This design comes from an exercise in tuning for small area and a short achievable clock period on the open sky130 flow, not from production work.
At most, simulation tests tie the RTL to the original design; equivalence was not proved.
The series may have gaps, and a smaller design here may also do less where the tests do not look.
Only the layout flow was run in runs 1 to 6; the RTL was not checked for function there.

[flow/design.v]
module pe (
    input clk,
    input [31:0] x,       
    input [31:0] w,       
    input clr,            
    output [31:0] sum     
);
  wire neg0 = x[1];
  wire one0 = x[0] ^ 1'b0;
  wire two0 = (x[1] & ~x[0] & ~1'b0) | (~x[1] & x[0] & 1'b0);
  wire neg1 = x[3];
  wire one1 = x[2] ^ x[1];
  wire two1 = (x[3] & ~x[2] & ~x[1]) | (~x[3] & x[2] & x[1]);
  wire neg2 = x[5];
  wire one2 = x[4] ^ x[3];
  wire two2 = (x[5] & ~x[4] & ~x[3]) | (~x[5] & x[4] & x[3]);
  wire neg3 = x[7];
  wire one3 = x[6] ^ x[5];
  wire two3 = (x[7] & ~x[6] & ~x[5]) | (~x[7] & x[6] & x[5]);
  wire neg4 = x[9];
  wire one4 = x[8] ^ x[7];
  wire two4 = (x[9] & ~x[8] & ~x[7]) | (~x[9] & x[8] & x[7]);
  wire neg5 = x[11];
  wire one5 = x[10] ^ x[9];
  wire two5 = (x[11] & ~x[10] & ~x[9]) | (~x[11] & x[10] & x[9]);
  wire neg6 = x[13];
  wire one6 = x[12] ^ x[11];
  wire two6 = (x[13] & ~x[12] & ~x[11]) | (~x[13] & x[12] & x[11]);
  wire neg7 = x[15];
  wire one7 = x[14] ^ x[13];
  wire two7 = (x[15] & ~x[14] & ~x[13]) | (~x[15] & x[14] & x[13]);
  wire neg8 = x[17];
  wire one8 = x[16] ^ x[15];
  wire two8 = (x[17] & ~x[16] & ~x[15]) | (~x[17] & x[16] & x[15]);
  wire neg9 = x[19];
  wire one9 = x[18] ^ x[17];
  wire two9 = (x[19] & ~x[18] & ~x[17]) | (~x[19] & x[18] & x[17]);
  wire neg10 = x[21];
  wire one10 = x[20] ^ x[19];
  wire two10 = (x[21] & ~x[20] & ~x[19]) | (~x[21] & x[20] & x[19]);
  wire neg11 = x[23];
  wire one11 = x[22] ^ x[21];
  wire two11 = (x[23] & ~x[22] & ~x[21]) | (~x[23] & x[22] & x[21]);
  wire neg12 = x[25];
  wire one12 = x[24] ^ x[23];
  wire two12 = (x[25] & ~x[24] & ~x[23]) | (~x[25] & x[24] & x[23]);
  wire neg13 = x[27];
  wire one13 = x[26] ^ x[25];
  wire two13 = (x[27] & ~x[26] & ~x[25]) | (~x[27] & x[26] & x[25]);
  wire neg14 = x[29];
  wire one14 = x[28] ^ x[27];
  wire two14 = (x[29] & ~x[28] & ~x[27]) | (~x[29] & x[28] & x[27]);
  wire neg15 = x[31];
  wire one15 = x[30] ^ x[29];
  wire two15 = (x[31] & ~x[30] & ~x[29]) | (~x[31] & x[30] & x[29]);
  wire pp0_0 = (one0 & w[0]) ^ neg0;
  wire pp0_1 = ((one0 & w[1]) | (two0 & w[0])) ^ neg0;
  wire pp0_2 = ((one0 & w[2]) | (two0 & w[1])) ^ neg0;
  wire pp0_3 = ((one0 & w[3]) | (two0 & w[2])) ^ neg0;
  wire pp0_4 = ((one0 & w[4]) | (two0 & w[3])) ^ neg0;
  wire pp0_5 = ((one0 & w[5]) | (two0 & w[4])) ^ neg0;
  wire pp0_6 = ((one0 & w[6]) | (two0 & w[5])) ^ neg0;
  wire pp0_7 = ((one0 & w[7]) | (two0 & w[6])) ^ neg0;
  wire pp0_8 = ((one0 & w[8]) | (two0 & w[7])) ^ neg0;
  wire pp0_9 = ((one0 & w[9]) | (two0 & w[8])) ^ neg0;
  wire pp0_10 = ((one0 & w[10]) | (two0 & w[9])) ^ neg0;
  wire pp0_11 = ((one0 & w[11]) | (two0 & w[10])) ^ neg0;
  wire pp0_12 = ((one0 & w[12]) | (two0 & w[11])) ^ neg0;
  wire pp0_13 = ((one0 & w[13]) | (two0 & w[12])) ^ neg0;
  wire pp0_14 = ((one0 & w[14]) | (two0 & w[13])) ^ neg0;
  wire pp0_15 = ((one0 & w[15]) | (two0 & w[14])) ^ neg0;
  wire pp0_16 = ((one0 & w[16]) | (two0 & w[15])) ^ neg0;
  wire pp0_17 = ((one0 & w[17]) | (two0 & w[16])) ^ neg0;
  wire pp0_18 = ((one0 & w[18]) | (two0 & w[17])) ^ neg0;
  wire pp0_19 = ((one0 & w[19]) | (two0 & w[18])) ^ neg0;
  wire pp0_20 = ((one0 & w[20]) | (two0 & w[19])) ^ neg0;
  wire pp0_21 = ((one0 & w[21]) | (two0 & w[20])) ^ neg0;
  wire pp0_22 = ((one0 & w[22]) | (two0 & w[21])) ^ neg0;
  wire pp0_23 = ((one0 & w[23]) | (two0 & w[22])) ^ neg0;
  wire pp0_24 = ((one0 & w[24]) | (two0 & w[23])) ^ neg0;
  wire pp0_25 = ((one0 & w[25]) | (two0 & w[24])) ^ neg0;
  wire pp0_26 = ((one0 & w[26]) | (two0 & w[25])) ^ neg0;
  wire pp0_27 = ((one0 & w[27]) | (two0 & w[26])) ^ neg0;
  wire pp0_28 = ((one0 & w[28]) | (two0 & w[27])) ^ neg0;
  wire pp0_29 = ((one0 & w[29]) | (two0 & w[28])) ^ neg0;
  wire pp0_30 = ((one0 & w[30]) | (two0 & w[29])) ^ neg0;
  wire pp0_31 = ((one0 & w[31]) | (two0 & w[30])) ^ neg0;
  wire pp1_2 = (one1 & w[0]) ^ neg1;
  wire pp1_3 = ((one1 & w[1]) | (two1 & w[0])) ^ neg1;
  wire pp1_4 = ((one1 & w[2]) | (two1 & w[1])) ^ neg1;
  wire pp1_5 = ((one1 & w[3]) | (two1 & w[2])) ^ neg1;
  wire pp1_6 = ((one1 & w[4]) | (two1 & w[3])) ^ neg1;
  wire pp1_7 = ((one1 & w[5]) | (two1 & w[4])) ^ neg1;
  wire pp1_8 = ((one1 & w[6]) | (two1 & w[5])) ^ neg1;
  wire pp1_9 = ((one1 & w[7]) | (two1 & w[6])) ^ neg1;
  wire pp1_10 = ((one1 & w[8]) | (two1 & w[7])) ^ neg1;
  wire pp1_11 = ((one1 & w[9]) | (two1 & w[8])) ^ neg1;
  wire pp1_12 = ((one1 & w[10]) | (two1 & w[9])) ^ neg1;
  wire pp1_13 = ((one1 & w[11]) | (two1 & w[10])) ^ neg1;
  wire pp1_14 = ((one1 & w[12]) | (two1 & w[11])) ^ neg1;
  wire pp1_15 = ((one1 & w[13]) | (two1 & w[12])) ^ neg1;
  wire pp1_16 = ((one1 & w[14]) | (two1 & w[13])) ^ neg1;
  wire pp1_17 = ((one1 & w[15]) | (two1 & w[14])) ^ neg1;
  wire pp1_18 = ((one1 & w[16]) | (two1 & w[15])) ^ neg1;
  wire pp1_19 = ((one1 & w[17]) | (two1 & w[16])) ^ neg1;
  wire pp1_20 = ((one1 & w[18]) | (two1 & w[17])) ^ neg1;
  wire pp1_21 = ((one1 & w[19]) | (two1 & w[18])) ^ neg1;
  wire pp1_22 = ((one1 & w[20]) | (two1 & w[19])) ^ neg1;
  wire pp1_23 = ((one1 & w[21]) | (two1 & w[20])) ^ neg1;
  wire pp1_24 = ((one1 & w[22]) | (two1 & w[21])) ^ neg1;
  wire pp1_25 = ((one1 & w[23]) | (two1 & w[22])) ^ neg1;
  wire pp1_26 = ((one1 & w[24]) | (two1 & w[23])) ^ neg1;
  wire pp1_27 = ((one1 & w[25]) | (two1 & w[24])) ^ neg1;
  wire pp1_28 = ((one1 & w[26]) | (two1 & w[25])) ^ neg1;
  wire pp1_29 = ((one1 & w[27]) | (two1 & w[26])) ^ neg1;
  wire pp1_30 = ((one1 & w[28]) | (two1 & w[27])) ^ neg1;
  wire pp1_31 = ((one1 & w[29]) | (two1 & w[28])) ^ neg1;
  wire pp2_4 = (one2 & w[0]) ^ neg2;
  wire pp2_5 = ((one2 & w[1]) | (two2 & w[0])) ^ neg2;
  wire pp2_6 = ((one2 & w[2]) | (two2 & w[1])) ^ neg2;
  wire pp2_7 = ((one2 & w[3]) | (two2 & w[2])) ^ neg2;
  wire pp2_8 = ((one2 & w[4]) | (two2 & w[3])) ^ neg2;
  wire pp2_9 = ((one2 & w[5]) | (two2 & w[4])) ^ neg2;
  wire pp2_10 = ((one2 & w[6]) | (two2 & w[5])) ^ neg2;
  wire pp2_11 = ((one2 & w[7]) | (two2 & w[6])) ^ neg2;
  wire pp2_12 = ((one2 & w[8]) | (two2 & w[7])) ^ neg2;
  wire pp2_13 = ((one2 & w[9]) | (two2 & w[8])) ^ neg2;
  wire pp2_14 = ((one2 & w[10]) | (two2 & w[9])) ^ neg2;
  wire pp2_15 = ((one2 & w[11]) | (two2 & w[10])) ^ neg2;
  wire pp2_16 = ((one2 & w[12]) | (two2 & w[11])) ^ neg2;
  wire pp2_17 = ((one2 & w[13]) | (two2 & w[12])) ^ neg2;
  wire pp2_18 = ((one2 & w[14]) | (two2 & w[13])) ^ neg2;
  wire pp2_19 = ((one2 & w[15]) | (two2 & w[14])) ^ neg2;
  wire pp2_20 = ((one2 & w[16]) | (two2 & w[15])) ^ neg2;
  wire pp2_21 = ((one2 & w[17]) | (two2 & w[16])) ^ neg2;
  wire pp2_22 = ((one2 & w[18]) | (two2 & w[17])) ^ neg2;
  wire pp2_23 = ((one2 & w[19]) | (two2 & w[18])) ^ neg2;
  wire pp2_24 = ((one2 & w[20]) | (two2 & w[19])) ^ neg2;
  wire pp2_25 = ((one2 & w[21]) | (two2 & w[20])) ^ neg2;
  wire pp2_26 = ((one2 & w[22]) | (two2 & w[21])) ^ neg2;
  wire pp2_27 = ((one2 & w[23]) | (two2 & w[22])) ^ neg2;
  wire pp2_28 = ((one2 & w[24]) | (two2 & w[23])) ^ neg2;
  wire pp2_29 = ((one2 & w[25]) | (two2 & w[24])) ^ neg2;
  wire pp2_30 = ((one2 & w[26]) | (two2 & w[25])) ^ neg2;
  wire pp2_31 = ((one2 & w[27]) | (two2 & w[26])) ^ neg2;
  wire pp3_6 = (one3 & w[0]) ^ neg3;
  wire pp3_7 = ((one3 & w[1]) | (two3 & w[0])) ^ neg3;
  wire pp3_8 = ((one3 & w[2]) | (two3 & w[1])) ^ neg3;
  wire pp3_9 = ((one3 & w[3]) | (two3 & w[2])) ^ neg3;
  wire pp3_10 = ((one3 & w[4]) | (two3 & w[3])) ^ neg3;
  wire pp3_11 = ((one3 & w[5]) | (two3 & w[4])) ^ neg3;
  wire pp3_12 = ((one3 & w[6]) | (two3 & w[5])) ^ neg3;
  wire pp3_13 = ((one3 & w[7]) | (two3 & w[6])) ^ neg3;
  wire pp3_14 = ((one3 & w[8]) | (two3 & w[7])) ^ neg3;
  wire pp3_15 = ((one3 & w[9]) | (two3 & w[8])) ^ neg3;
  wire pp3_16 = ((one3 & w[10]) | (two3 & w[9])) ^ neg3;
  wire pp3_17 = ((one3 & w[11]) | (two3 & w[10])) ^ neg3;
  wire pp3_18 = ((one3 & w[12]) | (two3 & w[11])) ^ neg3;
  wire pp3_19 = ((one3 & w[13]) | (two3 & w[12])) ^ neg3;
  wire pp3_20 = ((one3 & w[14]) | (two3 & w[13])) ^ neg3;
  wire pp3_21 = ((one3 & w[15]) | (two3 & w[14])) ^ neg3;
  wire pp3_22 = ((one3 & w[16]) | (two3 & w[15])) ^ neg3;
  wire pp3_23 = ((one3 & w[17]) | (two3 & w[16])) ^ neg3;
  wire pp3_24 = ((one3 & w[18]) | (two3 & w[17])) ^ neg3;
  wire pp3_25 = ((one3 & w[19]) | (two3 & w[18])) ^ neg3;
  wire pp3_26 = ((one3 & w[20]) | (two3 & w[19])) ^ neg3;
  wire pp3_27 = ((one3 & w[21]) | (two3 & w[20])) ^ neg3;
  wire pp3_28 = ((one3 & w[22]) | (two3 & w[21])) ^ neg3;
  wire pp3_29 = ((one3 & w[23]) | (two3 & w[22])) ^ neg3;
  wire pp3_30 = ((one3 & w[24]) | (two3 & w[23])) ^ neg3;
  wire pp3_31 = ((one3 & w[25]) | (two3 & w[24])) ^ neg3;
  wire pp4_8 = (one4 & w[0]) ^ neg4;
  wire pp4_9 = ((one4 & w[1]) | (two4 & w[0])) ^ neg4;
  wire pp4_10 = ((one4 & w[2]) | (two4 & w[1])) ^ neg4;
  wire pp4_11 = ((one4 & w[3]) | (two4 & w[2])) ^ neg4;
  wire pp4_12 = ((one4 & w[4]) | (two4 & w[3])) ^ neg4;
  wire pp4_13 = ((one4 & w[5]) | (two4 & w[4])) ^ neg4;
  wire pp4_14 = ((one4 & w[6]) | (two4 & w[5])) ^ neg4;
  wire pp4_15 = ((one4 & w[7]) | (two4 & w[6])) ^ neg4;
  wire pp4_16 = ((one4 & w[8]) | (two4 & w[7])) ^ neg4;
  wire pp4_17 = ((one4 & w[9]) | (two4 & w[8])) ^ neg4;
  wire pp4_18 = ((one4 & w[10]) | (two4 & w[9])) ^ neg4;
  wire pp4_19 = ((one4 & w[11]) | (two4 & w[10])) ^ neg4;
  wire pp4_20 = ((one4 & w[12]) | (two4 & w[11])) ^ neg4;
  wire pp4_21 = ((one4 & w[13]) | (two4 & w[12])) ^ neg4;
  wire pp4_22 = ((one4 & w[14]) | (two4 & w[13])) ^ neg4;
  wire pp4_23 = ((one4 & w[15]) | (two4 & w[14])) ^ neg4;
  wire pp4_24 = ((one4 & w[16]) | (two4 & w[15])) ^ neg4;
  wire pp4_25 = ((one4 & w[17]) | (two4 & w[16])) ^ neg4;
  wire pp4_26 = ((one4 & w[18]) | (two4 & w[17])) ^ neg4;
  wire pp4_27 = ((one4 & w[19]) | (two4 & w[18])) ^ neg4;
  wire pp4_28 = ((one4 & w[20]) | (two4 & w[19])) ^ neg4;
  wire pp4_29 = ((one4 & w[21]) | (two4 & w[20])) ^ neg4;
  wire pp4_30 = ((one4 & w[22]) | (two4 & w[21])) ^ neg4;
  wire pp4_31 = ((one4 & w[23]) | (two4 & w[22])) ^ neg4;
  wire pp5_10 = (one5 & w[0]) ^ neg5;
  wire pp5_11 = ((one5 & w[1]) | (two5 & w[0])) ^ neg5;
  wire pp5_12 = ((one5 & w[2]) | (two5 & w[1])) ^ neg5;
  wire pp5_13 = ((one5 & w[3]) | (two5 & w[2])) ^ neg5;
  wire pp5_14 = ((one5 & w[4]) | (two5 & w[3])) ^ neg5;
  wire pp5_15 = ((one5 & w[5]) | (two5 & w[4])) ^ neg5;
  wire pp5_16 = ((one5 & w[6]) | (two5 & w[5])) ^ neg5;
  wire pp5_17 = ((one5 & w[7]) | (two5 & w[6])) ^ neg5;
  wire pp5_18 = ((one5 & w[8]) | (two5 & w[7])) ^ neg5;
  wire pp5_19 = ((one5 & w[9]) | (two5 & w[8])) ^ neg5;
  wire pp5_20 = ((one5 & w[10]) | (two5 & w[9])) ^ neg5;
  wire pp5_21 = ((one5 & w[11]) | (two5 & w[10])) ^ neg5;
  wire pp5_22 = ((one5 & w[12]) | (two5 & w[11])) ^ neg5;
  wire pp5_23 = ((one5 & w[13]) | (two5 & w[12])) ^ neg5;
  wire pp5_24 = ((one5 & w[14]) | (two5 & w[13])) ^ neg5;
  wire pp5_25 = ((one5 & w[15]) | (two5 & w[14])) ^ neg5;
  wire pp5_26 = ((one5 & w[16]) | (two5 & w[15])) ^ neg5;
  wire pp5_27 = ((one5 & w[17]) | (two5 & w[16])) ^ neg5;
  wire pp5_28 = ((one5 & w[18]) | (two5 & w[17])) ^ neg5;
  wire pp5_29 = ((one5 & w[19]) | (two5 & w[18])) ^ neg5;
  wire pp5_30 = ((one5 & w[20]) | (two5 & w[19])) ^ neg5;
  wire pp5_31 = ((one5 & w[21]) | (two5 & w[20])) ^ neg5;
  wire pp6_12 = (one6 & w[0]) ^ neg6;
  wire pp6_13 = ((one6 & w[1]) | (two6 & w[0])) ^ neg6;
  wire pp6_14 = ((one6 & w[2]) | (two6 & w[1])) ^ neg6;
  wire pp6_15 = ((one6 & w[3]) | (two6 & w[2])) ^ neg6;
  wire pp6_16 = ((one6 & w[4]) | (two6 & w[3])) ^ neg6;
  wire pp6_17 = ((one6 & w[5]) | (two6 & w[4])) ^ neg6;
  wire pp6_18 = ((one6 & w[6]) | (two6 & w[5])) ^ neg6;
  wire pp6_19 = ((one6 & w[7]) | (two6 & w[6])) ^ neg6;
  wire pp6_20 = ((one6 & w[8]) | (two6 & w[7])) ^ neg6;
  wire pp6_21 = ((one6 & w[9]) | (two6 & w[8])) ^ neg6;
  wire pp6_22 = ((one6 & w[10]) | (two6 & w[9])) ^ neg6;
  wire pp6_23 = ((one6 & w[11]) | (two6 & w[10])) ^ neg6;
  wire pp6_24 = ((one6 & w[12]) | (two6 & w[11])) ^ neg6;
  wire pp6_25 = ((one6 & w[13]) | (two6 & w[12])) ^ neg6;
  wire pp6_26 = ((one6 & w[14]) | (two6 & w[13])) ^ neg6;
  wire pp6_27 = ((one6 & w[15]) | (two6 & w[14])) ^ neg6;
  wire pp6_28 = ((one6 & w[16]) | (two6 & w[15])) ^ neg6;
  wire pp6_29 = ((one6 & w[17]) | (two6 & w[16])) ^ neg6;
  wire pp6_30 = ((one6 & w[18]) | (two6 & w[17])) ^ neg6;
  wire pp6_31 = ((one6 & w[19]) | (two6 & w[18])) ^ neg6;
  wire pp7_14 = (one7 & w[0]) ^ neg7;
  wire pp7_15 = ((one7 & w[1]) | (two7 & w[0])) ^ neg7;
  wire pp7_16 = ((one7 & w[2]) | (two7 & w[1])) ^ neg7;
  wire pp7_17 = ((one7 & w[3]) | (two7 & w[2])) ^ neg7;
  wire pp7_18 = ((one7 & w[4]) | (two7 & w[3])) ^ neg7;
  wire pp7_19 = ((one7 & w[5]) | (two7 & w[4])) ^ neg7;
  wire pp7_20 = ((one7 & w[6]) | (two7 & w[5])) ^ neg7;
  wire pp7_21 = ((one7 & w[7]) | (two7 & w[6])) ^ neg7;
  wire pp7_22 = ((one7 & w[8]) | (two7 & w[7])) ^ neg7;
  wire pp7_23 = ((one7 & w[9]) | (two7 & w[8])) ^ neg7;
  wire pp7_24 = ((one7 & w[10]) | (two7 & w[9])) ^ neg7;
  wire pp7_25 = ((one7 & w[11]) | (two7 & w[10])) ^ neg7;
  wire pp7_26 = ((one7 & w[12]) | (two7 & w[11])) ^ neg7;
  wire pp7_27 = ((one7 & w[13]) | (two7 & w[12])) ^ neg7;
  wire pp7_28 = ((one7 & w[14]) | (two7 & w[13])) ^ neg7;
  wire pp7_29 = ((one7 & w[15]) | (two7 & w[14])) ^ neg7;
  wire pp7_30 = ((one7 & w[16]) | (two7 & w[15])) ^ neg7;
  wire pp7_31 = ((one7 & w[17]) | (two7 & w[16])) ^ neg7;
  wire pp8_16 = (one8 & w[0]) ^ neg8;
  wire pp8_17 = ((one8 & w[1]) | (two8 & w[0])) ^ neg8;
  wire pp8_18 = ((one8 & w[2]) | (two8 & w[1])) ^ neg8;
  wire pp8_19 = ((one8 & w[3]) | (two8 & w[2])) ^ neg8;
  wire pp8_20 = ((one8 & w[4]) | (two8 & w[3])) ^ neg8;
  wire pp8_21 = ((one8 & w[5]) | (two8 & w[4])) ^ neg8;
  wire pp8_22 = ((one8 & w[6]) | (two8 & w[5])) ^ neg8;
  wire pp8_23 = ((one8 & w[7]) | (two8 & w[6])) ^ neg8;
  wire pp8_24 = ((one8 & w[8]) | (two8 & w[7])) ^ neg8;
  wire pp8_25 = ((one8 & w[9]) | (two8 & w[8])) ^ neg8;
  wire pp8_26 = ((one8 & w[10]) | (two8 & w[9])) ^ neg8;
  wire pp8_27 = ((one8 & w[11]) | (two8 & w[10])) ^ neg8;
  wire pp8_28 = ((one8 & w[12]) | (two8 & w[11])) ^ neg8;
  wire pp8_29 = ((one8 & w[13]) | (two8 & w[12])) ^ neg8;
  wire pp8_30 = ((one8 & w[14]) | (two8 & w[13])) ^ neg8;
  wire pp8_31 = ((one8 & w[15]) | (two8 & w[14])) ^ neg8;
  wire pp9_18 = (one9 & w[0]) ^ neg9;
  wire pp9_19 = ((one9 & w[1]) | (two9 & w[0])) ^ neg9;
  wire pp9_20 = ((one9 & w[2]) | (two9 & w[1])) ^ neg9;
  wire pp9_21 = ((one9 & w[3]) | (two9 & w[2])) ^ neg9;
  wire pp9_22 = ((one9 & w[4]) | (two9 & w[3])) ^ neg9;
  wire pp9_23 = ((one9 & w[5]) | (two9 & w[4])) ^ neg9;
  wire pp9_24 = ((one9 & w[6]) | (two9 & w[5])) ^ neg9;
  wire pp9_25 = ((one9 & w[7]) | (two9 & w[6])) ^ neg9;
  wire pp9_26 = ((one9 & w[8]) | (two9 & w[7])) ^ neg9;
  wire pp9_27 = ((one9 & w[9]) | (two9 & w[8])) ^ neg9;
  wire pp9_28 = ((one9 & w[10]) | (two9 & w[9])) ^ neg9;
  wire pp9_29 = ((one9 & w[11]) | (two9 & w[10])) ^ neg9;
  wire pp9_30 = ((one9 & w[12]) | (two9 & w[11])) ^ neg9;
  wire pp9_31 = ((one9 & w[13]) | (two9 & w[12])) ^ neg9;
  wire pp10_20 = (one10 & w[0]) ^ neg10;
  wire pp10_21 = ((one10 & w[1]) | (two10 & w[0])) ^ neg10;
  wire pp10_22 = ((one10 & w[2]) | (two10 & w[1])) ^ neg10;
  wire pp10_23 = ((one10 & w[3]) | (two10 & w[2])) ^ neg10;
  wire pp10_24 = ((one10 & w[4]) | (two10 & w[3])) ^ neg10;
  wire pp10_25 = ((one10 & w[5]) | (two10 & w[4])) ^ neg10;
  wire pp10_26 = ((one10 & w[6]) | (two10 & w[5])) ^ neg10;
  wire pp10_27 = ((one10 & w[7]) | (two10 & w[6])) ^ neg10;
  wire pp10_28 = ((one10 & w[8]) | (two10 & w[7])) ^ neg10;
  wire pp10_29 = ((one10 & w[9]) | (two10 & w[8])) ^ neg10;
  wire pp10_30 = ((one10 & w[10]) | (two10 & w[9])) ^ neg10;
  wire pp10_31 = ((one10 & w[11]) | (two10 & w[10])) ^ neg10;
  wire pp11_22 = (one11 & w[0]) ^ neg11;
  wire pp11_23 = ((one11 & w[1]) | (two11 & w[0])) ^ neg11;
  wire pp11_24 = ((one11 & w[2]) | (two11 & w[1])) ^ neg11;
  wire pp11_25 = ((one11 & w[3]) | (two11 & w[2])) ^ neg11;
  wire pp11_26 = ((one11 & w[4]) | (two11 & w[3])) ^ neg11;
  wire pp11_27 = ((one11 & w[5]) | (two11 & w[4])) ^ neg11;
  wire pp11_28 = ((one11 & w[6]) | (two11 & w[5])) ^ neg11;
  wire pp11_29 = ((one11 & w[7]) | (two11 & w[6])) ^ neg11;
  wire pp11_30 = ((one11 & w[8]) | (two11 & w[7])) ^ neg11;
  wire pp11_31 = ((one11 & w[9]) | (two11 & w[8])) ^ neg11;
  wire pp12_24 = (one12 & w[0]) ^ neg12;
  wire pp12_25 = ((one12 & w[1]) | (two12 & w[0])) ^ neg12;
  wire pp12_26 = ((one12 & w[2]) | (two12 & w[1])) ^ neg12;
  wire pp12_27 = ((one12 & w[3]) | (two12 & w[2])) ^ neg12;
  wire pp12_28 = ((one12 & w[4]) | (two12 & w[3])) ^ neg12;
  wire pp12_29 = ((one12 & w[5]) | (two12 & w[4])) ^ neg12;
  wire pp12_30 = ((one12 & w[6]) | (two12 & w[5])) ^ neg12;
  wire pp12_31 = ((one12 & w[7]) | (two12 & w[6])) ^ neg12;
  wire pp13_26 = (one13 & w[0]) ^ neg13;
  wire pp13_27 = ((one13 & w[1]) | (two13 & w[0])) ^ neg13;
  wire pp13_28 = ((one13 & w[2]) | (two13 & w[1])) ^ neg13;
  wire pp13_29 = ((one13 & w[3]) | (two13 & w[2])) ^ neg13;
  wire pp13_30 = ((one13 & w[4]) | (two13 & w[3])) ^ neg13;
  wire pp13_31 = ((one13 & w[5]) | (two13 & w[4])) ^ neg13;
  wire pp14_28 = (one14 & w[0]) ^ neg14;
  wire pp14_29 = ((one14 & w[1]) | (two14 & w[0])) ^ neg14;
  wire pp14_30 = ((one14 & w[2]) | (two14 & w[1])) ^ neg14;
  wire pp14_31 = ((one14 & w[3]) | (two14 & w[2])) ^ neg14;
  wire pp15_30 = (one15 & w[0]) ^ neg15;
  wire pp15_31 = ((one15 & w[1]) | (two15 & w[0])) ^ neg15;
  wire as1 = neg12 ^ pp0_24;
  wire ac2 = neg12 & pp0_24;
  wire as3 = pp0_25 ^ pp1_25;
  wire ac4 = pp0_25 & pp1_25;
  wire as5 = neg13 ^ pp0_26 ^ pp1_26;
  wire ac6 = (neg13 & pp0_26) | (neg13 & pp1_26) | (pp0_26 & pp1_26);
  wire as7 = pp2_26 ^ pp3_26;
  wire ac8 = pp2_26 & pp3_26;
  wire as9 = pp0_27 ^ pp1_27 ^ pp2_27;
  wire ac10 = (pp0_27 & pp1_27) | (pp0_27 & pp2_27) | (pp1_27 & pp2_27);
  wire as11 = pp3_27 ^ pp4_27;
  wire ac12 = pp3_27 & pp4_27;
  wire as13 = neg14 ^ pp0_28 ^ pp1_28;
  wire ac14 = (neg14 & pp0_28) | (neg14 & pp1_28) | (pp0_28 & pp1_28);
  wire as15 = pp2_28 ^ pp3_28 ^ pp4_28;
  wire ac16 = (pp2_28 & pp3_28) | (pp2_28 & pp4_28) | (pp3_28 & pp4_28);
  wire as17 = pp5_28 ^ pp6_28;
  wire ac18 = pp5_28 & pp6_28;
  wire as19 = pp0_29 ^ pp1_29 ^ pp2_29;
  wire ac20 = (pp0_29 & pp1_29) | (pp0_29 & pp2_29) | (pp1_29 & pp2_29);
  wire as21 = pp3_29 ^ pp4_29 ^ pp5_29;
  wire ac22 = (pp3_29 & pp4_29) | (pp3_29 & pp5_29) | (pp4_29 & pp5_29);
  wire as23 = pp6_29 ^ pp7_29;
  wire ac24 = pp6_29 & pp7_29;
  wire as25 = neg15 ^ pp0_30 ^ pp1_30;
  wire ac26 = (neg15 & pp0_30) | (neg15 & pp1_30) | (pp0_30 & pp1_30);
  wire as27 = pp2_30 ^ pp3_30 ^ pp4_30;
  wire ac28 = (pp2_30 & pp3_30) | (pp2_30 & pp4_30) | (pp3_30 & pp4_30);
  wire as29 = pp5_30 ^ pp6_30 ^ pp7_30;
  wire ac30 = (pp5_30 & pp6_30) | (pp5_30 & pp7_30) | (pp6_30 & pp7_30);
  wire as31 = pp8_30 ^ pp9_30;
  wire ac32 = pp8_30 & pp9_30;
  wire as33 = pp0_31 ^ pp1_31 ^ pp2_31;
  wire ac34 = (pp0_31 & pp1_31) | (pp0_31 & pp2_31) | (pp1_31 & pp2_31);
  wire as35 = pp3_31 ^ pp4_31 ^ pp5_31;
  wire ac36 = (pp3_31 & pp4_31) | (pp3_31 & pp5_31) | (pp4_31 & pp5_31);
  wire as37 = pp6_31 ^ pp7_31 ^ pp8_31;
  wire ac38 = (pp6_31 & pp7_31) | (pp6_31 & pp8_31) | (pp7_31 & pp8_31);
  wire as39 = pp9_31 ^ pp10_31;
  wire ac40 = pp9_31 & pp10_31;
  wire as41 = neg8 ^ pp0_16;
  wire ac42 = neg8 & pp0_16;
  wire as43 = pp0_17 ^ pp1_17;
  wire ac44 = pp0_17 & pp1_17;
  wire as45 = neg9 ^ pp0_18 ^ pp1_18;
  wire ac46 = (neg9 & pp0_18) | (neg9 & pp1_18) | (pp0_18 & pp1_18);
  wire as47 = pp2_18 ^ pp3_18;
  wire ac48 = pp2_18 & pp3_18;
  wire as49 = pp0_19 ^ pp1_19 ^ pp2_19;
  wire ac50 = (pp0_19 & pp1_19) | (pp0_19 & pp2_19) | (pp1_19 & pp2_19);
  wire as51 = pp3_19 ^ pp4_19;
  wire ac52 = pp3_19 & pp4_19;
  wire as53 = neg10 ^ pp0_20 ^ pp1_20;
  wire ac54 = (neg10 & pp0_20) | (neg10 & pp1_20) | (pp0_20 & pp1_20);
  wire as55 = pp2_20 ^ pp3_20 ^ pp4_20;
  wire ac56 = (pp2_20 & pp3_20) | (pp2_20 & pp4_20) | (pp3_20 & pp4_20);
  wire as57 = pp5_20 ^ pp6_20;
  wire ac58 = pp5_20 & pp6_20;
  wire as59 = pp0_21 ^ pp1_21 ^ pp2_21;
  wire ac60 = (pp0_21 & pp1_21) | (pp0_21 & pp2_21) | (pp1_21 & pp2_21);
  wire as61 = pp3_21 ^ pp4_21 ^ pp5_21;
  wire ac62 = (pp3_21 & pp4_21) | (pp3_21 & pp5_21) | (pp4_21 & pp5_21);
  wire as63 = pp6_21 ^ pp7_21;
  wire ac64 = pp6_21 & pp7_21;
  wire as65 = neg11 ^ pp0_22 ^ pp1_22;
  wire ac66 = (neg11 & pp0_22) | (neg11 & pp1_22) | (pp0_22 & pp1_22);
  wire as67 = pp2_22 ^ pp3_22 ^ pp4_22;
  wire ac68 = (pp2_22 & pp3_22) | (pp2_22 & pp4_22) | (pp3_22 & pp4_22);
  wire as69 = pp5_22 ^ pp6_22 ^ pp7_22;
  wire ac70 = (pp5_22 & pp6_22) | (pp5_22 & pp7_22) | (pp6_22 & pp7_22);
  wire as71 = pp8_22 ^ pp9_22;
  wire ac72 = pp8_22 & pp9_22;
  wire as73 = pp0_23 ^ pp1_23 ^ pp2_23;
  wire ac74 = (pp0_23 & pp1_23) | (pp0_23 & pp2_23) | (pp1_23 & pp2_23);
  wire as75 = pp3_23 ^ pp4_23 ^ pp5_23;
  wire ac76 = (pp3_23 & pp4_23) | (pp3_23 & pp5_23) | (pp4_23 & pp5_23);
  wire as77 = pp6_23 ^ pp7_23 ^ pp8_23;
  wire ac78 = (pp6_23 & pp7_23) | (pp6_23 & pp8_23) | (pp7_23 & pp8_23);
  wire as79 = pp9_23 ^ pp10_23;
  wire ac80 = pp9_23 & pp10_23;
  wire as81 = pp1_24 ^ pp2_24 ^ pp3_24;
  wire ac82 = (pp1_24 & pp2_24) | (pp1_24 & pp3_24) | (pp2_24 & pp3_24);
  wire as83 = pp4_24 ^ pp5_24 ^ pp6_24;
  wire ac84 = (pp4_24 & pp5_24) | (pp4_24 & pp6_24) | (pp5_24 & pp6_24);
  wire as85 = pp7_24 ^ pp8_24 ^ pp9_24;
  wire ac86 = (pp7_24 & pp8_24) | (pp7_24 & pp9_24) | (pp8_24 & pp9_24);
  wire as87 = pp10_24 ^ pp11_24 ^ pp12_24;
  wire ac88 = (pp10_24 & pp11_24) | (pp10_24 & pp12_24) | (pp11_24 & pp12_24);
  wire as89 = pp2_25 ^ pp3_25 ^ pp4_25;
  wire ac90 = (pp2_25 & pp3_25) | (pp2_25 & pp4_25) | (pp3_25 & pp4_25);
  wire as91 = pp5_25 ^ pp6_25 ^ pp7_25;
  wire ac92 = (pp5_25 & pp6_25) | (pp5_25 & pp7_25) | (pp6_25 & pp7_25);
  wire as93 = pp8_25 ^ pp9_25 ^ pp10_25;
  wire ac94 = (pp8_25 & pp9_25) | (pp8_25 & pp10_25) | (pp9_25 & pp10_25);
  wire as95 = pp11_25 ^ pp12_25 ^ ac2;
  wire ac96 = (pp11_25 & pp12_25) | (pp11_25 & ac2) | (pp12_25 & ac2);
  wire as97 = pp4_26 ^ pp5_26 ^ pp6_26;
  wire ac98 = (pp4_26 & pp5_26) | (pp4_26 & pp6_26) | (pp5_26 & pp6_26);
  wire as99 = pp7_26 ^ pp8_26 ^ pp9_26;
  wire ac100 = (pp7_26 & pp8_26) | (pp7_26 & pp9_26) | (pp8_26 & pp9_26);
  wire as101 = pp10_26 ^ pp11_26 ^ pp12_26;
  wire ac102 = (pp10_26 & pp11_26) | (pp10_26 & pp12_26) | (pp11_26 & pp12_26);
  wire as103 = pp13_26 ^ ac4 ^ as5;
  wire ac104 = (pp13_26 & ac4) | (pp13_26 & as5) | (ac4 & as5);
  wire as105 = pp5_27 ^ pp6_27 ^ pp7_27;
  wire ac106 = (pp5_27 & pp6_27) | (pp5_27 & pp7_27) | (pp6_27 & pp7_27);
  wire as107 = pp8_27 ^ pp9_27 ^ pp10_27;
  wire ac108 = (pp8_27 & pp9_27) | (pp8_27 & pp10_27) | (pp9_27 & pp10_27);
  wire as109 = pp11_27 ^ pp12_27 ^ pp13_27;
  wire ac110 = (pp11_27 & pp12_27) | (pp11_27 & pp13_27) | (pp12_27 & pp13_27);
  wire as111 = ac6 ^ ac8 ^ as9;
  wire ac112 = (ac6 & ac8) | (ac6 & as9) | (ac8 & as9);
  wire as113 = pp7_28 ^ pp8_28 ^ pp9_28;
  wire ac114 = (pp7_28 & pp8_28) | (pp7_28 & pp9_28) | (pp8_28 & pp9_28);
  wire as115 = pp10_28 ^ pp11_28 ^ pp12_28;
  wire ac116 = (pp10_28 & pp11_28) | (pp10_28 & pp12_28) | (pp11_28 & pp12_28);
  wire as117 = pp13_28 ^ pp14_28 ^ ac10;
  wire ac118 = (pp13_28 & pp14_28) | (pp13_28 & ac10) | (pp14_28 & ac10);
  wire as119 = ac12 ^ as13 ^ as15;
  wire ac120 = (ac12 & as13) | (ac12 & as15) | (as13 & as15);
  wire as121 = pp8_29 ^ pp9_29 ^ pp10_29;
  wire ac122 = (pp8_29 & pp9_29) | (pp8_29 & pp10_29) | (pp9_29 & pp10_29);
  wire as123 = pp11_29 ^ pp12_29 ^ pp13_29;
  wire ac124 = (pp11_29 & pp12_29) | (pp11_29 & pp13_29) | (pp12_29 & pp13_29);
  wire as125 = pp14_29 ^ ac14 ^ ac16;
  wire ac126 = (pp14_29 & ac14) | (pp14_29 & ac16) | (ac14 & ac16);
  wire as127 = ac18 ^ as19 ^ as21;
  wire ac128 = (ac18 & as19) | (ac18 & as21) | (as19 & as21);
  wire as129 = pp10_30 ^ pp11_30 ^ pp12_30;
  wire ac130 = (pp10_30 & pp11_30) | (pp10_30 & pp12_30) | (pp11_30 & pp12_30);
  wire as131 = pp13_30 ^ pp14_30 ^ pp15_30;
  wire ac132 = (pp13_30 & pp14_30) | (pp13_30 & pp15_30) | (pp14_30 & pp15_30);
  wire as133 = ac20 ^ ac22 ^ ac24;
  wire ac134 = (ac20 & ac22) | (ac20 & ac24) | (ac22 & ac24);
  wire as135 = as25 ^ as27 ^ as29;
  wire ac136 = (as25 & as27) | (as25 & as29) | (as27 & as29);
  wire as137 = pp11_31 ^ pp12_31 ^ pp13_31;
  wire ac138 = (pp11_31 & pp12_31) | (pp11_31 & pp13_31) | (pp12_31 & pp13_31);
  wire as139 = pp14_31 ^ pp15_31 ^ ac26;
  wire ac140 = (pp14_31 & pp15_31) | (pp14_31 & ac26) | (pp15_31 & ac26);
  wire as141 = ac28 ^ ac30 ^ ac32;
  wire ac142 = (ac28 & ac30) | (ac28 & ac32) | (ac30 & ac32);
  wire as143 = as33 ^ as35 ^ as37;
  wire ac144 = (as33 & as35) | (as33 & as37) | (as35 & as37);
  wire as145 = neg5 ^ pp0_10;
  wire ac146 = neg5 & pp0_10;
  wire as147 = pp0_11 ^ pp1_11;
  wire ac148 = pp0_11 & pp1_11;
  wire as149 = neg6 ^ pp0_12 ^ pp1_12;
  wire ac150 = (neg6 & pp0_12) | (neg6 & pp1_12) | (pp0_12 & pp1_12);
  wire as151 = pp2_12 ^ pp3_12;
  wire ac152 = pp2_12 & pp3_12;
  wire as153 = pp0_13 ^ pp1_13 ^ pp2_13;
  wire ac154 = (pp0_13 & pp1_13) | (pp0_13 & pp2_13) | (pp1_13 & pp2_13);
  wire as155 = pp3_13 ^ pp4_13;
  wire ac156 = pp3_13 & pp4_13;
  wire as157 = neg7 ^ pp0_14 ^ pp1_14;
  wire ac158 = (neg7 & pp0_14) | (neg7 & pp1_14) | (pp0_14 & pp1_14);
  wire as159 = pp2_14 ^ pp3_14 ^ pp4_14;
  wire ac160 = (pp2_14 & pp3_14) | (pp2_14 & pp4_14) | (pp3_14 & pp4_14);
  wire as161 = pp5_14 ^ pp6_14;
  wire ac162 = pp5_14 & pp6_14;
  wire as163 = pp0_15 ^ pp1_15 ^ pp2_15;
  wire ac164 = (pp0_15 & pp1_15) | (pp0_15 & pp2_15) | (pp1_15 & pp2_15);
  wire as165 = pp3_15 ^ pp4_15 ^ pp5_15;
  wire ac166 = (pp3_15 & pp4_15) | (pp3_15 & pp5_15) | (pp4_15 & pp5_15);
  wire as167 = pp6_15 ^ pp7_15;
  wire ac168 = pp6_15 & pp7_15;
  wire as169 = pp1_16 ^ pp2_16 ^ pp3_16;
  wire ac170 = (pp1_16 & pp2_16) | (pp1_16 & pp3_16) | (pp2_16 & pp3_16);
  wire as171 = pp4_16 ^ pp5_16 ^ pp6_16;
  wire ac172 = (pp4_16 & pp5_16) | (pp4_16 & pp6_16) | (pp5_16 & pp6_16);
  wire as173 = pp7_16 ^ pp8_16 ^ as41;
  wire ac174 = (pp7_16 & pp8_16) | (pp7_16 & as41) | (pp8_16 & as41);
  wire as175 = pp2_17 ^ pp3_17 ^ pp4_17;
  wire ac176 = (pp2_17 & pp3_17) | (pp2_17 & pp4_17) | (pp3_17 & pp4_17);
  wire as177 = pp5_17 ^ pp6_17 ^ pp7_17;
  wire ac178 = (pp5_17 & pp6_17) | (pp5_17 & pp7_17) | (pp6_17 & pp7_17);
  wire as179 = pp8_17 ^ ac42 ^ as43;
  wire ac180 = (pp8_17 & ac42) | (pp8_17 & as43) | (ac42 & as43);
  wire as181 = pp4_18 ^ pp5_18 ^ pp6_18;
  wire ac182 = (pp4_18 & pp5_18) | (pp4_18 & pp6_18) | (pp5_18 & pp6_18);
  wire as183 = pp7_18 ^ pp8_18 ^ pp9_18;
  wire ac184 = (pp7_18 & pp8_18) | (pp7_18 & pp9_18) | (pp8_18 & pp9_18);
  wire as185 = ac44 ^ as45 ^ as47;
  wire ac186 = (ac44 & as45) | (ac44 & as47) | (as45 & as47);
  wire as187 = pp5_19 ^ pp6_19 ^ pp7_19;
  wire ac188 = (pp5_19 & pp6_19) | (pp5_19 & pp7_19) | (pp6_19 & pp7_19);
  wire as189 = pp8_19 ^ pp9_19 ^ ac46;
  wire ac190 = (pp8_19 & pp9_19) | (pp8_19 & ac46) | (pp9_19 & ac46);
  wire as191 = ac48 ^ as49 ^ as51;
  wire ac192 = (ac48 & as49) | (ac48 & as51) | (as49 & as51);
  wire as193 = pp7_20 ^ pp8_20 ^ pp9_20;
  wire ac194 = (pp7_20 & pp8_20) | (pp7_20 & pp9_20) | (pp8_20 & pp9_20);
  wire as195 = pp10_20 ^ ac50 ^ ac52;
  wire ac196 = (pp10_20 & ac50) | (pp10_20 & ac52) | (ac50 & ac52);
  wire as197 = as53 ^ as55 ^ as57;
  wire ac198 = (as53 & as55) | (as53 & as57) | (as55 & as57);
  wire as199 = pp8_21 ^ pp9_21 ^ pp10_21;
  wire ac200 = (pp8_21 & pp9_21) | (pp8_21 & pp10_21) | (pp9_21 & pp10_21);
  wire as201 = ac54 ^ ac56 ^ ac58;
  wire ac202 = (ac54 & ac56) | (ac54 & ac58) | (ac56 & ac58);
  wire as203 = as59 ^ as61 ^ as63;
  wire ac204 = (as59 & as61) | (as59 & as63) | (as61 & as63);
  wire as205 = pp10_22 ^ pp11_22 ^ ac60;
  wire ac206 = (pp10_22 & pp11_22) | (pp10_22 & ac60) | (pp11_22 & ac60);
  wire as207 = ac62 ^ ac64 ^ as65;
  wire ac208 = (ac62 & ac64) | (ac62 & as65) | (ac64 & as65);
  wire as209 = as67 ^ as69 ^ as71;
  wire ac210 = (as67 & as69) | (as67 & as71) | (as69 & as71);
  wire as211 = pp11_23 ^ ac66 ^ ac68;
  wire ac212 = (pp11_23 & ac66) | (pp11_23 & ac68) | (ac66 & ac68);
  wire as213 = ac70 ^ ac72 ^ as73;
  wire ac214 = (ac70 & ac72) | (ac70 & as73) | (ac72 & as73);
  wire as215 = as75 ^ as77 ^ as79;
  wire ac216 = (as75 & as77) | (as75 & as79) | (as77 & as79);
  wire as217 = as1 ^ ac74 ^ ac76;
  wire ac218 = (as1 & ac74) | (as1 & ac76) | (ac74 & ac76);
  wire as219 = ac78 ^ ac80 ^ as81;
  wire ac220 = (ac78 & ac80) | (ac78 & as81) | (ac80 & as81);
  wire as221 = as83 ^ as85 ^ as87;
  wire ac222 = (as83 & as85) | (as83 & as87) | (as85 & as87);
  wire as223 = as3 ^ ac82 ^ ac84;
  wire ac224 = (as3 & ac82) | (as3 & ac84) | (ac82 & ac84);
  wire as225 = ac86 ^ ac88 ^ as89;
  wire ac226 = (ac86 & ac88) | (ac86 & as89) | (ac88 & as89);
  wire as227 = as91 ^ as93 ^ as95;
  wire ac228 = (as91 & as93) | (as91 & as95) | (as93 & as95);
  wire as229 = as7 ^ ac90 ^ ac92;
  wire ac230 = (as7 & ac90) | (as7 & ac92) | (ac90 & ac92);
  wire as231 = ac94 ^ ac96 ^ as97;
  wire ac232 = (ac94 & ac96) | (ac94 & as97) | (ac96 & as97);
  wire as233 = as99 ^ as101 ^ as103;
  wire ac234 = (as99 & as101) | (as99 & as103) | (as101 & as103);
  wire as235 = as11 ^ ac98 ^ ac100;
  wire ac236 = (as11 & ac98) | (as11 & ac100) | (ac98 & ac100);
  wire as237 = ac102 ^ as105 ^ as107;
  wire ac238 = (ac102 & as105) | (ac102 & as107) | (as105 & as107);
  wire as239 = as109 ^ ac104 ^ as111;
  wire ac240 = (as109 & ac104) | (as109 & as111) | (ac104 & as111);
  wire as241 = as17 ^ ac106 ^ ac108;
  wire ac242 = (as17 & ac106) | (as17 & ac108) | (ac106 & ac108);
  wire as243 = ac110 ^ as113 ^ as115;
  wire ac244 = (ac110 & as113) | (ac110 & as115) | (as113 & as115);
  wire as245 = as117 ^ ac112 ^ as119;
  wire ac246 = (as117 & ac112) | (as117 & as119) | (ac112 & as119);
  wire as247 = as23 ^ ac114 ^ ac116;
  wire ac248 = (as23 & ac114) | (as23 & ac116) | (ac114 & ac116);
  wire as249 = ac118 ^ as121 ^ as123;
  wire ac250 = (ac118 & as121) | (ac118 & as123) | (as121 & as123);
  wire as251 = ac120 ^ as125 ^ as127;
  wire ac252 = (ac120 & as125) | (ac120 & as127) | (as125 & as127);
  wire as253 = as31 ^ ac122 ^ ac124;
  wire ac254 = (as31 & ac122) | (as31 & ac124) | (ac122 & ac124);
  wire as255 = as129 ^ as131 ^ ac126;
  wire ac256 = (as129 & as131) | (as129 & ac126) | (as131 & ac126);
  wire as257 = ac128 ^ as133 ^ as135;
  wire ac258 = (ac128 & as133) | (ac128 & as135) | (as133 & as135);
  wire as259 = as39 ^ ac130 ^ ac132;
  wire ac260 = (as39 & ac130) | (as39 & ac132) | (ac130 & ac132);
  wire as261 = as137 ^ as139 ^ ac134;
  wire ac262 = (as137 & as139) | (as137 & ac134) | (as139 & ac134);
  wire as263 = ac136 ^ as141 ^ as143;
  wire ac264 = (ac136 & as141) | (ac136 & as143) | (as141 & as143);
  wire as265 = neg3 ^ pp0_6;
  wire ac266 = neg3 & pp0_6;
  wire as267 = pp0_7 ^ pp1_7;
  wire ac268 = pp0_7 & pp1_7;
  wire as269 = neg4 ^ pp0_8 ^ pp1_8;
  wire ac270 = (neg4 & pp0_8) | (neg4 & pp1_8) | (pp0_8 & pp1_8);
  wire as271 = pp2_8 ^ pp3_8;
  wire ac272 = pp2_8 & pp3_8;
  wire as273 = pp0_9 ^ pp1_9 ^ pp2_9;
  wire ac274 = (pp0_9 & pp1_9) | (pp0_9 & pp2_9) | (pp1_9 & pp2_9);
  wire as275 = pp3_9 ^ pp4_9;
  wire ac276 = pp3_9 & pp4_9;
  wire as277 = pp1_10 ^ pp2_10 ^ pp3_10;
  wire ac278 = (pp1_10 & pp2_10) | (pp1_10 & pp3_10) | (pp2_10 & pp3_10);
  wire as279 = pp4_10 ^ pp5_10 ^ as145;
  wire ac280 = (pp4_10 & pp5_10) | (pp4_10 & as145) | (pp5_10 & as145);
  wire as281 = pp2_11 ^ pp3_11 ^ pp4_11;
  wire ac282 = (pp2_11 & pp3_11) | (pp2_11 & pp4_11) | (pp3_11 & pp4_11);
  wire as283 = pp5_11 ^ ac146 ^ as147;
  wire ac284 = (pp5_11 & ac146) | (pp5_11 & as147) | (ac146 & as147);
  wire as285 = pp4_12 ^ pp5_12 ^ pp6_12;
  wire ac286 = (pp4_12 & pp5_12) | (pp4_12 & pp6_12) | (pp5_12 & pp6_12);
  wire as287 = ac148 ^ as149 ^ as151;
  wire ac288 = (ac148 & as149) | (ac148 & as151) | (as149 & as151);
  wire as289 = pp5_13 ^ pp6_13 ^ ac150;
  wire ac290 = (pp5_13 & pp6_13) | (pp5_13 & ac150) | (pp6_13 & ac150);
  wire as291 = ac152 ^ as153 ^ as155;
  wire ac292 = (ac152 & as153) | (ac152 & as155) | (as153 & as155);
  wire as293 = pp7_14 ^ ac154 ^ ac156;
  wire ac294 = (pp7_14 & ac154) | (pp7_14 & ac156) | (ac154 & ac156);
  wire as295 = as157 ^ as159 ^ as161;
  wire ac296 = (as157 & as159) | (as157 & as161) | (as159 & as161);
  wire as297 = ac158 ^ ac160 ^ ac162;
  wire ac298 = (ac158 & ac160) | (ac158 & ac162) | (ac160 & ac162);
  wire as299 = as163 ^ as165 ^ as167;
  wire ac300 = (as163 & as165) | (as163 & as167) | (as165 & as167);
  wire as301 = ac164 ^ ac166 ^ ac168;
  wire ac302 = (ac164 & ac166) | (ac164 & ac168) | (ac166 & ac168);
  wire as303 = as169 ^ as171 ^ as173;
  wire ac304 = (as169 & as171) | (as169 & as173) | (as171 & as173);
  wire as305 = ac170 ^ ac172 ^ ac174;
  wire ac306 = (ac170 & ac172) | (ac170 & ac174) | (ac172 & ac174);
  wire as307 = as175 ^ as177 ^ as179;
  wire ac308 = (as175 & as177) | (as175 & as179) | (as177 & as179);
  wire as309 = ac176 ^ ac178 ^ as181;
  wire ac310 = (ac176 & ac178) | (ac176 & as181) | (ac178 & as181);
  wire as311 = as183 ^ ac180 ^ as185;
  wire ac312 = (as183 & ac180) | (as183 & as185) | (ac180 & as185);
  wire as313 = ac182 ^ ac184 ^ as187;
  wire ac314 = (ac182 & ac184) | (ac182 & as187) | (ac184 & as187);
  wire as315 = as189 ^ ac186 ^ as191;
  wire ac316 = (as189 & ac186) | (as189 & as191) | (ac186 & as191);
  wire as317 = ac188 ^ ac190 ^ as193;
  wire ac318 = (ac188 & ac190) | (ac188 & as193) | (ac190 & as193);
  wire as319 = ac192 ^ as195 ^ as197;
  wire ac320 = (ac192 & as195) | (ac192 & as197) | (as195 & as197);
  wire as321 = ac194 ^ as199 ^ ac196;
  wire ac322 = (ac194 & as199) | (ac194 & ac196) | (as199 & ac196);
  wire as323 = ac198 ^ as201 ^ as203;
  wire ac324 = (ac198 & as201) | (ac198 & as203) | (as201 & as203);
  wire as325 = ac200 ^ as205 ^ ac202;
  wire ac326 = (ac200 & as205) | (ac200 & ac202) | (as205 & ac202);
  wire as327 = ac204 ^ as207 ^ as209;
  wire ac328 = (ac204 & as207) | (ac204 & as209) | (as207 & as209);
  wire as329 = ac206 ^ ac208 ^ ac210;
  wire ac330 = (ac206 & ac208) | (ac206 & ac210) | (ac208 & ac210);
  wire as331 = as211 ^ as213 ^ as215;
  wire ac332 = (as211 & as213) | (as211 & as215) | (as213 & as215);
  wire as333 = ac212 ^ ac214 ^ ac216;
  wire ac334 = (ac212 & ac214) | (ac212 & ac216) | (ac214 & ac216);
  wire as335 = as217 ^ as219 ^ as221;
  wire ac336 = (as217 & as219) | (as217 & as221) | (as219 & as221);
  wire as337 = ac218 ^ ac220 ^ ac222;
  wire ac338 = (ac218 & ac220) | (ac218 & ac222) | (ac220 & ac222);
  wire as339 = as223 ^ as225 ^ as227;
  wire ac340 = (as223 & as225) | (as223 & as227) | (as225 & as227);
  wire as341 = ac224 ^ ac226 ^ ac228;
  wire ac342 = (ac224 & ac226) | (ac224 & ac228) | (ac226 & ac228);
  wire as343 = as229 ^ as231 ^ as233;
  wire ac344 = (as229 & as231) | (as229 & as233) | (as231 & as233);
  wire as345 = ac230 ^ ac232 ^ ac234;
  wire ac346 = (ac230 & ac232) | (ac230 & ac234) | (ac232 & ac234);
  wire as347 = as235 ^ as237 ^ as239;
  wire ac348 = (as235 & as237) | (as235 & as239) | (as237 & as239);
  wire as349 = ac236 ^ ac238 ^ as241;
  wire ac350 = (ac236 & ac238) | (ac236 & as241) | (ac238 & as241);
  wire as351 = as243 ^ ac240 ^ as245;
  wire ac352 = (as243 & ac240) | (as243 & as245) | (ac240 & as245);
  wire as353 = ac242 ^ ac244 ^ as247;
  wire ac354 = (ac242 & ac244) | (ac242 & as247) | (ac244 & as247);
  wire as355 = as249 ^ ac246 ^ as251;
  wire ac356 = (as249 & ac246) | (as249 & as251) | (ac246 & as251);
  wire as357 = ac248 ^ ac250 ^ as253;
  wire ac358 = (ac248 & ac250) | (ac248 & as253) | (ac250 & as253);
  wire as359 = as255 ^ ac252 ^ as257;
  wire ac360 = (as255 & ac252) | (as255 & as257) | (ac252 & as257);
  wire as361 = ac254 ^ ac256 ^ as259;
  wire ac362 = (ac254 & ac256) | (ac254 & as259) | (ac256 & as259);
  wire as363 = as261 ^ ac258 ^ as263;
  wire ac364 = (as261 & ac258) | (as261 & as263) | (ac258 & as263);
  reg ra_0_0;
  reg ra_0_1;
  reg ra_1_0;
  reg ra_2_0;
  reg ra_2_1;
  reg ra_2_2;
  reg ra_3_0;
  reg ra_3_1;
  reg ra_4_0;
  reg ra_4_1;
  reg ra_4_2;
  reg ra_4_3;
  reg ra_5_0;
  reg ra_5_1;
  reg ra_5_2;
  reg ra_6_0;
  reg ra_6_1;
  reg ra_6_2;
  reg ra_6_3;
  reg ra_7_0;
  reg ra_7_1;
  reg ra_7_2;
  reg ra_7_3;
  reg ra_8_0;
  reg ra_8_1;
  reg ra_8_2;
  reg ra_8_3;
  reg ra_9_0;
  reg ra_9_1;
  reg ra_9_2;
  reg ra_9_3;
  reg ra_10_0;
  reg ra_10_1;
  reg ra_10_2;
  reg ra_10_3;
  reg ra_11_0;
  reg ra_11_1;
  reg ra_11_2;
  reg ra_11_3;
  reg ra_12_0;
  reg ra_12_1;
  reg ra_12_2;
  reg ra_12_3;
  reg ra_13_0;
  reg ra_13_1;
  reg ra_13_2;
  reg ra_13_3;
  reg ra_14_0;
  reg ra_14_1;
  reg ra_14_2;
  reg ra_14_3;
  reg ra_15_0;
  reg ra_15_1;
  reg ra_15_2;
  reg ra_15_3;
  reg ra_16_0;
  reg ra_16_1;
  reg ra_16_2;
  reg ra_16_3;
  reg ra_17_0;
  reg ra_17_1;
  reg ra_17_2;
  reg ra_17_3;
  reg ra_18_0;
  reg ra_18_1;
  reg ra_18_2;
  reg ra_18_3;
  reg ra_19_0;
  reg ra_19_1;
  reg ra_19_2;
  reg ra_19_3;
  reg ra_20_0;
  reg ra_20_1;
  reg ra_20_2;
  reg ra_20_3;
  reg ra_21_0;
  reg ra_21_1;
  reg ra_21_2;
  reg ra_21_3;
  reg ra_22_0;
  reg ra_22_1;
  reg ra_22_2;
  reg ra_22_3;
  reg ra_23_0;
  reg ra_23_1;
  reg ra_23_2;
  reg ra_23_3;
  reg ra_24_0;
  reg ra_24_1;
  reg ra_24_2;
  reg ra_24_3;
  reg ra_25_0;
  reg ra_25_1;
  reg ra_25_2;
  reg ra_25_3;
  reg ra_26_0;
  reg ra_26_1;
  reg ra_26_2;
  reg ra_26_3;
  reg ra_27_0;
  reg ra_27_1;
  reg ra_27_2;
  reg ra_27_3;
  reg ra_28_0;
  reg ra_28_1;
  reg ra_28_2;
  reg ra_28_3;
  reg ra_29_0;
  reg ra_29_1;
  reg ra_29_2;
  reg ra_29_3;
  reg ra_30_0;
  reg ra_30_1;
  reg ra_30_2;
  reg ra_30_3;
  reg ra_31_0;
  reg ra_31_1;
  reg ra_31_2;
  reg ra_31_3;
  always @(posedge clk) begin
    ra_0_0 <= neg0;
    ra_0_1 <= pp0_0;
    ra_1_0 <= pp0_1;
    ra_2_0 <= neg1;
    ra_2_1 <= pp0_2;
    ra_2_2 <= pp1_2;
    ra_3_0 <= pp0_3;
    ra_3_1 <= pp1_3;
    ra_4_0 <= neg2;
    ra_4_1 <= pp0_4;
    ra_4_2 <= pp1_4;
    ra_4_3 <= pp2_4;
    ra_5_0 <= pp0_5;
    ra_5_1 <= pp1_5;
    ra_5_2 <= pp2_5;
    ra_6_0 <= pp1_6;
    ra_6_1 <= pp2_6;
    ra_6_2 <= pp3_6;
    ra_6_3 <= as265;
    ra_7_0 <= pp2_7;
    ra_7_1 <= pp3_7;
    ra_7_2 <= ac266;
    ra_7_3 <= as267;
    ra_8_0 <= pp4_8;
    ra_8_1 <= ac268;
    ra_8_2 <= as269;
    ra_8_3 <= as271;
    ra_9_0 <= ac270;
    ra_9_1 <= ac272;
    ra_9_2 <= as273;
    ra_9_3 <= as275;
    ra_10_0 <= ac274;
    ra_10_1 <= ac276;
    ra_10_2 <= as277;
    ra_10_3 <= as279;
    ra_11_0 <= ac278;
    ra_11_1 <= ac280;
    ra_11_2 <= as281;
    ra_11_3 <= as283;
    ra_12_0 <= ac282;
    ra_12_1 <= ac284;
    ra_12_2 <= as285;
    ra_12_3 <= as287;
    ra_13_0 <= ac286;
    ra_13_1 <= ac288;
    ra_13_2 <= as289;
    ra_13_3 <= as291;
    ra_14_0 <= ac290;
    ra_14_1 <= ac292;
    ra_14_2 <= as293;
    ra_14_3 <= as295;
    ra_15_0 <= ac294;
    ra_15_1 <= ac296;
    ra_15_2 <= as297;
    ra_15_3 <= as299;
    ra_16_0 <= ac298;
    ra_16_1 <= ac300;
    ra_16_2 <= as301;
    ra_16_3 <= as303;
    ra_17_0 <= ac302;
    ra_17_1 <= ac304;
    ra_17_2 <= as305;
    ra_17_3 <= as307;
    ra_18_0 <= ac306;
    ra_18_1 <= ac308;
    ra_18_2 <= as309;
    ra_18_3 <= as311;
    ra_19_0 <= ac310;
    ra_19_1 <= ac312;
    ra_19_2 <= as313;
    ra_19_3 <= as315;
    ra_20_0 <= ac314;
    ra_20_1 <= ac316;
    ra_20_2 <= as317;
    ra_20_3 <= as319;
    ra_21_0 <= ac318;
    ra_21_1 <= ac320;
    ra_21_2 <= as321;
    ra_21_3 <= as323;
    ra_22_0 <= ac322;
    ra_22_1 <= ac324;
    ra_22_2 <= as325;
    ra_22_3 <= as327;
    ra_23_0 <= ac326;
    ra_23_1 <= ac328;
    ra_23_2 <= as329;
    ra_23_3 <= as331;
    ra_24_0 <= ac330;
    ra_24_1 <= ac332;
    ra_24_2 <= as333;
    ra_24_3 <= as335;
    ra_25_0 <= ac334;
    ra_25_1 <= ac336;
    ra_25_2 <= as337;
    ra_25_3 <= as339;
    ra_26_0 <= ac338;
    ra_26_1 <= ac340;
    ra_26_2 <= as341;
    ra_26_3 <= as343;
    ra_27_0 <= ac342;
    ra_27_1 <= ac344;
    ra_27_2 <= as345;
    ra_27_3 <= as347;
    ra_28_0 <= ac346;
    ra_28_1 <= ac348;
    ra_28_2 <= as349;
    ra_28_3 <= as351;
    ra_29_0 <= ac350;
    ra_29_1 <= ac352;
    ra_29_2 <= as353;
    ra_29_3 <= as355;
    ra_30_0 <= ac354;
    ra_30_1 <= ac356;
    ra_30_2 <= as357;
    ra_30_3 <= as359;
    ra_31_0 <= ac358;
    ra_31_1 <= ac360;
    ra_31_2 <= as361;
    ra_31_3 <= as363;
  end
  reg [31:0] acc;
  wire [31:0] accm = clr ? 32'd0 : acc;
  wire bs1 = ra_4_0 ^ ra_4_1;
  wire bc2 = ra_4_0 & ra_4_1;
  wire bs3 = ra_5_0 ^ ra_5_1;
  wire bc4 = ra_5_0 & ra_5_1;
  wire bs5 = ra_6_0 ^ ra_6_1 ^ ra_6_2;
  wire bc6 = (ra_6_0 & ra_6_1) | (ra_6_0 & ra_6_2) | (ra_6_1 & ra_6_2);
  wire bs7 = ra_7_0 ^ ra_7_1 ^ ra_7_2;
  wire bc8 = (ra_7_0 & ra_7_1) | (ra_7_0 & ra_7_2) | (ra_7_1 & ra_7_2);
  wire bs9 = ra_8_0 ^ ra_8_1 ^ ra_8_2;
  wire bc10 = (ra_8_0 & ra_8_1) | (ra_8_0 & ra_8_2) | (ra_8_1 & ra_8_2);
  wire bs11 = ra_9_0 ^ ra_9_1 ^ ra_9_2;
  wire bc12 = (ra_9_0 & ra_9_1) | (ra_9_0 & ra_9_2) | (ra_9_1 & ra_9_2);
  wire bs13 = ra_10_0 ^ ra_10_1 ^ ra_10_2;
  wire bc14 = (ra_10_0 & ra_10_1) | (ra_10_0 & ra_10_2) | (ra_10_1 & ra_10_2);
  wire bs15 = ra_11_0 ^ ra_11_1 ^ ra_11_2;
  wire bc16 = (ra_11_0 & ra_11_1) | (ra_11_0 & ra_11_2) | (ra_11_1 & ra_11_2);
  wire bs17 = ra_12_0 ^ ra_12_1 ^ ra_12_2;
  wire bc18 = (ra_12_0 & ra_12_1) | (ra_12_0 & ra_12_2) | (ra_12_1 & ra_12_2);
  wire bs19 = ra_13_0 ^ ra_13_1 ^ ra_13_2;
  wire bc20 = (ra_13_0 & ra_13_1) | (ra_13_0 & ra_13_2) | (ra_13_1 & ra_13_2);
  wire bs21 = ra_14_0 ^ ra_14_1 ^ ra_14_2;
  wire bc22 = (ra_14_0 & ra_14_1) | (ra_14_0 & ra_14_2) | (ra_14_1 & ra_14_2);
  wire bs23 = ra_15_0 ^ ra_15_1 ^ ra_15_2;
  wire bc24 = (ra_15_0 & ra_15_1) | (ra_15_0 & ra_15_2) | (ra_15_1 & ra_15_2);
  wire bs25 = ra_16_0 ^ ra_16_1 ^ ra_16_2;
  wire bc26 = (ra_16_0 & ra_16_1) | (ra_16_0 & ra_16_2) | (ra_16_1 & ra_16_2);
  wire bs27 = ra_17_0 ^ ra_17_1 ^ ra_17_2;
  wire bc28 = (ra_17_0 & ra_17_1) | (ra_17_0 & ra_17_2) | (ra_17_1 & ra_17_2);
  wire bs29 = ra_18_0 ^ ra_18_1 ^ ra_18_2;
  wire bc30 = (ra_18_0 & ra_18_1) | (ra_18_0 & ra_18_2) | (ra_18_1 & ra_18_2);
  wire bs31 = ra_19_0 ^ ra_19_1 ^ ra_19_2;
  wire bc32 = (ra_19_0 & ra_19_1) | (ra_19_0 & ra_19_2) | (ra_19_1 & ra_19_2);
  wire bs33 = ra_20_0 ^ ra_20_1 ^ ra_20_2;
  wire bc34 = (ra_20_0 & ra_20_1) | (ra_20_0 & ra_20_2) | (ra_20_1 & ra_20_2);
  wire bs35 = ra_21_0 ^ ra_21_1 ^ ra_21_2;
  wire bc36 = (ra_21_0 & ra_21_1) | (ra_21_0 & ra_21_2) | (ra_21_1 & ra_21_2);
  wire bs37 = ra_22_0 ^ ra_22_1 ^ ra_22_2;
  wire bc38 = (ra_22_0 & ra_22_1) | (ra_22_0 & ra_22_2) | (ra_22_1 & ra_22_2);
  wire bs39 = ra_23_0 ^ ra_23_1 ^ ra_23_2;
  wire bc40 = (ra_23_0 & ra_23_1) | (ra_23_0 & ra_23_2) | (ra_23_1 & ra_23_2);
  wire bs41 = ra_24_0 ^ ra_24_1 ^ ra_24_2;
  wire bc42 = (ra_24_0 & ra_24_1) | (ra_24_0 & ra_24_2) | (ra_24_1 & ra_24_2);
  wire bs43 = ra_25_0 ^ ra_25_1 ^ ra_25_2;
  wire bc44 = (ra_25_0 & ra_25_1) | (ra_25_0 & ra_25_2) | (ra_25_1 & ra_25_2);
  wire bs45 = ra_26_0 ^ ra_26_1 ^ ra_26_2;
  wire bc46 = (ra_26_0 & ra_26_1) | (ra_26_0 & ra_26_2) | (ra_26_1 & ra_26_2);
  wire bs47 = ra_27_0 ^ ra_27_1 ^ ra_27_2;
  wire bc48 = (ra_27_0 & ra_27_1) | (ra_27_0 & ra_27_2) | (ra_27_1 & ra_27_2);
  wire bs49 = ra_28_0 ^ ra_28_1 ^ ra_28_2;
  wire bc50 = (ra_28_0 & ra_28_1) | (ra_28_0 & ra_28_2) | (ra_28_1 & ra_28_2);
  wire bs51 = ra_29_0 ^ ra_29_1 ^ ra_29_2;
  wire bc52 = (ra_29_0 & ra_29_1) | (ra_29_0 & ra_29_2) | (ra_29_1 & ra_29_2);
  wire bs53 = ra_30_0 ^ ra_30_1 ^ ra_30_2;
  wire bc54 = (ra_30_0 & ra_30_1) | (ra_30_0 & ra_30_2) | (ra_30_1 & ra_30_2);
  wire bs55 = ra_31_0 ^ ra_31_1 ^ ra_31_2;
  wire bc56 = (ra_31_0 & ra_31_1) | (ra_31_0 & ra_31_2) | (ra_31_1 & ra_31_2);
  wire bs57 = ra_2_0 ^ ra_2_1;
  wire bc58 = ra_2_0 & ra_2_1;
  wire bs59 = ra_3_0 ^ ra_3_1;
  wire bc60 = ra_3_0 & ra_3_1;
  wire bs61 = ra_4_2 ^ ra_4_3 ^ accm[4];
  wire bc62 = (ra_4_2 & ra_4_3) | (ra_4_2 & accm[4]) | (ra_4_3 & accm[4]);
  wire bs63 = ra_5_2 ^ accm[5] ^ bc2;
  wire bc64 = (ra_5_2 & accm[5]) | (ra_5_2 & bc2) | (accm[5] & bc2);
  wire bs65 = ra_6_3 ^ accm[6] ^ bc4;
  wire bc66 = (ra_6_3 & accm[6]) | (ra_6_3 & bc4) | (accm[6] & bc4);
  wire bs67 = ra_7_3 ^ accm[7] ^ bc6;
  wire bc68 = (ra_7_3 & accm[7]) | (ra_7_3 & bc6) | (accm[7] & bc6);
  wire bs69 = ra_8_3 ^ accm[8] ^ bc8;
  wire bc70 = (ra_8_3 & accm[8]) | (ra_8_3 & bc8) | (accm[8] & bc8);
  wire bs71 = ra_9_3 ^ accm[9] ^ bc10;
  wire bc72 = (ra_9_3 & accm[9]) | (ra_9_3 & bc10) | (accm[9] & bc10);
  wire bs73 = ra_10_3 ^ accm[10] ^ bc12;
  wire bc74 = (ra_10_3 & accm[10]) | (ra_10_3 & bc12) | (accm[10] & bc12);
  wire bs75 = ra_11_3 ^ accm[11] ^ bc14;
  wire bc76 = (ra_11_3 & accm[11]) | (ra_11_3 & bc14) | (accm[11] & bc14);
  wire bs77 = ra_12_3 ^ accm[12] ^ bc16;
  wire bc78 = (ra_12_3 & accm[12]) | (ra_12_3 & bc16) | (accm[12] & bc16);
  wire bs79 = ra_13_3 ^ accm[13] ^ bc18;
  wire bc80 = (ra_13_3 & accm[13]) | (ra_13_3 & bc18) | (accm[13] & bc18);
  wire bs81 = ra_14_3 ^ accm[14] ^ bc20;
  wire bc82 = (ra_14_3 & accm[14]) | (ra_14_3 & bc20) | (accm[14] & bc20);
  wire bs83 = ra_15_3 ^ accm[15] ^ bc22;
  wire bc84 = (ra_15_3 & accm[15]) | (ra_15_3 & bc22) | (accm[15] & bc22);
  wire bs85 = ra_16_3 ^ accm[16] ^ bc24;
  wire bc86 = (ra_16_3 & accm[16]) | (ra_16_3 & bc24) | (accm[16] & bc24);
  wire bs87 = ra_17_3 ^ accm[17] ^ bc26;
  wire bc88 = (ra_17_3 & accm[17]) | (ra_17_3 & bc26) | (accm[17] & bc26);
  wire bs89 = ra_18_3 ^ accm[18] ^ bc28;
  wire bc90 = (ra_18_3 & accm[18]) | (ra_18_3 & bc28) | (accm[18] & bc28);
  wire bs91 = ra_19_3 ^ accm[19] ^ bc30;
  wire bc92 = (ra_19_3 & accm[19]) | (ra_19_3 & bc30) | (accm[19] & bc30);
  wire bs93 = ra_20_3 ^ accm[20] ^ bc32;
  wire bc94 = (ra_20_3 & accm[20]) | (ra_20_3 & bc32) | (accm[20] & bc32);
  wire bs95 = ra_21_3 ^ accm[21] ^ bc34;
  wire bc96 = (ra_21_3 & accm[21]) | (ra_21_3 & bc34) | (accm[21] & bc34);
  wire bs97 = ra_22_3 ^ accm[22] ^ bc36;
  wire bc98 = (ra_22_3 & accm[22]) | (ra_22_3 & bc36) | (accm[22] & bc36);
  wire bs99 = ra_23_3 ^ accm[23] ^ bc38;
  wire bc100 = (ra_23_3 & accm[23]) | (ra_23_3 & bc38) | (accm[23] & bc38);
  wire bs101 = ra_24_3 ^ accm[24] ^ bc40;
  wire bc102 = (ra_24_3 & accm[24]) | (ra_24_3 & bc40) | (accm[24] & bc40);
  wire bs103 = ra_25_3 ^ accm[25] ^ bc42;
  wire bc104 = (ra_25_3 & accm[25]) | (ra_25_3 & bc42) | (accm[25] & bc42);
  wire bs105 = ra_26_3 ^ accm[26] ^ bc44;
  wire bc106 = (ra_26_3 & accm[26]) | (ra_26_3 & bc44) | (accm[26] & bc44);
  wire bs107 = ra_27_3 ^ accm[27] ^ bc46;
  wire bc108 = (ra_27_3 & accm[27]) | (ra_27_3 & bc46) | (accm[27] & bc46);
  wire bs109 = ra_28_3 ^ accm[28] ^ bc48;
  wire bc110 = (ra_28_3 & accm[28]) | (ra_28_3 & bc48) | (accm[28] & bc48);
  wire bs111 = ra_29_3 ^ accm[29] ^ bc50;
  wire bc112 = (ra_29_3 & accm[29]) | (ra_29_3 & bc50) | (accm[29] & bc50);
  wire bs113 = ra_30_3 ^ accm[30] ^ bc52;
  wire bc114 = (ra_30_3 & accm[30]) | (ra_30_3 & bc52) | (accm[30] & bc52);
  wire bs115 = ra_31_3 ^ accm[31] ^ bc54;
  wire bc116 = (ra_31_3 & accm[31]) | (ra_31_3 & bc54) | (accm[31] & bc54);
  wire bs117 = ra_0_0 ^ ra_0_1;
  wire bc118 = ra_0_0 & ra_0_1;
  wire bs119 = ra_1_0 ^ accm[1];
  wire bc120 = ra_1_0 & accm[1];
  wire bs121 = ra_2_2 ^ accm[2] ^ bs57;
  wire bc122 = (ra_2_2 & accm[2]) | (ra_2_2 & bs57) | (accm[2] & bs57);
  wire bs123 = accm[3] ^ bc58 ^ bs59;
  wire bc124 = (accm[3] & bc58) | (accm[3] & bs59) | (bc58 & bs59);
  wire bs125 = bs1 ^ bc60 ^ bs61;
  wire bc126 = (bs1 & bc60) | (bs1 & bs61) | (bc60 & bs61);
  wire bs127 = bs3 ^ bc62 ^ bs63;
  wire bc128 = (bs3 & bc62) | (bs3 & bs63) | (bc62 & bs63);
  wire bs129 = bs5 ^ bc64 ^ bs65;
  wire bc130 = (bs5 & bc64) | (bs5 & bs65) | (bc64 & bs65);
  wire bs131 = bs7 ^ bc66 ^ bs67;
  wire bc132 = (bs7 & bc66) | (bs7 & bs67) | (bc66 & bs67);
  wire bs133 = bs9 ^ bc68 ^ bs69;
  wire bc134 = (bs9 & bc68) | (bs9 & bs69) | (bc68 & bs69);
  wire bs135 = bs11 ^ bc70 ^ bs71;
  wire bc136 = (bs11 & bc70) | (bs11 & bs71) | (bc70 & bs71);
  wire bs137 = bs13 ^ bc72 ^ bs73;
  wire bc138 = (bs13 & bc72) | (bs13 & bs73) | (bc72 & bs73);
  wire bs139 = bs15 ^ bc74 ^ bs75;
  wire bc140 = (bs15 & bc74) | (bs15 & bs75) | (bc74 & bs75);
  wire bs141 = bs17 ^ bc76 ^ bs77;
  wire bc142 = (bs17 & bc76) | (bs17 & bs77) | (bc76 & bs77);
  wire bs143 = bs19 ^ bc78 ^ bs79;
  wire bc144 = (bs19 & bc78) | (bs19 & bs79) | (bc78 & bs79);
  wire bs145 = bs21 ^ bc80 ^ bs81;
  wire bc146 = (bs21 & bc80) | (bs21 & bs81) | (bc80 & bs81);
  wire bs147 = bs23 ^ bc82 ^ bs83;
  wire bc148 = (bs23 & bc82) | (bs23 & bs83) | (bc82 & bs83);
  wire bs149 = bs25 ^ bc84 ^ bs85;
  wire bc150 = (bs25 & bc84) | (bs25 & bs85) | (bc84 & bs85);
  wire bs151 = bs27 ^ bc86 ^ bs87;
  wire bc152 = (bs27 & bc86) | (bs27 & bs87) | (bc86 & bs87);
  wire bs153 = bs29 ^ bc88 ^ bs89;
  wire bc154 = (bs29 & bc88) | (bs29 & bs89) | (bc88 & bs89);
  wire bs155 = bs31 ^ bc90 ^ bs91;
  wire bc156 = (bs31 & bc90) | (bs31 & bs91) | (bc90 & bs91);
  wire bs157 = bs33 ^ bc92 ^ bs93;
  wire bc158 = (bs33 & bc92) | (bs33 & bs93) | (bc92 & bs93);
  wire bs159 = bs35 ^ bc94 ^ bs95;
  wire bc160 = (bs35 & bc94) | (bs35 & bs95) | (bc94 & bs95);
  wire bs161 = bs37 ^ bc96 ^ bs97;
  wire bc162 = (bs37 & bc96) | (bs37 & bs97) | (bc96 & bs97);
  wire bs163 = bs39 ^ bc98 ^ bs99;
  wire bc164 = (bs39 & bc98) | (bs39 & bs99) | (bc98 & bs99);
  wire bs165 = bs41 ^ bc100 ^ bs101;
  wire bc166 = (bs41 & bc100) | (bs41 & bs101) | (bc100 & bs101);
  wire bs167 = bs43 ^ bc102 ^ bs103;
  wire bc168 = (bs43 & bc102) | (bs43 & bs103) | (bc102 & bs103);
  wire bs169 = bs45 ^ bc104 ^ bs105;
  wire bc170 = (bs45 & bc104) | (bs45 & bs105) | (bc104 & bs105);
  wire bs171 = bs47 ^ bc106 ^ bs107;
  wire bc172 = (bs47 & bc106) | (bs47 & bs107) | (bc106 & bs107);
  wire bs173 = bs49 ^ bc108 ^ bs109;
  wire bc174 = (bs49 & bc108) | (bs49 & bs109) | (bc108 & bs109);
  wire bs175 = bs51 ^ bc110 ^ bs111;
  wire bc176 = (bs51 & bc110) | (bs51 & bs111) | (bc110 & bs111);
  wire bs177 = bs53 ^ bc112 ^ bs113;
  wire bc178 = (bs53 & bc112) | (bs53 & bs113) | (bc112 & bs113);
  wire bs179 = bs55 ^ bc114 ^ bs115;
  wire bc180 = (bs55 & bc114) | (bs55 & bs115) | (bc114 & bs115);
  wire [31:0] r0 = {bc178, bc176, bc174, bc172, bc170, bc168, bc166, bc164, bc162, bc160, bc158, bc156, bc154, bc152, bc150, bc148, bc146, bc144, bc142, bc140, bc138, bc136, bc134, bc132, bc130, bc128, bc126, bc124, bc122, bc120, bc118, accm[0]};
  wire [31:0] r1 = {bs179, bs177, bs175, bs173, bs171, bs169, bs167, bs165, bs163, bs161, bs159, bs157, bs155, bs153, bs151, bs149, bs147, bs145, bs143, bs141, bs139, bs137, bs135, bs133, bs131, bs129, bs127, bs125, bs123, bs121, bs119, bs117};
  assign sum = r0 + r1;
  always @(posedge clk) acc <= sum;
endmodule
module systolic_array #(
    parameter M           = 5,
    parameter N           = 3,
    parameter K           = 4,
    parameter DATA_WIDTH  = 32
) (
    input clk,
    input rst_n,
    input [DATA_WIDTH*M-1:0] X,
    input [DATA_WIDTH*K-1:0] W,
    output reg [DATA_WIDTH*M*K-1:0] Y,
    output done
);
reg [3:0] cnt;
reg done_q;
always @(posedge clk or negedge rst_n) begin
    if (!rst_n) begin
        cnt <= 4'd0;
        done_q <= 1'b0;
    end else begin
        if (cnt != 4'd15) cnt <= cnt + 4'd1;
        if (cnt == 4'd13) done_q <= 1'b1;
    end
end
assign done = done_q;
wire ld  = (cnt <= 4'd2);                        
wire clr = (cnt == 4'd2) | (cnt == 4'd5) | (cnt == 4'd8) | (cnt == 4'd11);
wire [3:0] wy;                                   
assign wy[0] = (cnt == 4'd4);
assign wy[1] = (cnt == 4'd7);
assign wy[2] = (cnt == 4'd10);
assign wy[3] = (cnt == 4'd13);
reg [31:0] wq [0:9];
integer p;
always @(posedge clk) begin
    for (p = 0; p < 9; p = p + 1) begin
        if (p % 3 == 0 && ld) wq[p] <= W[32*(p/3) +: 32];
        else wq[p] <= wq[p+1];
    end
    wq[9] <= W[96 +: 32];
end
genvar i;
generate
    for (i = 0; i < M; i = i + 1) begin : row
        reg [31:0] xr0, xr1, xr2;
        always @(posedge clk) begin
            xr0 <= ld ? X[32*i +: 32] : xr1;
            xr1 <= xr2;
            xr2 <= xr0;
        end
        wire [31:0] sum;
        pe u (.clk(clk), .x(xr0), .w(wq[0]), .clr(clr), .sum(sum));
        always @(posedge clk) begin
            if (wy[0]) Y[32*(4*i+0) +: 32] <= sum;
            if (wy[1]) Y[32*(4*i+1) +: 32] <= sum;
            if (wy[2]) Y[32*(4*i+2) +: 32] <= sum;
            if (wy[3]) Y[32*(4*i+3) +: 32] <= sum;
        end
    end
endgenerate
endmodule
[flow/run.sh]
#!/bin/bash
# synth_recipe.tcl (not shown) runs the flow's synth.tcl, then flattens the netlist and writes it again
# the make line also repeats each setting of config.mk as NAME=value (left out here)
make -C /OpenROAD-flow-scripts/flow DESIGN_CONFIG=/design/flow/config.mk WORK_HOME=/design/flow/orfs CLKGATE_MAP_FILE= SYNTH_SCRIPT=/design/flow/synth_recipe.tcl finish
[flow/config.mk]
export PLATFORM = sky130hd
export DESIGN_NAME = systolic_array
export DESIGN_NICKNAME = systolic_array
export VERILOG_FILES = /design/flow/design.v
export SDC_FILE = /design/flow/constraint.sdc
export NUM_CORES = 8
export LEC_CHECK = 0
export CAP_MARGIN = 20
export CORE_MARGIN = 2
export CORE_UTILIZATION = 40
export SLEW_MARGIN = 20
[flow/constraint.sdc]
create_clock -name core_clock -period 8.5 [get_ports {clk}]
set_input_delay 1.7000 -clock core_clock [delete_from_list [all_inputs] [get_ports {clk}]]
set_output_delay 1.7000 -clock core_clock [all_outputs]
set_load 0.01 [all_outputs]
==> run_1/flops_by_reg.png <==
Other sequential cells in the stronger grey, the rest of the logic in the fainter grey.
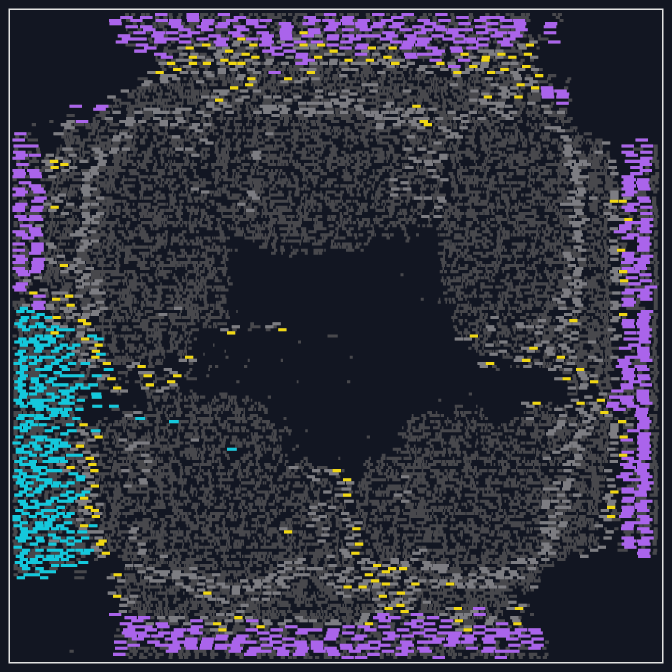
| colour | netlist name | flops |
|---|---|---|
| yellow | row.xr1 | 160 |
| purple | Y | 640 |
| cyan | wq | 320 |
not coloured: 1,065
post-layout util: 46.4%
register area: 0.0503 mm^2

==> run_1/power_grid.png <==
Pins as bars on the die edge.
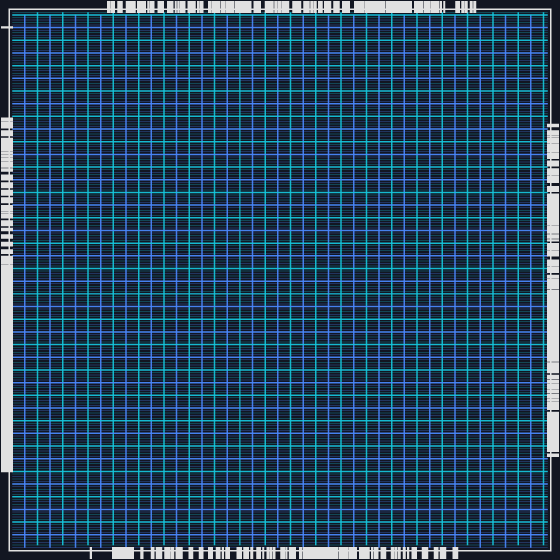
| colour | net |
|---|---|
| blue | VSS |
| cyan | VDD |
met4 straps: 42
rows: 211
met1 rails: 212
signal pins: 931
die width: 579 um
Std-Cell Core Area: 0.330 mm^2

==> run_1/clock_tree.png <==
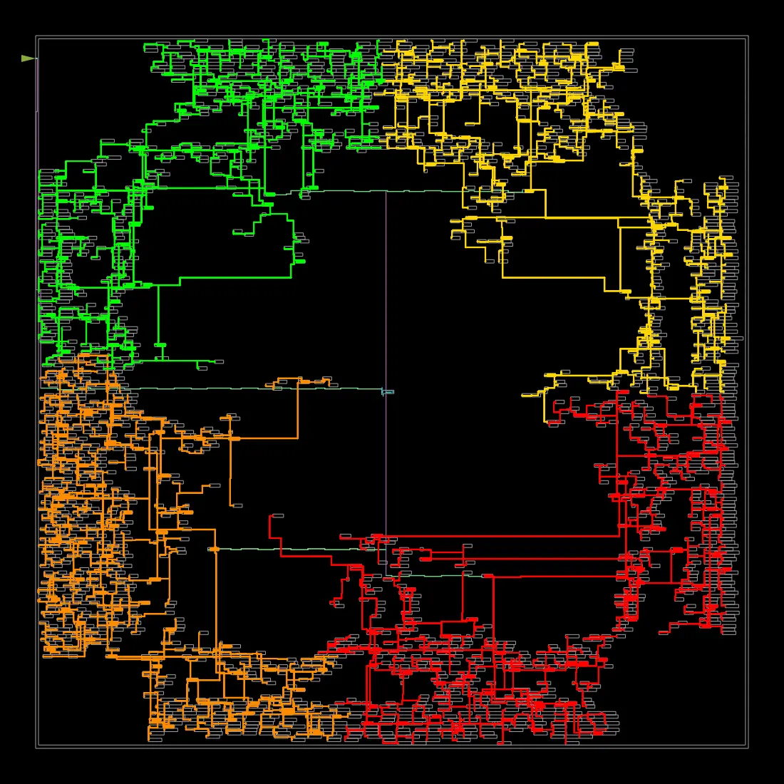
CTS sink count: 2,185
htree depth: 4
seq_cells: 2,185
total CTS buffers: 230

==> run_1/clk_routes.png <==
The bar under the picture is 200 um long.
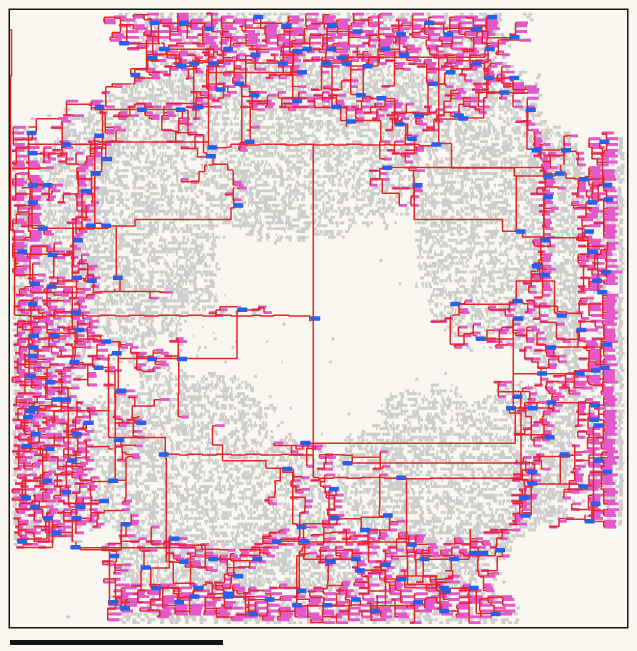
[blue] clock drivers | count: 230
[red] clock wires | length: 27.8 mm
[magenta] flip-flops | count: 2,185
flops lie: spread over the die
Worst-Skew Late Latency: 0.97 ns

==> flow_summary.json, run 1 <==
{
  "io_buffer_count": 930,
  "path_buf_inv": 5,
  "crit_family": "compound AO/OA/AOI/OAI gates",
  "top_usage_layer": "met2",
  "required_ns": 9.18,
  "nonClkBufAreaFrac_pct": 7.80,
  "hold_viol_final": 0,
  "firstDrtPassIters": 7,
  "clock.fmax_ghz": 0.162,
  "wl_mm": 434,
  "start_util_pct": 40.1,
  "yosysTopAreaCell": "dfxtp_1",
  "min_from": "wq[6][24]",
  "drc": 0,
  "layout_common_cells": "nor2_1 (1,791), dfxtp_1 (1,493), inv_1 (1,258), fa_1 (1,130), a211oi_1 (932)",
  "holdPathEnd": "wq[5][24]",
  "taps": 4366,
  "final-clk-cell-share_pct": 5.20,
  "nNonClkBuffers": 1247,
  "synth-edff-count": 640,
  "synth_xor_area_share_pct": 4.51,
  "min_period_over_period_pct": 72.7,
  "inverters": 1280,
  "met2_usage_pct": 39.9,
  "cp.arrival_ns": 6.86,
  "ys_ff_latch": 2185,
  "avgSynthCellArea_um2": 9.66,
  "yosysMostFrequentCell": "nor2_1",
  "layout.nets": 15600,
  "cpPeakStageDelay_ns": 0.53,
  "cap_violations": 0,
  "root_buffer": "clkbuf_16",
  "path_clk_slew_ns": 0.07,
  "hold_buffers": 0,
  "seq_area_share_pct": 32.9,
  "viasPerCell": 5.60,
  "clkbuf_count": 320,
  "tns_ns": 0,
  "path_cells": "inv_1 -> ha_1 -> inv_1 -> o21ai_0 -> o21ai_4 -> buf_12 -> and2_1 -> fa_1 -> inv_1 -> fa_1 -> inv_1 -> ha_1 -> o21a_1 -> o21ai_1 -> a21bo_2 -> nor4_1 -> o211ai_1 -> a21oi_2 -> a211o_1 -> a31o_1 -> a21oi_2 -> xnor2_1",
  "gp_congestion": 0.890,
  "grtUsageTotal_pct": 25.3,
  "grt.met1_usage_pct": 33.4,
  "synth_nets": 15400,
  "drtAntennaViolNets": 0,
  "yosysSeqAreaShare_pct": 37.9,
  "syn_to_final_growth_pct": 15.6,
  "grt.overflow.total": 0,
  "endpoint_kind": "flip-flop",
  "ff2ff_path_depth": 22,
  "synthSimpleGateAreaFrac_pct": 9.06,
  "cp.depth": 22,
  "fin_cells": 18400,
  "ys_warn_count": 4,
  "critPathCapture": "Y[189]",
  "cts_tree": "built",
  "rsz0062_at_grt": "false",
  "grt_max_degree": 118,
  "status": "timing/DRC/antenna clean",
  "wl_per_cell_um": 23.6
}
==> run 1: metal layers <==
layer / vias up / wire length (um)
met5: - / 422
li1: 46900 / -
met3: 1039 / 42300
met2: 5102 / 197000
met4: 64 / 19100
met1: 49900 / 176000
==> run 1: registers in the layout, summed over array words and instances, names as in the netlist, 160 cells and up <==
| register | count |
|---|---|
| row.xr2 | 160 |
| Y | 640 |
| row.u.acc | 160 |
| row.xr0 | 160 |
| wq | 320 |
| row.xr1 | 160 |
==> run 1: stage by stage <==
stage	util [%]	area, um^2	setup WS [ns]
floorplan	-	132000	1.05
global placement	43.9	145000	2.52
detailed placement	43.9	145000	2.35
CTS	46.4	153000	2.34
global route	46.4	153000	1.94
finish	46.4	153000	2.32
--- run 2 (diff from run 1) ---
--- a/flow/design.v
+++ b/flow/design.v
@@ -1141,13 +1141,23 @@
     end
 end
 assign done = done_q;
-wire ld  = (cnt <= 4'd2);                        
-wire clr = (cnt == 4'd2) | (cnt == 4'd5) | (cnt == 4'd8) | (cnt == 4'd11);
-wire [3:0] wy;                                   
-assign wy[0] = (cnt == 4'd4);
-assign wy[1] = (cnt == 4'd7);
-assign wy[2] = (cnt == 4'd10);
-assign wy[3] = (cnt == 4'd13);
+reg ld;          
+reg [M-1:0] clr;  
+reg [3:0] wy;    
+always @(posedge clk or negedge rst_n) begin
+    if (!rst_n) begin
+        ld <= 1'b1;
+        clr <= {M{1'b0}};
+        wy <= 4'd0;
+    end else begin
+        ld <= (cnt <= 4'd1);
+        clr <= {M{(cnt == 4'd1) | (cnt == 4'd4) | (cnt == 4'd7) | (cnt == 4'd10)}};
+        wy[0] <= (cnt == 4'd3);
+        wy[1] <= (cnt == 4'd6);
+        wy[2] <= (cnt == 4'd9);
+        wy[3] <= (cnt == 4'd12);
+    end
+end
 reg [31:0] wq [0:9];
 integer p;
 always @(posedge clk) begin
@@ -1167,7 +1177,7 @@
             xr2 <= xr0;
         end
         wire [31:0] sum;
-        pe u (.clk(clk), .x(xr0), .w(wq[0]), .clr(clr), .sum(sum));
+        pe u (.clk(clk), .x(xr0), .w(wq[0]), .clr(clr[i]), .sum(sum));
         always @(posedge clk) begin
             if (wy[0]) Y[32*(4*i+0) +: 32] <= sum;
             if (wy[1]) Y[32*(4*i+1) +: 32] <= sum;
==> run 2 against run 1 <==
Effect of this change:
- utilization shrank 0.078 points
- setup slack gained 0.13 ns
- cell area grew 0.79%
- still clean on timing, DRC and antenna
- maximum frequency grew 2.2%
==> flow_summary.json, run 2 <==
{
  "root_buffer": "clkbuf_16",
  "critPathCapture": "Y[223]",
  "htreeDepth": 4,
  "path_cells": "buf_4 -> nor2b_1 -> fa_1 -> inv_1 -> fa_1 -> inv_1 -> ha_1 -> nand3_1 -> nor2_1 -> nand2_1 -> a2111o_1 -> a31oi_1 -> a21oi_1 -> o21ai_1 -> a221oi_1 -> xnor2_1",
  "top_usage_layer": "met2",
  "clkbuf_count": 323,
  "ff2ff_path_depth": 16,
  "largest_reg_flops": 640,
  "synth-edff-count": 640,
  "top_layer": "met5",
  "required_ns": 9.13,
  "grtUsageTotal_pct": 25.5,
  "endpoint_kind": "flip-flop",
  "regArea_mm2": 0.0505,
  "hold_buffers": 0,
  "tns_ns": 0,
  "clock_sinks": 2191,
  "cts_tree": "built",
  "syn_to_final_growth_pct": 15.4,
  "yosysSeqAreaShare_pct": 37.7,
  "status": "timing/DRC/antenna clean",
  "io_buffer_count": 930,
  "hold_viol_final": 0,
  "wl_met3_mm": 43.6,
  "cp.arrival_ns": 6.67,
  "avgSynthCellArea_um2": 9.61,
  "nonClkBufAreaFrac_pct": 7.68,
  "drtAntennaViolNets": 0,
  "inverters": 1412,
  "clk_latency_ns": 0.99,
  "synth_nets": 15600,
  "nFlopsAndLatches": 2191,
  "yosysTopAreaCell": "dfxtp_1",
  "clock.fmax_ghz": 0.165,
  "cap_violations": 0,
  "grt_max_degree": 141,
  "cpPeakStageDelay_ns": 0.77,
  "start_util_pct": 40.1,
  "seq_area_share_pct": 32.8,
  "firstDrtPassIters": 6,
  "grt.overflow.total": 0,
  "cp.depth": 16,
  "crit_family": "compound AO/OA/AOI/OAI gates",
  "largest_registers": "Y x640, wq x320",
  "cts_buffers": 232,
  "path_buf_inv": 3,
  "dr_wl_met2_mm": 194,
  "final-clk-cell-share_pct": 5.17,
  "drc": 0,
  "min_from": "row[1].xr2[23]"
}
## run 2: cell types whose count changed after synthesis, moves of 8 or more
cell	change
o21ai_0	+9
mux2i_1	+10
nor2_1	-19
nand2b_1	+92
xor2_1	+9
and2_1	-54
inv_1	+134
xnor2_1	-13
a31oi_1	+9
a21oi_1	+15
nand2_1	-79
nor2b_1	+72
o21ai_1	-8
## run 2: cells by family after synthesis
| kind of cell | after synthesis | share of synthesized area (%) |
|---|---|---|
| muxes | 271 | 2.27 |
| buffers and inverters | 2775 | 7.80 |
| DFF | 2191 | 37.7 |
| xor gates and xnor gates | 678 | 4.44 |
| and+or+nand+nor | 2952 | 9.33 |
| AOI/OAI and AO/OA | 3517 | 18.1 |
| adders and majority gates | 1518 | 20.4 |
## run 2: metrics by stage
step	hold WS, ns	setup slack [ns]	cell area (um^2)	std cells	utilization (%)
2_1_floorplan	0.310	4.18	134000	13900	-
3_3_place_gp	0.310	2.46	146000	18200	43.9
3_5_place_dp	0.312	2.46	146000	18200	43.9
4_1_cts	0.305	2.43	154000	18600	46.3
5_1_grt	0.313	2.12	154000	18600	46.3
6_report	0.313	2.46	154000	18600	46.3
==> run_2/layer_met1.png <==
The bar under the picture is 200 um long. Supply wires on this layer in grey.
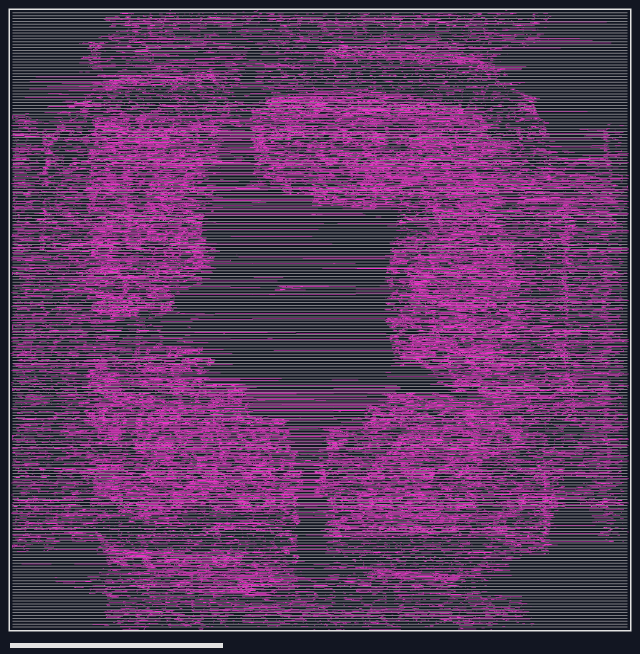
nets with wire on the layer: 14,490
longest straight run: 165 um
met1 Usage GRT: 34.7%
Via Count: 104,000
WL final: 443 mm

==> run_2/power_grid.png <==
Pins as bars on the die edge.
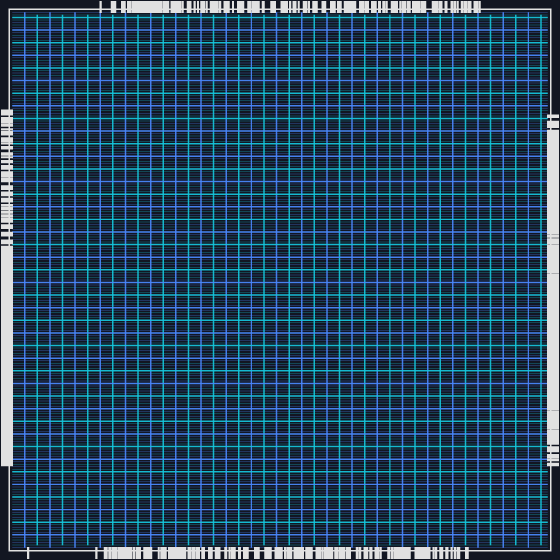
| colour | net |
|---|---|
| cyan | VDD |
| blue | VSS |
rows: 212
met4 straps: 42
Std-Cell Core Area: 0.333 mm^2
Die Height: 582 um
die width: 582 um

==> run_2/clk_routes.png <==
The bar under the picture is 200 um long.
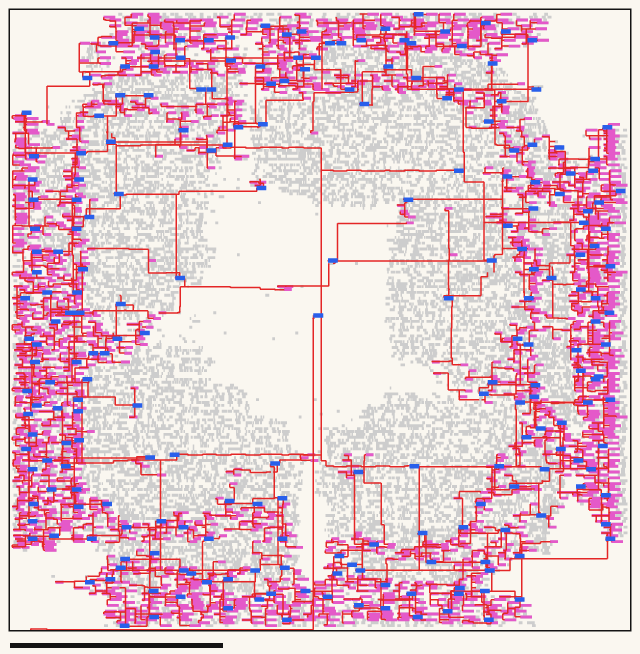
[blue] clock drivers | count: 232
[red] clock wires | length: 28.6 mm
[magenta] flip-flops | count: 2,191
routed clock nets: 233
flops lie: spread over the die
Max Clock Skew: 0.111 ns

--- run 3 (changed files replaced; the others as in run 2) ---
==> flow/design.v <==
module pe (
    input clk,
    input [31:0] x,       
    input [31:0] w,       
    input clr,            
    output [31:0] sum     
);
  reg [31:0] acc;        
  wire [31:0] accm = clr ? 32'd0 : acc;
  wire neg0 = x[1];
  wire one0 = x[0] ^ 1'b0;
  wire two0 = (x[1] & ~x[0] & ~1'b0) | (~x[1] & x[0] & 1'b0);
  wire neg1 = x[3];
  wire one1 = x[2] ^ x[1];
  wire two1 = (x[3] & ~x[2] & ~x[1]) | (~x[3] & x[2] & x[1]);
  wire neg2 = x[5];
  wire one2 = x[4] ^ x[3];
  wire two2 = (x[5] & ~x[4] & ~x[3]) | (~x[5] & x[4] & x[3]);
  wire neg3 = x[7];
  wire one3 = x[6] ^ x[5];
  wire two3 = (x[7] & ~x[6] & ~x[5]) | (~x[7] & x[6] & x[5]);
  wire neg4 = x[9];
  wire one4 = x[8] ^ x[7];
  wire two4 = (x[9] & ~x[8] & ~x[7]) | (~x[9] & x[8] & x[7]);
  wire neg5 = x[11];
  wire one5 = x[10] ^ x[9];
  wire two5 = (x[11] & ~x[10] & ~x[9]) | (~x[11] & x[10] & x[9]);
  wire neg6 = x[13];
  wire one6 = x[12] ^ x[11];
  wire two6 = (x[13] & ~x[12] & ~x[11]) | (~x[13] & x[12] & x[11]);
  wire neg7 = x[15];
  wire one7 = x[14] ^ x[13];
  wire two7 = (x[15] & ~x[14] & ~x[13]) | (~x[15] & x[14] & x[13]);
  wire neg8 = x[17];
  wire one8 = x[16] ^ x[15];
  wire two8 = (x[17] & ~x[16] & ~x[15]) | (~x[17] & x[16] & x[15]);
  wire neg9 = x[19];
  wire one9 = x[18] ^ x[17];
  wire two9 = (x[19] & ~x[18] & ~x[17]) | (~x[19] & x[18] & x[17]);
  wire neg10 = x[21];
  wire one10 = x[20] ^ x[19];
  wire two10 = (x[21] & ~x[20] & ~x[19]) | (~x[21] & x[20] & x[19]);
  wire neg11 = x[23];
  wire one11 = x[22] ^ x[21];
  wire two11 = (x[23] & ~x[22] & ~x[21]) | (~x[23] & x[22] & x[21]);
  wire neg12 = x[25];
  wire one12 = x[24] ^ x[23];
  wire two12 = (x[25] & ~x[24] & ~x[23]) | (~x[25] & x[24] & x[23]);
  wire neg13 = x[27];
  wire one13 = x[26] ^ x[25];
  wire two13 = (x[27] & ~x[26] & ~x[25]) | (~x[27] & x[26] & x[25]);
  wire neg14 = x[29];
  wire one14 = x[28] ^ x[27];
  wire two14 = (x[29] & ~x[28] & ~x[27]) | (~x[29] & x[28] & x[27]);
  wire neg15 = x[31];
  wire one15 = x[30] ^ x[29];
  wire two15 = (x[31] & ~x[30] & ~x[29]) | (~x[31] & x[30] & x[29]);
  wire pp0_0 = (one0 & w[0]) ^ neg0;
  wire pp0_1 = ((one0 & w[1]) | (two0 & w[0])) ^ neg0;
  wire pp0_2 = ((one0 & w[2]) | (two0 & w[1])) ^ neg0;
  wire pp0_3 = ((one0 & w[3]) | (two0 & w[2])) ^ neg0;
  wire pp0_4 = ((one0 & w[4]) | (two0 & w[3])) ^ neg0;
  wire pp0_5 = ((one0 & w[5]) | (two0 & w[4])) ^ neg0;
  wire pp0_6 = ((one0 & w[6]) | (two0 & w[5])) ^ neg0;
  wire pp0_7 = ((one0 & w[7]) | (two0 & w[6])) ^ neg0;
  wire pp0_8 = ((one0 & w[8]) | (two0 & w[7])) ^ neg0;
  wire pp0_9 = ((one0 & w[9]) | (two0 & w[8])) ^ neg0;
  wire pp0_10 = ((one0 & w[10]) | (two0 & w[9])) ^ neg0;
  wire pp0_11 = ((one0 & w[11]) | (two0 & w[10])) ^ neg0;
  wire pp0_12 = ((one0 & w[12]) | (two0 & w[11])) ^ neg0;
  wire pp0_13 = ((one0 & w[13]) | (two0 & w[12])) ^ neg0;
  wire pp0_14 = ((one0 & w[14]) | (two0 & w[13])) ^ neg0;
  wire pp0_15 = ((one0 & w[15]) | (two0 & w[14])) ^ neg0;
  wire pp0_16 = ((one0 & w[16]) | (two0 & w[15])) ^ neg0;
  wire pp0_17 = ((one0 & w[17]) | (two0 & w[16])) ^ neg0;
  wire pp0_18 = ((one0 & w[18]) | (two0 & w[17])) ^ neg0;
  wire pp0_19 = ((one0 & w[19]) | (two0 & w[18])) ^ neg0;
  wire pp0_20 = ((one0 & w[20]) | (two0 & w[19])) ^ neg0;
  wire pp0_21 = ((one0 & w[21]) | (two0 & w[20])) ^ neg0;
  wire pp0_22 = ((one0 & w[22]) | (two0 & w[21])) ^ neg0;
  wire pp0_23 = ((one0 & w[23]) | (two0 & w[22])) ^ neg0;
  wire pp0_24 = ((one0 & w[24]) | (two0 & w[23])) ^ neg0;
  wire pp0_25 = ((one0 & w[25]) | (two0 & w[24])) ^ neg0;
  wire pp0_26 = ((one0 & w[26]) | (two0 & w[25])) ^ neg0;
  wire pp0_27 = ((one0 & w[27]) | (two0 & w[26])) ^ neg0;
  wire pp0_28 = ((one0 & w[28]) | (two0 & w[27])) ^ neg0;
  wire pp0_29 = ((one0 & w[29]) | (two0 & w[28])) ^ neg0;
  wire pp0_30 = ((one0 & w[30]) | (two0 & w[29])) ^ neg0;
  wire pp0_31 = ((one0 & w[31]) | (two0 & w[30])) ^ neg0;
  wire pp1_2 = (one1 & w[0]) ^ neg1;
  wire pp1_3 = ((one1 & w[1]) | (two1 & w[0])) ^ neg1;
  wire pp1_4 = ((one1 & w[2]) | (two1 & w[1])) ^ neg1;
  wire pp1_5 = ((one1 & w[3]) | (two1 & w[2])) ^ neg1;
  wire pp1_6 = ((one1 & w[4]) | (two1 & w[3])) ^ neg1;
  wire pp1_7 = ((one1 & w[5]) | (two1 & w[4])) ^ neg1;
  wire pp1_8 = ((one1 & w[6]) | (two1 & w[5])) ^ neg1;
  wire pp1_9 = ((one1 & w[7]) | (two1 & w[6])) ^ neg1;
  wire pp1_10 = ((one1 & w[8]) | (two1 & w[7])) ^ neg1;
  wire pp1_11 = ((one1 & w[9]) | (two1 & w[8])) ^ neg1;
  wire pp1_12 = ((one1 & w[10]) | (two1 & w[9])) ^ neg1;
  wire pp1_13 = ((one1 & w[11]) | (two1 & w[10])) ^ neg1;
  wire pp1_14 = ((one1 & w[12]) | (two1 & w[11])) ^ neg1;
  wire pp1_15 = ((one1 & w[13]) | (two1 & w[12])) ^ neg1;
  wire pp1_16 = ((one1 & w[14]) | (two1 & w[13])) ^ neg1;
  wire pp1_17 = ((one1 & w[15]) | (two1 & w[14])) ^ neg1;
  wire pp1_18 = ((one1 & w[16]) | (two1 & w[15])) ^ neg1;
  wire pp1_19 = ((one1 & w[17]) | (two1 & w[16])) ^ neg1;
  wire pp1_20 = ((one1 & w[18]) | (two1 & w[17])) ^ neg1;
  wire pp1_21 = ((one1 & w[19]) | (two1 & w[18])) ^ neg1;
  wire pp1_22 = ((one1 & w[20]) | (two1 & w[19])) ^ neg1;
  wire pp1_23 = ((one1 & w[21]) | (two1 & w[20])) ^ neg1;
  wire pp1_24 = ((one1 & w[22]) | (two1 & w[21])) ^ neg1;
  wire pp1_25 = ((one1 & w[23]) | (two1 & w[22])) ^ neg1;
  wire pp1_26 = ((one1 & w[24]) | (two1 & w[23])) ^ neg1;
  wire pp1_27 = ((one1 & w[25]) | (two1 & w[24])) ^ neg1;
  wire pp1_28 = ((one1 & w[26]) | (two1 & w[25])) ^ neg1;
  wire pp1_29 = ((one1 & w[27]) | (two1 & w[26])) ^ neg1;
  wire pp1_30 = ((one1 & w[28]) | (two1 & w[27])) ^ neg1;
  wire pp1_31 = ((one1 & w[29]) | (two1 & w[28])) ^ neg1;
  wire pp2_4 = (one2 & w[0]) ^ neg2;
  wire pp2_5 = ((one2 & w[1]) | (two2 & w[0])) ^ neg2;
  wire pp2_6 = ((one2 & w[2]) | (two2 & w[1])) ^ neg2;
  wire pp2_7 = ((one2 & w[3]) | (two2 & w[2])) ^ neg2;
  wire pp2_8 = ((one2 & w[4]) | (two2 & w[3])) ^ neg2;
  wire pp2_9 = ((one2 & w[5]) | (two2 & w[4])) ^ neg2;
  wire pp2_10 = ((one2 & w[6]) | (two2 & w[5])) ^ neg2;
  wire pp2_11 = ((one2 & w[7]) | (two2 & w[6])) ^ neg2;
  wire pp2_12 = ((one2 & w[8]) | (two2 & w[7])) ^ neg2;
  wire pp2_13 = ((one2 & w[9]) | (two2 & w[8])) ^ neg2;
  wire pp2_14 = ((one2 & w[10]) | (two2 & w[9])) ^ neg2;
  wire pp2_15 = ((one2 & w[11]) | (two2 & w[10])) ^ neg2;
  wire pp2_16 = ((one2 & w[12]) | (two2 & w[11])) ^ neg2;
  wire pp2_17 = ((one2 & w[13]) | (two2 & w[12])) ^ neg2;
  wire pp2_18 = ((one2 & w[14]) | (two2 & w[13])) ^ neg2;
  wire pp2_19 = ((one2 & w[15]) | (two2 & w[14])) ^ neg2;
  wire pp2_20 = ((one2 & w[16]) | (two2 & w[15])) ^ neg2;
  wire pp2_21 = ((one2 & w[17]) | (two2 & w[16])) ^ neg2;
  wire pp2_22 = ((one2 & w[18]) | (two2 & w[17])) ^ neg2;
  wire pp2_23 = ((one2 & w[19]) | (two2 & w[18])) ^ neg2;
  wire pp2_24 = ((one2 & w[20]) | (two2 & w[19])) ^ neg2;
  wire pp2_25 = ((one2 & w[21]) | (two2 & w[20])) ^ neg2;
  wire pp2_26 = ((one2 & w[22]) | (two2 & w[21])) ^ neg2;
  wire pp2_27 = ((one2 & w[23]) | (two2 & w[22])) ^ neg2;
  wire pp2_28 = ((one2 & w[24]) | (two2 & w[23])) ^ neg2;
  wire pp2_29 = ((one2 & w[25]) | (two2 & w[24])) ^ neg2;
  wire pp2_30 = ((one2 & w[26]) | (two2 & w[25])) ^ neg2;
  wire pp2_31 = ((one2 & w[27]) | (two2 & w[26])) ^ neg2;
  wire pp3_6 = (one3 & w[0]) ^ neg3;
  wire pp3_7 = ((one3 & w[1]) | (two3 & w[0])) ^ neg3;
  wire pp3_8 = ((one3 & w[2]) | (two3 & w[1])) ^ neg3;
  wire pp3_9 = ((one3 & w[3]) | (two3 & w[2])) ^ neg3;
  wire pp3_10 = ((one3 & w[4]) | (two3 & w[3])) ^ neg3;
  wire pp3_11 = ((one3 & w[5]) | (two3 & w[4])) ^ neg3;
  wire pp3_12 = ((one3 & w[6]) | (two3 & w[5])) ^ neg3;
  wire pp3_13 = ((one3 & w[7]) | (two3 & w[6])) ^ neg3;
  wire pp3_14 = ((one3 & w[8]) | (two3 & w[7])) ^ neg3;
  wire pp3_15 = ((one3 & w[9]) | (two3 & w[8])) ^ neg3;
  wire pp3_16 = ((one3 & w[10]) | (two3 & w[9])) ^ neg3;
  wire pp3_17 = ((one3 & w[11]) | (two3 & w[10])) ^ neg3;
  wire pp3_18 = ((one3 & w[12]) | (two3 & w[11])) ^ neg3;
  wire pp3_19 = ((one3 & w[13]) | (two3 & w[12])) ^ neg3;
  wire pp3_20 = ((one3 & w[14]) | (two3 & w[13])) ^ neg3;
  wire pp3_21 = ((one3 & w[15]) | (two3 & w[14])) ^ neg3;
  wire pp3_22 = ((one3 & w[16]) | (two3 & w[15])) ^ neg3;
  wire pp3_23 = ((one3 & w[17]) | (two3 & w[16])) ^ neg3;
  wire pp3_24 = ((one3 & w[18]) | (two3 & w[17])) ^ neg3;
  wire pp3_25 = ((one3 & w[19]) | (two3 & w[18])) ^ neg3;
  wire pp3_26 = ((one3 & w[20]) | (two3 & w[19])) ^ neg3;
  wire pp3_27 = ((one3 & w[21]) | (two3 & w[20])) ^ neg3;
  wire pp3_28 = ((one3 & w[22]) | (two3 & w[21])) ^ neg3;
  wire pp3_29 = ((one3 & w[23]) | (two3 & w[22])) ^ neg3;
  wire pp3_30 = ((one3 & w[24]) | (two3 & w[23])) ^ neg3;
  wire pp3_31 = ((one3 & w[25]) | (two3 & w[24])) ^ neg3;
  wire pp4_8 = (one4 & w[0]) ^ neg4;
  wire pp4_9 = ((one4 & w[1]) | (two4 & w[0])) ^ neg4;
  wire pp4_10 = ((one4 & w[2]) | (two4 & w[1])) ^ neg4;
  wire pp4_11 = ((one4 & w[3]) | (two4 & w[2])) ^ neg4;
  wire pp4_12 = ((one4 & w[4]) | (two4 & w[3])) ^ neg4;
  wire pp4_13 = ((one4 & w[5]) | (two4 & w[4])) ^ neg4;
  wire pp4_14 = ((one4 & w[6]) | (two4 & w[5])) ^ neg4;
  wire pp4_15 = ((one4 & w[7]) | (two4 & w[6])) ^ neg4;
  wire pp4_16 = ((one4 & w[8]) | (two4 & w[7])) ^ neg4;
  wire pp4_17 = ((one4 & w[9]) | (two4 & w[8])) ^ neg4;
  wire pp4_18 = ((one4 & w[10]) | (two4 & w[9])) ^ neg4;
  wire pp4_19 = ((one4 & w[11]) | (two4 & w[10])) ^ neg4;
  wire pp4_20 = ((one4 & w[12]) | (two4 & w[11])) ^ neg4;
  wire pp4_21 = ((one4 & w[13]) | (two4 & w[12])) ^ neg4;
  wire pp4_22 = ((one4 & w[14]) | (two4 & w[13])) ^ neg4;
  wire pp4_23 = ((one4 & w[15]) | (two4 & w[14])) ^ neg4;
  wire pp4_24 = ((one4 & w[16]) | (two4 & w[15])) ^ neg4;
  wire pp4_25 = ((one4 & w[17]) | (two4 & w[16])) ^ neg4;
  wire pp4_26 = ((one4 & w[18]) | (two4 & w[17])) ^ neg4;
  wire pp4_27 = ((one4 & w[19]) | (two4 & w[18])) ^ neg4;
  wire pp4_28 = ((one4 & w[20]) | (two4 & w[19])) ^ neg4;
  wire pp4_29 = ((one4 & w[21]) | (two4 & w[20])) ^ neg4;
  wire pp4_30 = ((one4 & w[22]) | (two4 & w[21])) ^ neg4;
  wire pp4_31 = ((one4 & w[23]) | (two4 & w[22])) ^ neg4;
  wire pp5_10 = (one5 & w[0]) ^ neg5;
  wire pp5_11 = ((one5 & w[1]) | (two5 & w[0])) ^ neg5;
  wire pp5_12 = ((one5 & w[2]) | (two5 & w[1])) ^ neg5;
  wire pp5_13 = ((one5 & w[3]) | (two5 & w[2])) ^ neg5;
  wire pp5_14 = ((one5 & w[4]) | (two5 & w[3])) ^ neg5;
  wire pp5_15 = ((one5 & w[5]) | (two5 & w[4])) ^ neg5;
  wire pp5_16 = ((one5 & w[6]) | (two5 & w[5])) ^ neg5;
  wire pp5_17 = ((one5 & w[7]) | (two5 & w[6])) ^ neg5;
  wire pp5_18 = ((one5 & w[8]) | (two5 & w[7])) ^ neg5;
  wire pp5_19 = ((one5 & w[9]) | (two5 & w[8])) ^ neg5;
  wire pp5_20 = ((one5 & w[10]) | (two5 & w[9])) ^ neg5;
  wire pp5_21 = ((one5 & w[11]) | (two5 & w[10])) ^ neg5;
  wire pp5_22 = ((one5 & w[12]) | (two5 & w[11])) ^ neg5;
  wire pp5_23 = ((one5 & w[13]) | (two5 & w[12])) ^ neg5;
  wire pp5_24 = ((one5 & w[14]) | (two5 & w[13])) ^ neg5;
  wire pp5_25 = ((one5 & w[15]) | (two5 & w[14])) ^ neg5;
  wire pp5_26 = ((one5 & w[16]) | (two5 & w[15])) ^ neg5;
  wire pp5_27 = ((one5 & w[17]) | (two5 & w[16])) ^ neg5;
  wire pp5_28 = ((one5 & w[18]) | (two5 & w[17])) ^ neg5;
  wire pp5_29 = ((one5 & w[19]) | (two5 & w[18])) ^ neg5;
  wire pp5_30 = ((one5 & w[20]) | (two5 & w[19])) ^ neg5;
  wire pp5_31 = ((one5 & w[21]) | (two5 & w[20])) ^ neg5;
  wire pp6_12 = (one6 & w[0]) ^ neg6;
  wire pp6_13 = ((one6 & w[1]) | (two6 & w[0])) ^ neg6;
  wire pp6_14 = ((one6 & w[2]) | (two6 & w[1])) ^ neg6;
  wire pp6_15 = ((one6 & w[3]) | (two6 & w[2])) ^ neg6;
  wire pp6_16 = ((one6 & w[4]) | (two6 & w[3])) ^ neg6;
  wire pp6_17 = ((one6 & w[5]) | (two6 & w[4])) ^ neg6;
  wire pp6_18 = ((one6 & w[6]) | (two6 & w[5])) ^ neg6;
  wire pp6_19 = ((one6 & w[7]) | (two6 & w[6])) ^ neg6;
  wire pp6_20 = ((one6 & w[8]) | (two6 & w[7])) ^ neg6;
  wire pp6_21 = ((one6 & w[9]) | (two6 & w[8])) ^ neg6;
  wire pp6_22 = ((one6 & w[10]) | (two6 & w[9])) ^ neg6;
  wire pp6_23 = ((one6 & w[11]) | (two6 & w[10])) ^ neg6;
  wire pp6_24 = ((one6 & w[12]) | (two6 & w[11])) ^ neg6;
  wire pp6_25 = ((one6 & w[13]) | (two6 & w[12])) ^ neg6;
  wire pp6_26 = ((one6 & w[14]) | (two6 & w[13])) ^ neg6;
  wire pp6_27 = ((one6 & w[15]) | (two6 & w[14])) ^ neg6;
  wire pp6_28 = ((one6 & w[16]) | (two6 & w[15])) ^ neg6;
  wire pp6_29 = ((one6 & w[17]) | (two6 & w[16])) ^ neg6;
  wire pp6_30 = ((one6 & w[18]) | (two6 & w[17])) ^ neg6;
  wire pp6_31 = ((one6 & w[19]) | (two6 & w[18])) ^ neg6;
  wire pp7_14 = (one7 & w[0]) ^ neg7;
  wire pp7_15 = ((one7 & w[1]) | (two7 & w[0])) ^ neg7;
  wire pp7_16 = ((one7 & w[2]) | (two7 & w[1])) ^ neg7;
  wire pp7_17 = ((one7 & w[3]) | (two7 & w[2])) ^ neg7;
  wire pp7_18 = ((one7 & w[4]) | (two7 & w[3])) ^ neg7;
  wire pp7_19 = ((one7 & w[5]) | (two7 & w[4])) ^ neg7;
  wire pp7_20 = ((one7 & w[6]) | (two7 & w[5])) ^ neg7;
  wire pp7_21 = ((one7 & w[7]) | (two7 & w[6])) ^ neg7;
  wire pp7_22 = ((one7 & w[8]) | (two7 & w[7])) ^ neg7;
  wire pp7_23 = ((one7 & w[9]) | (two7 & w[8])) ^ neg7;
  wire pp7_24 = ((one7 & w[10]) | (two7 & w[9])) ^ neg7;
  wire pp7_25 = ((one7 & w[11]) | (two7 & w[10])) ^ neg7;
  wire pp7_26 = ((one7 & w[12]) | (two7 & w[11])) ^ neg7;
  wire pp7_27 = ((one7 & w[13]) | (two7 & w[12])) ^ neg7;
  wire pp7_28 = ((one7 & w[14]) | (two7 & w[13])) ^ neg7;
  wire pp7_29 = ((one7 & w[15]) | (two7 & w[14])) ^ neg7;
  wire pp7_30 = ((one7 & w[16]) | (two7 & w[15])) ^ neg7;
  wire pp7_31 = ((one7 & w[17]) | (two7 & w[16])) ^ neg7;
  wire pp8_16 = (one8 & w[0]) ^ neg8;
  wire pp8_17 = ((one8 & w[1]) | (two8 & w[0])) ^ neg8;
  wire pp8_18 = ((one8 & w[2]) | (two8 & w[1])) ^ neg8;
  wire pp8_19 = ((one8 & w[3]) | (two8 & w[2])) ^ neg8;
  wire pp8_20 = ((one8 & w[4]) | (two8 & w[3])) ^ neg8;
  wire pp8_21 = ((one8 & w[5]) | (two8 & w[4])) ^ neg8;
  wire pp8_22 = ((one8 & w[6]) | (two8 & w[5])) ^ neg8;
  wire pp8_23 = ((one8 & w[7]) | (two8 & w[6])) ^ neg8;
  wire pp8_24 = ((one8 & w[8]) | (two8 & w[7])) ^ neg8;
  wire pp8_25 = ((one8 & w[9]) | (two8 & w[8])) ^ neg8;
  wire pp8_26 = ((one8 & w[10]) | (two8 & w[9])) ^ neg8;
  wire pp8_27 = ((one8 & w[11]) | (two8 & w[10])) ^ neg8;
  wire pp8_28 = ((one8 & w[12]) | (two8 & w[11])) ^ neg8;
  wire pp8_29 = ((one8 & w[13]) | (two8 & w[12])) ^ neg8;
  wire pp8_30 = ((one8 & w[14]) | (two8 & w[13])) ^ neg8;
  wire pp8_31 = ((one8 & w[15]) | (two8 & w[14])) ^ neg8;
  wire pp9_18 = (one9 & w[0]) ^ neg9;
  wire pp9_19 = ((one9 & w[1]) | (two9 & w[0])) ^ neg9;
  wire pp9_20 = ((one9 & w[2]) | (two9 & w[1])) ^ neg9;
  wire pp9_21 = ((one9 & w[3]) | (two9 & w[2])) ^ neg9;
  wire pp9_22 = ((one9 & w[4]) | (two9 & w[3])) ^ neg9;
  wire pp9_23 = ((one9 & w[5]) | (two9 & w[4])) ^ neg9;
  wire pp9_24 = ((one9 & w[6]) | (two9 & w[5])) ^ neg9;
  wire pp9_25 = ((one9 & w[7]) | (two9 & w[6])) ^ neg9;
  wire pp9_26 = ((one9 & w[8]) | (two9 & w[7])) ^ neg9;
  wire pp9_27 = ((one9 & w[9]) | (two9 & w[8])) ^ neg9;
  wire pp9_28 = ((one9 & w[10]) | (two9 & w[9])) ^ neg9;
  wire pp9_29 = ((one9 & w[11]) | (two9 & w[10])) ^ neg9;
  wire pp9_30 = ((one9 & w[12]) | (two9 & w[11])) ^ neg9;
  wire pp9_31 = ((one9 & w[13]) | (two9 & w[12])) ^ neg9;
  wire pp10_20 = (one10 & w[0]) ^ neg10;
  wire pp10_21 = ((one10 & w[1]) | (two10 & w[0])) ^ neg10;
  wire pp10_22 = ((one10 & w[2]) | (two10 & w[1])) ^ neg10;
  wire pp10_23 = ((one10 & w[3]) | (two10 & w[2])) ^ neg10;
  wire pp10_24 = ((one10 & w[4]) | (two10 & w[3])) ^ neg10;
  wire pp10_25 = ((one10 & w[5]) | (two10 & w[4])) ^ neg10;
  wire pp10_26 = ((one10 & w[6]) | (two10 & w[5])) ^ neg10;
  wire pp10_27 = ((one10 & w[7]) | (two10 & w[6])) ^ neg10;
  wire pp10_28 = ((one10 & w[8]) | (two10 & w[7])) ^ neg10;
  wire pp10_29 = ((one10 & w[9]) | (two10 & w[8])) ^ neg10;
  wire pp10_30 = ((one10 & w[10]) | (two10 & w[9])) ^ neg10;
  wire pp10_31 = ((one10 & w[11]) | (two10 & w[10])) ^ neg10;
  wire pp11_22 = (one11 & w[0]) ^ neg11;
  wire pp11_23 = ((one11 & w[1]) | (two11 & w[0])) ^ neg11;
  wire pp11_24 = ((one11 & w[2]) | (two11 & w[1])) ^ neg11;
  wire pp11_25 = ((one11 & w[3]) | (two11 & w[2])) ^ neg11;
  wire pp11_26 = ((one11 & w[4]) | (two11 & w[3])) ^ neg11;
  wire pp11_27 = ((one11 & w[5]) | (two11 & w[4])) ^ neg11;
  wire pp11_28 = ((one11 & w[6]) | (two11 & w[5])) ^ neg11;
  wire pp11_29 = ((one11 & w[7]) | (two11 & w[6])) ^ neg11;
  wire pp11_30 = ((one11 & w[8]) | (two11 & w[7])) ^ neg11;
  wire pp11_31 = ((one11 & w[9]) | (two11 & w[8])) ^ neg11;
  wire pp12_24 = (one12 & w[0]) ^ neg12;
  wire pp12_25 = ((one12 & w[1]) | (two12 & w[0])) ^ neg12;
  wire pp12_26 = ((one12 & w[2]) | (two12 & w[1])) ^ neg12;
  wire pp12_27 = ((one12 & w[3]) | (two12 & w[2])) ^ neg12;
  wire pp12_28 = ((one12 & w[4]) | (two12 & w[3])) ^ neg12;
  wire pp12_29 = ((one12 & w[5]) | (two12 & w[4])) ^ neg12;
  wire pp12_30 = ((one12 & w[6]) | (two12 & w[5])) ^ neg12;
  wire pp12_31 = ((one12 & w[7]) | (two12 & w[6])) ^ neg12;
  wire pp13_26 = (one13 & w[0]) ^ neg13;
  wire pp13_27 = ((one13 & w[1]) | (two13 & w[0])) ^ neg13;
  wire pp13_28 = ((one13 & w[2]) | (two13 & w[1])) ^ neg13;
  wire pp13_29 = ((one13 & w[3]) | (two13 & w[2])) ^ neg13;
  wire pp13_30 = ((one13 & w[4]) | (two13 & w[3])) ^ neg13;
  wire pp13_31 = ((one13 & w[5]) | (two13 & w[4])) ^ neg13;
  wire pp14_28 = (one14 & w[0]) ^ neg14;
  wire pp14_29 = ((one14 & w[1]) | (two14 & w[0])) ^ neg14;
  wire pp14_30 = ((one14 & w[2]) | (two14 & w[1])) ^ neg14;
  wire pp14_31 = ((one14 & w[3]) | (two14 & w[2])) ^ neg14;
  wire pp15_30 = (one15 & w[0]) ^ neg15;
  wire pp15_31 = ((one15 & w[1]) | (two15 & w[0])) ^ neg15;
  wire as1 = neg11 ^ accm[22];
  wire ac2 = neg11 & accm[22];
  wire as3 = accm[23] ^ pp0_23;
  wire ac4 = accm[23] & pp0_23;
  wire as5 = neg12 ^ accm[24] ^ pp0_24;
  wire ac6 = (neg12 & accm[24]) | (neg12 & pp0_24) | (accm[24] & pp0_24);
  wire as7 = pp1_24 ^ pp2_24;
  wire ac8 = pp1_24 & pp2_24;
  wire as9 = accm[25] ^ pp0_25 ^ pp1_25;
  wire ac10 = (accm[25] & pp0_25) | (accm[25] & pp1_25) | (pp0_25 & pp1_25);
  wire as11 = pp2_25 ^ pp3_25;
  wire ac12 = pp2_25 & pp3_25;
  wire as13 = neg13 ^ accm[26] ^ pp0_26;
  wire ac14 = (neg13 & accm[26]) | (neg13 & pp0_26) | (accm[26] & pp0_26);
  wire as15 = pp1_26 ^ pp2_26 ^ pp3_26;
  wire ac16 = (pp1_26 & pp2_26) | (pp1_26 & pp3_26) | (pp2_26 & pp3_26);
  wire as17 = pp4_26 ^ pp5_26;
  wire ac18 = pp4_26 & pp5_26;
  wire as19 = accm[27] ^ pp0_27 ^ pp1_27;
  wire ac20 = (accm[27] & pp0_27) | (accm[27] & pp1_27) | (pp0_27 & pp1_27);
  wire as21 = pp2_27 ^ pp3_27 ^ pp4_27;
  wire ac22 = (pp2_27 & pp3_27) | (pp2_27 & pp4_27) | (pp3_27 & pp4_27);
  wire as23 = pp5_27 ^ pp6_27;
  wire ac24 = pp5_27 & pp6_27;
  wire as25 = neg14 ^ accm[28] ^ pp0_28;
  wire ac26 = (neg14 & accm[28]) | (neg14 & pp0_28) | (accm[28] & pp0_28);
  wire as27 = pp1_28 ^ pp2_28 ^ pp3_28;
  wire ac28 = (pp1_28 & pp2_28) | (pp1_28 & pp3_28) | (pp2_28 & pp3_28);
  wire as29 = pp4_28 ^ pp5_28 ^ pp6_28;
  wire ac30 = (pp4_28 & pp5_28) | (pp4_28 & pp6_28) | (pp5_28 & pp6_28);
  wire as31 = pp7_28 ^ pp8_28;
  wire ac32 = pp7_28 & pp8_28;
  wire as33 = accm[29] ^ pp0_29 ^ pp1_29;
  wire ac34 = (accm[29] & pp0_29) | (accm[29] & pp1_29) | (pp0_29 & pp1_29);
  wire as35 = pp2_29 ^ pp3_29 ^ pp4_29;
  wire ac36 = (pp2_29 & pp3_29) | (pp2_29 & pp4_29) | (pp3_29 & pp4_29);
  wire as37 = pp5_29 ^ pp6_29 ^ pp7_29;
  wire ac38 = (pp5_29 & pp6_29) | (pp5_29 & pp7_29) | (pp6_29 & pp7_29);
  wire as39 = pp8_29 ^ pp9_29;
  wire ac40 = pp8_29 & pp9_29;
  wire as41 = neg15 ^ accm[30] ^ pp0_30;
  wire ac42 = (neg15 & accm[30]) | (neg15 & pp0_30) | (accm[30] & pp0_30);
  wire as43 = pp1_30 ^ pp2_30 ^ pp3_30;
  wire ac44 = (pp1_30 & pp2_30) | (pp1_30 & pp3_30) | (pp2_30 & pp3_30);
  wire as45 = pp4_30 ^ pp5_30 ^ pp6_30;
  wire ac46 = (pp4_30 & pp5_30) | (pp4_30 & pp6_30) | (pp5_30 & pp6_30);
  wire as47 = pp7_30 ^ pp8_30 ^ pp9_30;
  wire ac48 = (pp7_30 & pp8_30) | (pp7_30 & pp9_30) | (pp8_30 & pp9_30);
  wire as49 = pp10_30 ^ pp11_30;
  wire ac50 = pp10_30 & pp11_30;
  wire as51 = accm[31] ^ pp0_31 ^ pp1_31;
  wire ac52 = (accm[31] & pp0_31) | (accm[31] & pp1_31) | (pp0_31 & pp1_31);
  wire as53 = pp2_31 ^ pp3_31 ^ pp4_31;
  wire ac54 = (pp2_31 & pp3_31) | (pp2_31 & pp4_31) | (pp3_31 & pp4_31);
  wire as55 = pp5_31 ^ pp6_31 ^ pp7_31;
  wire ac56 = (pp5_31 & pp6_31) | (pp5_31 & pp7_31) | (pp6_31 & pp7_31);
  wire as57 = pp8_31 ^ pp9_31 ^ pp10_31;
  wire ac58 = (pp8_31 & pp9_31) | (pp8_31 & pp10_31) | (pp9_31 & pp10_31);
  wire as59 = pp11_31 ^ pp12_31;
  wire ac60 = pp11_31 & pp12_31;
  wire as61 = neg7 ^ accm[14];
  wire ac62 = neg7 & accm[14];
  wire as63 = accm[15] ^ pp0_15;
  wire ac64 = accm[15] & pp0_15;
  wire as65 = neg8 ^ accm[16] ^ pp0_16;
  wire ac66 = (neg8 & accm[16]) | (neg8 & pp0_16) | (accm[16] & pp0_16);
  wire as67 = pp1_16 ^ pp2_16;
  wire ac68 = pp1_16 & pp2_16;
  wire as69 = accm[17] ^ pp0_17 ^ pp1_17;
  wire ac70 = (accm[17] & pp0_17) | (accm[17] & pp1_17) | (pp0_17 & pp1_17);
  wire as71 = pp2_17 ^ pp3_17;
  wire ac72 = pp2_17 & pp3_17;
  wire as73 = neg9 ^ accm[18] ^ pp0_18;
  wire ac74 = (neg9 & accm[18]) | (neg9 & pp0_18) | (accm[18] & pp0_18);
  wire as75 = pp1_18 ^ pp2_18 ^ pp3_18;
  wire ac76 = (pp1_18 & pp2_18) | (pp1_18 & pp3_18) | (pp2_18 & pp3_18);
  wire as77 = pp4_18 ^ pp5_18;
  wire ac78 = pp4_18 & pp5_18;
  wire as79 = accm[19] ^ pp0_19 ^ pp1_19;
  wire ac80 = (accm[19] & pp0_19) | (accm[19] & pp1_19) | (pp0_19 & pp1_19);
  wire as81 = pp2_19 ^ pp3_19 ^ pp4_19;
  wire ac82 = (pp2_19 & pp3_19) | (pp2_19 & pp4_19) | (pp3_19 & pp4_19);
  wire as83 = pp5_19 ^ pp6_19;
  wire ac84 = pp5_19 & pp6_19;
  wire as85 = neg10 ^ accm[20] ^ pp0_20;
  wire ac86 = (neg10 & accm[20]) | (neg10 & pp0_20) | (accm[20] & pp0_20);
  wire as87 = pp1_20 ^ pp2_20 ^ pp3_20;
  wire ac88 = (pp1_20 & pp2_20) | (pp1_20 & pp3_20) | (pp2_20 & pp3_20);
  wire as89 = pp4_20 ^ pp5_20 ^ pp6_20;
  wire ac90 = (pp4_20 & pp5_20) | (pp4_20 & pp6_20) | (pp5_20 & pp6_20);
  wire as91 = pp7_20 ^ pp8_20;
  wire ac92 = pp7_20 & pp8_20;
  wire as93 = accm[21] ^ pp0_21 ^ pp1_21;
  wire ac94 = (accm[21] & pp0_21) | (accm[21] & pp1_21) | (pp0_21 & pp1_21);
  wire as95 = pp2_21 ^ pp3_21 ^ pp4_21;
  wire ac96 = (pp2_21 & pp3_21) | (pp2_21 & pp4_21) | (pp3_21 & pp4_21);
  wire as97 = pp5_21 ^ pp6_21 ^ pp7_21;
  wire ac98 = (pp5_21 & pp6_21) | (pp5_21 & pp7_21) | (pp6_21 & pp7_21);
  wire as99 = pp8_21 ^ pp9_21;
  wire ac100 = pp8_21 & pp9_21;
  wire as101 = pp0_22 ^ pp1_22 ^ pp2_22;
  wire ac102 = (pp0_22 & pp1_22) | (pp0_22 & pp2_22) | (pp1_22 & pp2_22);
  wire as103 = pp3_22 ^ pp4_22 ^ pp5_22;
  wire ac104 = (pp3_22 & pp4_22) | (pp3_22 & pp5_22) | (pp4_22 & pp5_22);
  wire as105 = pp6_22 ^ pp7_22 ^ pp8_22;
  wire ac106 = (pp6_22 & pp7_22) | (pp6_22 & pp8_22) | (pp7_22 & pp8_22);
  wire as107 = pp9_22 ^ pp10_22 ^ pp11_22;
  wire ac108 = (pp9_22 & pp10_22) | (pp9_22 & pp11_22) | (pp10_22 & pp11_22);
  wire as109 = pp1_23 ^ pp2_23 ^ pp3_23;
  wire ac110 = (pp1_23 & pp2_23) | (pp1_23 & pp3_23) | (pp2_23 & pp3_23);
  wire as111 = pp4_23 ^ pp5_23 ^ pp6_23;
  wire ac112 = (pp4_23 & pp5_23) | (pp4_23 & pp6_23) | (pp5_23 & pp6_23);
  wire as113 = pp7_23 ^ pp8_23 ^ pp9_23;
  wire ac114 = (pp7_23 & pp8_23) | (pp7_23 & pp9_23) | (pp8_23 & pp9_23);
  wire as115 = pp10_23 ^ pp11_23 ^ ac2;
  wire ac116 = (pp10_23 & pp11_23) | (pp10_23 & ac2) | (pp11_23 & ac2);
  wire as117 = pp3_24 ^ pp4_24 ^ pp5_24;
  wire ac118 = (pp3_24 & pp4_24) | (pp3_24 & pp5_24) | (pp4_24 & pp5_24);
  wire as119 = pp6_24 ^ pp7_24 ^ pp8_24;
  wire ac120 = (pp6_24 & pp7_24) | (pp6_24 & pp8_24) | (pp7_24 & pp8_24);
  wire as121 = pp9_24 ^ pp10_24 ^ pp11_24;
  wire ac122 = (pp9_24 & pp10_24) | (pp9_24 & pp11_24) | (pp10_24 & pp11_24);
  wire as123 = pp12_24 ^ as5 ^ ac4;
  wire ac124 = (pp12_24 & as5) | (pp12_24 & ac4) | (as5 & ac4);
  wire as125 = pp4_25 ^ pp5_25 ^ pp6_25;
  wire ac126 = (pp4_25 & pp5_25) | (pp4_25 & pp6_25) | (pp5_25 & pp6_25);
  wire as127 = pp7_25 ^ pp8_25 ^ pp9_25;
  wire ac128 = (pp7_25 & pp8_25) | (pp7_25 & pp9_25) | (pp8_25 & pp9_25);
  wire as129 = pp10_25 ^ pp11_25 ^ pp12_25;
  wire ac130 = (pp10_25 & pp11_25) | (pp10_25 & pp12_25) | (pp11_25 & pp12_25);
  wire as131 = ac6 ^ ac8 ^ as9;
  wire ac132 = (ac6 & ac8) | (ac6 & as9) | (ac8 & as9);
  wire as133 = pp6_26 ^ pp7_26 ^ pp8_26;
  wire ac134 = (pp6_26 & pp7_26) | (pp6_26 & pp8_26) | (pp7_26 & pp8_26);
  wire as135 = pp9_26 ^ pp10_26 ^ pp11_26;
  wire ac136 = (pp9_26 & pp10_26) | (pp9_26 & pp11_26) | (pp10_26 & pp11_26);
  wire as137 = pp12_26 ^ pp13_26 ^ as13;
  wire ac138 = (pp12_26 & pp13_26) | (pp12_26 & as13) | (pp13_26 & as13);
  wire as139 = ac10 ^ ac12 ^ as15;
  wire ac140 = (ac10 & ac12) | (ac10 & as15) | (ac12 & as15);
  wire as141 = pp7_27 ^ pp8_27 ^ pp9_27;
  wire ac142 = (pp7_27 & pp8_27) | (pp7_27 & pp9_27) | (pp8_27 & pp9_27);
  wire as143 = pp10_27 ^ pp11_27 ^ pp12_27;
  wire ac144 = (pp10_27 & pp11_27) | (pp10_27 & pp12_27) | (pp11_27 & pp12_27);
  wire as145 = pp13_27 ^ ac14 ^ ac16;
  wire ac146 = (pp13_27 & ac14) | (pp13_27 & ac16) | (ac14 & ac16);
  wire as147 = ac18 ^ as19 ^ as21;
  wire ac148 = (ac18 & as19) | (ac18 & as21) | (as19 & as21);
  wire as149 = pp9_28 ^ pp10_28 ^ pp11_28;
  wire ac150 = (pp9_28 & pp10_28) | (pp9_28 & pp11_28) | (pp10_28 & pp11_28);
  wire as151 = pp12_28 ^ pp13_28 ^ pp14_28;
  wire ac152 = (pp12_28 & pp13_28) | (pp12_28 & pp14_28) | (pp13_28 & pp14_28);
  wire as153 = as25 ^ ac20 ^ ac22;
  wire ac154 = (as25 & ac20) | (as25 & ac22) | (ac20 & ac22);
  wire as155 = ac24 ^ as27 ^ as29;
  wire ac156 = (ac24 & as27) | (ac24 & as29) | (as27 & as29);
  wire as157 = pp10_29 ^ pp11_29 ^ pp12_29;
  wire ac158 = (pp10_29 & pp11_29) | (pp10_29 & pp12_29) | (pp11_29 & pp12_29);
  wire as159 = pp13_29 ^ pp14_29 ^ ac26;
  wire ac160 = (pp13_29 & pp14_29) | (pp13_29 & ac26) | (pp14_29 & ac26);
  wire as161 = ac28 ^ ac30 ^ ac32;
  wire ac162 = (ac28 & ac30) | (ac28 & ac32) | (ac30 & ac32);
  wire as163 = as33 ^ as35 ^ as37;
  wire ac164 = (as33 & as35) | (as33 & as37) | (as35 & as37);
  wire as165 = pp12_30 ^ pp13_30 ^ pp14_30;
  wire ac166 = (pp12_30 & pp13_30) | (pp12_30 & pp14_30) | (pp13_30 & pp14_30);
  wire as167 = pp15_30 ^ as41 ^ ac34;
  wire ac168 = (pp15_30 & as41) | (pp15_30 & ac34) | (as41 & ac34);
  wire as169 = ac36 ^ ac38 ^ ac40;
  wire ac170 = (ac36 & ac38) | (ac36 & ac40) | (ac38 & ac40);
  wire as171 = as43 ^ as45 ^ as47;
  wire ac172 = (as43 & as45) | (as43 & as47) | (as45 & as47);
  wire as173 = pp13_31 ^ pp14_31 ^ pp15_31;
  wire ac174 = (pp13_31 & pp14_31) | (pp13_31 & pp15_31) | (pp14_31 & pp15_31);
  wire as175 = ac42 ^ ac44 ^ ac46;
  wire ac176 = (ac42 & ac44) | (ac42 & ac46) | (ac44 & ac46);
  wire as177 = ac48 ^ ac50 ^ as51;
  wire ac178 = (ac48 & ac50) | (ac48 & as51) | (ac50 & as51);
  wire as179 = as53 ^ as55 ^ as57;
  wire ac180 = (as53 & as55) | (as53 & as57) | (as55 & as57);
  wire as181 = neg4 ^ accm[8];
  wire ac182 = neg4 & accm[8];
  wire as183 = accm[9] ^ pp0_9;
  wire ac184 = accm[9] & pp0_9;
  wire as185 = neg5 ^ accm[10] ^ pp0_10;
  wire ac186 = (neg5 & accm[10]) | (neg5 & pp0_10) | (accm[10] & pp0_10);
  wire as187 = pp1_10 ^ pp2_10;
  wire ac188 = pp1_10 & pp2_10;
  wire as189 = accm[11] ^ pp0_11 ^ pp1_11;
  wire ac190 = (accm[11] & pp0_11) | (accm[11] & pp1_11) | (pp0_11 & pp1_11);
  wire as191 = pp2_11 ^ pp3_11;
  wire ac192 = pp2_11 & pp3_11;
  wire as193 = neg6 ^ accm[12] ^ pp0_12;
  wire ac194 = (neg6 & accm[12]) | (neg6 & pp0_12) | (accm[12] & pp0_12);
  wire as195 = pp1_12 ^ pp2_12 ^ pp3_12;
  wire ac196 = (pp1_12 & pp2_12) | (pp1_12 & pp3_12) | (pp2_12 & pp3_12);
  wire as197 = pp4_12 ^ pp5_12;
  wire ac198 = pp4_12 & pp5_12;
  wire as199 = accm[13] ^ pp0_13 ^ pp1_13;
  wire ac200 = (accm[13] & pp0_13) | (accm[13] & pp1_13) | (pp0_13 & pp1_13);
  wire as201 = pp2_13 ^ pp3_13 ^ pp4_13;
  wire ac202 = (pp2_13 & pp3_13) | (pp2_13 & pp4_13) | (pp3_13 & pp4_13);
  wire as203 = pp5_13 ^ pp6_13;
  wire ac204 = pp5_13 & pp6_13;
  wire as205 = pp0_14 ^ pp1_14 ^ pp2_14;
  wire ac206 = (pp0_14 & pp1_14) | (pp0_14 & pp2_14) | (pp1_14 & pp2_14);
  wire as207 = pp3_14 ^ pp4_14 ^ pp5_14;
  wire ac208 = (pp3_14 & pp4_14) | (pp3_14 & pp5_14) | (pp4_14 & pp5_14);
  wire as209 = pp6_14 ^ pp7_14 ^ as61;
  wire ac210 = (pp6_14 & pp7_14) | (pp6_14 & as61) | (pp7_14 & as61);
  wire as211 = pp1_15 ^ pp2_15 ^ pp3_15;
  wire ac212 = (pp1_15 & pp2_15) | (pp1_15 & pp3_15) | (pp2_15 & pp3_15);
  wire as213 = pp4_15 ^ pp5_15 ^ pp6_15;
  wire ac214 = (pp4_15 & pp5_15) | (pp4_15 & pp6_15) | (pp5_15 & pp6_15);
  wire as215 = pp7_15 ^ ac62 ^ as63;
  wire ac216 = (pp7_15 & ac62) | (pp7_15 & as63) | (ac62 & as63);
  wire as217 = pp3_16 ^ pp4_16 ^ pp5_16;
  wire ac218 = (pp3_16 & pp4_16) | (pp3_16 & pp5_16) | (pp4_16 & pp5_16);
  wire as219 = pp6_16 ^ pp7_16 ^ pp8_16;
  wire ac220 = (pp6_16 & pp7_16) | (pp6_16 & pp8_16) | (pp7_16 & pp8_16);
  wire as221 = as65 ^ ac64 ^ as67;
  wire ac222 = (as65 & ac64) | (as65 & as67) | (ac64 & as67);
  wire as223 = pp4_17 ^ pp5_17 ^ pp6_17;
  wire ac224 = (pp4_17 & pp5_17) | (pp4_17 & pp6_17) | (pp5_17 & pp6_17);
  wire as225 = pp7_17 ^ pp8_17 ^ ac66;
  wire ac226 = (pp7_17 & pp8_17) | (pp7_17 & ac66) | (pp8_17 & ac66);
  wire as227 = ac68 ^ as69 ^ as71;
  wire ac228 = (ac68 & as69) | (ac68 & as71) | (as69 & as71);
  wire as229 = pp6_18 ^ pp7_18 ^ pp8_18;
  wire ac230 = (pp6_18 & pp7_18) | (pp6_18 & pp8_18) | (pp7_18 & pp8_18);
  wire as231 = pp9_18 ^ as73 ^ ac70;
  wire ac232 = (pp9_18 & as73) | (pp9_18 & ac70) | (as73 & ac70);
  wire as233 = ac72 ^ as75 ^ as77;
  wire ac234 = (ac72 & as75) | (ac72 & as77) | (as75 & as77);
  wire as235 = pp7_19 ^ pp8_19 ^ pp9_19;
  wire ac236 = (pp7_19 & pp8_19) | (pp7_19 & pp9_19) | (pp8_19 & pp9_19);
  wire as237 = ac74 ^ ac76 ^ ac78;
  wire ac238 = (ac74 & ac76) | (ac74 & ac78) | (ac76 & ac78);
  wire as239 = as79 ^ as81 ^ as83;
  wire ac240 = (as79 & as81) | (as79 & as83) | (as81 & as83);
  wire as241 = pp9_20 ^ pp10_20 ^ as85;
  wire ac242 = (pp9_20 & pp10_20) | (pp9_20 & as85) | (pp10_20 & as85);
  wire as243 = ac80 ^ ac82 ^ ac84;
  wire ac244 = (ac80 & ac82) | (ac80 & ac84) | (ac82 & ac84);
  wire as245 = as87 ^ as89 ^ as91;
  wire ac246 = (as87 & as89) | (as87 & as91) | (as89 & as91);
  wire as247 = pp10_21 ^ ac86 ^ ac88;
  wire ac248 = (pp10_21 & ac86) | (pp10_21 & ac88) | (ac86 & ac88);
  wire as249 = ac90 ^ ac92 ^ as93;
  wire ac250 = (ac90 & ac92) | (ac90 & as93) | (ac92 & as93);
  wire as251 = as95 ^ as97 ^ as99;
  wire ac252 = (as95 & as97) | (as95 & as99) | (as97 & as99);
  wire as253 = as1 ^ ac94 ^ ac96;
  wire ac254 = (as1 & ac94) | (as1 & ac96) | (ac94 & ac96);
  wire as255 = ac98 ^ ac100 ^ as101;
  wire ac256 = (ac98 & ac100) | (ac98 & as101) | (ac100 & as101);
  wire as257 = as103 ^ as105 ^ as107;
  wire ac258 = (as103 & as105) | (as103 & as107) | (as105 & as107);
  wire as259 = as3 ^ ac102 ^ ac104;
  wire ac260 = (as3 & ac102) | (as3 & ac104) | (ac102 & ac104);
  wire as261 = ac106 ^ ac108 ^ as109;
  wire ac262 = (ac106 & ac108) | (ac106 & as109) | (ac108 & as109);
  wire as263 = as111 ^ as113 ^ as115;
  wire ac264 = (as111 & as113) | (as111 & as115) | (as113 & as115);
  wire as265 = as7 ^ ac110 ^ ac112;
  wire ac266 = (as7 & ac110) | (as7 & ac112) | (ac110 & ac112);
  wire as267 = ac114 ^ ac116 ^ as117;
  wire ac268 = (ac114 & ac116) | (ac114 & as117) | (ac116 & as117);
  wire as269 = as119 ^ as121 ^ as123;
  wire ac270 = (as119 & as121) | (as119 & as123) | (as121 & as123);
  wire as271 = as11 ^ ac118 ^ ac120;
  wire ac272 = (as11 & ac118) | (as11 & ac120) | (ac118 & ac120);
  wire as273 = ac122 ^ ac124 ^ as125;
  wire ac274 = (ac122 & ac124) | (ac122 & as125) | (ac124 & as125);
  wire as275 = as127 ^ as129 ^ as131;
  wire ac276 = (as127 & as129) | (as127 & as131) | (as129 & as131);
  wire as277 = as17 ^ ac126 ^ ac128;
  wire ac278 = (as17 & ac126) | (as17 & ac128) | (ac126 & ac128);
  wire as279 = ac130 ^ as133 ^ as135;
  wire ac280 = (ac130 & as133) | (ac130 & as135) | (as133 & as135);
  wire as281 = as137 ^ ac132 ^ as139;
  wire ac282 = (as137 & ac132) | (as137 & as139) | (ac132 & as139);
  wire as283 = as23 ^ ac134 ^ ac136;
  wire ac284 = (as23 & ac134) | (as23 & ac136) | (ac134 & ac136);
  wire as285 = ac138 ^ as141 ^ as143;
  wire ac286 = (ac138 & as141) | (ac138 & as143) | (as141 & as143);
  wire as287 = as145 ^ ac140 ^ as147;
  wire ac288 = (as145 & ac140) | (as145 & as147) | (ac140 & as147);
  wire as289 = as31 ^ ac142 ^ ac144;
  wire ac290 = (as31 & ac142) | (as31 & ac144) | (ac142 & ac144);
  wire as291 = ac146 ^ as149 ^ as151;
  wire ac292 = (ac146 & as149) | (ac146 & as151) | (as149 & as151);
  wire as293 = ac148 ^ as153 ^ as155;
  wire ac294 = (ac148 & as153) | (ac148 & as155) | (as153 & as155);
  wire as295 = as39 ^ ac150 ^ ac152;
  wire ac296 = (as39 & ac150) | (as39 & ac152) | (ac150 & ac152);
  wire as297 = as157 ^ as159 ^ ac154;
  wire ac298 = (as157 & as159) | (as157 & ac154) | (as159 & ac154);
  wire as299 = ac156 ^ as161 ^ as163;
  wire ac300 = (ac156 & as161) | (ac156 & as163) | (as161 & as163);
  wire as301 = as49 ^ ac158 ^ ac160;
  wire ac302 = (as49 & ac158) | (as49 & ac160) | (ac158 & ac160);
  wire as303 = as165 ^ as167 ^ ac162;
  wire ac304 = (as165 & as167) | (as165 & ac162) | (as167 & ac162);
  wire as305 = ac164 ^ as169 ^ as171;
  wire ac306 = (ac164 & as169) | (ac164 & as171) | (as169 & as171);
  wire as307 = as59 ^ ac166 ^ ac168;
  wire ac308 = (as59 & ac166) | (as59 & ac168) | (ac166 & ac168);
  wire as309 = as173 ^ ac170 ^ ac172;
  wire ac310 = (as173 & ac170) | (as173 & ac172) | (ac170 & ac172);
  wire as311 = as175 ^ as177 ^ as179;
  wire ac312 = (as175 & as177) | (as175 & as179) | (as177 & as179);
  wire as313 = neg2 ^ accm[4];
  wire ac314 = neg2 & accm[4];
  wire as315 = accm[5] ^ pp0_5;
  wire ac316 = accm[5] & pp0_5;
  wire as317 = neg3 ^ accm[6] ^ pp0_6;
  wire ac318 = (neg3 & accm[6]) | (neg3 & pp0_6) | (accm[6] & pp0_6);
  wire as319 = pp1_6 ^ pp2_6;
  wire ac320 = pp1_6 & pp2_6;
  wire as321 = accm[7] ^ pp0_7 ^ pp1_7;
  wire ac322 = (accm[7] & pp0_7) | (accm[7] & pp1_7) | (pp0_7 & pp1_7);
  wire as323 = pp2_7 ^ pp3_7;
  wire ac324 = pp2_7 & pp3_7;
  wire as325 = pp0_8 ^ pp1_8 ^ pp2_8;
  wire ac326 = (pp0_8 & pp1_8) | (pp0_8 & pp2_8) | (pp1_8 & pp2_8);
  wire as327 = pp3_8 ^ pp4_8 ^ as181;
  wire ac328 = (pp3_8 & pp4_8) | (pp3_8 & as181) | (pp4_8 & as181);
  wire as329 = pp1_9 ^ pp2_9 ^ pp3_9;
  wire ac330 = (pp1_9 & pp2_9) | (pp1_9 & pp3_9) | (pp2_9 & pp3_9);
  wire as331 = pp4_9 ^ ac182 ^ as183;
  wire ac332 = (pp4_9 & ac182) | (pp4_9 & as183) | (ac182 & as183);
  wire as333 = pp3_10 ^ pp4_10 ^ pp5_10;
  wire ac334 = (pp3_10 & pp4_10) | (pp3_10 & pp5_10) | (pp4_10 & pp5_10);
  wire as335 = as185 ^ ac184 ^ as187;
  wire ac336 = (as185 & ac184) | (as185 & as187) | (ac184 & as187);
  wire as337 = pp4_11 ^ pp5_11 ^ ac186;
  wire ac338 = (pp4_11 & pp5_11) | (pp4_11 & ac186) | (pp5_11 & ac186);
  wire as339 = ac188 ^ as189 ^ as191;
  wire ac340 = (ac188 & as189) | (ac188 & as191) | (as189 & as191);
  wire as341 = pp6_12 ^ as193 ^ ac190;
  wire ac342 = (pp6_12 & as193) | (pp6_12 & ac190) | (as193 & ac190);
  wire as343 = ac192 ^ as195 ^ as197;
  wire ac344 = (ac192 & as195) | (ac192 & as197) | (as195 & as197);
  wire as345 = ac194 ^ ac196 ^ ac198;
  wire ac346 = (ac194 & ac196) | (ac194 & ac198) | (ac196 & ac198);
  wire as347 = as199 ^ as201 ^ as203;
  wire ac348 = (as199 & as201) | (as199 & as203) | (as201 & as203);
  wire as349 = ac200 ^ ac202 ^ ac204;
  wire ac350 = (ac200 & ac202) | (ac200 & ac204) | (ac202 & ac204);
  wire as351 = as205 ^ as207 ^ as209;
  wire ac352 = (as205 & as207) | (as205 & as209) | (as207 & as209);
  wire as353 = ac206 ^ ac208 ^ ac210;
  wire ac354 = (ac206 & ac208) | (ac206 & ac210) | (ac208 & ac210);
  wire as355 = as211 ^ as213 ^ as215;
  wire ac356 = (as211 & as213) | (as211 & as215) | (as213 & as215);
  wire as357 = ac212 ^ ac214 ^ ac216;
  wire ac358 = (ac212 & ac214) | (ac212 & ac216) | (ac214 & ac216);
  wire as359 = as217 ^ as219 ^ as221;
  wire ac360 = (as217 & as219) | (as217 & as221) | (as219 & as221);
  wire as361 = ac218 ^ ac220 ^ as223;
  wire ac362 = (ac218 & ac220) | (ac218 & as223) | (ac220 & as223);
  wire as363 = as225 ^ ac222 ^ as227;
  wire ac364 = (as225 & ac222) | (as225 & as227) | (ac222 & as227);
  wire as365 = ac224 ^ ac226 ^ as229;
  wire ac366 = (ac224 & ac226) | (ac224 & as229) | (ac226 & as229);
  wire as367 = as231 ^ ac228 ^ as233;
  wire ac368 = (as231 & ac228) | (as231 & as233) | (ac228 & as233);
  wire as369 = ac230 ^ ac232 ^ as235;
  wire ac370 = (ac230 & ac232) | (ac230 & as235) | (ac232 & as235);
  wire as371 = ac234 ^ as237 ^ as239;
  wire ac372 = (ac234 & as237) | (ac234 & as239) | (as237 & as239);
  wire as373 = ac236 ^ as241 ^ ac238;
  wire ac374 = (ac236 & as241) | (ac236 & ac238) | (as241 & ac238);
  wire as375 = ac240 ^ as243 ^ as245;
  wire ac376 = (ac240 & as243) | (ac240 & as245) | (as243 & as245);
  wire as377 = ac242 ^ as247 ^ ac244;
  wire ac378 = (ac242 & as247) | (ac242 & ac244) | (as247 & ac244);
  wire as379 = ac246 ^ as249 ^ as251;
  wire ac380 = (ac246 & as249) | (ac246 & as251) | (as249 & as251);
  wire as381 = ac248 ^ ac250 ^ ac252;
  wire ac382 = (ac248 & ac250) | (ac248 & ac252) | (ac250 & ac252);
  wire as383 = as253 ^ as255 ^ as257;
  wire ac384 = (as253 & as255) | (as253 & as257) | (as255 & as257);
  wire as385 = ac254 ^ ac256 ^ ac258;
  wire ac386 = (ac254 & ac256) | (ac254 & ac258) | (ac256 & ac258);
  wire as387 = as259 ^ as261 ^ as263;
  wire ac388 = (as259 & as261) | (as259 & as263) | (as261 & as263);
  wire as389 = ac260 ^ ac262 ^ ac264;
  wire ac390 = (ac260 & ac262) | (ac260 & ac264) | (ac262 & ac264);
  wire as391 = as265 ^ as267 ^ as269;
  wire ac392 = (as265 & as267) | (as265 & as269) | (as267 & as269);
  wire as393 = ac266 ^ ac268 ^ ac270;
  wire ac394 = (ac266 & ac268) | (ac266 & ac270) | (ac268 & ac270);
  wire as395 = as271 ^ as273 ^ as275;
  wire ac396 = (as271 & as273) | (as271 & as275) | (as273 & as275);
  wire as397 = ac272 ^ ac274 ^ ac276;
  wire ac398 = (ac272 & ac274) | (ac272 & ac276) | (ac274 & ac276);
  wire as399 = as277 ^ as279 ^ as281;
  wire ac400 = (as277 & as279) | (as277 & as281) | (as279 & as281);
  wire as401 = ac278 ^ ac280 ^ as283;
  wire ac402 = (ac278 & ac280) | (ac278 & as283) | (ac280 & as283);
  wire as403 = as285 ^ ac282 ^ as287;
  wire ac404 = (as285 & ac282) | (as285 & as287) | (ac282 & as287);
  wire as405 = ac284 ^ ac286 ^ as289;
  wire ac406 = (ac284 & ac286) | (ac284 & as289) | (ac286 & as289);
  wire as407 = as291 ^ ac288 ^ as293;
  wire ac408 = (as291 & ac288) | (as291 & as293) | (ac288 & as293);
  wire as409 = ac290 ^ ac292 ^ as295;
  wire ac410 = (ac290 & ac292) | (ac290 & as295) | (ac292 & as295);
  wire as411 = as297 ^ ac294 ^ as299;
  wire ac412 = (as297 & ac294) | (as297 & as299) | (ac294 & as299);
  wire as413 = ac296 ^ ac298 ^ as301;
  wire ac414 = (ac296 & ac298) | (ac296 & as301) | (ac298 & as301);
  wire as415 = as303 ^ ac300 ^ as305;
  wire ac416 = (as303 & ac300) | (as303 & as305) | (ac300 & as305);
  wire as417 = ac302 ^ ac304 ^ as307;
  wire ac418 = (ac302 & ac304) | (ac302 & as307) | (ac304 & as307);
  wire as419 = ac306 ^ as309 ^ as311;
  wire ac420 = (ac306 & as309) | (ac306 & as311) | (as309 & as311);
  reg ra_0_0;
  reg ra_0_1;
  reg ra_0_2;
  reg ra_1_0;
  reg ra_1_1;
  reg ra_2_0;
  reg ra_2_1;
  reg ra_2_2;
  reg ra_2_3;
  reg ra_3_0;
  reg ra_3_1;
  reg ra_3_2;
  reg ra_4_0;
  reg ra_4_1;
  reg ra_4_2;
  reg ra_4_3;
  reg ra_5_0;
  reg ra_5_1;
  reg ra_5_2;
  reg ra_5_3;
  reg ra_6_0;
  reg ra_6_1;
  reg ra_6_2;
  reg ra_6_3;
  reg ra_7_0;
  reg ra_7_1;
  reg ra_7_2;
  reg ra_7_3;
  reg ra_8_0;
  reg ra_8_1;
  reg ra_8_2;
  reg ra_8_3;
  reg ra_9_0;
  reg ra_9_1;
  reg ra_9_2;
  reg ra_9_3;
  reg ra_10_0;
  reg ra_10_1;
  reg ra_10_2;
  reg ra_10_3;
  reg ra_11_0;
  reg ra_11_1;
  reg ra_11_2;
  reg ra_11_3;
  reg ra_12_0;
  reg ra_12_1;
  reg ra_12_2;
  reg ra_12_3;
  reg ra_13_0;
  reg ra_13_1;
  reg ra_13_2;
  reg ra_13_3;
  reg ra_14_0;
  reg ra_14_1;
  reg ra_14_2;
  reg ra_14_3;
  reg ra_15_0;
  reg ra_15_1;
  reg ra_15_2;
  reg ra_15_3;
  reg ra_16_0;
  reg ra_16_1;
  reg ra_16_2;
  reg ra_16_3;
  reg ra_17_0;
  reg ra_17_1;
  reg ra_17_2;
  reg ra_17_3;
  reg ra_18_0;
  reg ra_18_1;
  reg ra_18_2;
  reg ra_18_3;
  reg ra_19_0;
  reg ra_19_1;
  reg ra_19_2;
  reg ra_19_3;
  reg ra_20_0;
  reg ra_20_1;
  reg ra_20_2;
  reg ra_20_3;
  reg ra_21_0;
  reg ra_21_1;
  reg ra_21_2;
  reg ra_21_3;
  reg ra_22_0;
  reg ra_22_1;
  reg ra_22_2;
  reg ra_22_3;
  reg ra_23_0;
  reg ra_23_1;
  reg ra_23_2;
  reg ra_23_3;
  reg ra_24_0;
  reg ra_24_1;
  reg ra_24_2;
  reg ra_24_3;
  reg ra_25_0;
  reg ra_25_1;
  reg ra_25_2;
  reg ra_25_3;
  reg ra_26_0;
  reg ra_26_1;
  reg ra_26_2;
  reg ra_26_3;
  reg ra_27_0;
  reg ra_27_1;
  reg ra_27_2;
  reg ra_27_3;
  reg ra_28_0;
  reg ra_28_1;
  reg ra_28_2;
  reg ra_28_3;
  reg ra_29_0;
  reg ra_29_1;
  reg ra_29_2;
  reg ra_29_3;
  reg ra_30_0;
  reg ra_30_1;
  reg ra_30_2;
  reg ra_30_3;
  reg ra_31_0;
  reg ra_31_1;
  reg ra_31_2;
  reg ra_31_3;
  always @(posedge clk) begin
    ra_0_0 <= neg0;
    ra_0_1 <= accm[0];
    ra_0_2 <= pp0_0;
    ra_1_0 <= accm[1];
    ra_1_1 <= pp0_1;
    ra_2_0 <= neg1;
    ra_2_1 <= accm[2];
    ra_2_2 <= pp0_2;
    ra_2_3 <= pp1_2;
    ra_3_0 <= accm[3];
    ra_3_1 <= pp0_3;
    ra_3_2 <= pp1_3;
    ra_4_0 <= pp0_4;
    ra_4_1 <= pp1_4;
    ra_4_2 <= pp2_4;
    ra_4_3 <= as313;
    ra_5_0 <= pp1_5;
    ra_5_1 <= pp2_5;
    ra_5_2 <= ac314;
    ra_5_3 <= as315;
    ra_6_0 <= pp3_6;
    ra_6_1 <= ac316;
    ra_6_2 <= as317;
    ra_6_3 <= as319;
    ra_7_0 <= ac318;
    ra_7_1 <= ac320;
    ra_7_2 <= as321;
    ra_7_3 <= as323;
    ra_8_0 <= ac322;
    ra_8_1 <= ac324;
    ra_8_2 <= as325;
    ra_8_3 <= as327;
    ra_9_0 <= ac326;
    ra_9_1 <= ac328;
    ra_9_2 <= as329;
    ra_9_3 <= as331;
    ra_10_0 <= ac330;
    ra_10_1 <= ac332;
    ra_10_2 <= as333;
    ra_10_3 <= as335;
    ra_11_0 <= ac334;
    ra_11_1 <= ac336;
    ra_11_2 <= as337;
    ra_11_3 <= as339;
    ra_12_0 <= ac338;
    ra_12_1 <= ac340;
    ra_12_2 <= as341;
    ra_12_3 <= as343;
    ra_13_0 <= ac342;
    ra_13_1 <= ac344;
    ra_13_2 <= as345;
    ra_13_3 <= as347;
    ra_14_0 <= ac346;
    ra_14_1 <= ac348;
    ra_14_2 <= as349;
    ra_14_3 <= as351;
    ra_15_0 <= ac350;
    ra_15_1 <= ac352;
    ra_15_2 <= as353;
    ra_15_3 <= as355;
    ra_16_0 <= ac354;
    ra_16_1 <= ac356;
    ra_16_2 <= as357;
    ra_16_3 <= as359;
    ra_17_0 <= ac358;
    ra_17_1 <= ac360;
    ra_17_2 <= as361;
    ra_17_3 <= as363;
    ra_18_0 <= ac362;
    ra_18_1 <= ac364;
    ra_18_2 <= as365;
    ra_18_3 <= as367;
    ra_19_0 <= ac366;
    ra_19_1 <= ac368;
    ra_19_2 <= as369;
    ra_19_3 <= as371;
    ra_20_0 <= ac370;
    ra_20_1 <= ac372;
    ra_20_2 <= as373;
    ra_20_3 <= as375;
    ra_21_0 <= ac374;
    ra_21_1 <= ac376;
    ra_21_2 <= as377;
    ra_21_3 <= as379;
    ra_22_0 <= ac378;
    ra_22_1 <= ac380;
    ra_22_2 <= as381;
    ra_22_3 <= as383;
    ra_23_0 <= ac382;
    ra_23_1 <= ac384;
    ra_23_2 <= as385;
    ra_23_3 <= as387;
    ra_24_0 <= ac386;
    ra_24_1 <= ac388;
    ra_24_2 <= as389;
    ra_24_3 <= as391;
    ra_25_0 <= ac390;
    ra_25_1 <= ac392;
    ra_25_2 <= as393;
    ra_25_3 <= as395;
    ra_26_0 <= ac394;
    ra_26_1 <= ac396;
    ra_26_2 <= as397;
    ra_26_3 <= as399;
    ra_27_0 <= ac398;
    ra_27_1 <= ac400;
    ra_27_2 <= as401;
    ra_27_3 <= as403;
    ra_28_0 <= ac402;
    ra_28_1 <= ac404;
    ra_28_2 <= as405;
    ra_28_3 <= as407;
    ra_29_0 <= ac406;
    ra_29_1 <= ac408;
    ra_29_2 <= as409;
    ra_29_3 <= as411;
    ra_30_0 <= ac410;
    ra_30_1 <= ac412;
    ra_30_2 <= as413;
    ra_30_3 <= as415;
    ra_31_0 <= ac414;
    ra_31_1 <= ac416;
    ra_31_2 <= as417;
    ra_31_3 <= as419;
  end
  wire bs1 = ra_2_0 ^ ra_2_1;
  wire bc2 = ra_2_0 & ra_2_1;
  wire bs3 = ra_3_0 ^ ra_3_1;
  wire bc4 = ra_3_0 & ra_3_1;
  wire bs5 = ra_4_0 ^ ra_4_1 ^ ra_4_2;
  wire bc6 = (ra_4_0 & ra_4_1) | (ra_4_0 & ra_4_2) | (ra_4_1 & ra_4_2);
  wire bs7 = ra_5_0 ^ ra_5_1 ^ ra_5_2;
  wire bc8 = (ra_5_0 & ra_5_1) | (ra_5_0 & ra_5_2) | (ra_5_1 & ra_5_2);
  wire bs9 = ra_6_0 ^ ra_6_1 ^ ra_6_2;
  wire bc10 = (ra_6_0 & ra_6_1) | (ra_6_0 & ra_6_2) | (ra_6_1 & ra_6_2);
  wire bs11 = ra_7_0 ^ ra_7_1 ^ ra_7_2;
  wire bc12 = (ra_7_0 & ra_7_1) | (ra_7_0 & ra_7_2) | (ra_7_1 & ra_7_2);
  wire bs13 = ra_8_0 ^ ra_8_1 ^ ra_8_2;
  wire bc14 = (ra_8_0 & ra_8_1) | (ra_8_0 & ra_8_2) | (ra_8_1 & ra_8_2);
  wire bs15 = ra_9_0 ^ ra_9_1 ^ ra_9_2;
  wire bc16 = (ra_9_0 & ra_9_1) | (ra_9_0 & ra_9_2) | (ra_9_1 & ra_9_2);
  wire bs17 = ra_10_0 ^ ra_10_1 ^ ra_10_2;
  wire bc18 = (ra_10_0 & ra_10_1) | (ra_10_0 & ra_10_2) | (ra_10_1 & ra_10_2);
  wire bs19 = ra_11_0 ^ ra_11_1 ^ ra_11_2;
  wire bc20 = (ra_11_0 & ra_11_1) | (ra_11_0 & ra_11_2) | (ra_11_1 & ra_11_2);
  wire bs21 = ra_12_0 ^ ra_12_1 ^ ra_12_2;
  wire bc22 = (ra_12_0 & ra_12_1) | (ra_12_0 & ra_12_2) | (ra_12_1 & ra_12_2);
  wire bs23 = ra_13_0 ^ ra_13_1 ^ ra_13_2;
  wire bc24 = (ra_13_0 & ra_13_1) | (ra_13_0 & ra_13_2) | (ra_13_1 & ra_13_2);
  wire bs25 = ra_14_0 ^ ra_14_1 ^ ra_14_2;
  wire bc26 = (ra_14_0 & ra_14_1) | (ra_14_0 & ra_14_2) | (ra_14_1 & ra_14_2);
  wire bs27 = ra_15_0 ^ ra_15_1 ^ ra_15_2;
  wire bc28 = (ra_15_0 & ra_15_1) | (ra_15_0 & ra_15_2) | (ra_15_1 & ra_15_2);
  wire bs29 = ra_16_0 ^ ra_16_1 ^ ra_16_2;
  wire bc30 = (ra_16_0 & ra_16_1) | (ra_16_0 & ra_16_2) | (ra_16_1 & ra_16_2);
  wire bs31 = ra_17_0 ^ ra_17_1 ^ ra_17_2;
  wire bc32 = (ra_17_0 & ra_17_1) | (ra_17_0 & ra_17_2) | (ra_17_1 & ra_17_2);
  wire bs33 = ra_18_0 ^ ra_18_1 ^ ra_18_2;
  wire bc34 = (ra_18_0 & ra_18_1) | (ra_18_0 & ra_18_2) | (ra_18_1 & ra_18_2);
  wire bs35 = ra_19_0 ^ ra_19_1 ^ ra_19_2;
  wire bc36 = (ra_19_0 & ra_19_1) | (ra_19_0 & ra_19_2) | (ra_19_1 & ra_19_2);
  wire bs37 = ra_20_0 ^ ra_20_1 ^ ra_20_2;
  wire bc38 = (ra_20_0 & ra_20_1) | (ra_20_0 & ra_20_2) | (ra_20_1 & ra_20_2);
  wire bs39 = ra_21_0 ^ ra_21_1 ^ ra_21_2;
  wire bc40 = (ra_21_0 & ra_21_1) | (ra_21_0 & ra_21_2) | (ra_21_1 & ra_21_2);
  wire bs41 = ra_22_0 ^ ra_22_1 ^ ra_22_2;
  wire bc42 = (ra_22_0 & ra_22_1) | (ra_22_0 & ra_22_2) | (ra_22_1 & ra_22_2);
  wire bs43 = ra_23_0 ^ ra_23_1 ^ ra_23_2;
  wire bc44 = (ra_23_0 & ra_23_1) | (ra_23_0 & ra_23_2) | (ra_23_1 & ra_23_2);
  wire bs45 = ra_24_0 ^ ra_24_1 ^ ra_24_2;
  wire bc46 = (ra_24_0 & ra_24_1) | (ra_24_0 & ra_24_2) | (ra_24_1 & ra_24_2);
  wire bs47 = ra_25_0 ^ ra_25_1 ^ ra_25_2;
  wire bc48 = (ra_25_0 & ra_25_1) | (ra_25_0 & ra_25_2) | (ra_25_1 & ra_25_2);
  wire bs49 = ra_26_0 ^ ra_26_1 ^ ra_26_2;
  wire bc50 = (ra_26_0 & ra_26_1) | (ra_26_0 & ra_26_2) | (ra_26_1 & ra_26_2);
  wire bs51 = ra_27_0 ^ ra_27_1 ^ ra_27_2;
  wire bc52 = (ra_27_0 & ra_27_1) | (ra_27_0 & ra_27_2) | (ra_27_1 & ra_27_2);
  wire bs53 = ra_28_0 ^ ra_28_1 ^ ra_28_2;
  wire bc54 = (ra_28_0 & ra_28_1) | (ra_28_0 & ra_28_2) | (ra_28_1 & ra_28_2);
  wire bs55 = ra_29_0 ^ ra_29_1 ^ ra_29_2;
  wire bc56 = (ra_29_0 & ra_29_1) | (ra_29_0 & ra_29_2) | (ra_29_1 & ra_29_2);
  wire bs57 = ra_30_0 ^ ra_30_1 ^ ra_30_2;
  wire bc58 = (ra_30_0 & ra_30_1) | (ra_30_0 & ra_30_2) | (ra_30_1 & ra_30_2);
  wire bs59 = ra_31_0 ^ ra_31_1 ^ ra_31_2;
  wire bc60 = (ra_31_0 & ra_31_1) | (ra_31_0 & ra_31_2) | (ra_31_1 & ra_31_2);
  wire bs61 = ra_0_0 ^ ra_0_1;
  wire bc62 = ra_0_0 & ra_0_1;
  wire bs63 = ra_1_0 ^ ra_1_1;
  wire bc64 = ra_1_0 & ra_1_1;
  wire bs65 = ra_2_2 ^ ra_2_3 ^ bs1;
  wire bc66 = (ra_2_2 & ra_2_3) | (ra_2_2 & bs1) | (ra_2_3 & bs1);
  wire bs67 = ra_3_2 ^ bc2 ^ bs3;
  wire bc68 = (ra_3_2 & bc2) | (ra_3_2 & bs3) | (bc2 & bs3);
  wire bs69 = ra_4_3 ^ bc4 ^ bs5;
  wire bc70 = (ra_4_3 & bc4) | (ra_4_3 & bs5) | (bc4 & bs5);
  wire bs71 = ra_5_3 ^ bc6 ^ bs7;
  wire bc72 = (ra_5_3 & bc6) | (ra_5_3 & bs7) | (bc6 & bs7);
  wire bs73 = ra_6_3 ^ bc8 ^ bs9;
  wire bc74 = (ra_6_3 & bc8) | (ra_6_3 & bs9) | (bc8 & bs9);
  wire bs75 = ra_7_3 ^ bc10 ^ bs11;
  wire bc76 = (ra_7_3 & bc10) | (ra_7_3 & bs11) | (bc10 & bs11);
  wire bs77 = ra_8_3 ^ bc12 ^ bs13;
  wire bc78 = (ra_8_3 & bc12) | (ra_8_3 & bs13) | (bc12 & bs13);
  wire bs79 = ra_9_3 ^ bc14 ^ bs15;
  wire bc80 = (ra_9_3 & bc14) | (ra_9_3 & bs15) | (bc14 & bs15);
  wire bs81 = ra_10_3 ^ bc16 ^ bs17;
  wire bc82 = (ra_10_3 & bc16) | (ra_10_3 & bs17) | (bc16 & bs17);
  wire bs83 = ra_11_3 ^ bc18 ^ bs19;
  wire bc84 = (ra_11_3 & bc18) | (ra_11_3 & bs19) | (bc18 & bs19);
  wire bs85 = ra_12_3 ^ bc20 ^ bs21;
  wire bc86 = (ra_12_3 & bc20) | (ra_12_3 & bs21) | (bc20 & bs21);
  wire bs87 = ra_13_3 ^ bc22 ^ bs23;
  wire bc88 = (ra_13_3 & bc22) | (ra_13_3 & bs23) | (bc22 & bs23);
  wire bs89 = ra_14_3 ^ bc24 ^ bs25;
  wire bc90 = (ra_14_3 & bc24) | (ra_14_3 & bs25) | (bc24 & bs25);
  wire bs91 = ra_15_3 ^ bc26 ^ bs27;
  wire bc92 = (ra_15_3 & bc26) | (ra_15_3 & bs27) | (bc26 & bs27);
  wire bs93 = ra_16_3 ^ bc28 ^ bs29;
  wire bc94 = (ra_16_3 & bc28) | (ra_16_3 & bs29) | (bc28 & bs29);
  wire bs95 = ra_17_3 ^ bc30 ^ bs31;
  wire bc96 = (ra_17_3 & bc30) | (ra_17_3 & bs31) | (bc30 & bs31);
  wire bs97 = ra_18_3 ^ bc32 ^ bs33;
  wire bc98 = (ra_18_3 & bc32) | (ra_18_3 & bs33) | (bc32 & bs33);
  wire bs99 = ra_19_3 ^ bc34 ^ bs35;
  wire bc100 = (ra_19_3 & bc34) | (ra_19_3 & bs35) | (bc34 & bs35);
  wire bs101 = ra_20_3 ^ bc36 ^ bs37;
  wire bc102 = (ra_20_3 & bc36) | (ra_20_3 & bs37) | (bc36 & bs37);
  wire bs103 = ra_21_3 ^ bc38 ^ bs39;
  wire bc104 = (ra_21_3 & bc38) | (ra_21_3 & bs39) | (bc38 & bs39);
  wire bs105 = ra_22_3 ^ bc40 ^ bs41;
  wire bc106 = (ra_22_3 & bc40) | (ra_22_3 & bs41) | (bc40 & bs41);
  wire bs107 = ra_23_3 ^ bc42 ^ bs43;
  wire bc108 = (ra_23_3 & bc42) | (ra_23_3 & bs43) | (bc42 & bs43);
  wire bs109 = ra_24_3 ^ bc44 ^ bs45;
  wire bc110 = (ra_24_3 & bc44) | (ra_24_3 & bs45) | (bc44 & bs45);
  wire bs111 = ra_25_3 ^ bc46 ^ bs47;
  wire bc112 = (ra_25_3 & bc46) | (ra_25_3 & bs47) | (bc46 & bs47);
  wire bs113 = ra_26_3 ^ bc48 ^ bs49;
  wire bc114 = (ra_26_3 & bc48) | (ra_26_3 & bs49) | (bc48 & bs49);
  wire bs115 = ra_27_3 ^ bc50 ^ bs51;
  wire bc116 = (ra_27_3 & bc50) | (ra_27_3 & bs51) | (bc50 & bs51);
  wire bs117 = ra_28_3 ^ bc52 ^ bs53;
  wire bc118 = (ra_28_3 & bc52) | (ra_28_3 & bs53) | (bc52 & bs53);
  wire bs119 = ra_29_3 ^ bc54 ^ bs55;
  wire bc120 = (ra_29_3 & bc54) | (ra_29_3 & bs55) | (bc54 & bs55);
  wire bs121 = ra_30_3 ^ bc56 ^ bs57;
  wire bc122 = (ra_30_3 & bc56) | (ra_30_3 & bs57) | (bc56 & bs57);
  wire bs123 = ra_31_3 ^ bc58 ^ bs59;
  wire bc124 = (ra_31_3 & bc58) | (ra_31_3 & bs59) | (bc58 & bs59);
  wire [31:0] r0 = {bc122, bc120, bc118, bc116, bc114, bc112, bc110, bc108, bc106, bc104, bc102, bc100, bc98, bc96, bc94, bc92, bc90, bc88, bc86, bc84, bc82, bc80, bc78, bc76, bc74, bc72, bc70, bc68, bc66, bc64, bc62, ra_0_2};
  wire [31:0] r1 = {bs123, bs121, bs119, bs117, bs115, bs113, bs111, bs109, bs107, bs105, bs103, bs101, bs99, bs97, bs95, bs93, bs91, bs89, bs87, bs85, bs83, bs81, bs79, bs77, bs75, bs73, bs71, bs69, bs67, bs65, bs63, bs61};
  assign sum = r0 + r1;
  always @(posedge clk) acc <= sum;
endmodule
module systolic_array #(
    parameter M           = 5,
    parameter N           = 3,
    parameter K           = 4,
    parameter DATA_WIDTH  = 32
) (
    input clk,
    input rst_n,
    input [DATA_WIDTH*M-1:0] X,
    input [DATA_WIDTH*K-1:0] W,
    output reg [DATA_WIDTH*M*K-1:0] Y,
    output done
);
reg [3:0] cnt;
reg done_q;
always @(posedge clk or negedge rst_n) begin
    if (!rst_n) begin
        cnt <= 4'd0;
        done_q <= 1'b0;
    end else begin
        if (cnt != 4'd15) cnt <= cnt + 4'd1;
        if (cnt == 4'd13) done_q <= 1'b1;
    end
end
assign done = done_q;
reg [2:0] ld;     
reg [M-1:0] clr;  
reg [3:0] wy;     
always @(posedge clk or negedge rst_n) begin
    if (!rst_n) begin
        ld <= 3'b001;
        clr <= {M{1'b0}};
        wy <= 4'd0;
    end else begin
        ld <= {cnt == 4'd1, cnt == 4'd0, 1'b0};
        clr <= {M{(cnt == 4'd0) | (cnt == 4'd1) | (cnt == 4'd6) | (cnt == 4'd7)}};
        wy[0] <= (cnt == 4'd5);
        wy[1] <= (cnt == 4'd6);
        wy[2] <= (cnt == 4'd11);
        wy[3] <= (cnt == 4'd12);
    end
end
wire ldany = |ld;
reg [31:0] wq [0:9];
integer q;
always @(posedge clk) begin
    for (q = 0; q < 9; q = q + 1) wq[q] <= wq[q+1];
    if (ld[0] | ld[2]) begin
        wq[0] <= W[0 +: 32];  wq[3] <= W[32 +: 32];
        wq[6] <= W[64 +: 32]; wq[9] <= W[96 +: 32];
    end else if (ld[1]) begin
        wq[0] <= W[32 +: 32]; wq[3] <= W[0 +: 32];
        wq[6] <= W[96 +: 32]; wq[9] <= W[64 +: 32];
    end else begin
        wq[9] <= W[64 +: 32];
    end
end
genvar i;
generate
    for (i = 0; i < M; i = i + 1) begin : row
        reg [31:0] xr0, xr1, xr2;
        always @(posedge clk) begin
            xr0 <= ldany ? X[32*i +: 32] : xr1;
            xr1 <= xr2;
            xr2 <= xr0;
        end
        wire [31:0] sum;
        pe u (.clk(clk), .x(xr0), .w(wq[0]), .clr(clr[i]), .sum(sum));
        always @(posedge clk) begin
            if (wy[0]) Y[32*(4*i+0) +: 32] <= sum;
            if (wy[1]) Y[32*(4*i+1) +: 32] <= sum;
            if (wy[2]) Y[32*(4*i+2) +: 32] <= sum;
            if (wy[3]) Y[32*(4*i+3) +: 32] <= sum;
        end
    end
endgenerate
endmodule
==> flow/config.mk <==
export PLATFORM = sky130hd
export DESIGN_NAME = systolic_array
export DESIGN_NICKNAME = systolic_array
export VERILOG_FILES = /design/flow/design.v
export SDC_FILE = /design/flow/constraint.sdc
export NUM_CORES = 8
export LEC_CHECK = 0
export ABC_AREA = 1
export CAP_MARGIN = 20
export CORE_MARGIN = 2
export CORE_UTILIZATION = 60
export PLACE_DENSITY = 0.7
export SETUP_SLACK_MARGIN = 4
export SLEW_MARGIN = 20
==> run 3 against run 2 <==
Effect of this change:
- still clean
- largest cell class unchanged
- cell count decreased by 17%
- critical path depth fell by 4
- maximum frequency is 37% higher
- critical endpoint is now row[3].u.ra_31_2
- clock skew is 0.057 ns lower
==> flow_summary.json, run 3 <==
{
  "hold-path-cell-count": 0,
  "setup_slack_ns": 4.09,
  "largest_reg_flops": 640,
  "synth_top_area_share_pct": 25.6,
  "dieArea_mm2": 0.208,
  "min_period_over_period_pct": 51.9,
  "required_ns": 9.31,
  "critPathCapture": "row[3].u.ra_31_2",
  "synthTopCellsByArea": "dfxtp_1 (26%), fa_1 (18%), edfxtp_1 (16%)",
  "io_buffer_count": 930,
  "root_buffer": "clkbuf_16",
  "yosysUniqueCellTypes": 66,
  "antenna_found_initial": 26,
  "clock_sinks": 2223,
  "grtUsageTotal_pct": 36.1,
  "slew_headroom_pct": 30.6,
  "hold_viol_final": 0,
  "grt_max_degree": 116,
  "layout_common_cells": "inv_1 (1,924), dfxtp_1 (1,547), xor2_1 (1,444), o22ai_1 (1,245), fa_1 (1,130)",
  "ff2ff_path_depth": 12,
  "worstSetupStartpointType": "flip-flop",
  "cts_tree": "built",
  "yosysSeqAreaShare_pct": 41.5,
  "cpPeakStageDelay_ns": 0.73,
  "path_clk_slew_ns": 0.07,
  "place.detailed.instances": 15000,
  "largest_registers": "Y x640, wq x320",
  "clk_latency_ns": 0.89,
  "path_class": "flip-flop to flip-flop",
  "status": "timing/DRC/antenna clean",
  "rsz0062_at_grt": "true",
  "critPathLaunch": "wq[0][0]",
  "hp-class": "flip-flop to flip-flop",
  "async_flop_share_pct": 0.585,
  "top_register": "Y",
  "crit_family": "buffers and inverters",
  "min_from": "row[2].xr2[15]",
  "drtAntennaViolNets": 0,
  "fin_cells": 15500,
  "synth_mux_area_share_pct": 1.75,
  "synthAdderAreaFrac_pct": 21.6,
  "crit_slowest_cell": "inv_4",
  "holdPathEnd": "row[2].xr1[15]",
  "layout_commonest_cell": "inv_1",
  "avgSynthCellArea_um2": 10.3,
  "grt_pass1_wl_mm": 568,
  "drc": 0,
  "reg2reg_to": "row[3].u.ra_31_2",
  "yosysTopAreaCell": "dfxtp_1",
  "synth.cell_area_mm2": 0.123,
  "postSynthCellCount": 11900,
  "final_area_mm2": 0.143,
  "tns_ns": 0,
  "final.setup_skew_ns": 0.0544,
  "syn_to_final_growth_pct": 16.3,
  "drt_iter0_drc": 10500,
  "hold_ws_ns": 0.294,
  "setup_viol_count_final": 0,
  "synth_nets": 13600,
  "via_count": 89400,
  "ys_ff_latch": 2223,
  "cp.arrival_ns": 5.22,
  "ios": 931,
  "path_cells": "inv_4 -> buf_6 -> nor2_1 -> xor2_1 -> fa_1 -> inv_1 -> fa_1 -> xnor2_1 -> xnor2_1 -> xnor2_1 -> xor2_1 -> xor2_1",
  "dp_hpwl_mm": 277,
  "synth-edff-count": 640,
  "slew_viol_final": 0,
  "r2r_slack_ns": 4.09,
  "gp_congestion": 0.976,
  "cts-resized-gates": 77,
  "firstDrtPassIters": 9,
  "layout_min_cycle_time_ns": 4.41,
  "wl_per_cell_um": 24.7,
  "layout.nets": 14300,
  "synthSimpleGateAreaFrac_pct": 6.08,
  "hold_buffers": 0,
  "endpoint_kind": "flip-flop",
  "grt.overflow.total": 0,
  "post_cts_buffers": 6,
  "yosysMostFrequentCell": "inv_1",
  "cap_violations": 0,
  "num_rows": 166,
  "critPathMaxFanout": 63,
  "final_layout_size_suffix_gt1_share_pct": 8.32,
  "synth-compound-area-share_pct": 9.37,
  "netlist_top_cells_count": "inv_1 (1,958), dfxtp_1 (1,570), xor2_1 (1,444), o22ai_1 (1,248), fa_1 (1,130)",
  "htreeDepth": 4,
  "synth_ff_type": "dfxtp_1",
  "viasPerCell": 5.77,
  "place_ws_ns": 3.34,
  "placed_cell_area_mm2": 0.134,
  "start_util_pct": 60.2,
  "r2r-start": "wq[0][0]",
  "path_buf_inv": 3,
  "clockBufferDepth": 3,
  "ys_warn_count": 4,
  "clock.fmax_ghz": 0.227,
  "first_global_vias": 90600,
  "synth_top_family_by_area": "adder cells",
  "synth_xor_area_share_pct": 11.0,
  "cp.depth": 12,
  "cts_buffers": 217
}
## run 3: changes by cell type after synthesis, moves of 435 or more
cell / before / now
nor2_1: 1804 / 456
o22ai_1: 74 / 1248
xor2_1: 291 / 1444
a211oi_1: 929 / 3
clkbuf_1: 1151 / 408
inv_1: 1399 / 1958
a221oi_1: 553 / 4
o21ai_0: 775 / 321
nand2_1: 620 / 1064
a22oi_1: 437 / 2
## run 3: layout make-up
type	instances	area, um^2
Multi-Input combinational cell	6936	61500
Timing Repair Buffer	1144	11200
Tap cell	2688	3360
Antenna cell	11	27.5
Sequential cell	2223	51100
Clock buffer	288	6150
Inverter	2064	8030
Clock inverter	125	1470
Fill cell	15200	61100
Timing Repair inverter	14	70.1
## run 3: per-layer routing
layer	GRT usage (%)	wire length (um)	vias to the layer above
li1	-	-	39600
met4	16.3	20200	34
met5	0	236	-
met1	48.0	151000	43800
met2	55.8	171000	4877
met3	9.41	40200	1019
==> run_3/layer_met1.png <==
The bar under the picture is 100 um long. Supply wires on this layer in grey.
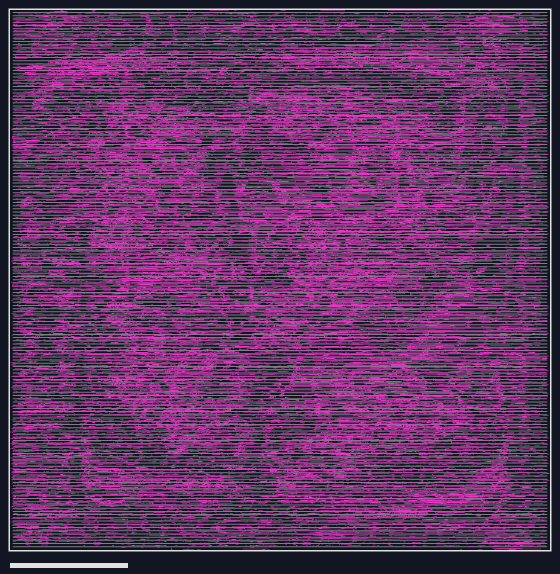
nets with wire on the layer: 13,416
share of all routed wire: 39%
met1 Usage GRT: 48.0%
WL final: 382 mm

==> run_3/flops_by_reg.png <==
Other sequential cells in the stronger grey, the rest of the logic in the fainter grey.
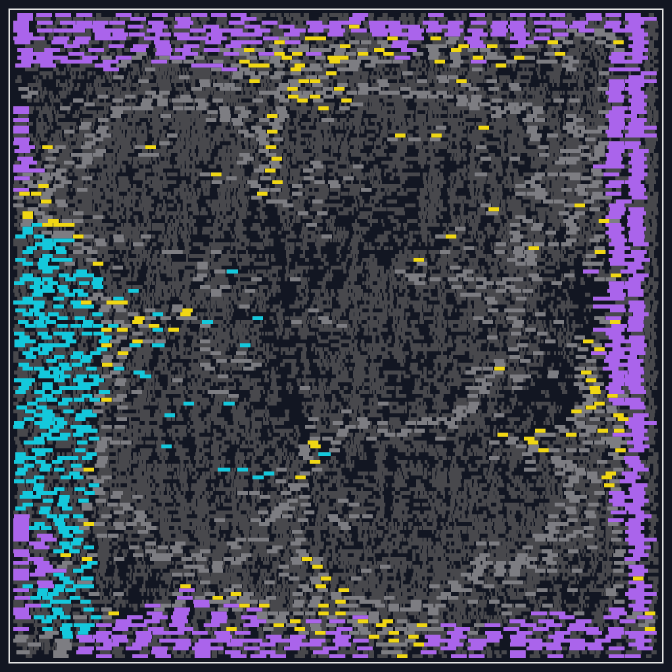
| colour | netlist name | flops |
|---|---|---|
| yellow | row.xr1 | 160 |
| cyan | wq | 320 |
| purple | Y | 640 |
post-layout util: 70.0%
sequential share of cell area: 35.7%
register area: 0.0511 mm^2

==> run_3/power_grid.png <==
Pins as bars on the die edge.
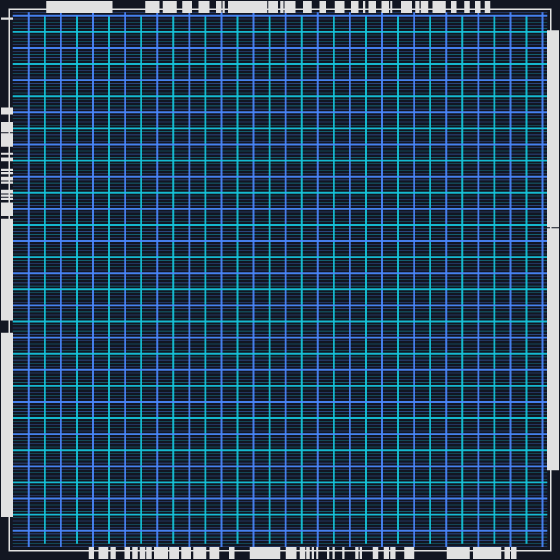
| colour | net |
|---|---|
| blue | VSS |
| cyan | VDD |
signal pins: 931
met4 straps: 33
met1 rails: 167
Die Height: 456 um
die width: 456 um
Std-Cell Core Area: 0.204 mm^2

--- run 4 (diff from run 3) ---
--- a/flow/design.v
+++ b/flow/design.v
@@ -1,60 +1,60 @@
 module pe (
     input clk,
-    input [31:0] x,       
+    input [47:0] xe,      
     input [31:0] w,       
     input clr,            
     output [31:0] sum     
 );
   reg [31:0] acc;        
   wire [31:0] accm = clr ? 32'd0 : acc;
-  wire neg0 = x[1];
-  wire one0 = x[0] ^ 1'b0;
-  wire two0 = (x[1] & ~x[0] & ~1'b0) | (~x[1] & x[0] & 1'b0);
-  wire neg1 = x[3];
-  wire one1 = x[2] ^ x[1];
-  wire two1 = (x[3] & ~x[2] & ~x[1]) | (~x[3] & x[2] & x[1]);
-  wire neg2 = x[5];
-  wire one2 = x[4] ^ x[3];
-  wire two2 = (x[5] & ~x[4] & ~x[3]) | (~x[5] & x[4] & x[3]);
-  wire neg3 = x[7];
-  wire one3 = x[6] ^ x[5];
-  wire two3 = (x[7] & ~x[6] & ~x[5]) | (~x[7] & x[6] & x[5]);
-  wire neg4 = x[9];
-  wire one4 = x[8] ^ x[7];
-  wire two4 = (x[9] & ~x[8] & ~x[7]) | (~x[9] & x[8] & x[7]);
-  wire neg5 = x[11];
-  wire one5 = x[10] ^ x[9];
-  wire two5 = (x[11] & ~x[10] & ~x[9]) | (~x[11] & x[10] & x[9]);
-  wire neg6 = x[13];
-  wire one6 = x[12] ^ x[11];
-  wire two6 = (x[13] & ~x[12] & ~x[11]) | (~x[13] & x[12] & x[11]);
-  wire neg7 = x[15];
-  wire one7 = x[14] ^ x[13];
-  wire two7 = (x[15] & ~x[14] & ~x[13]) | (~x[15] & x[14] & x[13]);
-  wire neg8 = x[17];
-  wire one8 = x[16] ^ x[15];
-  wire two8 = (x[17] & ~x[16] & ~x[15]) | (~x[17] & x[16] & x[15]);
-  wire neg9 = x[19];
-  wire one9 = x[18] ^ x[17];
-  wire two9 = (x[19] & ~x[18] & ~x[17]) | (~x[19] & x[18] & x[17]);
-  wire neg10 = x[21];
-  wire one10 = x[20] ^ x[19];
-  wire two10 = (x[21] & ~x[20] & ~x[19]) | (~x[21] & x[20] & x[19]);
-  wire neg11 = x[23];
-  wire one11 = x[22] ^ x[21];
-  wire two11 = (x[23] & ~x[22] & ~x[21]) | (~x[23] & x[22] & x[21]);
-  wire neg12 = x[25];
-  wire one12 = x[24] ^ x[23];
-  wire two12 = (x[25] & ~x[24] & ~x[23]) | (~x[25] & x[24] & x[23]);
-  wire neg13 = x[27];
-  wire one13 = x[26] ^ x[25];
-  wire two13 = (x[27] & ~x[26] & ~x[25]) | (~x[27] & x[26] & x[25]);
-  wire neg14 = x[29];
-  wire one14 = x[28] ^ x[27];
-  wire two14 = (x[29] & ~x[28] & ~x[27]) | (~x[29] & x[28] & x[27]);
-  wire neg15 = x[31];
-  wire one15 = x[30] ^ x[29];
-  wire two15 = (x[31] & ~x[30] & ~x[29]) | (~x[31] & x[30] & x[29]);
+  wire one0 = xe[0];
+  wire two0 = xe[1];
+  wire neg0 = xe[2];
+  wire one1 = xe[3];
+  wire two1 = xe[4];
+  wire neg1 = xe[5];
+  wire one2 = xe[6];
+  wire two2 = xe[7];
+  wire neg2 = xe[8];
+  wire one3 = xe[9];
+  wire two3 = xe[10];
+  wire neg3 = xe[11];
+  wire one4 = xe[12];
+  wire two4 = xe[13];
+  wire neg4 = xe[14];
+  wire one5 = xe[15];
+  wire two5 = xe[16];
+  wire neg5 = xe[17];
+  wire one6 = xe[18];
+  wire two6 = xe[19];
+  wire neg6 = xe[20];
+  wire one7 = xe[21];
+  wire two7 = xe[22];
+  wire neg7 = xe[23];
+  wire one8 = xe[24];
+  wire two8 = xe[25];
+  wire neg8 = xe[26];
+  wire one9 = xe[27];
+  wire two9 = xe[28];
+  wire neg9 = xe[29];
+  wire one10 = xe[30];
+  wire two10 = xe[31];
+  wire neg10 = xe[32];
+  wire one11 = xe[33];
+  wire two11 = xe[34];
+  wire neg11 = xe[35];
+  wire one12 = xe[36];
+  wire two12 = xe[37];
+  wire neg12 = xe[38];
+  wire one13 = xe[39];
+  wire two13 = xe[40];
+  wire neg13 = xe[41];
+  wire one14 = xe[42];
+  wire two14 = xe[43];
+  wire neg14 = xe[44];
+  wire one15 = xe[45];
+  wire two15 = xe[46];
+  wire neg15 = xe[47];
   wire pp0_0 = (one0 & w[0]) ^ neg0;
   wire pp0_1 = ((one0 & w[1]) | (two0 & w[0])) ^ neg0;
   wire pp0_2 = ((one0 & w[2]) | (two0 & w[1])) ^ neg0;
@@ -1183,17 +1183,31 @@
         wq[9] <= W[64 +: 32];
     end
 end
+function [47:0] benc(input [31:0] x);
+    integer k;
+    reg b2, b1, b0;
+    begin
+        for (k = 0; k < 16; k = k + 1) begin
+            b2 = x[2*k+1];
+            b1 = x[2*k];
+            b0 = (k == 0) ? 1'b0 : x[(k == 0) ? 0 : 2*k-1];
+            benc[3*k]   = b1 ^ b0;
+            benc[3*k+1] = (b2 & ~b1 & ~b0) | (~b2 & b1 & b0);
+            benc[3*k+2] = b2;
+        end
+    end
+endfunction
 genvar i;
 generate
     for (i = 0; i < M; i = i + 1) begin : row
-        reg [31:0] xr0, xr1, xr2;
+        reg [47:0] xr0, xr1, xr2;
         always @(posedge clk) begin
-            xr0 <= ldany ? X[32*i +: 32] : xr1;
+            xr0 <= ldany ? benc(X[32*i +: 32]) : xr1;
             xr1 <= xr2;
             xr2 <= xr0;
         end
         wire [31:0] sum;
-        pe u (.clk(clk), .x(xr0), .w(wq[0]), .clr(clr[i]), .sum(sum));
+        pe u (.clk(clk), .xe(xr0), .w(wq[0]), .clr(clr[i]), .sum(sum));
         always @(posedge clk) begin
             if (wy[0]) Y[32*(4*i+0) +: 32] <= sum;
             if (wy[1]) Y[32*(4*i+1) +: 32] <= sum;
==> run 4 against run 3 <==
Effect of this change:
- first-iteration DRC count increased by 5.5%
- still clean on timing, DRC and antenna
- critical endpoint is now row[1].u.ra_25_3
- maximum frequency about the same
- sequential cell count rose by 240
- clock skew up 0.0050 ns
- synthesized cell count up 7.1%
- critical path depth decreased by 2
- via count is 8.6% higher
- count of clock-buffer cells in the layout rose by 35
- setup slack got worse by 0.0033 ns
- non-clock buffer count shrank 63
==> flow_summary.json, run 4 <==
{
  "final_util_pct": 69.6,
  "path_buf_inv": 5,
  "multi_input_gates": 7392,
  "synth_mux_area_share_pct": 0.357,
  "multi_input_area_share_pct": 41.8,
  "final.setup_skew_ns": 0.0594,
  "final-clk-cell-share_pct": 5.67,
  "num_rows": 170,
  "largestClassByArea": "multi-input combinational cells",
  "cpPeakStageDelay_ns": 0.68,
  "status": "timing/DRC/antenna clean",
  "top_register": "Y",
  "post_cts_buffers": 0,
  "die_h_um": 468,
  "hold-path-cell-count": 0,
  "nNonClkBuffers": 1081,
  "met2_usage_pct": 57.3,
  "r2r-start": "clr[0]",
  "multiInputGateArea_mm2": 0.0623,
  "clock.fmax_ghz": 0.227,
  "final_area_mm2": 0.149,
  "ios": 931,
  "inverters": 2199,
  "drt_iter0_drc": 11100,
  "grt.overflow.total": 0,
  "synthAdderAreaFrac_pct": 20.5,
  "dp_hpwl_mm": 302,
  "yosysMostFrequentCell": "inv_1",
  "worstSetupStartpointType": "flip-flop",
  "setup_slack_ns": 4.09,
  "synth_top_family_by_area": "adder cells",
  "yosysSeqAreaShare_pct": 43.1,
  "crit_family": "adder cells",
  "grtUsageTotal_pct": 38.1,
  "layout_min_cycle_time_ns": 4.41,
  "final_layout_size_suffix_gt1_share_pct": 5.89,
  "yosysTopAreaCell": "dfxtp_1",
  "synth-edff-count": 640,
  "cts-resized-gates": 7,
  "antenna_found_initial": 43,
  "synth_nets": 14500,
  "slew_viol_final": 0,
  "setup_viol_count_final": 0,
  "avgSynthCellArea_um2": 10.1,
  "drc": 0,
  "synthTopCellsByArea": "dfxtp_1 (28%), fa_1 (17%), edfxtp_1 (15%)",
  "reg2reg_to": "row[1].u.ra_25_3",
  "grt_max_degree": 184,
  "cp.arrival_ns": 5.21,
  "ff2ff_path_depth": 10,
  "synth-compound-area-share_pct": 10.2,
  "rsz0062_at_grt": "true",
  "required_ns": 9.30,
  "hp-class": "flip-flop to flip-flop",
  "regArea_mm2": 0.0558,
  "clkbuf_count": 323,
  "top_usage_layer": "met2",
  "synth.cell_area_mm2": 0.129,
  "slew_headroom_pct": 16.7,
  "synthSimpleGateAreaFrac_pct": 6.91,
  "taps": 2838,
  "crit_slowest_cell": "dfrtp_4",
  "grt_pass1_wl_mm": 622,
  "synth_xor_area_share_pct": 10.1,
  "place.detailed.instances": 16000,
  "htreeDepth": 4,
  "dieArea_mm2": 0.219,
  "firstDrtPassIters": 7,
  "path_clk_slew_ns": 0.06,
  "gp_congestion": 1.01,
  "min_period_over_period_pct": 51.9,
  "netlist_top_cells_count": "inv_1 (2,082), dfxtp_1 (1,810), xor2_1 (1,422), o22ai_1 (1,243), nand2_1 (1,220)",
  "clockBufferDepth": 3,
  "synth_top_area_share_pct": 28.0,
  "synth_ff_type": "dfxtp_1",
  "nonClkBufAreaFrac_pct": 7.13,
  "first_global_vias": 98200,
  "postSynthCellCount": 12700,
  "cts_tree": "built",
  "antennaDiodeCount": 17,
  "min_from": "row[0].xr2[23]",
  "critPathMaxFanout": 38
}
==> run 4: cell count changes after synthesis, moves of 25 or more <==
cell      delta
or2_2       +70
a31oi_1    +115
inv_1      +124
buf_2       +96
nand2_1    +156
o21ai_0    +129
clkinv_1    +34
dfxtp_1    +240
a21oi_1     +88
nand3_1     +43
buf_1       -25
mux2_2     -150
clkbuf_1    -48
nor2_1      +73
==> run 4: worst max-delay path by stage <==
stage                          from  slack, ns                to  cells after the start
after floorplan               wy[0]       4.45              Y[0]                      0
after global placement    wq[0][27]       3.69  row[4].u.ra_31_3                     23
after detailed placement  wq[0][27]       3.83  row[4].u.ra_31_3                     23
after CTS                 wq[0][15]       3.90  row[4].u.ra_31_3                     24
after global routing      wq[0][19]       3.97  row[4].u.ra_31_3                     23
final                        clr[0]       4.09  row[1].u.ra_25_3                     10
==> run 4: metal layers <==
| metal | vias to the layer above | wire length (um) |
|---|---|---|
| met1 | 47500 | 164000 |
| met3 | 1372 | 49300 |
| met2 | 5951 | 185000 |
| li1 | 42200 | - |
| met5 | - | 328 |
| met4 | 48 | 24500 |
==> run_4/layer_met1.png <==
The bar under the picture is 100 um long. Supply wires on this layer in grey.
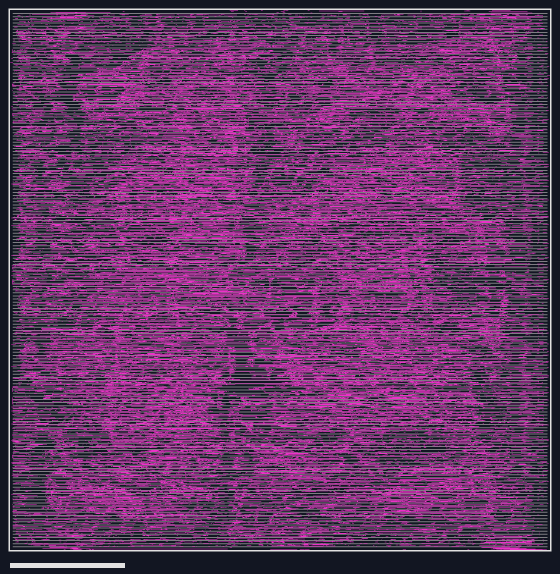
main direction: horizontal
nets with wire on the layer: 14,217
share of all routed wire: 39%
wire length on this layer: 164 mm
WL final: 423 mm
met1 Usage GRT: 50.1%
Via Count: 97,100

==> run_4/clk_routes.png <==
The bar under the picture is 100 um long.
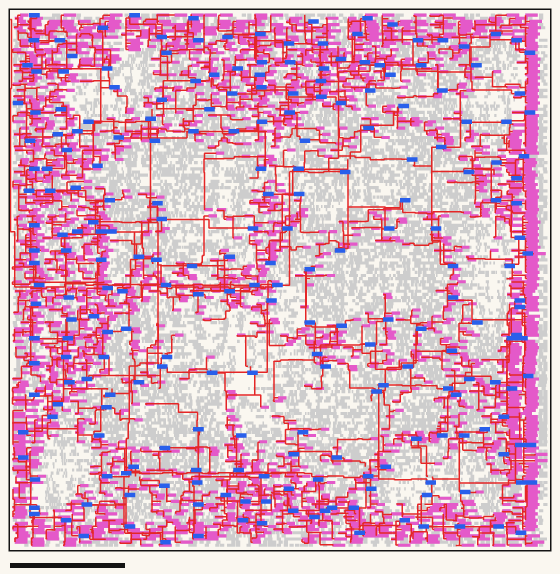
[magenta] flip-flops | count: 2,463
[red] clock wires | length: 28.3 mm
[blue] clock drivers | count: 240
routed clock nets: 241
flops lie: spread over the die
Worst-Skew Late Latency: 0.95 ns

==> run_4/clock_tree.png <==
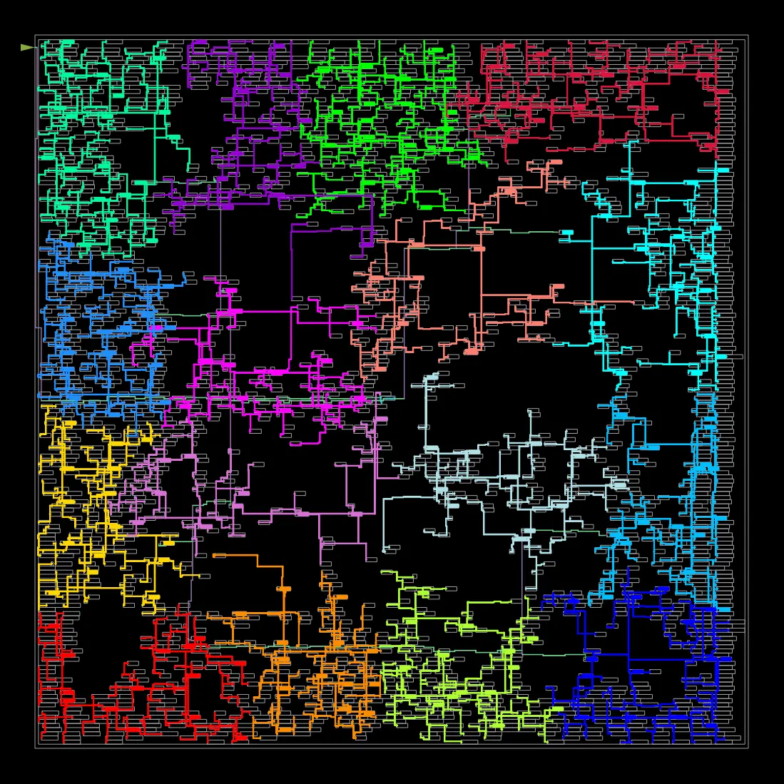
CTS Root Cell: clkbuf_16
seq_cells: 2,463
total CTS buffers: 240
CTS sink count: 2,463

## Run 5: large edit since run 4, in outline
flow/design.v: 1219 -> 966 lines; modules unchanged: 0
  wcopy: new, 7 lines
  systolic_array: edited, 91 -> 959 lines
  removed: pe
==> module wcopy as of run 5 <==
module wcopy (
    input clk,
    input [31:0] d,
    output reg [31:0] q
);
always @(posedge clk) q <= d;
endmodule
==> flow/flow/run.sh (new file) <==
#!/bin/bash
# The standard layout with two changes:
#  - input and output ports are buffered with plain buffers (buf_2) instead
#    of the delay cells buffer_ports picks by default;
#  - after the standard synthesis, fa_polarity.py complements some full
#    adders (a full adder is self-dual) so that fewer inverters are needed
#    between them; registers and all other cells are unchanged.
set -euo pipefail
export BUFFER_PORTS_ARGS="-buffer_cell sky130_fd_sc_hd__buf_2"
RES=orfs/results/${FLOW_PLATFORM}/systolic_array/base
bash standard.sh synth > make_synth.log 2>&1
python3 flow/fa_polarity.py $RES/1_2_yosys.v $RES/1_2_yosys.pol.v > fa_polarity.log 2>&1
cp $RES/1_2_yosys.v 1_2_yosys.standard.v
mv $RES/1_2_yosys.pol.v $RES/1_2_yosys.v
rm -f $RES/1_synth.odb $RES/1_synth.sdc
bash standard.sh > make_layout.log 2>&1
==> flow/flow/fa_polarity.py (new file) <==
#!/usr/bin/env python3
"""Remove inverters around full adders in a mapped netlist.

A full adder is self-dual: complementing its three inputs complements both
outputs.  This script chooses, for each sky130 fa cell, whether to use it in
complemented form so that as few inverters as possible are needed, removes
the netlist's inverters (inv/clkinv) and inserts one inverter per net that
still needs a complemented copy.  Registers, ports and every other cell are
left as they are; the netlist computes the same function.

usage: fa_polarity.py IN.v OUT.v
"""
import re, sys, random, collections

src = open(sys.argv[1]).read()
cell_re = re.compile(r'^(\s*)(sky130_fd_sc_hd__\w+)\s+(\S+)\s*\((.*?)\);\s*$', re.S | re.M)
pin_re = re.compile(r'\.(\w+)\(([^()]*)\)')
OUTPINS = {'X', 'Y', 'Q', 'Q_N', 'SUM', 'COUT', 'HI', 'LO'}

m = re.search(r'^\s*module\s+(\w+)\s*\(([^)]*)\);', src, re.M)
ports = set(p.strip() for p in m.group(2).split(','))
def is_port_net(n):
    base = n.split('[')[0].strip()
    return base in ports

cells = []   # [typ, name, pins(dict pin->net), span]
for mm in cell_re.finditer(src):
    typ = mm.group(2).split('__')[1]
    pins = {p: n.strip() for p, n in pin_re.findall(mm.group(4))}
    cells.append([typ, mm.group(3), pins, mm.span()])

def is_inv(t): return re.match(r'(clk)?inv_\d+$', t) is not None
def is_fa(t): return re.match(r'fa_\d+$', t) is not None

drv = {}
for i, (t, n, pins, _) in enumerate(cells):
    for p, net in pins.items():
        if p in OUTPINS:
            drv[net] = i
# inverters we may remove: those whose output is not a port
removable = set()
for i, (t, n, pins, _) in enumerate(cells):
    if is_inv(t) and not is_port_net(pins['Y']):
        removable.add(i)

def source(net):
    par = 0
    seen = 0
    while net in drv and drv[net] in removable:
        par ^= 1
        net = cells[drv[net]][2]['A']
        seen += 1
        assert seen < 100
    return net, par

# every input pin of a kept cell: (cell, pin, source net, parity)
uses = []
for i, (t, n, pins, _) in enumerate(cells):
    if i in removable:
        continue
    for p, net in pins.items():
        if p in OUTPINS:
            continue
        if not (net.startswith('_') or net.startswith('\\') or re.match(r'[A-Za-z]', net)):
            continue  # constants
        s, par = source(net)
        uses.append((i, p, s, par))

fas = [i for i, c in enumerate(cells) if is_fa(c[0])]
flip = collections.defaultdict(int)
bysrc = collections.defaultdict(list)
for u in uses:
    bysrc[u[2]].append(u)

def netcost(s):
    d = drv.get(s)
    fd = flip[d] if d is not None else 0
    need1 = any(par ^ fd ^ flip[i] for (i, p, _, par) in bysrc[s])
    return 1 if need1 else 0

famnets = collections.defaultdict(set)
for s, us in bysrc.items():
    d = drv.get(s)
    if d is not None and is_fa(cells[d][0]):
        famnets[d].add(s)
    for (i, p, _, par) in us:
        if is_fa(cells[i][0]):
            famnets[i].add(s)

def total():
    return sum(netcost(s) for s in bysrc)

before = total()
rng = random.Random(1)
best = before
order = list(fas)
for rnd in range(40):
    rng.shuffle(order)
    changed = False
    for f in order:
        nets = famnets[f]
        b = sum(netcost(s) for s in nets)
        flip[f] ^= 1
        a = sum(netcost(s) for s in nets)
        if a < b or (a == b and rng.random() < 0.3):
            changed = changed or a < b
        else:
            flip[f] ^= 1
    cur = total()
    if cur < best:
        best = cur
        bestflip = dict(flip)
    if rnd > 10 and not changed:
        break
if best < before:
    flip = collections.defaultdict(int, bestflip)
else:
    flip = collections.defaultdict(int)
after = total()

# rewrite
newinv = {}
newwires = []
def inverted(s):
    if s not in newinv:
        k = len(newinv)
        w = f"_polinv{k}_"
        newinv[s] = w
        newwires.append(w)
    return newinv[s]

out_cells = {}
for i, (t, n, pins, span) in enumerate(cells):
    if i in removable:
        out_cells[i] = None
        continue
    np = dict(pins)
    for p, net in pins.items():
        if p in OUTPINS:
            continue
    out_cells[i] = np
for (i, p, s, par) in uses:
    d = drv.get(s)
    fd = flip[d] if d is not None else 0
    need = par ^ fd ^ flip[i]
    out_cells[i][p] = inverted(s) if need else s

def esc(v):
    return v + " " if v.startswith("\\") else v

def fmt(t, n, pins, indent):
    body = ",\n".join(f"{indent}  .{p}({esc(v)})" for p, v in pins.items())
    return f"{indent}sky130_fd_sc_hd__{t} {n} (\n{body}\n{indent});"

pieces = []
last = 0
for i, (t, n, pins, span) in enumerate(cells):
    pieces.append(src[last:span[0]])
    last = span[1]
    if out_cells[i] is None:
        continue
    # keep original formatting of the instance, only pin values change
    indent = re.match(r'\s*', src[span[0]:span[1]]).group(0).lstrip('\n')
    pieces.append("\n" + fmt(t, n, out_cells[i], indent if indent else "  "))
pieces.append(src[last:])
text = "".join(pieces)
# declarations and new inverters
decl = "".join(f"  wire {w};\n" for w in newwires)
insts = "".join(f"  sky130_fd_sc_hd__inv_1 _polinvc{k}_ (\n    .A({esc(s)}),\n    .Y({w})\n  );\n"
                for k, (s, w) in enumerate(newinv.items()))
pos = text.rfind("endmodule")
text = text[:pos] + insts + text[pos:]
# wires right after the module's port list declarations: before first cell
first = cell_re.search(text).start()
text = text[:first] + "\n" + decl + text[first:]
open(sys.argv[2], "w").write(text)
print(f"fa_polarity: {len(fas)} full adders, {sum(flip.values())} complemented; "
      f"inverters {len(removable)} removable -> {len(newinv)} inserted (cost before flips {before})",
      file=sys.stderr)
==> flow/standard.sh (new file) <==
#!/bin/bash
# synth_recipe.tcl (not shown) runs the flow's synth.tcl, then flattens the netlist and writes it again
# the make line also repeats each setting of config.mk as NAME=value (left out here)
make -C /OpenROAD-flow-scripts/flow DESIGN_CONFIG=/design/flow/config.mk WORK_HOME=/design/flow/orfs CLKGATE_MAP_FILE= SYNTH_SCRIPT=/design/flow/synth_recipe.tcl "${@:-finish}"
--- a/flow/config.mk
+++ b/flow/config.mk
@@ -10,5 +10,8 @@
 export CORE_MARGIN = 2
 export CORE_UTILIZATION = 60
+export CTS_CLUSTER_DIAMETER = 150
+export CTS_CLUSTER_SIZE = 20
 export PLACE_DENSITY = 0.7
-export SETUP_SLACK_MARGIN = 4
+export SETUP_SLACK_MARGIN = 5
 export SLEW_MARGIN = 20
+export SYNTH_HIERARCHICAL = 1
removed: flow/run.sh
==> run 5 against run 4 <==
Effect of this change:
- first-iteration DRC count is 89% higher
- register-to-register slack gained 0.13 ns
- the layout now fails its checks (max-capacitance violations, max-slew violations)
- sequential cell count decreased by 266
- routed wire length increased by 33%
- clock skew increased by 0.012 ns
==> flow_summary.json, run 5 <==
{
  "avgSynthCellArea_um2": 9.96,
  "firstDrtPassIters": 22,
  "final_area_mm2": 0.144,
  "grt_max_degree": 154,
  "rsz0062_at_grt": "true",
  "fillers": 13200,
  "cts_buffers": 120,
  "fin_cells": 16000,
  "crit_family": "XOR/XNOR gates",
  "dieArea_mm2": 0.203,
  "crit_slowest_cell": "xor2_1",
  "so_faults": "max-capacitance violations, max-slew violations",
  "wl_mm": 563,
  "place.detailed.instances": 15100,
  "num_rows": 164,
  "slew_viol_final": 10,
  "antenna_found_initial": 74,
  "min_period_over_period_pct": 50.4,
  "ios": 931,
  "setup_viol_count_final": 0,
  "hp-class": "flip-flop to flip-flop",
  "cpPeakStageDelay_ns": 1.43,
  "die_h_um": 451,
  "placed_cell_area_mm2": 0.127,
  "root_buffer": "clkbuf_16",
  "path_clk_slew_ns": 0.10,
  "synth_nets": 13500,
  "cp.arrival_ns": 4.98,
  "clock_sinks": 2197,
  "grtUsageTotal_pct": 50.6,
  "gp_congestion": 1.07,
  "via_count": 114000,
  "path_buf_inv": 2,
  "final_layout_size_suffix_gt1_share_pct": 24.9,
  "critPathMaxFanout": 5,
  "slew_headroom_pct": -25.6,
  "core_mm2": 0.199,
  "hold_viol_final": 0,
  "path_class": "flip-flop to flip-flop",
  "worstSetupStartpointType": "flip-flop",
  "top_register": "Y",
  "hold-path-cell-count": 0,
  "cp.depth": 10,
  "layout_min_cycle_time_ns": 4.28,
  "layout_common_cells": "nand2_1 (1,629), dfxtp_1 (1,445), inv_1 (1,073), buf_2 (930), xor2_1 (897)",
  "status": "finished with violations",
  "grt_pass1_wl_mm": 753,
  "dp_hpwl_mm": 371,
  "synth.cell_area_mm2": 0.120,
  "setup_slack_ns": 4.22,
  "clk_latency_ns": 0.91,
  "first_global_vias": 108000,
  "io_buffer_count": 930,
  "clock.fmax_ghz": 0.233,
  "tns_ns": 0,
  "clockBufferDepth": 3,
  "cts_tree": "built",
  "drc": 0,
  "required_ns": 9.20,
  "postSynthCellCount": 12000,
  "ff2ff_path_depth": 10,
  "cap_violations": 3,
  "drt_iter0_drc": 20900,
  "grt.overflow.total": 0
}
-- run 5: area by class of cell --
type,count,area (um^2),area share [%]
multi-input cells,7992,68800,47.9
flip-flops and latches,2197,50700,35.3
repair buffers,1706,12300,8.56
inverters,1214,4990,3.47
well taps,2656,3320,2.31
clock buffers,183,3240,2.25
clock inverters,9,203,0.141
diodes,47,118,0.0818
repair inverters,8,45.0,0.0313
-- run 5: path summary, 6_finish.rpt --
kind | to | from
setup / recovery | Y[484] | row[3].ra_3_1
hold / removal | wq[2][31] | wq[3][31]
setup reg to reg | Y[484] | row[3].ra_3_1
hold reg to reg | wq[2][31] | wq[3][31]
max in group asynchronous | ld[0] | rst_n
min in group asynchronous | cnt[0] | rst_n
-- run 5: metal layers --
metal	vias to the layer above	wire length, um	track usage [%]
met5	-	1080	0.829
li1	44000	-	-
met4	84	52500	31.2
met2	11800	225000	71.6
met1	54300	190000	63.3
met3	3873	94200	22.0
-- run 5: repair_timing --
action,in CTS,in global routing
endpoints found under the setup margin,953,789
gates resized for setup,818,865
gates cloned,29,21
setup buffers,331,244
pin swaps,155,342
==> run_5/flops_by_reg.png <==
Other sequential cells in the stronger grey, the rest of the logic in the fainter grey.
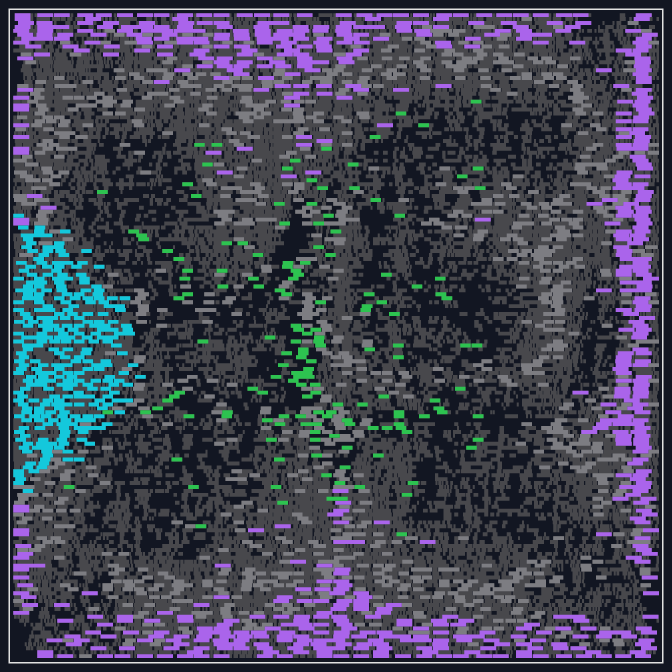
| colour | netlist name | flops | where |
|---|---|---|---|
| purple | Y | 640 | spread over the die |
| cyan | wq | 288 | middle left |
| green | row.wc3.q | 160 | centre |
sequential share of cell area: 35.3%
register area: 0.0507 mm^2
post-layout util: 72.1%

==> run_5/clk_routes.png <==
The bar under the picture is 100 um long.
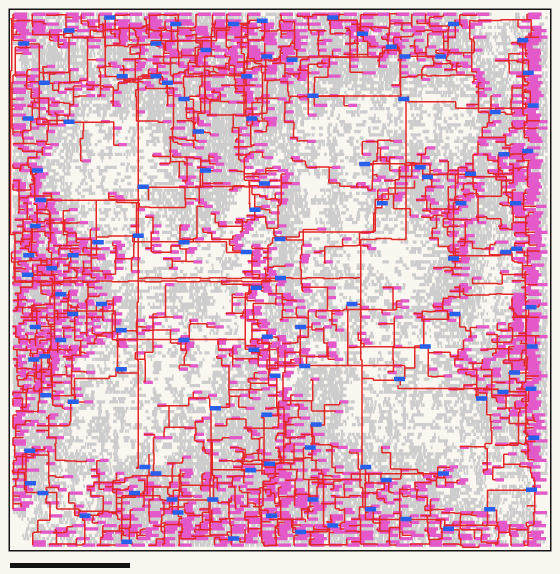
[magenta] flip-flops | count: 2,197
[blue] clock drivers | count: 120
[red] clock wires | length: 26.0 mm
flops lie: spread over the die
Max Clock Skew: 0.0717 ns

==> run_5/clock_tree.png <==
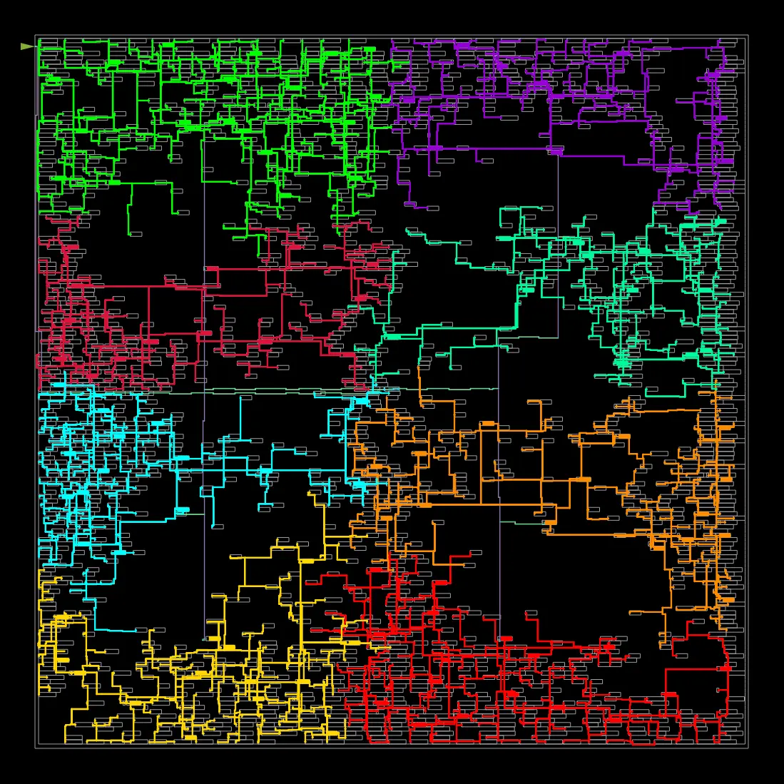
seq_cells: 2,197
htree depth: 3

--- run 6 (diff from run 5) ---
--- a/flow/design.v
+++ b/flow/design.v
@@ -951,7 +951,169 @@
         wire bx124 = bx122 ^ bx123;
         wire [31:0] r0 = {bc118, bc116, bc114, bc112, bc110, bc108, bc106, bc104, bc102, bc100, bc98, bc96, bc94, bc92, bc90, bc88, bc86, bc84, bc82, bc80, bc78, bc76, bc74, bc72, bc70, bc68, bc66, bc64, bc62, bc60, bc58, ra_0_2};
         wire [31:0] r1 = {bx124, bs117, bs115, bs113, bs111, bs109, bs107, bs105, bs103, bs101, bs99, bs97, bs95, bs93, bs91, bs89, bs87, bs85, bs83, bs81, bs79, bs77, bs75, bs73, bs71, bs69, bs67, bs65, bs63, bs61, bs59, bs57};
-        assign sum = r0 + r1;
+        wire [31:0] cg0 = r0 & r1;
+        wire [31:0] cp0 = r0 ^ r1;
+        wire sg1_1 = cg0[1] | (cp0[1] & cg0[0]);
+        wire sp1_1 = cp0[1] & cp0[0];
+        wire sg1_3 = cg0[3] | (cp0[3] & cg0[2]);
+        wire sp1_3 = cp0[3] & cp0[2];
+        wire sg1_5 = cg0[5] | (cp0[5] & cg0[4]);
+        wire sp1_5 = cp0[5] & cp0[4];
+        wire sg1_7 = cg0[7] | (cp0[7] & cg0[6]);
+        wire sp1_7 = cp0[7] & cp0[6];
+        wire sg1_9 = cg0[9] | (cp0[9] & cg0[8]);
+        wire sp1_9 = cp0[9] & cp0[8];
+        wire sg1_11 = cg0[11] | (cp0[11] & cg0[10]);
+        wire sp1_11 = cp0[11] & cp0[10];
+        wire sg1_13 = cg0[13] | (cp0[13] & cg0[12]);
+        wire sp1_13 = cp0[13] & cp0[12];
+        wire sg1_15 = cg0[15] | (cp0[15] & cg0[14]);
+        wire sp1_15 = cp0[15] & cp0[14];
+        wire sg1_17 = cg0[17] | (cp0[17] & cg0[16]);
+        wire sp1_17 = cp0[17] & cp0[16];
+        wire sg1_19 = cg0[19] | (cp0[19] & cg0[18]);
+        wire sp1_19 = cp0[19] & cp0[18];
+        wire sg1_21 = cg0[21] | (cp0[21] & cg0[20]);
+        wire sp1_21 = cp0[21] & cp0[20];
+        wire sg1_23 = cg0[23] | (cp0[23] & cg0[22]);
+        wire sp1_23 = cp0[23] & cp0[22];
+        wire sg1_25 = cg0[25] | (cp0[25] & cg0[24]);
+        wire sp1_25 = cp0[25] & cp0[24];
+        wire sg1_27 = cg0[27] | (cp0[27] & cg0[26]);
+        wire sp1_27 = cp0[27] & cp0[26];
+        wire sg1_29 = cg0[29] | (cp0[29] & cg0[28]);
+        wire sp1_29 = cp0[29] & cp0[28];
+        wire sg1_31 = cg0[31] | (cp0[31] & cg0[30]);
+        wire sp1_31 = cp0[31] & cp0[30];
+        wire sg2_2 = cg0[2] | (cp0[2] & sg1_1);
+        wire sp2_2 = cp0[2] & sp1_1;
+        wire sg2_3 = sg1_3 | (sp1_3 & sg1_1);
+        wire sp2_3 = sp1_3 & sp1_1;
+        wire sg2_6 = cg0[6] | (cp0[6] & sg1_5);
+        wire sp2_6 = cp0[6] & sp1_5;
+        wire sg2_7 = sg1_7 | (sp1_7 & sg1_5);
+        wire sp2_7 = sp1_7 & sp1_5;
+        wire sg2_10 = cg0[10] | (cp0[10] & sg1_9);
+        wire sp2_10 = cp0[10] & sp1_9;
+        wire sg2_11 = sg1_11 | (sp1_11 & sg1_9);
+        wire sp2_11 = sp1_11 & sp1_9;
+        wire sg2_14 = cg0[14] | (cp0[14] & sg1_13);
+        wire sp2_14 = cp0[14] & sp1_13;
+        wire sg2_15 = sg1_15 | (sp1_15 & sg1_13);
+        wire sp2_15 = sp1_15 & sp1_13;
+        wire sg2_18 = cg0[18] | (cp0[18] & sg1_17);
+        wire sp2_18 = cp0[18] & sp1_17;
+        wire sg2_19 = sg1_19 | (sp1_19 & sg1_17);
+        wire sp2_19 = sp1_19 & sp1_17;
+        wire sg2_22 = cg0[22] | (cp0[22] & sg1_21);
+        wire sp2_22 = cp0[22] & sp1_21;
+        wire sg2_23 = sg1_23 | (sp1_23 & sg1_21);
+        wire sp2_23 = sp1_23 & sp1_21;
+        wire sg2_26 = cg0[26] | (cp0[26] & sg1_25);
+        wire sp2_26 = cp0[26] & sp1_25;
+        wire sg2_27 = sg1_27 | (sp1_27 & sg1_25);
+        wire sp2_27 = sp1_27 & sp1_25;
+        wire sg2_30 = cg0[30] | (cp0[30] & sg1_29);
+        wire sp2_30 = cp0[30] & sp1_29;
+        wire sg2_31 = sg1_31 | (sp1_31 & sg1_29);
+        wire sp2_31 = sp1_31 & sp1_29;
+        wire sg3_4 = cg0[4] | (cp0[4] & sg2_3);
+        wire sp3_4 = cp0[4] & sp2_3;
+        wire sg3_5 = sg1_5 | (sp1_5 & sg2_3);
+        wire sp3_5 = sp1_5 & sp2_3;
+        wire sg3_6 = sg2_6 | (sp2_6 & sg2_3);
+        wire sp3_6 = sp2_6 & sp2_3;
+        wire sg3_7 = sg2_7 | (sp2_7 & sg2_3);
+        wire sp3_7 = sp2_7 & sp2_3;
+        wire sg3_12 = cg0[12] | (cp0[12] & sg2_11);
+        wire sp3_12 = cp0[12] & sp2_11;
+        wire sg3_13 = sg1_13 | (sp1_13 & sg2_11);
+        wire sp3_13 = sp1_13 & sp2_11;
+        wire sg3_14 = sg2_14 | (sp2_14 & sg2_11);
+        wire sp3_14 = sp2_14 & sp2_11;
+        wire sg3_15 = sg2_15 | (sp2_15 & sg2_11);
+        wire sp3_15 = sp2_15 & sp2_11;
+        wire sg3_20 = cg0[20] | (cp0[20] & sg2_19);
+        wire sp3_20 = cp0[20] & sp2_19;
+        wire sg3_21 = sg1_21 | (sp1_21 & sg2_19);
+        wire sp3_21 = sp1_21 & sp2_19;
+        wire sg3_22 = sg2_22 | (sp2_22 & sg2_19);
+        wire sp3_22 = sp2_22 & sp2_19;
+        wire sg3_23 = sg2_23 | (sp2_23 & sg2_19);
+        wire sp3_23 = sp2_23 & sp2_19;
+        wire sg3_28 = cg0[28] | (cp0[28] & sg2_27);
+        wire sp3_28 = cp0[28] & sp2_27;
+        wire sg3_29 = sg1_29 | (sp1_29 & sg2_27);
+        wire sp3_29 = sp1_29 & sp2_27;
+        wire sg3_30 = sg2_30 | (sp2_30 & sg2_27);
+        wire sp3_30 = sp2_30 & sp2_27;
+        wire sg3_31 = sg2_31 | (sp2_31 & sg2_27);
+        wire sp3_31 = sp2_31 & sp2_27;
+        wire sg4_8 = cg0[8] | (cp0[8] & sg3_7);
+        wire sp4_8 = cp0[8] & sp3_7;
+        wire sg4_9 = sg1_9 | (sp1_9 & sg3_7);
+        wire sp4_9 = sp1_9 & sp3_7;
+        wire sg4_10 = sg2_10 | (sp2_10 & sg3_7);
+        wire sp4_10 = sp2_10 & sp3_7;
+        wire sg4_11 = sg2_11 | (sp2_11 & sg3_7);
+        wire sp4_11 = sp2_11 & sp3_7;
+        wire sg4_12 = sg3_12 | (sp3_12 & sg3_7);
+        wire sp4_12 = sp3_12 & sp3_7;
+        wire sg4_13 = sg3_13 | (sp3_13 & sg3_7);
+        wire sp4_13 = sp3_13 & sp3_7;
+        wire sg4_14 = sg3_14 | (sp3_14 & sg3_7);
+        wire sp4_14 = sp3_14 & sp3_7;
+        wire sg4_15 = sg3_15 | (sp3_15 & sg3_7);
+        wire sp4_15 = sp3_15 & sp3_7;
+        wire sg4_24 = cg0[24] | (cp0[24] & sg3_23);
+        wire sp4_24 = cp0[24] & sp3_23;
+        wire sg4_25 = sg1_25 | (sp1_25 & sg3_23);
+        wire sp4_25 = sp1_25 & sp3_23;
+        wire sg4_26 = sg2_26 | (sp2_26 & sg3_23);
+        wire sp4_26 = sp2_26 & sp3_23;
+        wire sg4_27 = sg2_27 | (sp2_27 & sg3_23);
+        wire sp4_27 = sp2_27 & sp3_23;
+        wire sg4_28 = sg3_28 | (sp3_28 & sg3_23);
+        wire sp4_28 = sp3_28 & sp3_23;
+        wire sg4_29 = sg3_29 | (sp3_29 & sg3_23);
+        wire sp4_29 = sp3_29 & sp3_23;
+        wire sg4_30 = sg3_30 | (sp3_30 & sg3_23);
+        wire sp4_30 = sp3_30 & sp3_23;
+        wire sg4_31 = sg3_31 | (sp3_31 & sg3_23);
+        wire sp4_31 = sp3_31 & sp3_23;
+        wire sg5_16 = cg0[16] | (cp0[16] & sg4_15);
+        wire sp5_16 = cp0[16] & sp4_15;
+        wire sg5_17 = sg1_17 | (sp1_17 & sg4_15);
+        wire sp5_17 = sp1_17 & sp4_15;
+        wire sg5_18 = sg2_18 | (sp2_18 & sg4_15);
+        wire sp5_18 = sp2_18 & sp4_15;
+        wire sg5_19 = sg2_19 | (sp2_19 & sg4_15);
+        wire sp5_19 = sp2_19 & sp4_15;
+        wire sg5_20 = sg3_20 | (sp3_20 & sg4_15);
+        wire sp5_20 = sp3_20 & sp4_15;
+        wire sg5_21 = sg3_21 | (sp3_21 & sg4_15);
+        wire sp5_21 = sp3_21 & sp4_15;
+        wire sg5_22 = sg3_22 | (sp3_22 & sg4_15);
+        wire sp5_22 = sp3_22 & sp4_15;
+        wire sg5_23 = sg3_23 | (sp3_23 & sg4_15);
+        wire sp5_23 = sp3_23 & sp4_15;
+        wire sg5_24 = sg4_24 | (sp4_24 & sg4_15);
+        wire sp5_24 = sp4_24 & sp4_15;
+        wire sg5_25 = sg4_25 | (sp4_25 & sg4_15);
+        wire sp5_25 = sp4_25 & sp4_15;
+        wire sg5_26 = sg4_26 | (sp4_26 & sg4_15);
+        wire sp5_26 = sp4_26 & sp4_15;
+        wire sg5_27 = sg4_27 | (sp4_27 & sg4_15);
+        wire sp5_27 = sp4_27 & sp4_15;
+        wire sg5_28 = sg4_28 | (sp4_28 & sg4_15);
+        wire sp5_28 = sp4_28 & sp4_15;
+        wire sg5_29 = sg4_29 | (sp4_29 & sg4_15);
+        wire sp5_29 = sp4_29 & sp4_15;
+        wire sg5_30 = sg4_30 | (sp4_30 & sg4_15);
+        wire sp5_30 = sp4_30 & sp4_15;
+        wire sg5_31 = sg4_31 | (sp4_31 & sg4_15);
+        wire sp5_31 = sp4_31 & sp4_15;
+        assign sum = {cp0[31] ^ sg5_30, cp0[30] ^ sg5_29, cp0[29] ^ sg5_28, cp0[28] ^ sg5_27, cp0[27] ^ sg5_26, cp0[26] ^ sg5_25, cp0[25] ^ sg5_24, cp0[24] ^ sg5_23, cp0[23] ^ sg5_22, cp0[22] ^ sg5_21, cp0[21] ^ sg5_20, cp0[20] ^ sg5_19, cp0[19] ^ sg5_18, cp0[18] ^ sg5_17, cp0[17] ^ sg5_16, cp0[16] ^ sg4_15, cp0[15] ^ sg4_14, cp0[14] ^ sg4_13, cp0[13] ^ sg4_12, cp0[12] ^ sg4_11, cp0[11] ^ sg4_10, cp0[10] ^ sg4_9, cp0[9] ^ sg4_8, cp0[8] ^ sg3_7, cp0[7] ^ sg3_6, cp0[6] ^ sg3_5, cp0[5] ^ sg3_4, cp0[4] ^ sg2_3, cp0[3] ^ sg2_2, cp0[2] ^ sg1_1, cp0[1] ^ cg0[0], cp0[0]};
         always @(posedge clk) acc <= sum;
         always @(posedge clk) begin
             if (wy[0]) Y[32*(4*i+0) +: 32] <= sum;
==> flow/flow/run.sh (replaced) <==
#!/bin/bash
# The standard layout with two changes:
#  - input and output ports are buffered with plain buffers (buf_1) instead
#    of the delay cells buffer_ports picks by default;
#  - after the standard synthesis, fa_polarity.py complements some full
#    adders (a full adder is self-dual) so that fewer inverters are needed
#    between them; registers and all other cells are unchanged.
set -euo pipefail
export BUFFER_PORTS_ARGS="-buffer_cell sky130_fd_sc_hd__buf_1"
RES=orfs/results/${FLOW_PLATFORM}/systolic_array/base
bash standard.sh synth > make_synth.log 2>&1
python3 flow/fa_polarity.py $RES/1_2_yosys.v $RES/1_2_yosys.pol.v > fa_polarity.log 2>&1
cp $RES/1_2_yosys.v 1_2_yosys.standard.v
mv $RES/1_2_yosys.pol.v $RES/1_2_yosys.v
rm -f $RES/1_synth.odb $RES/1_synth.sdc
bash standard.sh > make_layout.log 2>&1
--- a/flow/config.mk
+++ b/flow/config.mk
@@ -8,10 +8,10 @@
 export ABC_AREA = 1
 export CAP_MARGIN = 20
 export CORE_MARGIN = 2
-export CORE_UTILIZATION = 60
+export CORE_UTILIZATION = 45
 export CTS_CLUSTER_DIAMETER = 150
 export CTS_CLUSTER_SIZE = 20
-export PLACE_DENSITY = 0.7
+export PLACE_DENSITY = 0.55
 export SETUP_SLACK_MARGIN = 5
 export SLEW_MARGIN = 20
 export SYNTH_HIERARCHICAL = 1
==> run 6 against run 5 <==
Effect of this change:
- the run now finishes clean
- first-iteration DRC count down 42%
- maximum frequency increased by 20%
- critical path depth increased by 2
- routed wire length down 5.2%
==> flow_summary.json, run 6 <==
{
  "status": "timing/DRC/antenna clean",
  "root_buffer": "clkbuf_16",
  "final.setup_skew_ns": 0.0781,
  "final_layout_size_suffix_gt1_share_pct": 15.8,
  "viasPerCell": 6.10,
  "cp.arrival_ns": 4.27,
  "ff2ff_path_depth": 12,
  "wl_mm": 533,
  "critPathCapture": "row[0].ra_25_3",
  "multi_input_area_share_pct": 46.5,
  "io_buffer_count": 930,
  "nonClkBufAreaFrac_pct": 8.41,
  "grt.met1_usage_pct": 51.6,
  "synth.cell_area_mm2": 0.118,
  "largest_registers": "Y x640, wq x288",
  "antenna_found_initial": 49,
  "start_util_pct": 45.2,
  "cap_violations": 0,
  "layout_common_cells": "nand2_1 (1,591), dfxtp_1 (1,442), inv_1 (1,073), buf_1 (928), xor2_1 (903)",
  "first_global_vias": 98800,
  "dp_hpwl_mm": 378,
  "reg2reg_to": "row[0].ra_25_3",
  "multiInputGateArea_mm2": 0.0657,
  "clock.fmax_ghz": 0.280,
  "taps": 3515,
  "num_rows": 188,
  "clockBufferDepth": 3,
  "drt_iter0_drc": 12100,
  "via_count": 102000,
  "cts_tree": "built",
  "cpPeakStageDelay_ns": 0.62,
  "layout.nets": 14500,
  "met2_usage_pct": 57.5,
  "r2r_slack_ns": 4.93,
  "clock_sinks": 2197,
  "hold_ws_ns": 0.306,
  "fin_cells": 16700,
  "synth_nets": 13300,
  "layout_commonest_cell": "nand2_1",
  "place.detailed.instances": 15800,
  "drc": 0,
  "worstSetupStartpointType": "flip-flop",
  "nNonClkBuffers": 1742,
  "antennaDiodeCount": 26,
  "core_mm2": 0.262,
  "largestClassByArea": "multi-input combinational cells",
  "largest_reg_flops": 640,
  "top_register": "Y",
  "layout_min_cycle_time_ns": 3.57,
  "clkbuf_count": 196,
  "critPathLaunch": "row[0].xr0[11]",
  "grt_max_degree": 123,
  "hp-class": "flip-flop to flip-flop",
  "setup_viol_count_final": 0,
  "final_area_mm2": 0.141,
  "nFlopsAndLatches": 2197,
  "ios": 931,
  "multi_input_gates": 7746,
  "hold-path-cell-count": 0,
  "final-clk-cell-share_pct": 2.48,
  "gp_congestion": 0.993,
  "cts_buffers": 120,
  "postSynthCellCount": 11800,
  "path_class": "flip-flop to flip-flop",
  "placed_cell_area_mm2": 0.126,
  "slew_headroom_pct": 15.4,
  "critPathMaxFanout": 5,
  "slew_viol_final": 0,
  "hold_viol_final": 0,
  "inverters": 1225,
  "avgSynthCellArea_um2": 10.0,
  "min_period_over_period_pct": 42.0,
  "setup_slack_ns": 4.93,
  "fillers": 23500,
  "worst_slew_pin_slew_ns": 1.26,
  "dieArea_mm2": 0.267,
  "tns_ns": 0,
  "grtUsageTotal_pct": 38.3,
  "path_clk_slew_ns": 0.09,
  "firstDrtPassIters": 10,
  "r2r-start": "row[0].xr0[11]",
  "grt_pass1_wl_mm": 734,
  "rsz0062_at_grt": "true",
  "htreeDepth": 3,
  "crit_slowest_cell": "fa_2",
  "grt.overflow.total": 0,
  "top_usage_layer": "met2",
  "min_from": "wq[2][7]",
  "required_ns": 9.20,
  "gr-usage-met3_pct": 10.0
}
run 6: changes by cell type in the layout (fill, tap and decap cells not counted), moves of 52 or more:
cell,change
mux2_2,-131
buf_2,-926
mux2_1,+100
ha_2,-58
nor2_1,-52
buf_1,+928
ha_1,+71
nand3_1,+77
run 6: worst min path at each step:
stage	slack, ns	endpoint
4_1_cts	0.31	wq[1][3]
6_report	0.31	wq[1][7]
2_1_floorplan	0.31	wq[1][0]
3_3_place_gp	0.31	wq[5][14]
5_1_grt	0.31	wq[1][3]
3_5_place_dp	0.31	wq[4][17]
run 6: timing repair:
| item | CTS | global route |
|---|---|---|
| pin swaps | 181 | 308 |
| resized for setup | 793 | 606 |
| cloned | 40 | 20 |
| endpoints found under the setup margin | 1090 | 570 |
| buffers inserted | 322 | 243 |
run 6: critical path, delay by kind of cell (launching register included):
kind	cells	cell delay (ns)
simple gates	1	0.23
compound gates	2	0.19
fa+ha+maj	4	1.63
buf+inv	4	0.68
flops	1	0.33
xor+xnor	1	0.32
run 6: layer usage:
layer  vias up  share of wire [%]
li1      43100                  -
met1     50500                 40
met2      6388                 43
met3      1577                 11
met4        50                5.9
met5         -              0.064
==> run_6/flops_by_reg.png <==
Other sequential cells in the stronger grey, the rest of the logic in the fainter grey.
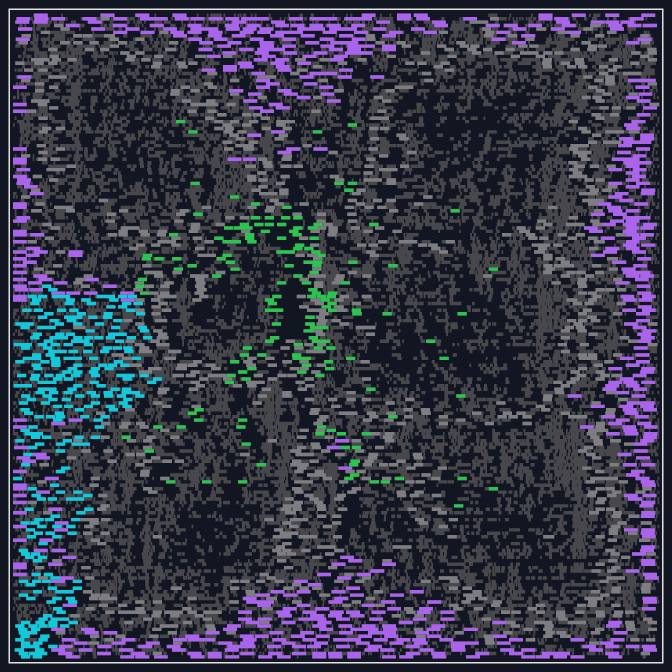
| colour | netlist name | flops |
|---|---|---|
| purple | Y | 640 |
| green | row.wc3.q | 160 |
| cyan | wq | 288 |
not coloured: 1,109
sequential share of cell area: 35.9%
register area: 0.0507 mm^2
post-layout util: 53.9%

==> run_6/power_grid.png <==
Pins as bars on the die edge.
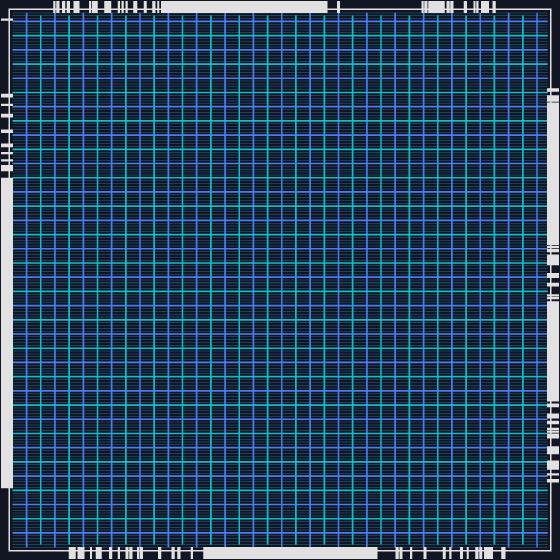
| colour | net |
|---|---|
| blue | VSS |
| cyan | VDD |
met1 rails: 189
rows: 188
met5 straps: 37
die width: 517 um
Die Height: 517 um

==> run_6/clk_routes.png <==
The bar under the picture is 200 um long.
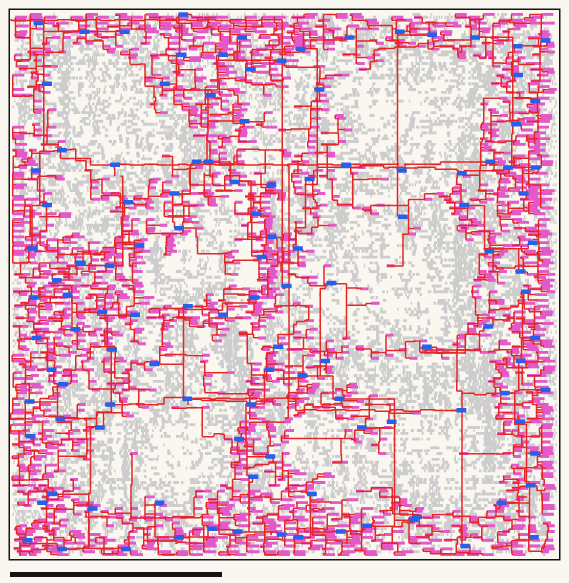
[blue] clock drivers | count: 120
[red] clock wires | length: 26.3 mm
[magenta] flip-flops | count: 2,197
routed clock nets: 121
Worst-Skew Late Latency: 0.90 ns

==> run 7: too many edits to list; what changed since run 6 <==
flow/design.v: 1128 -> 1239 lines; modules unchanged: 1
  systolic_array: edited, 1121 -> 1232 lines
--- a/flow/config.mk
+++ b/flow/config.mk
@@ -9,8 +9,8 @@
 export CAP_MARGIN = 20
 export CORE_MARGIN = 2
-export CORE_UTILIZATION = 45
+export CORE_UTILIZATION = 60
 export CTS_CLUSTER_DIAMETER = 150
 export CTS_CLUSTER_SIZE = 20
-export PLACE_DENSITY = 0.55
+export PLACE_DENSITY = 0.7
 export SETUP_SLACK_MARGIN = 5
 export SLEW_MARGIN = 20
==> run 7 against run 6 <==
Effect of this change:
- highest routed layer unchanged
- synthesized cell count up 13%
- critical endpoint is now Y[316]
- count of clock-buffer cells in the layout up 8
- register-to-register slack about the same
- utilization up 14 points
- first-iteration DRC count up 15%
- critical path type unchanged
==> flow_summary.json, run 7 <==
{
  "cp.depth": 12,
  "final_area_mm2": 0.142,
  "layout_commonest_cell": "nand2_1",
  "postSynthCellCount": 13300,
  "clockBufferDepth": 3,
  "r2r-start": "row[2].ra_7_0",
  "top_layer": "met5",
  "clock.fmax_ghz": 0.279,
  "start_util_pct": 60.5,
  "top_register": "Y",
  "grt.overflow.total": 0,
  "num_rows": 168,
  "largest_registers": "Y x640, wq x288",
  "critPathLaunch": "row[2].ra_7_0",
  "met2_usage_pct": 68.3,
  "avgSynthCellArea_um2": 9.54,
  "wl_met3_mm": 58.1,
  "min_period_over_period_pct": 42.1,
  "firstDrtPassIters": 7,
  "critPathMaxFanout": 4,
  "setup_viol_count_final": 0,
  "tns_ns": 0,
  "hold_ws_ns": 0.317,
  "antenna_found_initial": 50,
  "dp_hpwl_mm": 361,
  "synth_nets": 15000,
  "hold-path-cell-count": 0,
  "grt_pass1_wl_mm": 706,
  "ios": 931,
  "hold_viol_final": 0,
  "layout.nets": 16000,
  "required_ns": 9.09,
  "largest_reg_flops": 640,
  "met1_length_mm": 172,
  "path_clk_slew_ns": 0.11,
  "fin_cells": 17200,
  "cts_buffers": 120,
  "path_buf_inv": 1,
  "first_global_vias": 104000,
  "slew_headroom_pct": 9.30,
  "drt_iter0_drc": 13900,
  "cap_violations": 0,
  "layout_min_cycle_time_ns": 3.58,
  "grtUsageTotal_pct": 44.9,
  "gr-usage-met3_pct": 11.4,
  "worstSetupStartpointType": "flip-flop",
  "clock_sinks": 2207,
  "status": "timing/DRC/antenna clean",
  "layout_common_cells": "nand2_1 (2,535), inv_1 (1,640), dfxtp_1 (1,455), xor2_1 (1,402), o22ai_1 (1,239)",
  "dieArea_mm2": 0.215,
  "synth.cell_area_mm2": 0.127,
  "hp-class": "flip-flop to flip-flop",
  "htreeDepth": 3,
  "place.detailed.instances": 16600,
  "drc": 0,
  "core_mm2": 0.210,
  "setup_slack_ns": 4.92,
  "dieWidth_um": 464,
  "viasPerCell": 6.11,
  "gp_congestion": 1.04,
  "worst_slew_pin_slew_ns": 1.36,
  "grt_max_degree": 140,
  "cpPeakStageDelay_ns": 0.57,
  "crit_family": "adder cells",
  "ff2ff_path_depth": 12,
  "path_class": "flip-flop to flip-flop",
  "crit_slowest_cell": "fa_1",
  "cts_tree": "built",
  "die_h_um": 464,
  "placed_cell_area_mm2": 0.133,
  "cp.arrival_ns": 4.17,
  "root_buffer": "clkbuf_16",
  "min_from": "wq[2][21]",
  "slew_viol_final": 0,
  "io_buffer_count": 930,
  "endpoint_kind": "flip-flop",
  "top_usage_layer": "met2"
}
-- run 7: final timing paths --
kind                              to  slack [ns]
max in group asynchronous      wy[0]        6.71
setup reg to reg              Y[316]        4.92
min in group asynchronous     clr[0]        1.00
hold reg to reg            wq[1][21]        0.32
setup / recovery              Y[316]        4.92
hold / removal             wq[1][21]        0.32
-- run 7: repair_timing --
item                                    4_1_cts  5_1_grt
endpoints found under the setup margin      573      466
gates cloned                                 44        7
pin swaps                                     2       29
hold buffers                                  0        0
buffers inserted                            189      170
gates resized for setup                     302      374
-- run 7: cell type report --
| class | instances | area [um^2] |
|---|---|---|
| Multi-Input combinational cell | 8633 | 68400 |
| Fill cell | 16600 | 67900 |
| Sequential cell | 2207 | 50900 |
| Timing Repair Buffer | 1462 | 7940 |
| Inverter | 1812 | 7450 |
| Tap cell | 2805 | 3510 |
| Clock buffer | 204 | 3370 |
| Timing Repair inverter | 45 | 228 |
| Antenna cell | 51 | 128 |
| Clock inverter | 6 | 125 |
==> run_7/layer_met1.png <==
The bar under the picture is 100 um long. Supply wires on this layer in grey.
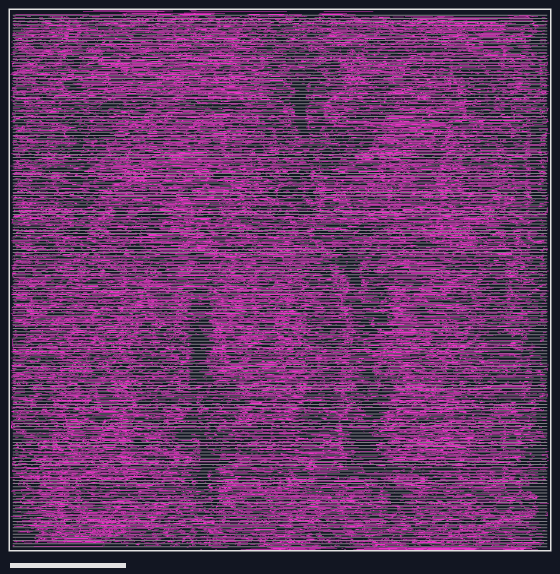
main direction: horizontal
wire length on this layer: 172 mm
nets with wire on the layer: 14,804
longest straight run: 173 um
share of all routed wire: 35%
met1 Usage GRT: 54.7%
Via Count: 105,000
WL final: 497 mm

==> run_7/flops_by_reg.png <==
Other sequential cells in the stronger grey, the rest of the logic in the fainter grey.
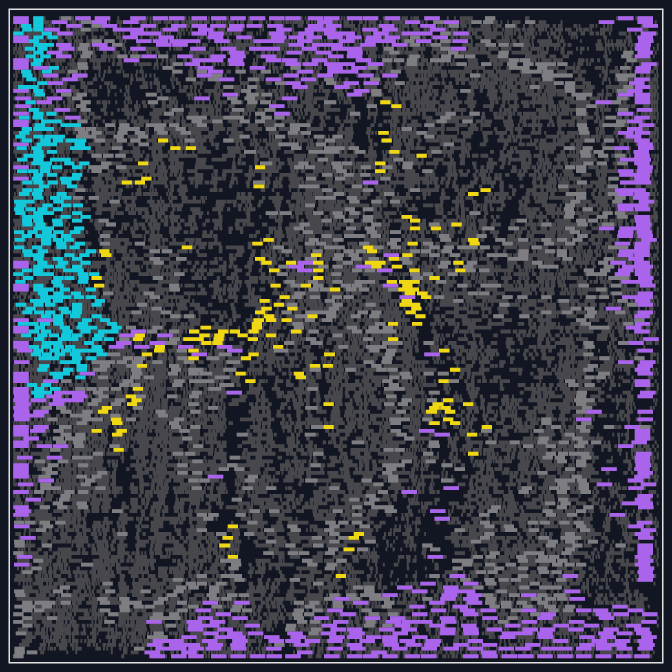
| colour | netlist name | flops |
|---|---|---|
| yellow | row.wc.q | 160 |
| cyan | wq | 288 |
| purple | Y | 640 |
not coloured: 1,119
register area: 0.0509 mm^2
post-layout util: 67.7%
sequential share of cell area: 35.8%

==> run_7/clk_routes.png <==
The bar under the picture is 100 um long.
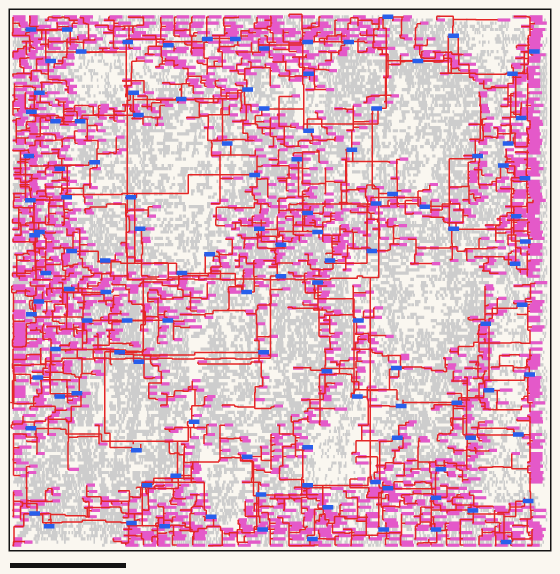
[red] clock wires | length: 24.6 mm
[blue] clock drivers | count: 120
[magenta] flip-flops | count: 2,207
flops lie: spread over the die
Max Clock Skew: 0.0605 ns
Worst-Skew Late Latency: 0.87 ns

--- run 8 (diff from run 7) ---
--- a/flow/config.mk
+++ b/flow/config.mk
@@ -8,10 +8,10 @@
 export ABC_AREA = 1
 export CAP_MARGIN = 20
 export CORE_MARGIN = 2
-export CORE_UTILIZATION = 60
+export CORE_UTILIZATION = 62
 export CTS_CLUSTER_DIAMETER = 150
 export CTS_CLUSTER_SIZE = 20
-export PLACE_DENSITY = 0.7
+export PLACE_DENSITY = 0.75
 export SETUP_SLACK_MARGIN = 5
 export SLEW_MARGIN = 20
 export SYNTH_HIERARCHICAL = 1
==> run 8 against run 7 <==
Effect of this change:
- register-to-register slack worse by 0.04 ns
- non-clock buffer count is 42 higher
- highest routed layer unchanged
- sequential cell count stayed put
- routed wire length is 4.1% higher
- die area is 3.2% lower
- critical path depth is 8 lower
- largest cell class unchanged
- still clean on timing, DRC and antenna
- setup slack worse by 0.040 ns
==> flow_summary.json, run 8 <==
{
  "layout_min_cycle_time_ns": 3.62,
  "wl_met3_mm": 72.2,
  "start_util_pct": 62.2,
  "clockBufferDepth": 3,
  "drc": 0,
  "top_usage_layer": "met2",
  "ios": 931,
  "layout_common_cells": "nand2_1 (2,529), inv_1 (1,663), dfxtp_1 (1,472), xor2_1 (1,392), o22ai_1 (1,222)",
  "slew_headroom_pct": 13.1,
  "grt.overflow.total": 0,
  "placed_cell_area_mm2": 0.133,
  "min_period_over_period_pct": 42.6,
  "fin_cells": 17100,
  "dp_hpwl_mm": 372,
  "top_layer": "met5",
  "viasPerCell": 6.31,
  "hold-path-cell-count": 0,
  "required_ns": 9.19,
  "setup_slack_ns": 4.88,
  "layout_commonest_cell": "nand2_1",
  "top_register": "Y",
  "clock.fmax_ghz": 0.276,
  "largest_reg_flops": 640,
  "hold_ws_ns": 0.282,
  "antenna_found_initial": 49,
  "drt_iter0_drc": 15900,
  "firstDrtPassIters": 10,
  "hp-class": "flip-flop to flip-flop",
  "setup_viol_count_final": 0,
  "met1_length_mm": 171,
  "endpoint_kind": "flip-flop",
  "gp_congestion": 1.06,
  "status": "timing/DRC/antenna clean",
  "io_buffer_count": 930,
  "ff2ff_path_depth": 4,
  "synth.cell_area_mm2": 0.127,
  "met2_usage_pct": 71.1,
  "avgSynthCellArea_um2": 9.54,
  "cap_violations": 0,
  "htreeDepth": 3,
  "critPathMaxFanout": 58,
  "grt_max_degree": 98,
  "path_clk_slew_ns": 0.10,
  "worstSetupStartpointType": "flip-flop",
  "num_rows": 166
}
run 8: final timing paths:
check | endpoint | from | slack [ns]
setup / recovery | Y[610] | wy[3] | 4.88
hold / removal | wq[5][12] | wq[6][12] | 0.28
setup reg to reg | Y[610] | wy[3] | 4.88
hold reg to reg | wq[5][12] | wq[6][12] | 0.28
max in group asynchronous | clr[0] | rst_n | 6.71
min in group asynchronous | wy[0] | rst_n | 1.02
run 8: what timing repair did:
item | CTS | global route
buffers inserted | 171 | 189
setup endpoints to repair | 918 | 489
hold buffers | 0 | 0
pin swaps | 7 | 60
gates resized for setup | 324 | 418
gates cloned | 31 | 9
run 8: area by class of cell:
cell class	count	area, um^2
multi-input cells	8634	68800
well taps	2688	3360
diodes	54	135
inverters	1812	7340
flip-flops and latches	2207	50800
clock inverters	5	115
repair inverters	28	143
fillers	15400	61500
clock buffers	206	3350
repair buffers	1504	8550
run 8: critical path, cell delays in order (launching register included):
cell     delay [ns]
dfrtp_4        0.80
inv_6          0.55
buf_4          0.95
nand2_1        0.80
nand2_1        0.23
==> run_8/layer_met1.png <==
The bar under the picture is 100 um long. Supply wires on this layer in grey.
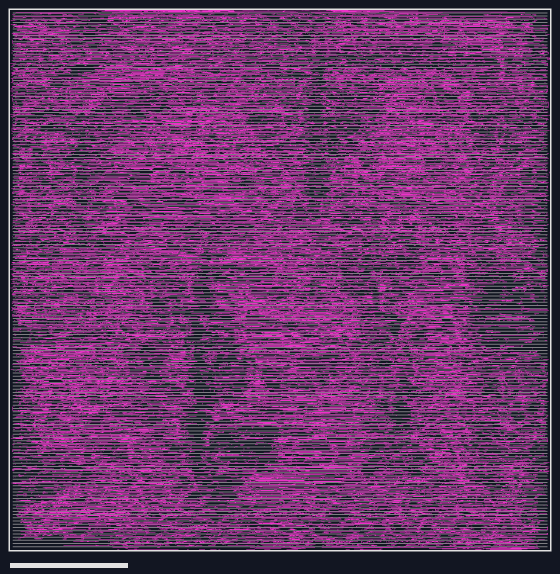
wire length on this layer: 171 mm
share of all routed wire: 33%
main direction: horizontal
nets with wire on the layer: 14,987
longest straight run: 107 um
met1 Usage GRT: 57.3%
Via Count: 108,000
WL final: 518 mm

==> run_8/flops_by_reg.png <==
Other sequential cells in the stronger grey, the rest of the logic in the fainter grey.
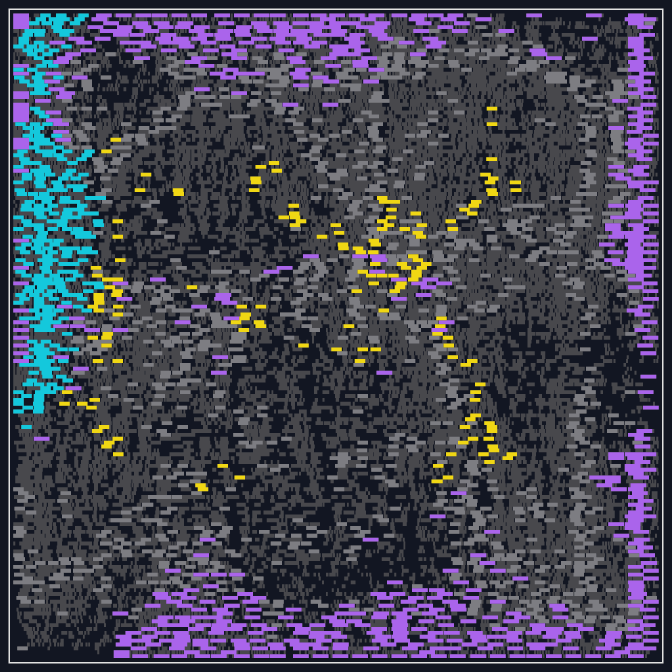
| colour | netlist name | flops |
|---|---|---|
| cyan | wq | 288 |
| yellow | row.wc.q | 160 |
| purple | Y | 640 |
not coloured: 1,119
post-layout util: 69.9%
register area: 0.0508 mm^2

==> run_8/power_grid.png <==
Pins as bars on the die edge.
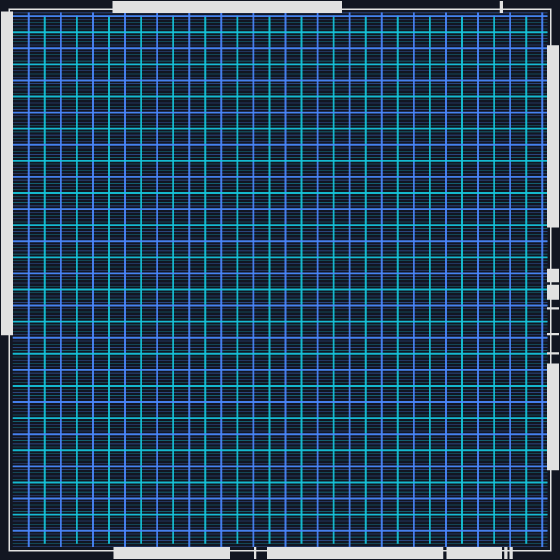
| colour | net |
|---|---|
| cyan | VDD |
| blue | VSS |
met4 straps: 33
signal pins: 931
rows: 166
Std-Cell Core Area: 0.204 mm^2
die width: 457 um
Die Height: 457 um

--- run 9 (diff from run 8) ---
--- a/flow/config.mk
+++ b/flow/config.mk
@@ -8,10 +8,10 @@
 export ABC_AREA = 1
 export CAP_MARGIN = 20
 export CORE_MARGIN = 2
-export CORE_UTILIZATION = 62
+export CORE_UTILIZATION = 55
 export CTS_CLUSTER_DIAMETER = 150
 export CTS_CLUSTER_SIZE = 20
-export PLACE_DENSITY = 0.75
+export PLACE_DENSITY = 0.65
 export SETUP_SLACK_MARGIN = 5
 export SLEW_MARGIN = 20
 export SYNTH_HIERARCHICAL = 1
==> run 9 against run 8 <==
Effect of this change:
- still clean
- clock skew grew 0.018 ns
- global-route usage fell by 6.1 points
- via count fell by 3.9%
- die area grew 13%
- sequential cell count did not move
- cell area is 0.40% lower
- utilization decreased by 8.1 points
- count of clock-buffer cells in the layout fell by 4
- setup slack improved by 0.11 ns
- sequential share of layout area grew 0.13 points
- maximum frequency increased by 3.1%
==> flow_summary.json, run 9 <==
{
  "status": "timing/DRC/antenna clean",
  "setup_slack_ns": 4.99,
  "grt.overflow.total": 0,
  "path_clk_slew_ns": 0.09,
  "drc": 0,
  "ios": 931,
  "top_usage_layer": "met2",
  "top_register": "Y",
  "largest_reg_flops": 640,
  "min_period_over_period_pct": 41.3,
  "io_buffer_count": 930,
  "syn_to_final_growth_pct": 11.8,
  "rsz0062_at_grt": "true",
  "grt.met1_usage_pct": 51.3,
  "dr_wl_met2_mm": 225,
  "crit_family": "adder cells",
  "place_ws_ns": 3.62,
  "postSynthCellCount": 13300,
  "clockBufferDepth": 3,
  "top_layer": "met5",
  "met1_length_mm": 184,
  "viasPerCell": 5.97,
  "worst_slew_pin_slew_ns": 1.35,
  "drtAntennaViolNets": 0,
  "wl_mm": 506,
  "drt_iter0_drc": 12000,
  "path_common_cell": "nand2_1",
  "via_count": 104000,
  "cp.depth": 12,
  "worstSetupStartpointType": "flip-flop",
  "post_cts_buffers": 176,
  "first_global_vias": 103000,
  "layout_commonest_cell": "nand2_1",
  "endpoint_kind": "flip-flop",
  "met2_usage_pct": 64.7,
  "cp.arrival_ns": 4.19,
  "htreeDepth": 3,
  "antenna_found_initial": 56,
  "ys_warn_count": 9,
  "hold_viol_final": 0,
  "avgSynthCellArea_um2": 9.54,
  "synth.cell_area_mm2": 0.127,
  "wl_per_cell_um": 29.1,
  "final_util_pct": 61.8,
  "final.setup_skew_ns": 0.105,
  "gp_congestion": 0.988,
  "layout_min_cycle_time_ns": 3.51,
  "layout.nets": 16000,
  "hold_buffers": 0,
  "path_class": "flip-flop to flip-flop",
  "slew_viol_final": 0,
  "place.detailed.instances": 16800,
  "grt_max_degree": 162,
  "fillers": 19700,
  "clock_sinks": 2207,
  "cpPeakStageDelay_ns": 0.63,
  "path_buf_inv": 1,
  "cts_buffers": 120,
  "required_ns": 9.18,
  "start_util_pct": 55.3,
  "num_rows": 176,
  "root_buffer": "clkbuf_16",
  "layout_common_cells": "nand2_1 (2,539), inv_1 (1,650), dfxtp_1 (1,475), xor2_1 (1,408), o22ai_1 (1,231)",
  "setup_viol_count_final": 0,
  "fin_cells": 17400,
  "wl_met3_mm": 53.8,
  "grtUsageTotal_pct": 41.9,
  "tns_ns": 0,
  "clock.fmax_ghz": 0.285,
  "crit_slowest_cell": "xor2_2",
  "ff2ff_path_depth": 12,
  "gr-usage-met3_pct": 11.0,
  "grt_pass1_wl_mm": 716,
  "hold-path-cell-count": 0,
  "critPathMaxFanout": 5,
  "firstDrtPassIters": 8,
  "dp_hpwl_mm": 364,
  "largest_registers": "Y x640, wq x288",
  "synth_nets": 15000,
  "hold_ws_ns": 0.279,
  "dieArea_mm2": 0.235,
  "slew_headroom_pct": 10.2,
  "final_area_mm2": 0.142,
  "cts-resized-gates": 311,
  "hp-class": "flip-flop to flip-flop",
  "placed_cell_area_mm2": 0.133,
  "cap_violations": 0,
  "multiInputGateArea_mm2": 0.0685,
  "path_cells": "fa_1 -> fa_1 -> ha_1 -> nand2_1 -> inv_1 -> a21oi_2 -> nand2_2 -> nand2_1 -> nand2_1 -> xor2_2 -> nand2_1 -> o21ai_0",
  "cts_tree": "built"
}
==> run 9: path summary, 6_finish.rpt <==
path                       slack, ns         to          start
setup / recovery                4.99     Y[235]  row[1].ra_6_0
hold / removal                  0.28  wq[4][22]      wq[5][22]
setup reg to reg                4.99     Y[235]  row[1].ra_6_0
hold reg to reg                 0.28  wq[4][22]      wq[5][22]
max in group asynchronous       6.79      wy[1]          rst_n
min in group asynchronous       0.96     done_q          rst_n
==> run 9: final cells by class <==
| class | count | share of cell area, % |
|---|---|---|
| clock buffer | 202 | 2.33 |
| inverter | 1812 | 5.23 |
| sequential | 2207 | 35.8 |
| timing repair inverter | 40 | 0.146 |
| clock inverter | 9 | 0.151 |
| timing repair buffer | 1413 | 5.44 |
| multi-input combinational | 8633 | 48.2 |
| antenna | 62 | 0.109 |
| tap | 3026 | 2.66 |
==> run_9/power_grid.png <==
Pins as bars on the die edge.
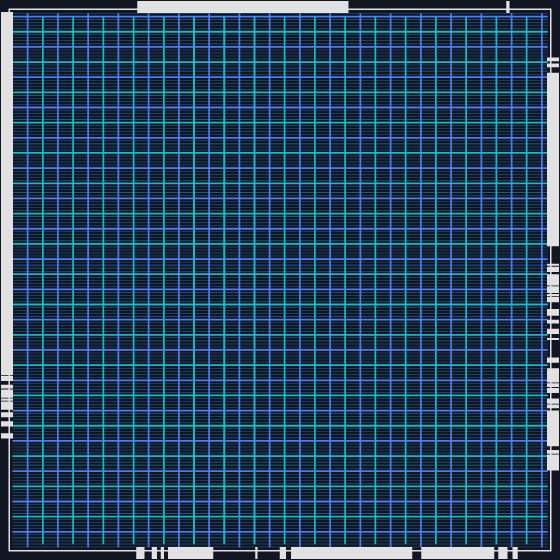
| colour | net |
|---|---|
| blue | VSS |
| cyan | VDD |
met4 straps: 35
rows: 176
Die Height: 485 um
Std-Cell Core Area: 0.230 mm^2
die width: 485 um

==> run_9/clk_routes.png <==
The bar under the picture is 100 um long.
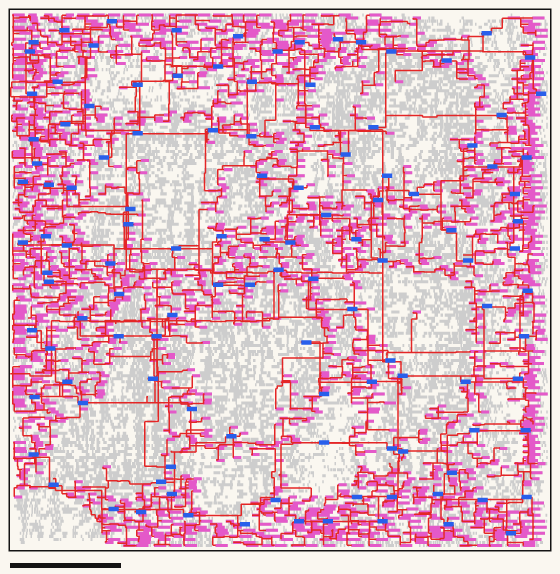
[red] clock wires | length: 25.6 mm
[blue] clock drivers | count: 120
[magenta] flip-flops | count: 2,207
flops lie: spread over the die
Worst-Skew Late Latency: 0.91 ns

==> run_9/flops_by_reg.png <==
Other sequential cells in the stronger grey, the rest of the logic in the fainter grey.
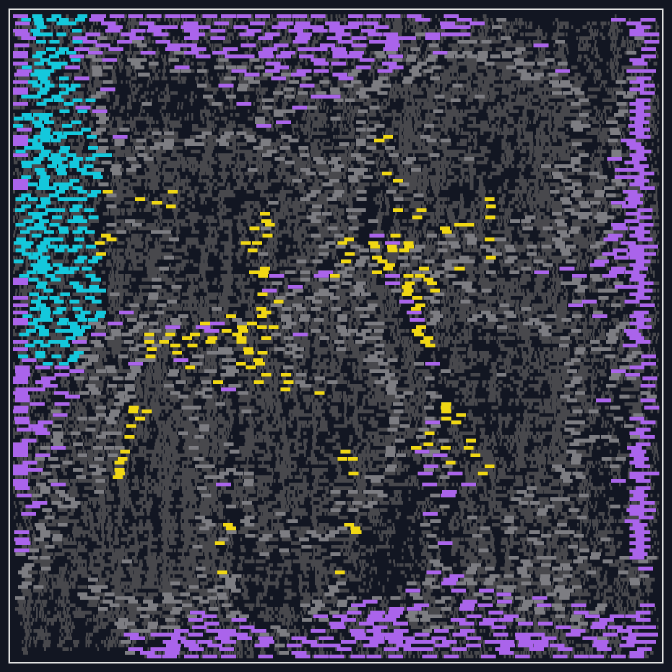
| colour | netlist name | flops |
|---|---|---|
| purple | Y | 640 |
| yellow | row.wc.q | 160 |
| cyan | wq | 288 |
not coloured: 1,119
register area: 0.0508 mm^2
sequential share of cell area: 35.8%


==> layout pictures side by side <==
Signal wires on met1.
(a)
The bar under the picture is 200 um long. Supply wires on this layer in grey.
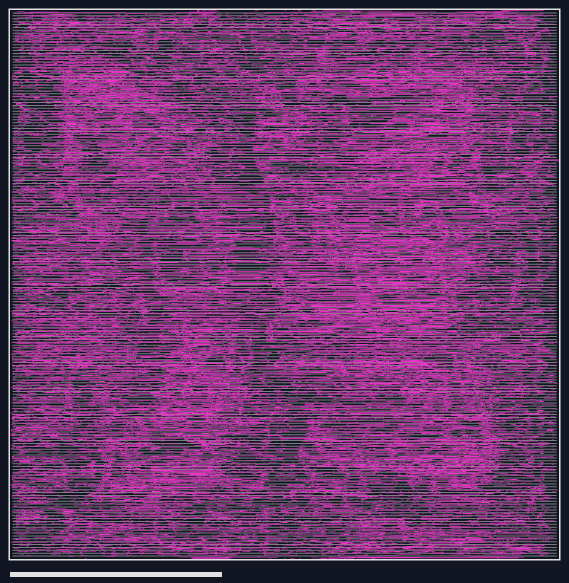
(b)
The bar under the picture is 200 um long. Supply wires on this layer in grey.
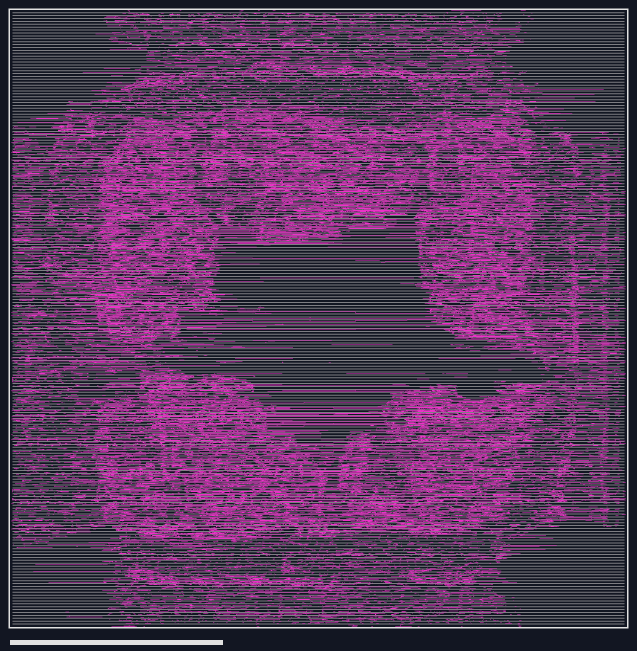
(c)
The bar under the picture is 100 um long. Supply wires on this layer in grey.
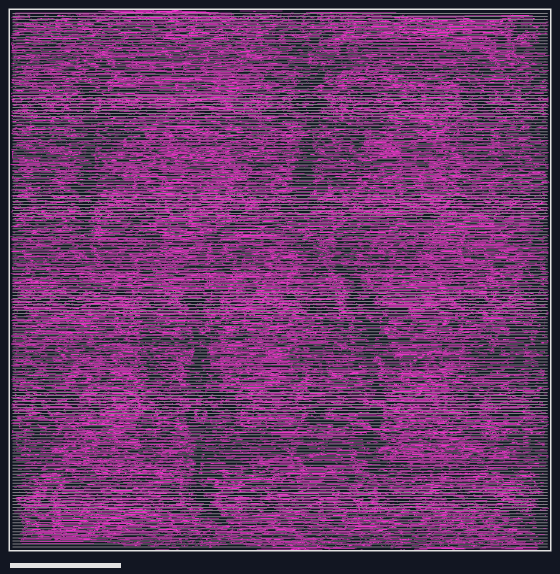
(d)
The bar under the picture is 100 um long. Supply wires on this layer in grey.
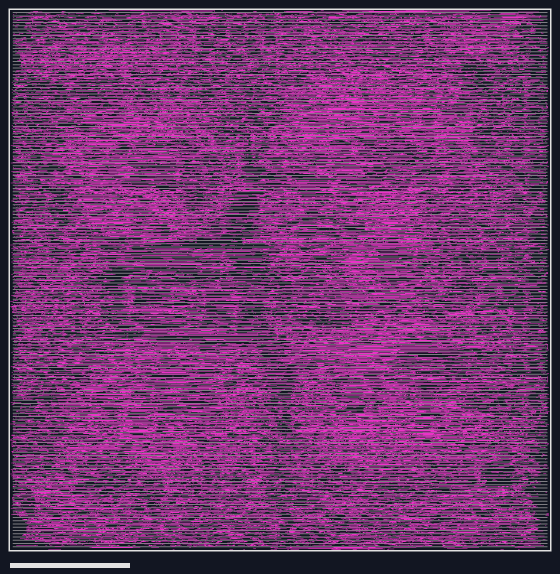
- smallest die: (d)
- largest die: (b)
(d) -> run 5
(b) -> run 1
(a) -> run 6
(c) -> run 9

## static timing again, ports no longer ideal
Ports are ideal in the flow. The routed layouts listed here were re-timed in OpenROAD. Step 1 (the two cells are an assumption about what drives the block):
set clk [get_ports {clk}]
set_driving_cell -lib_cell sky130_fd_sc_hd__clkbuf_16 $clk
set_driving_cell -lib_cell sky130_fd_sc_hd__buf_2 [delete_from_list [all_inputs] $clk]
Step 2, shift: input delay + t, output delay - t, t = (earliest + latest rising clock arrival at the registers) / 2. This alone moves slack from input paths to output paths. Three values: ideal, step 1, step 2; two values: the first two.
| run | shift t [ns] | setup slack, ns | hold WS [ns] |
|---|---|---|---|
| run 1 | 1.037 | 2.322 / 2.322 / 2.322 | 0.259 / 0.259 / 0.259 |
| run 2 | 1.022 | 2.455 / 2.455 / 2.455 | 0.313 / 0.313 / 0.313 |
| run 3 | 0.962 | 4.091 / 4.091 / 4.091 | 0.294 / 0.294 / 0.294 |
| run 4 | 1.018 | 4.087 / 4.087 / 4.087 | 0.305 / 0.305 / 0.305 |
| run 5 | 0.969 | 4.217 / 4.217 / 4.171 | 0.320 / 0.320 / 0.320 |
| run 6 | 0.978 | 4.929 / 4.929 / 4.200 | 0.306 / 0.306 / 0.306 |
| run 7 | 0.939 | 4.921 / 4.921 / 4.921 | 0.317 / 0.317 / 0.317 |
| run 8 | 0.908 | 4.881 / 4.881 / 4.881 | 0.282 / 0.282 / 0.282 |
| run 9 | 0.941 | 4.991 / 4.908 / 4.991 | 0.279 / 0.279 / 0.279 |
For run 6, which loses most, drivers alone change the setup slack by 0.000 ns; drivers and shift together by -0.729 ns.
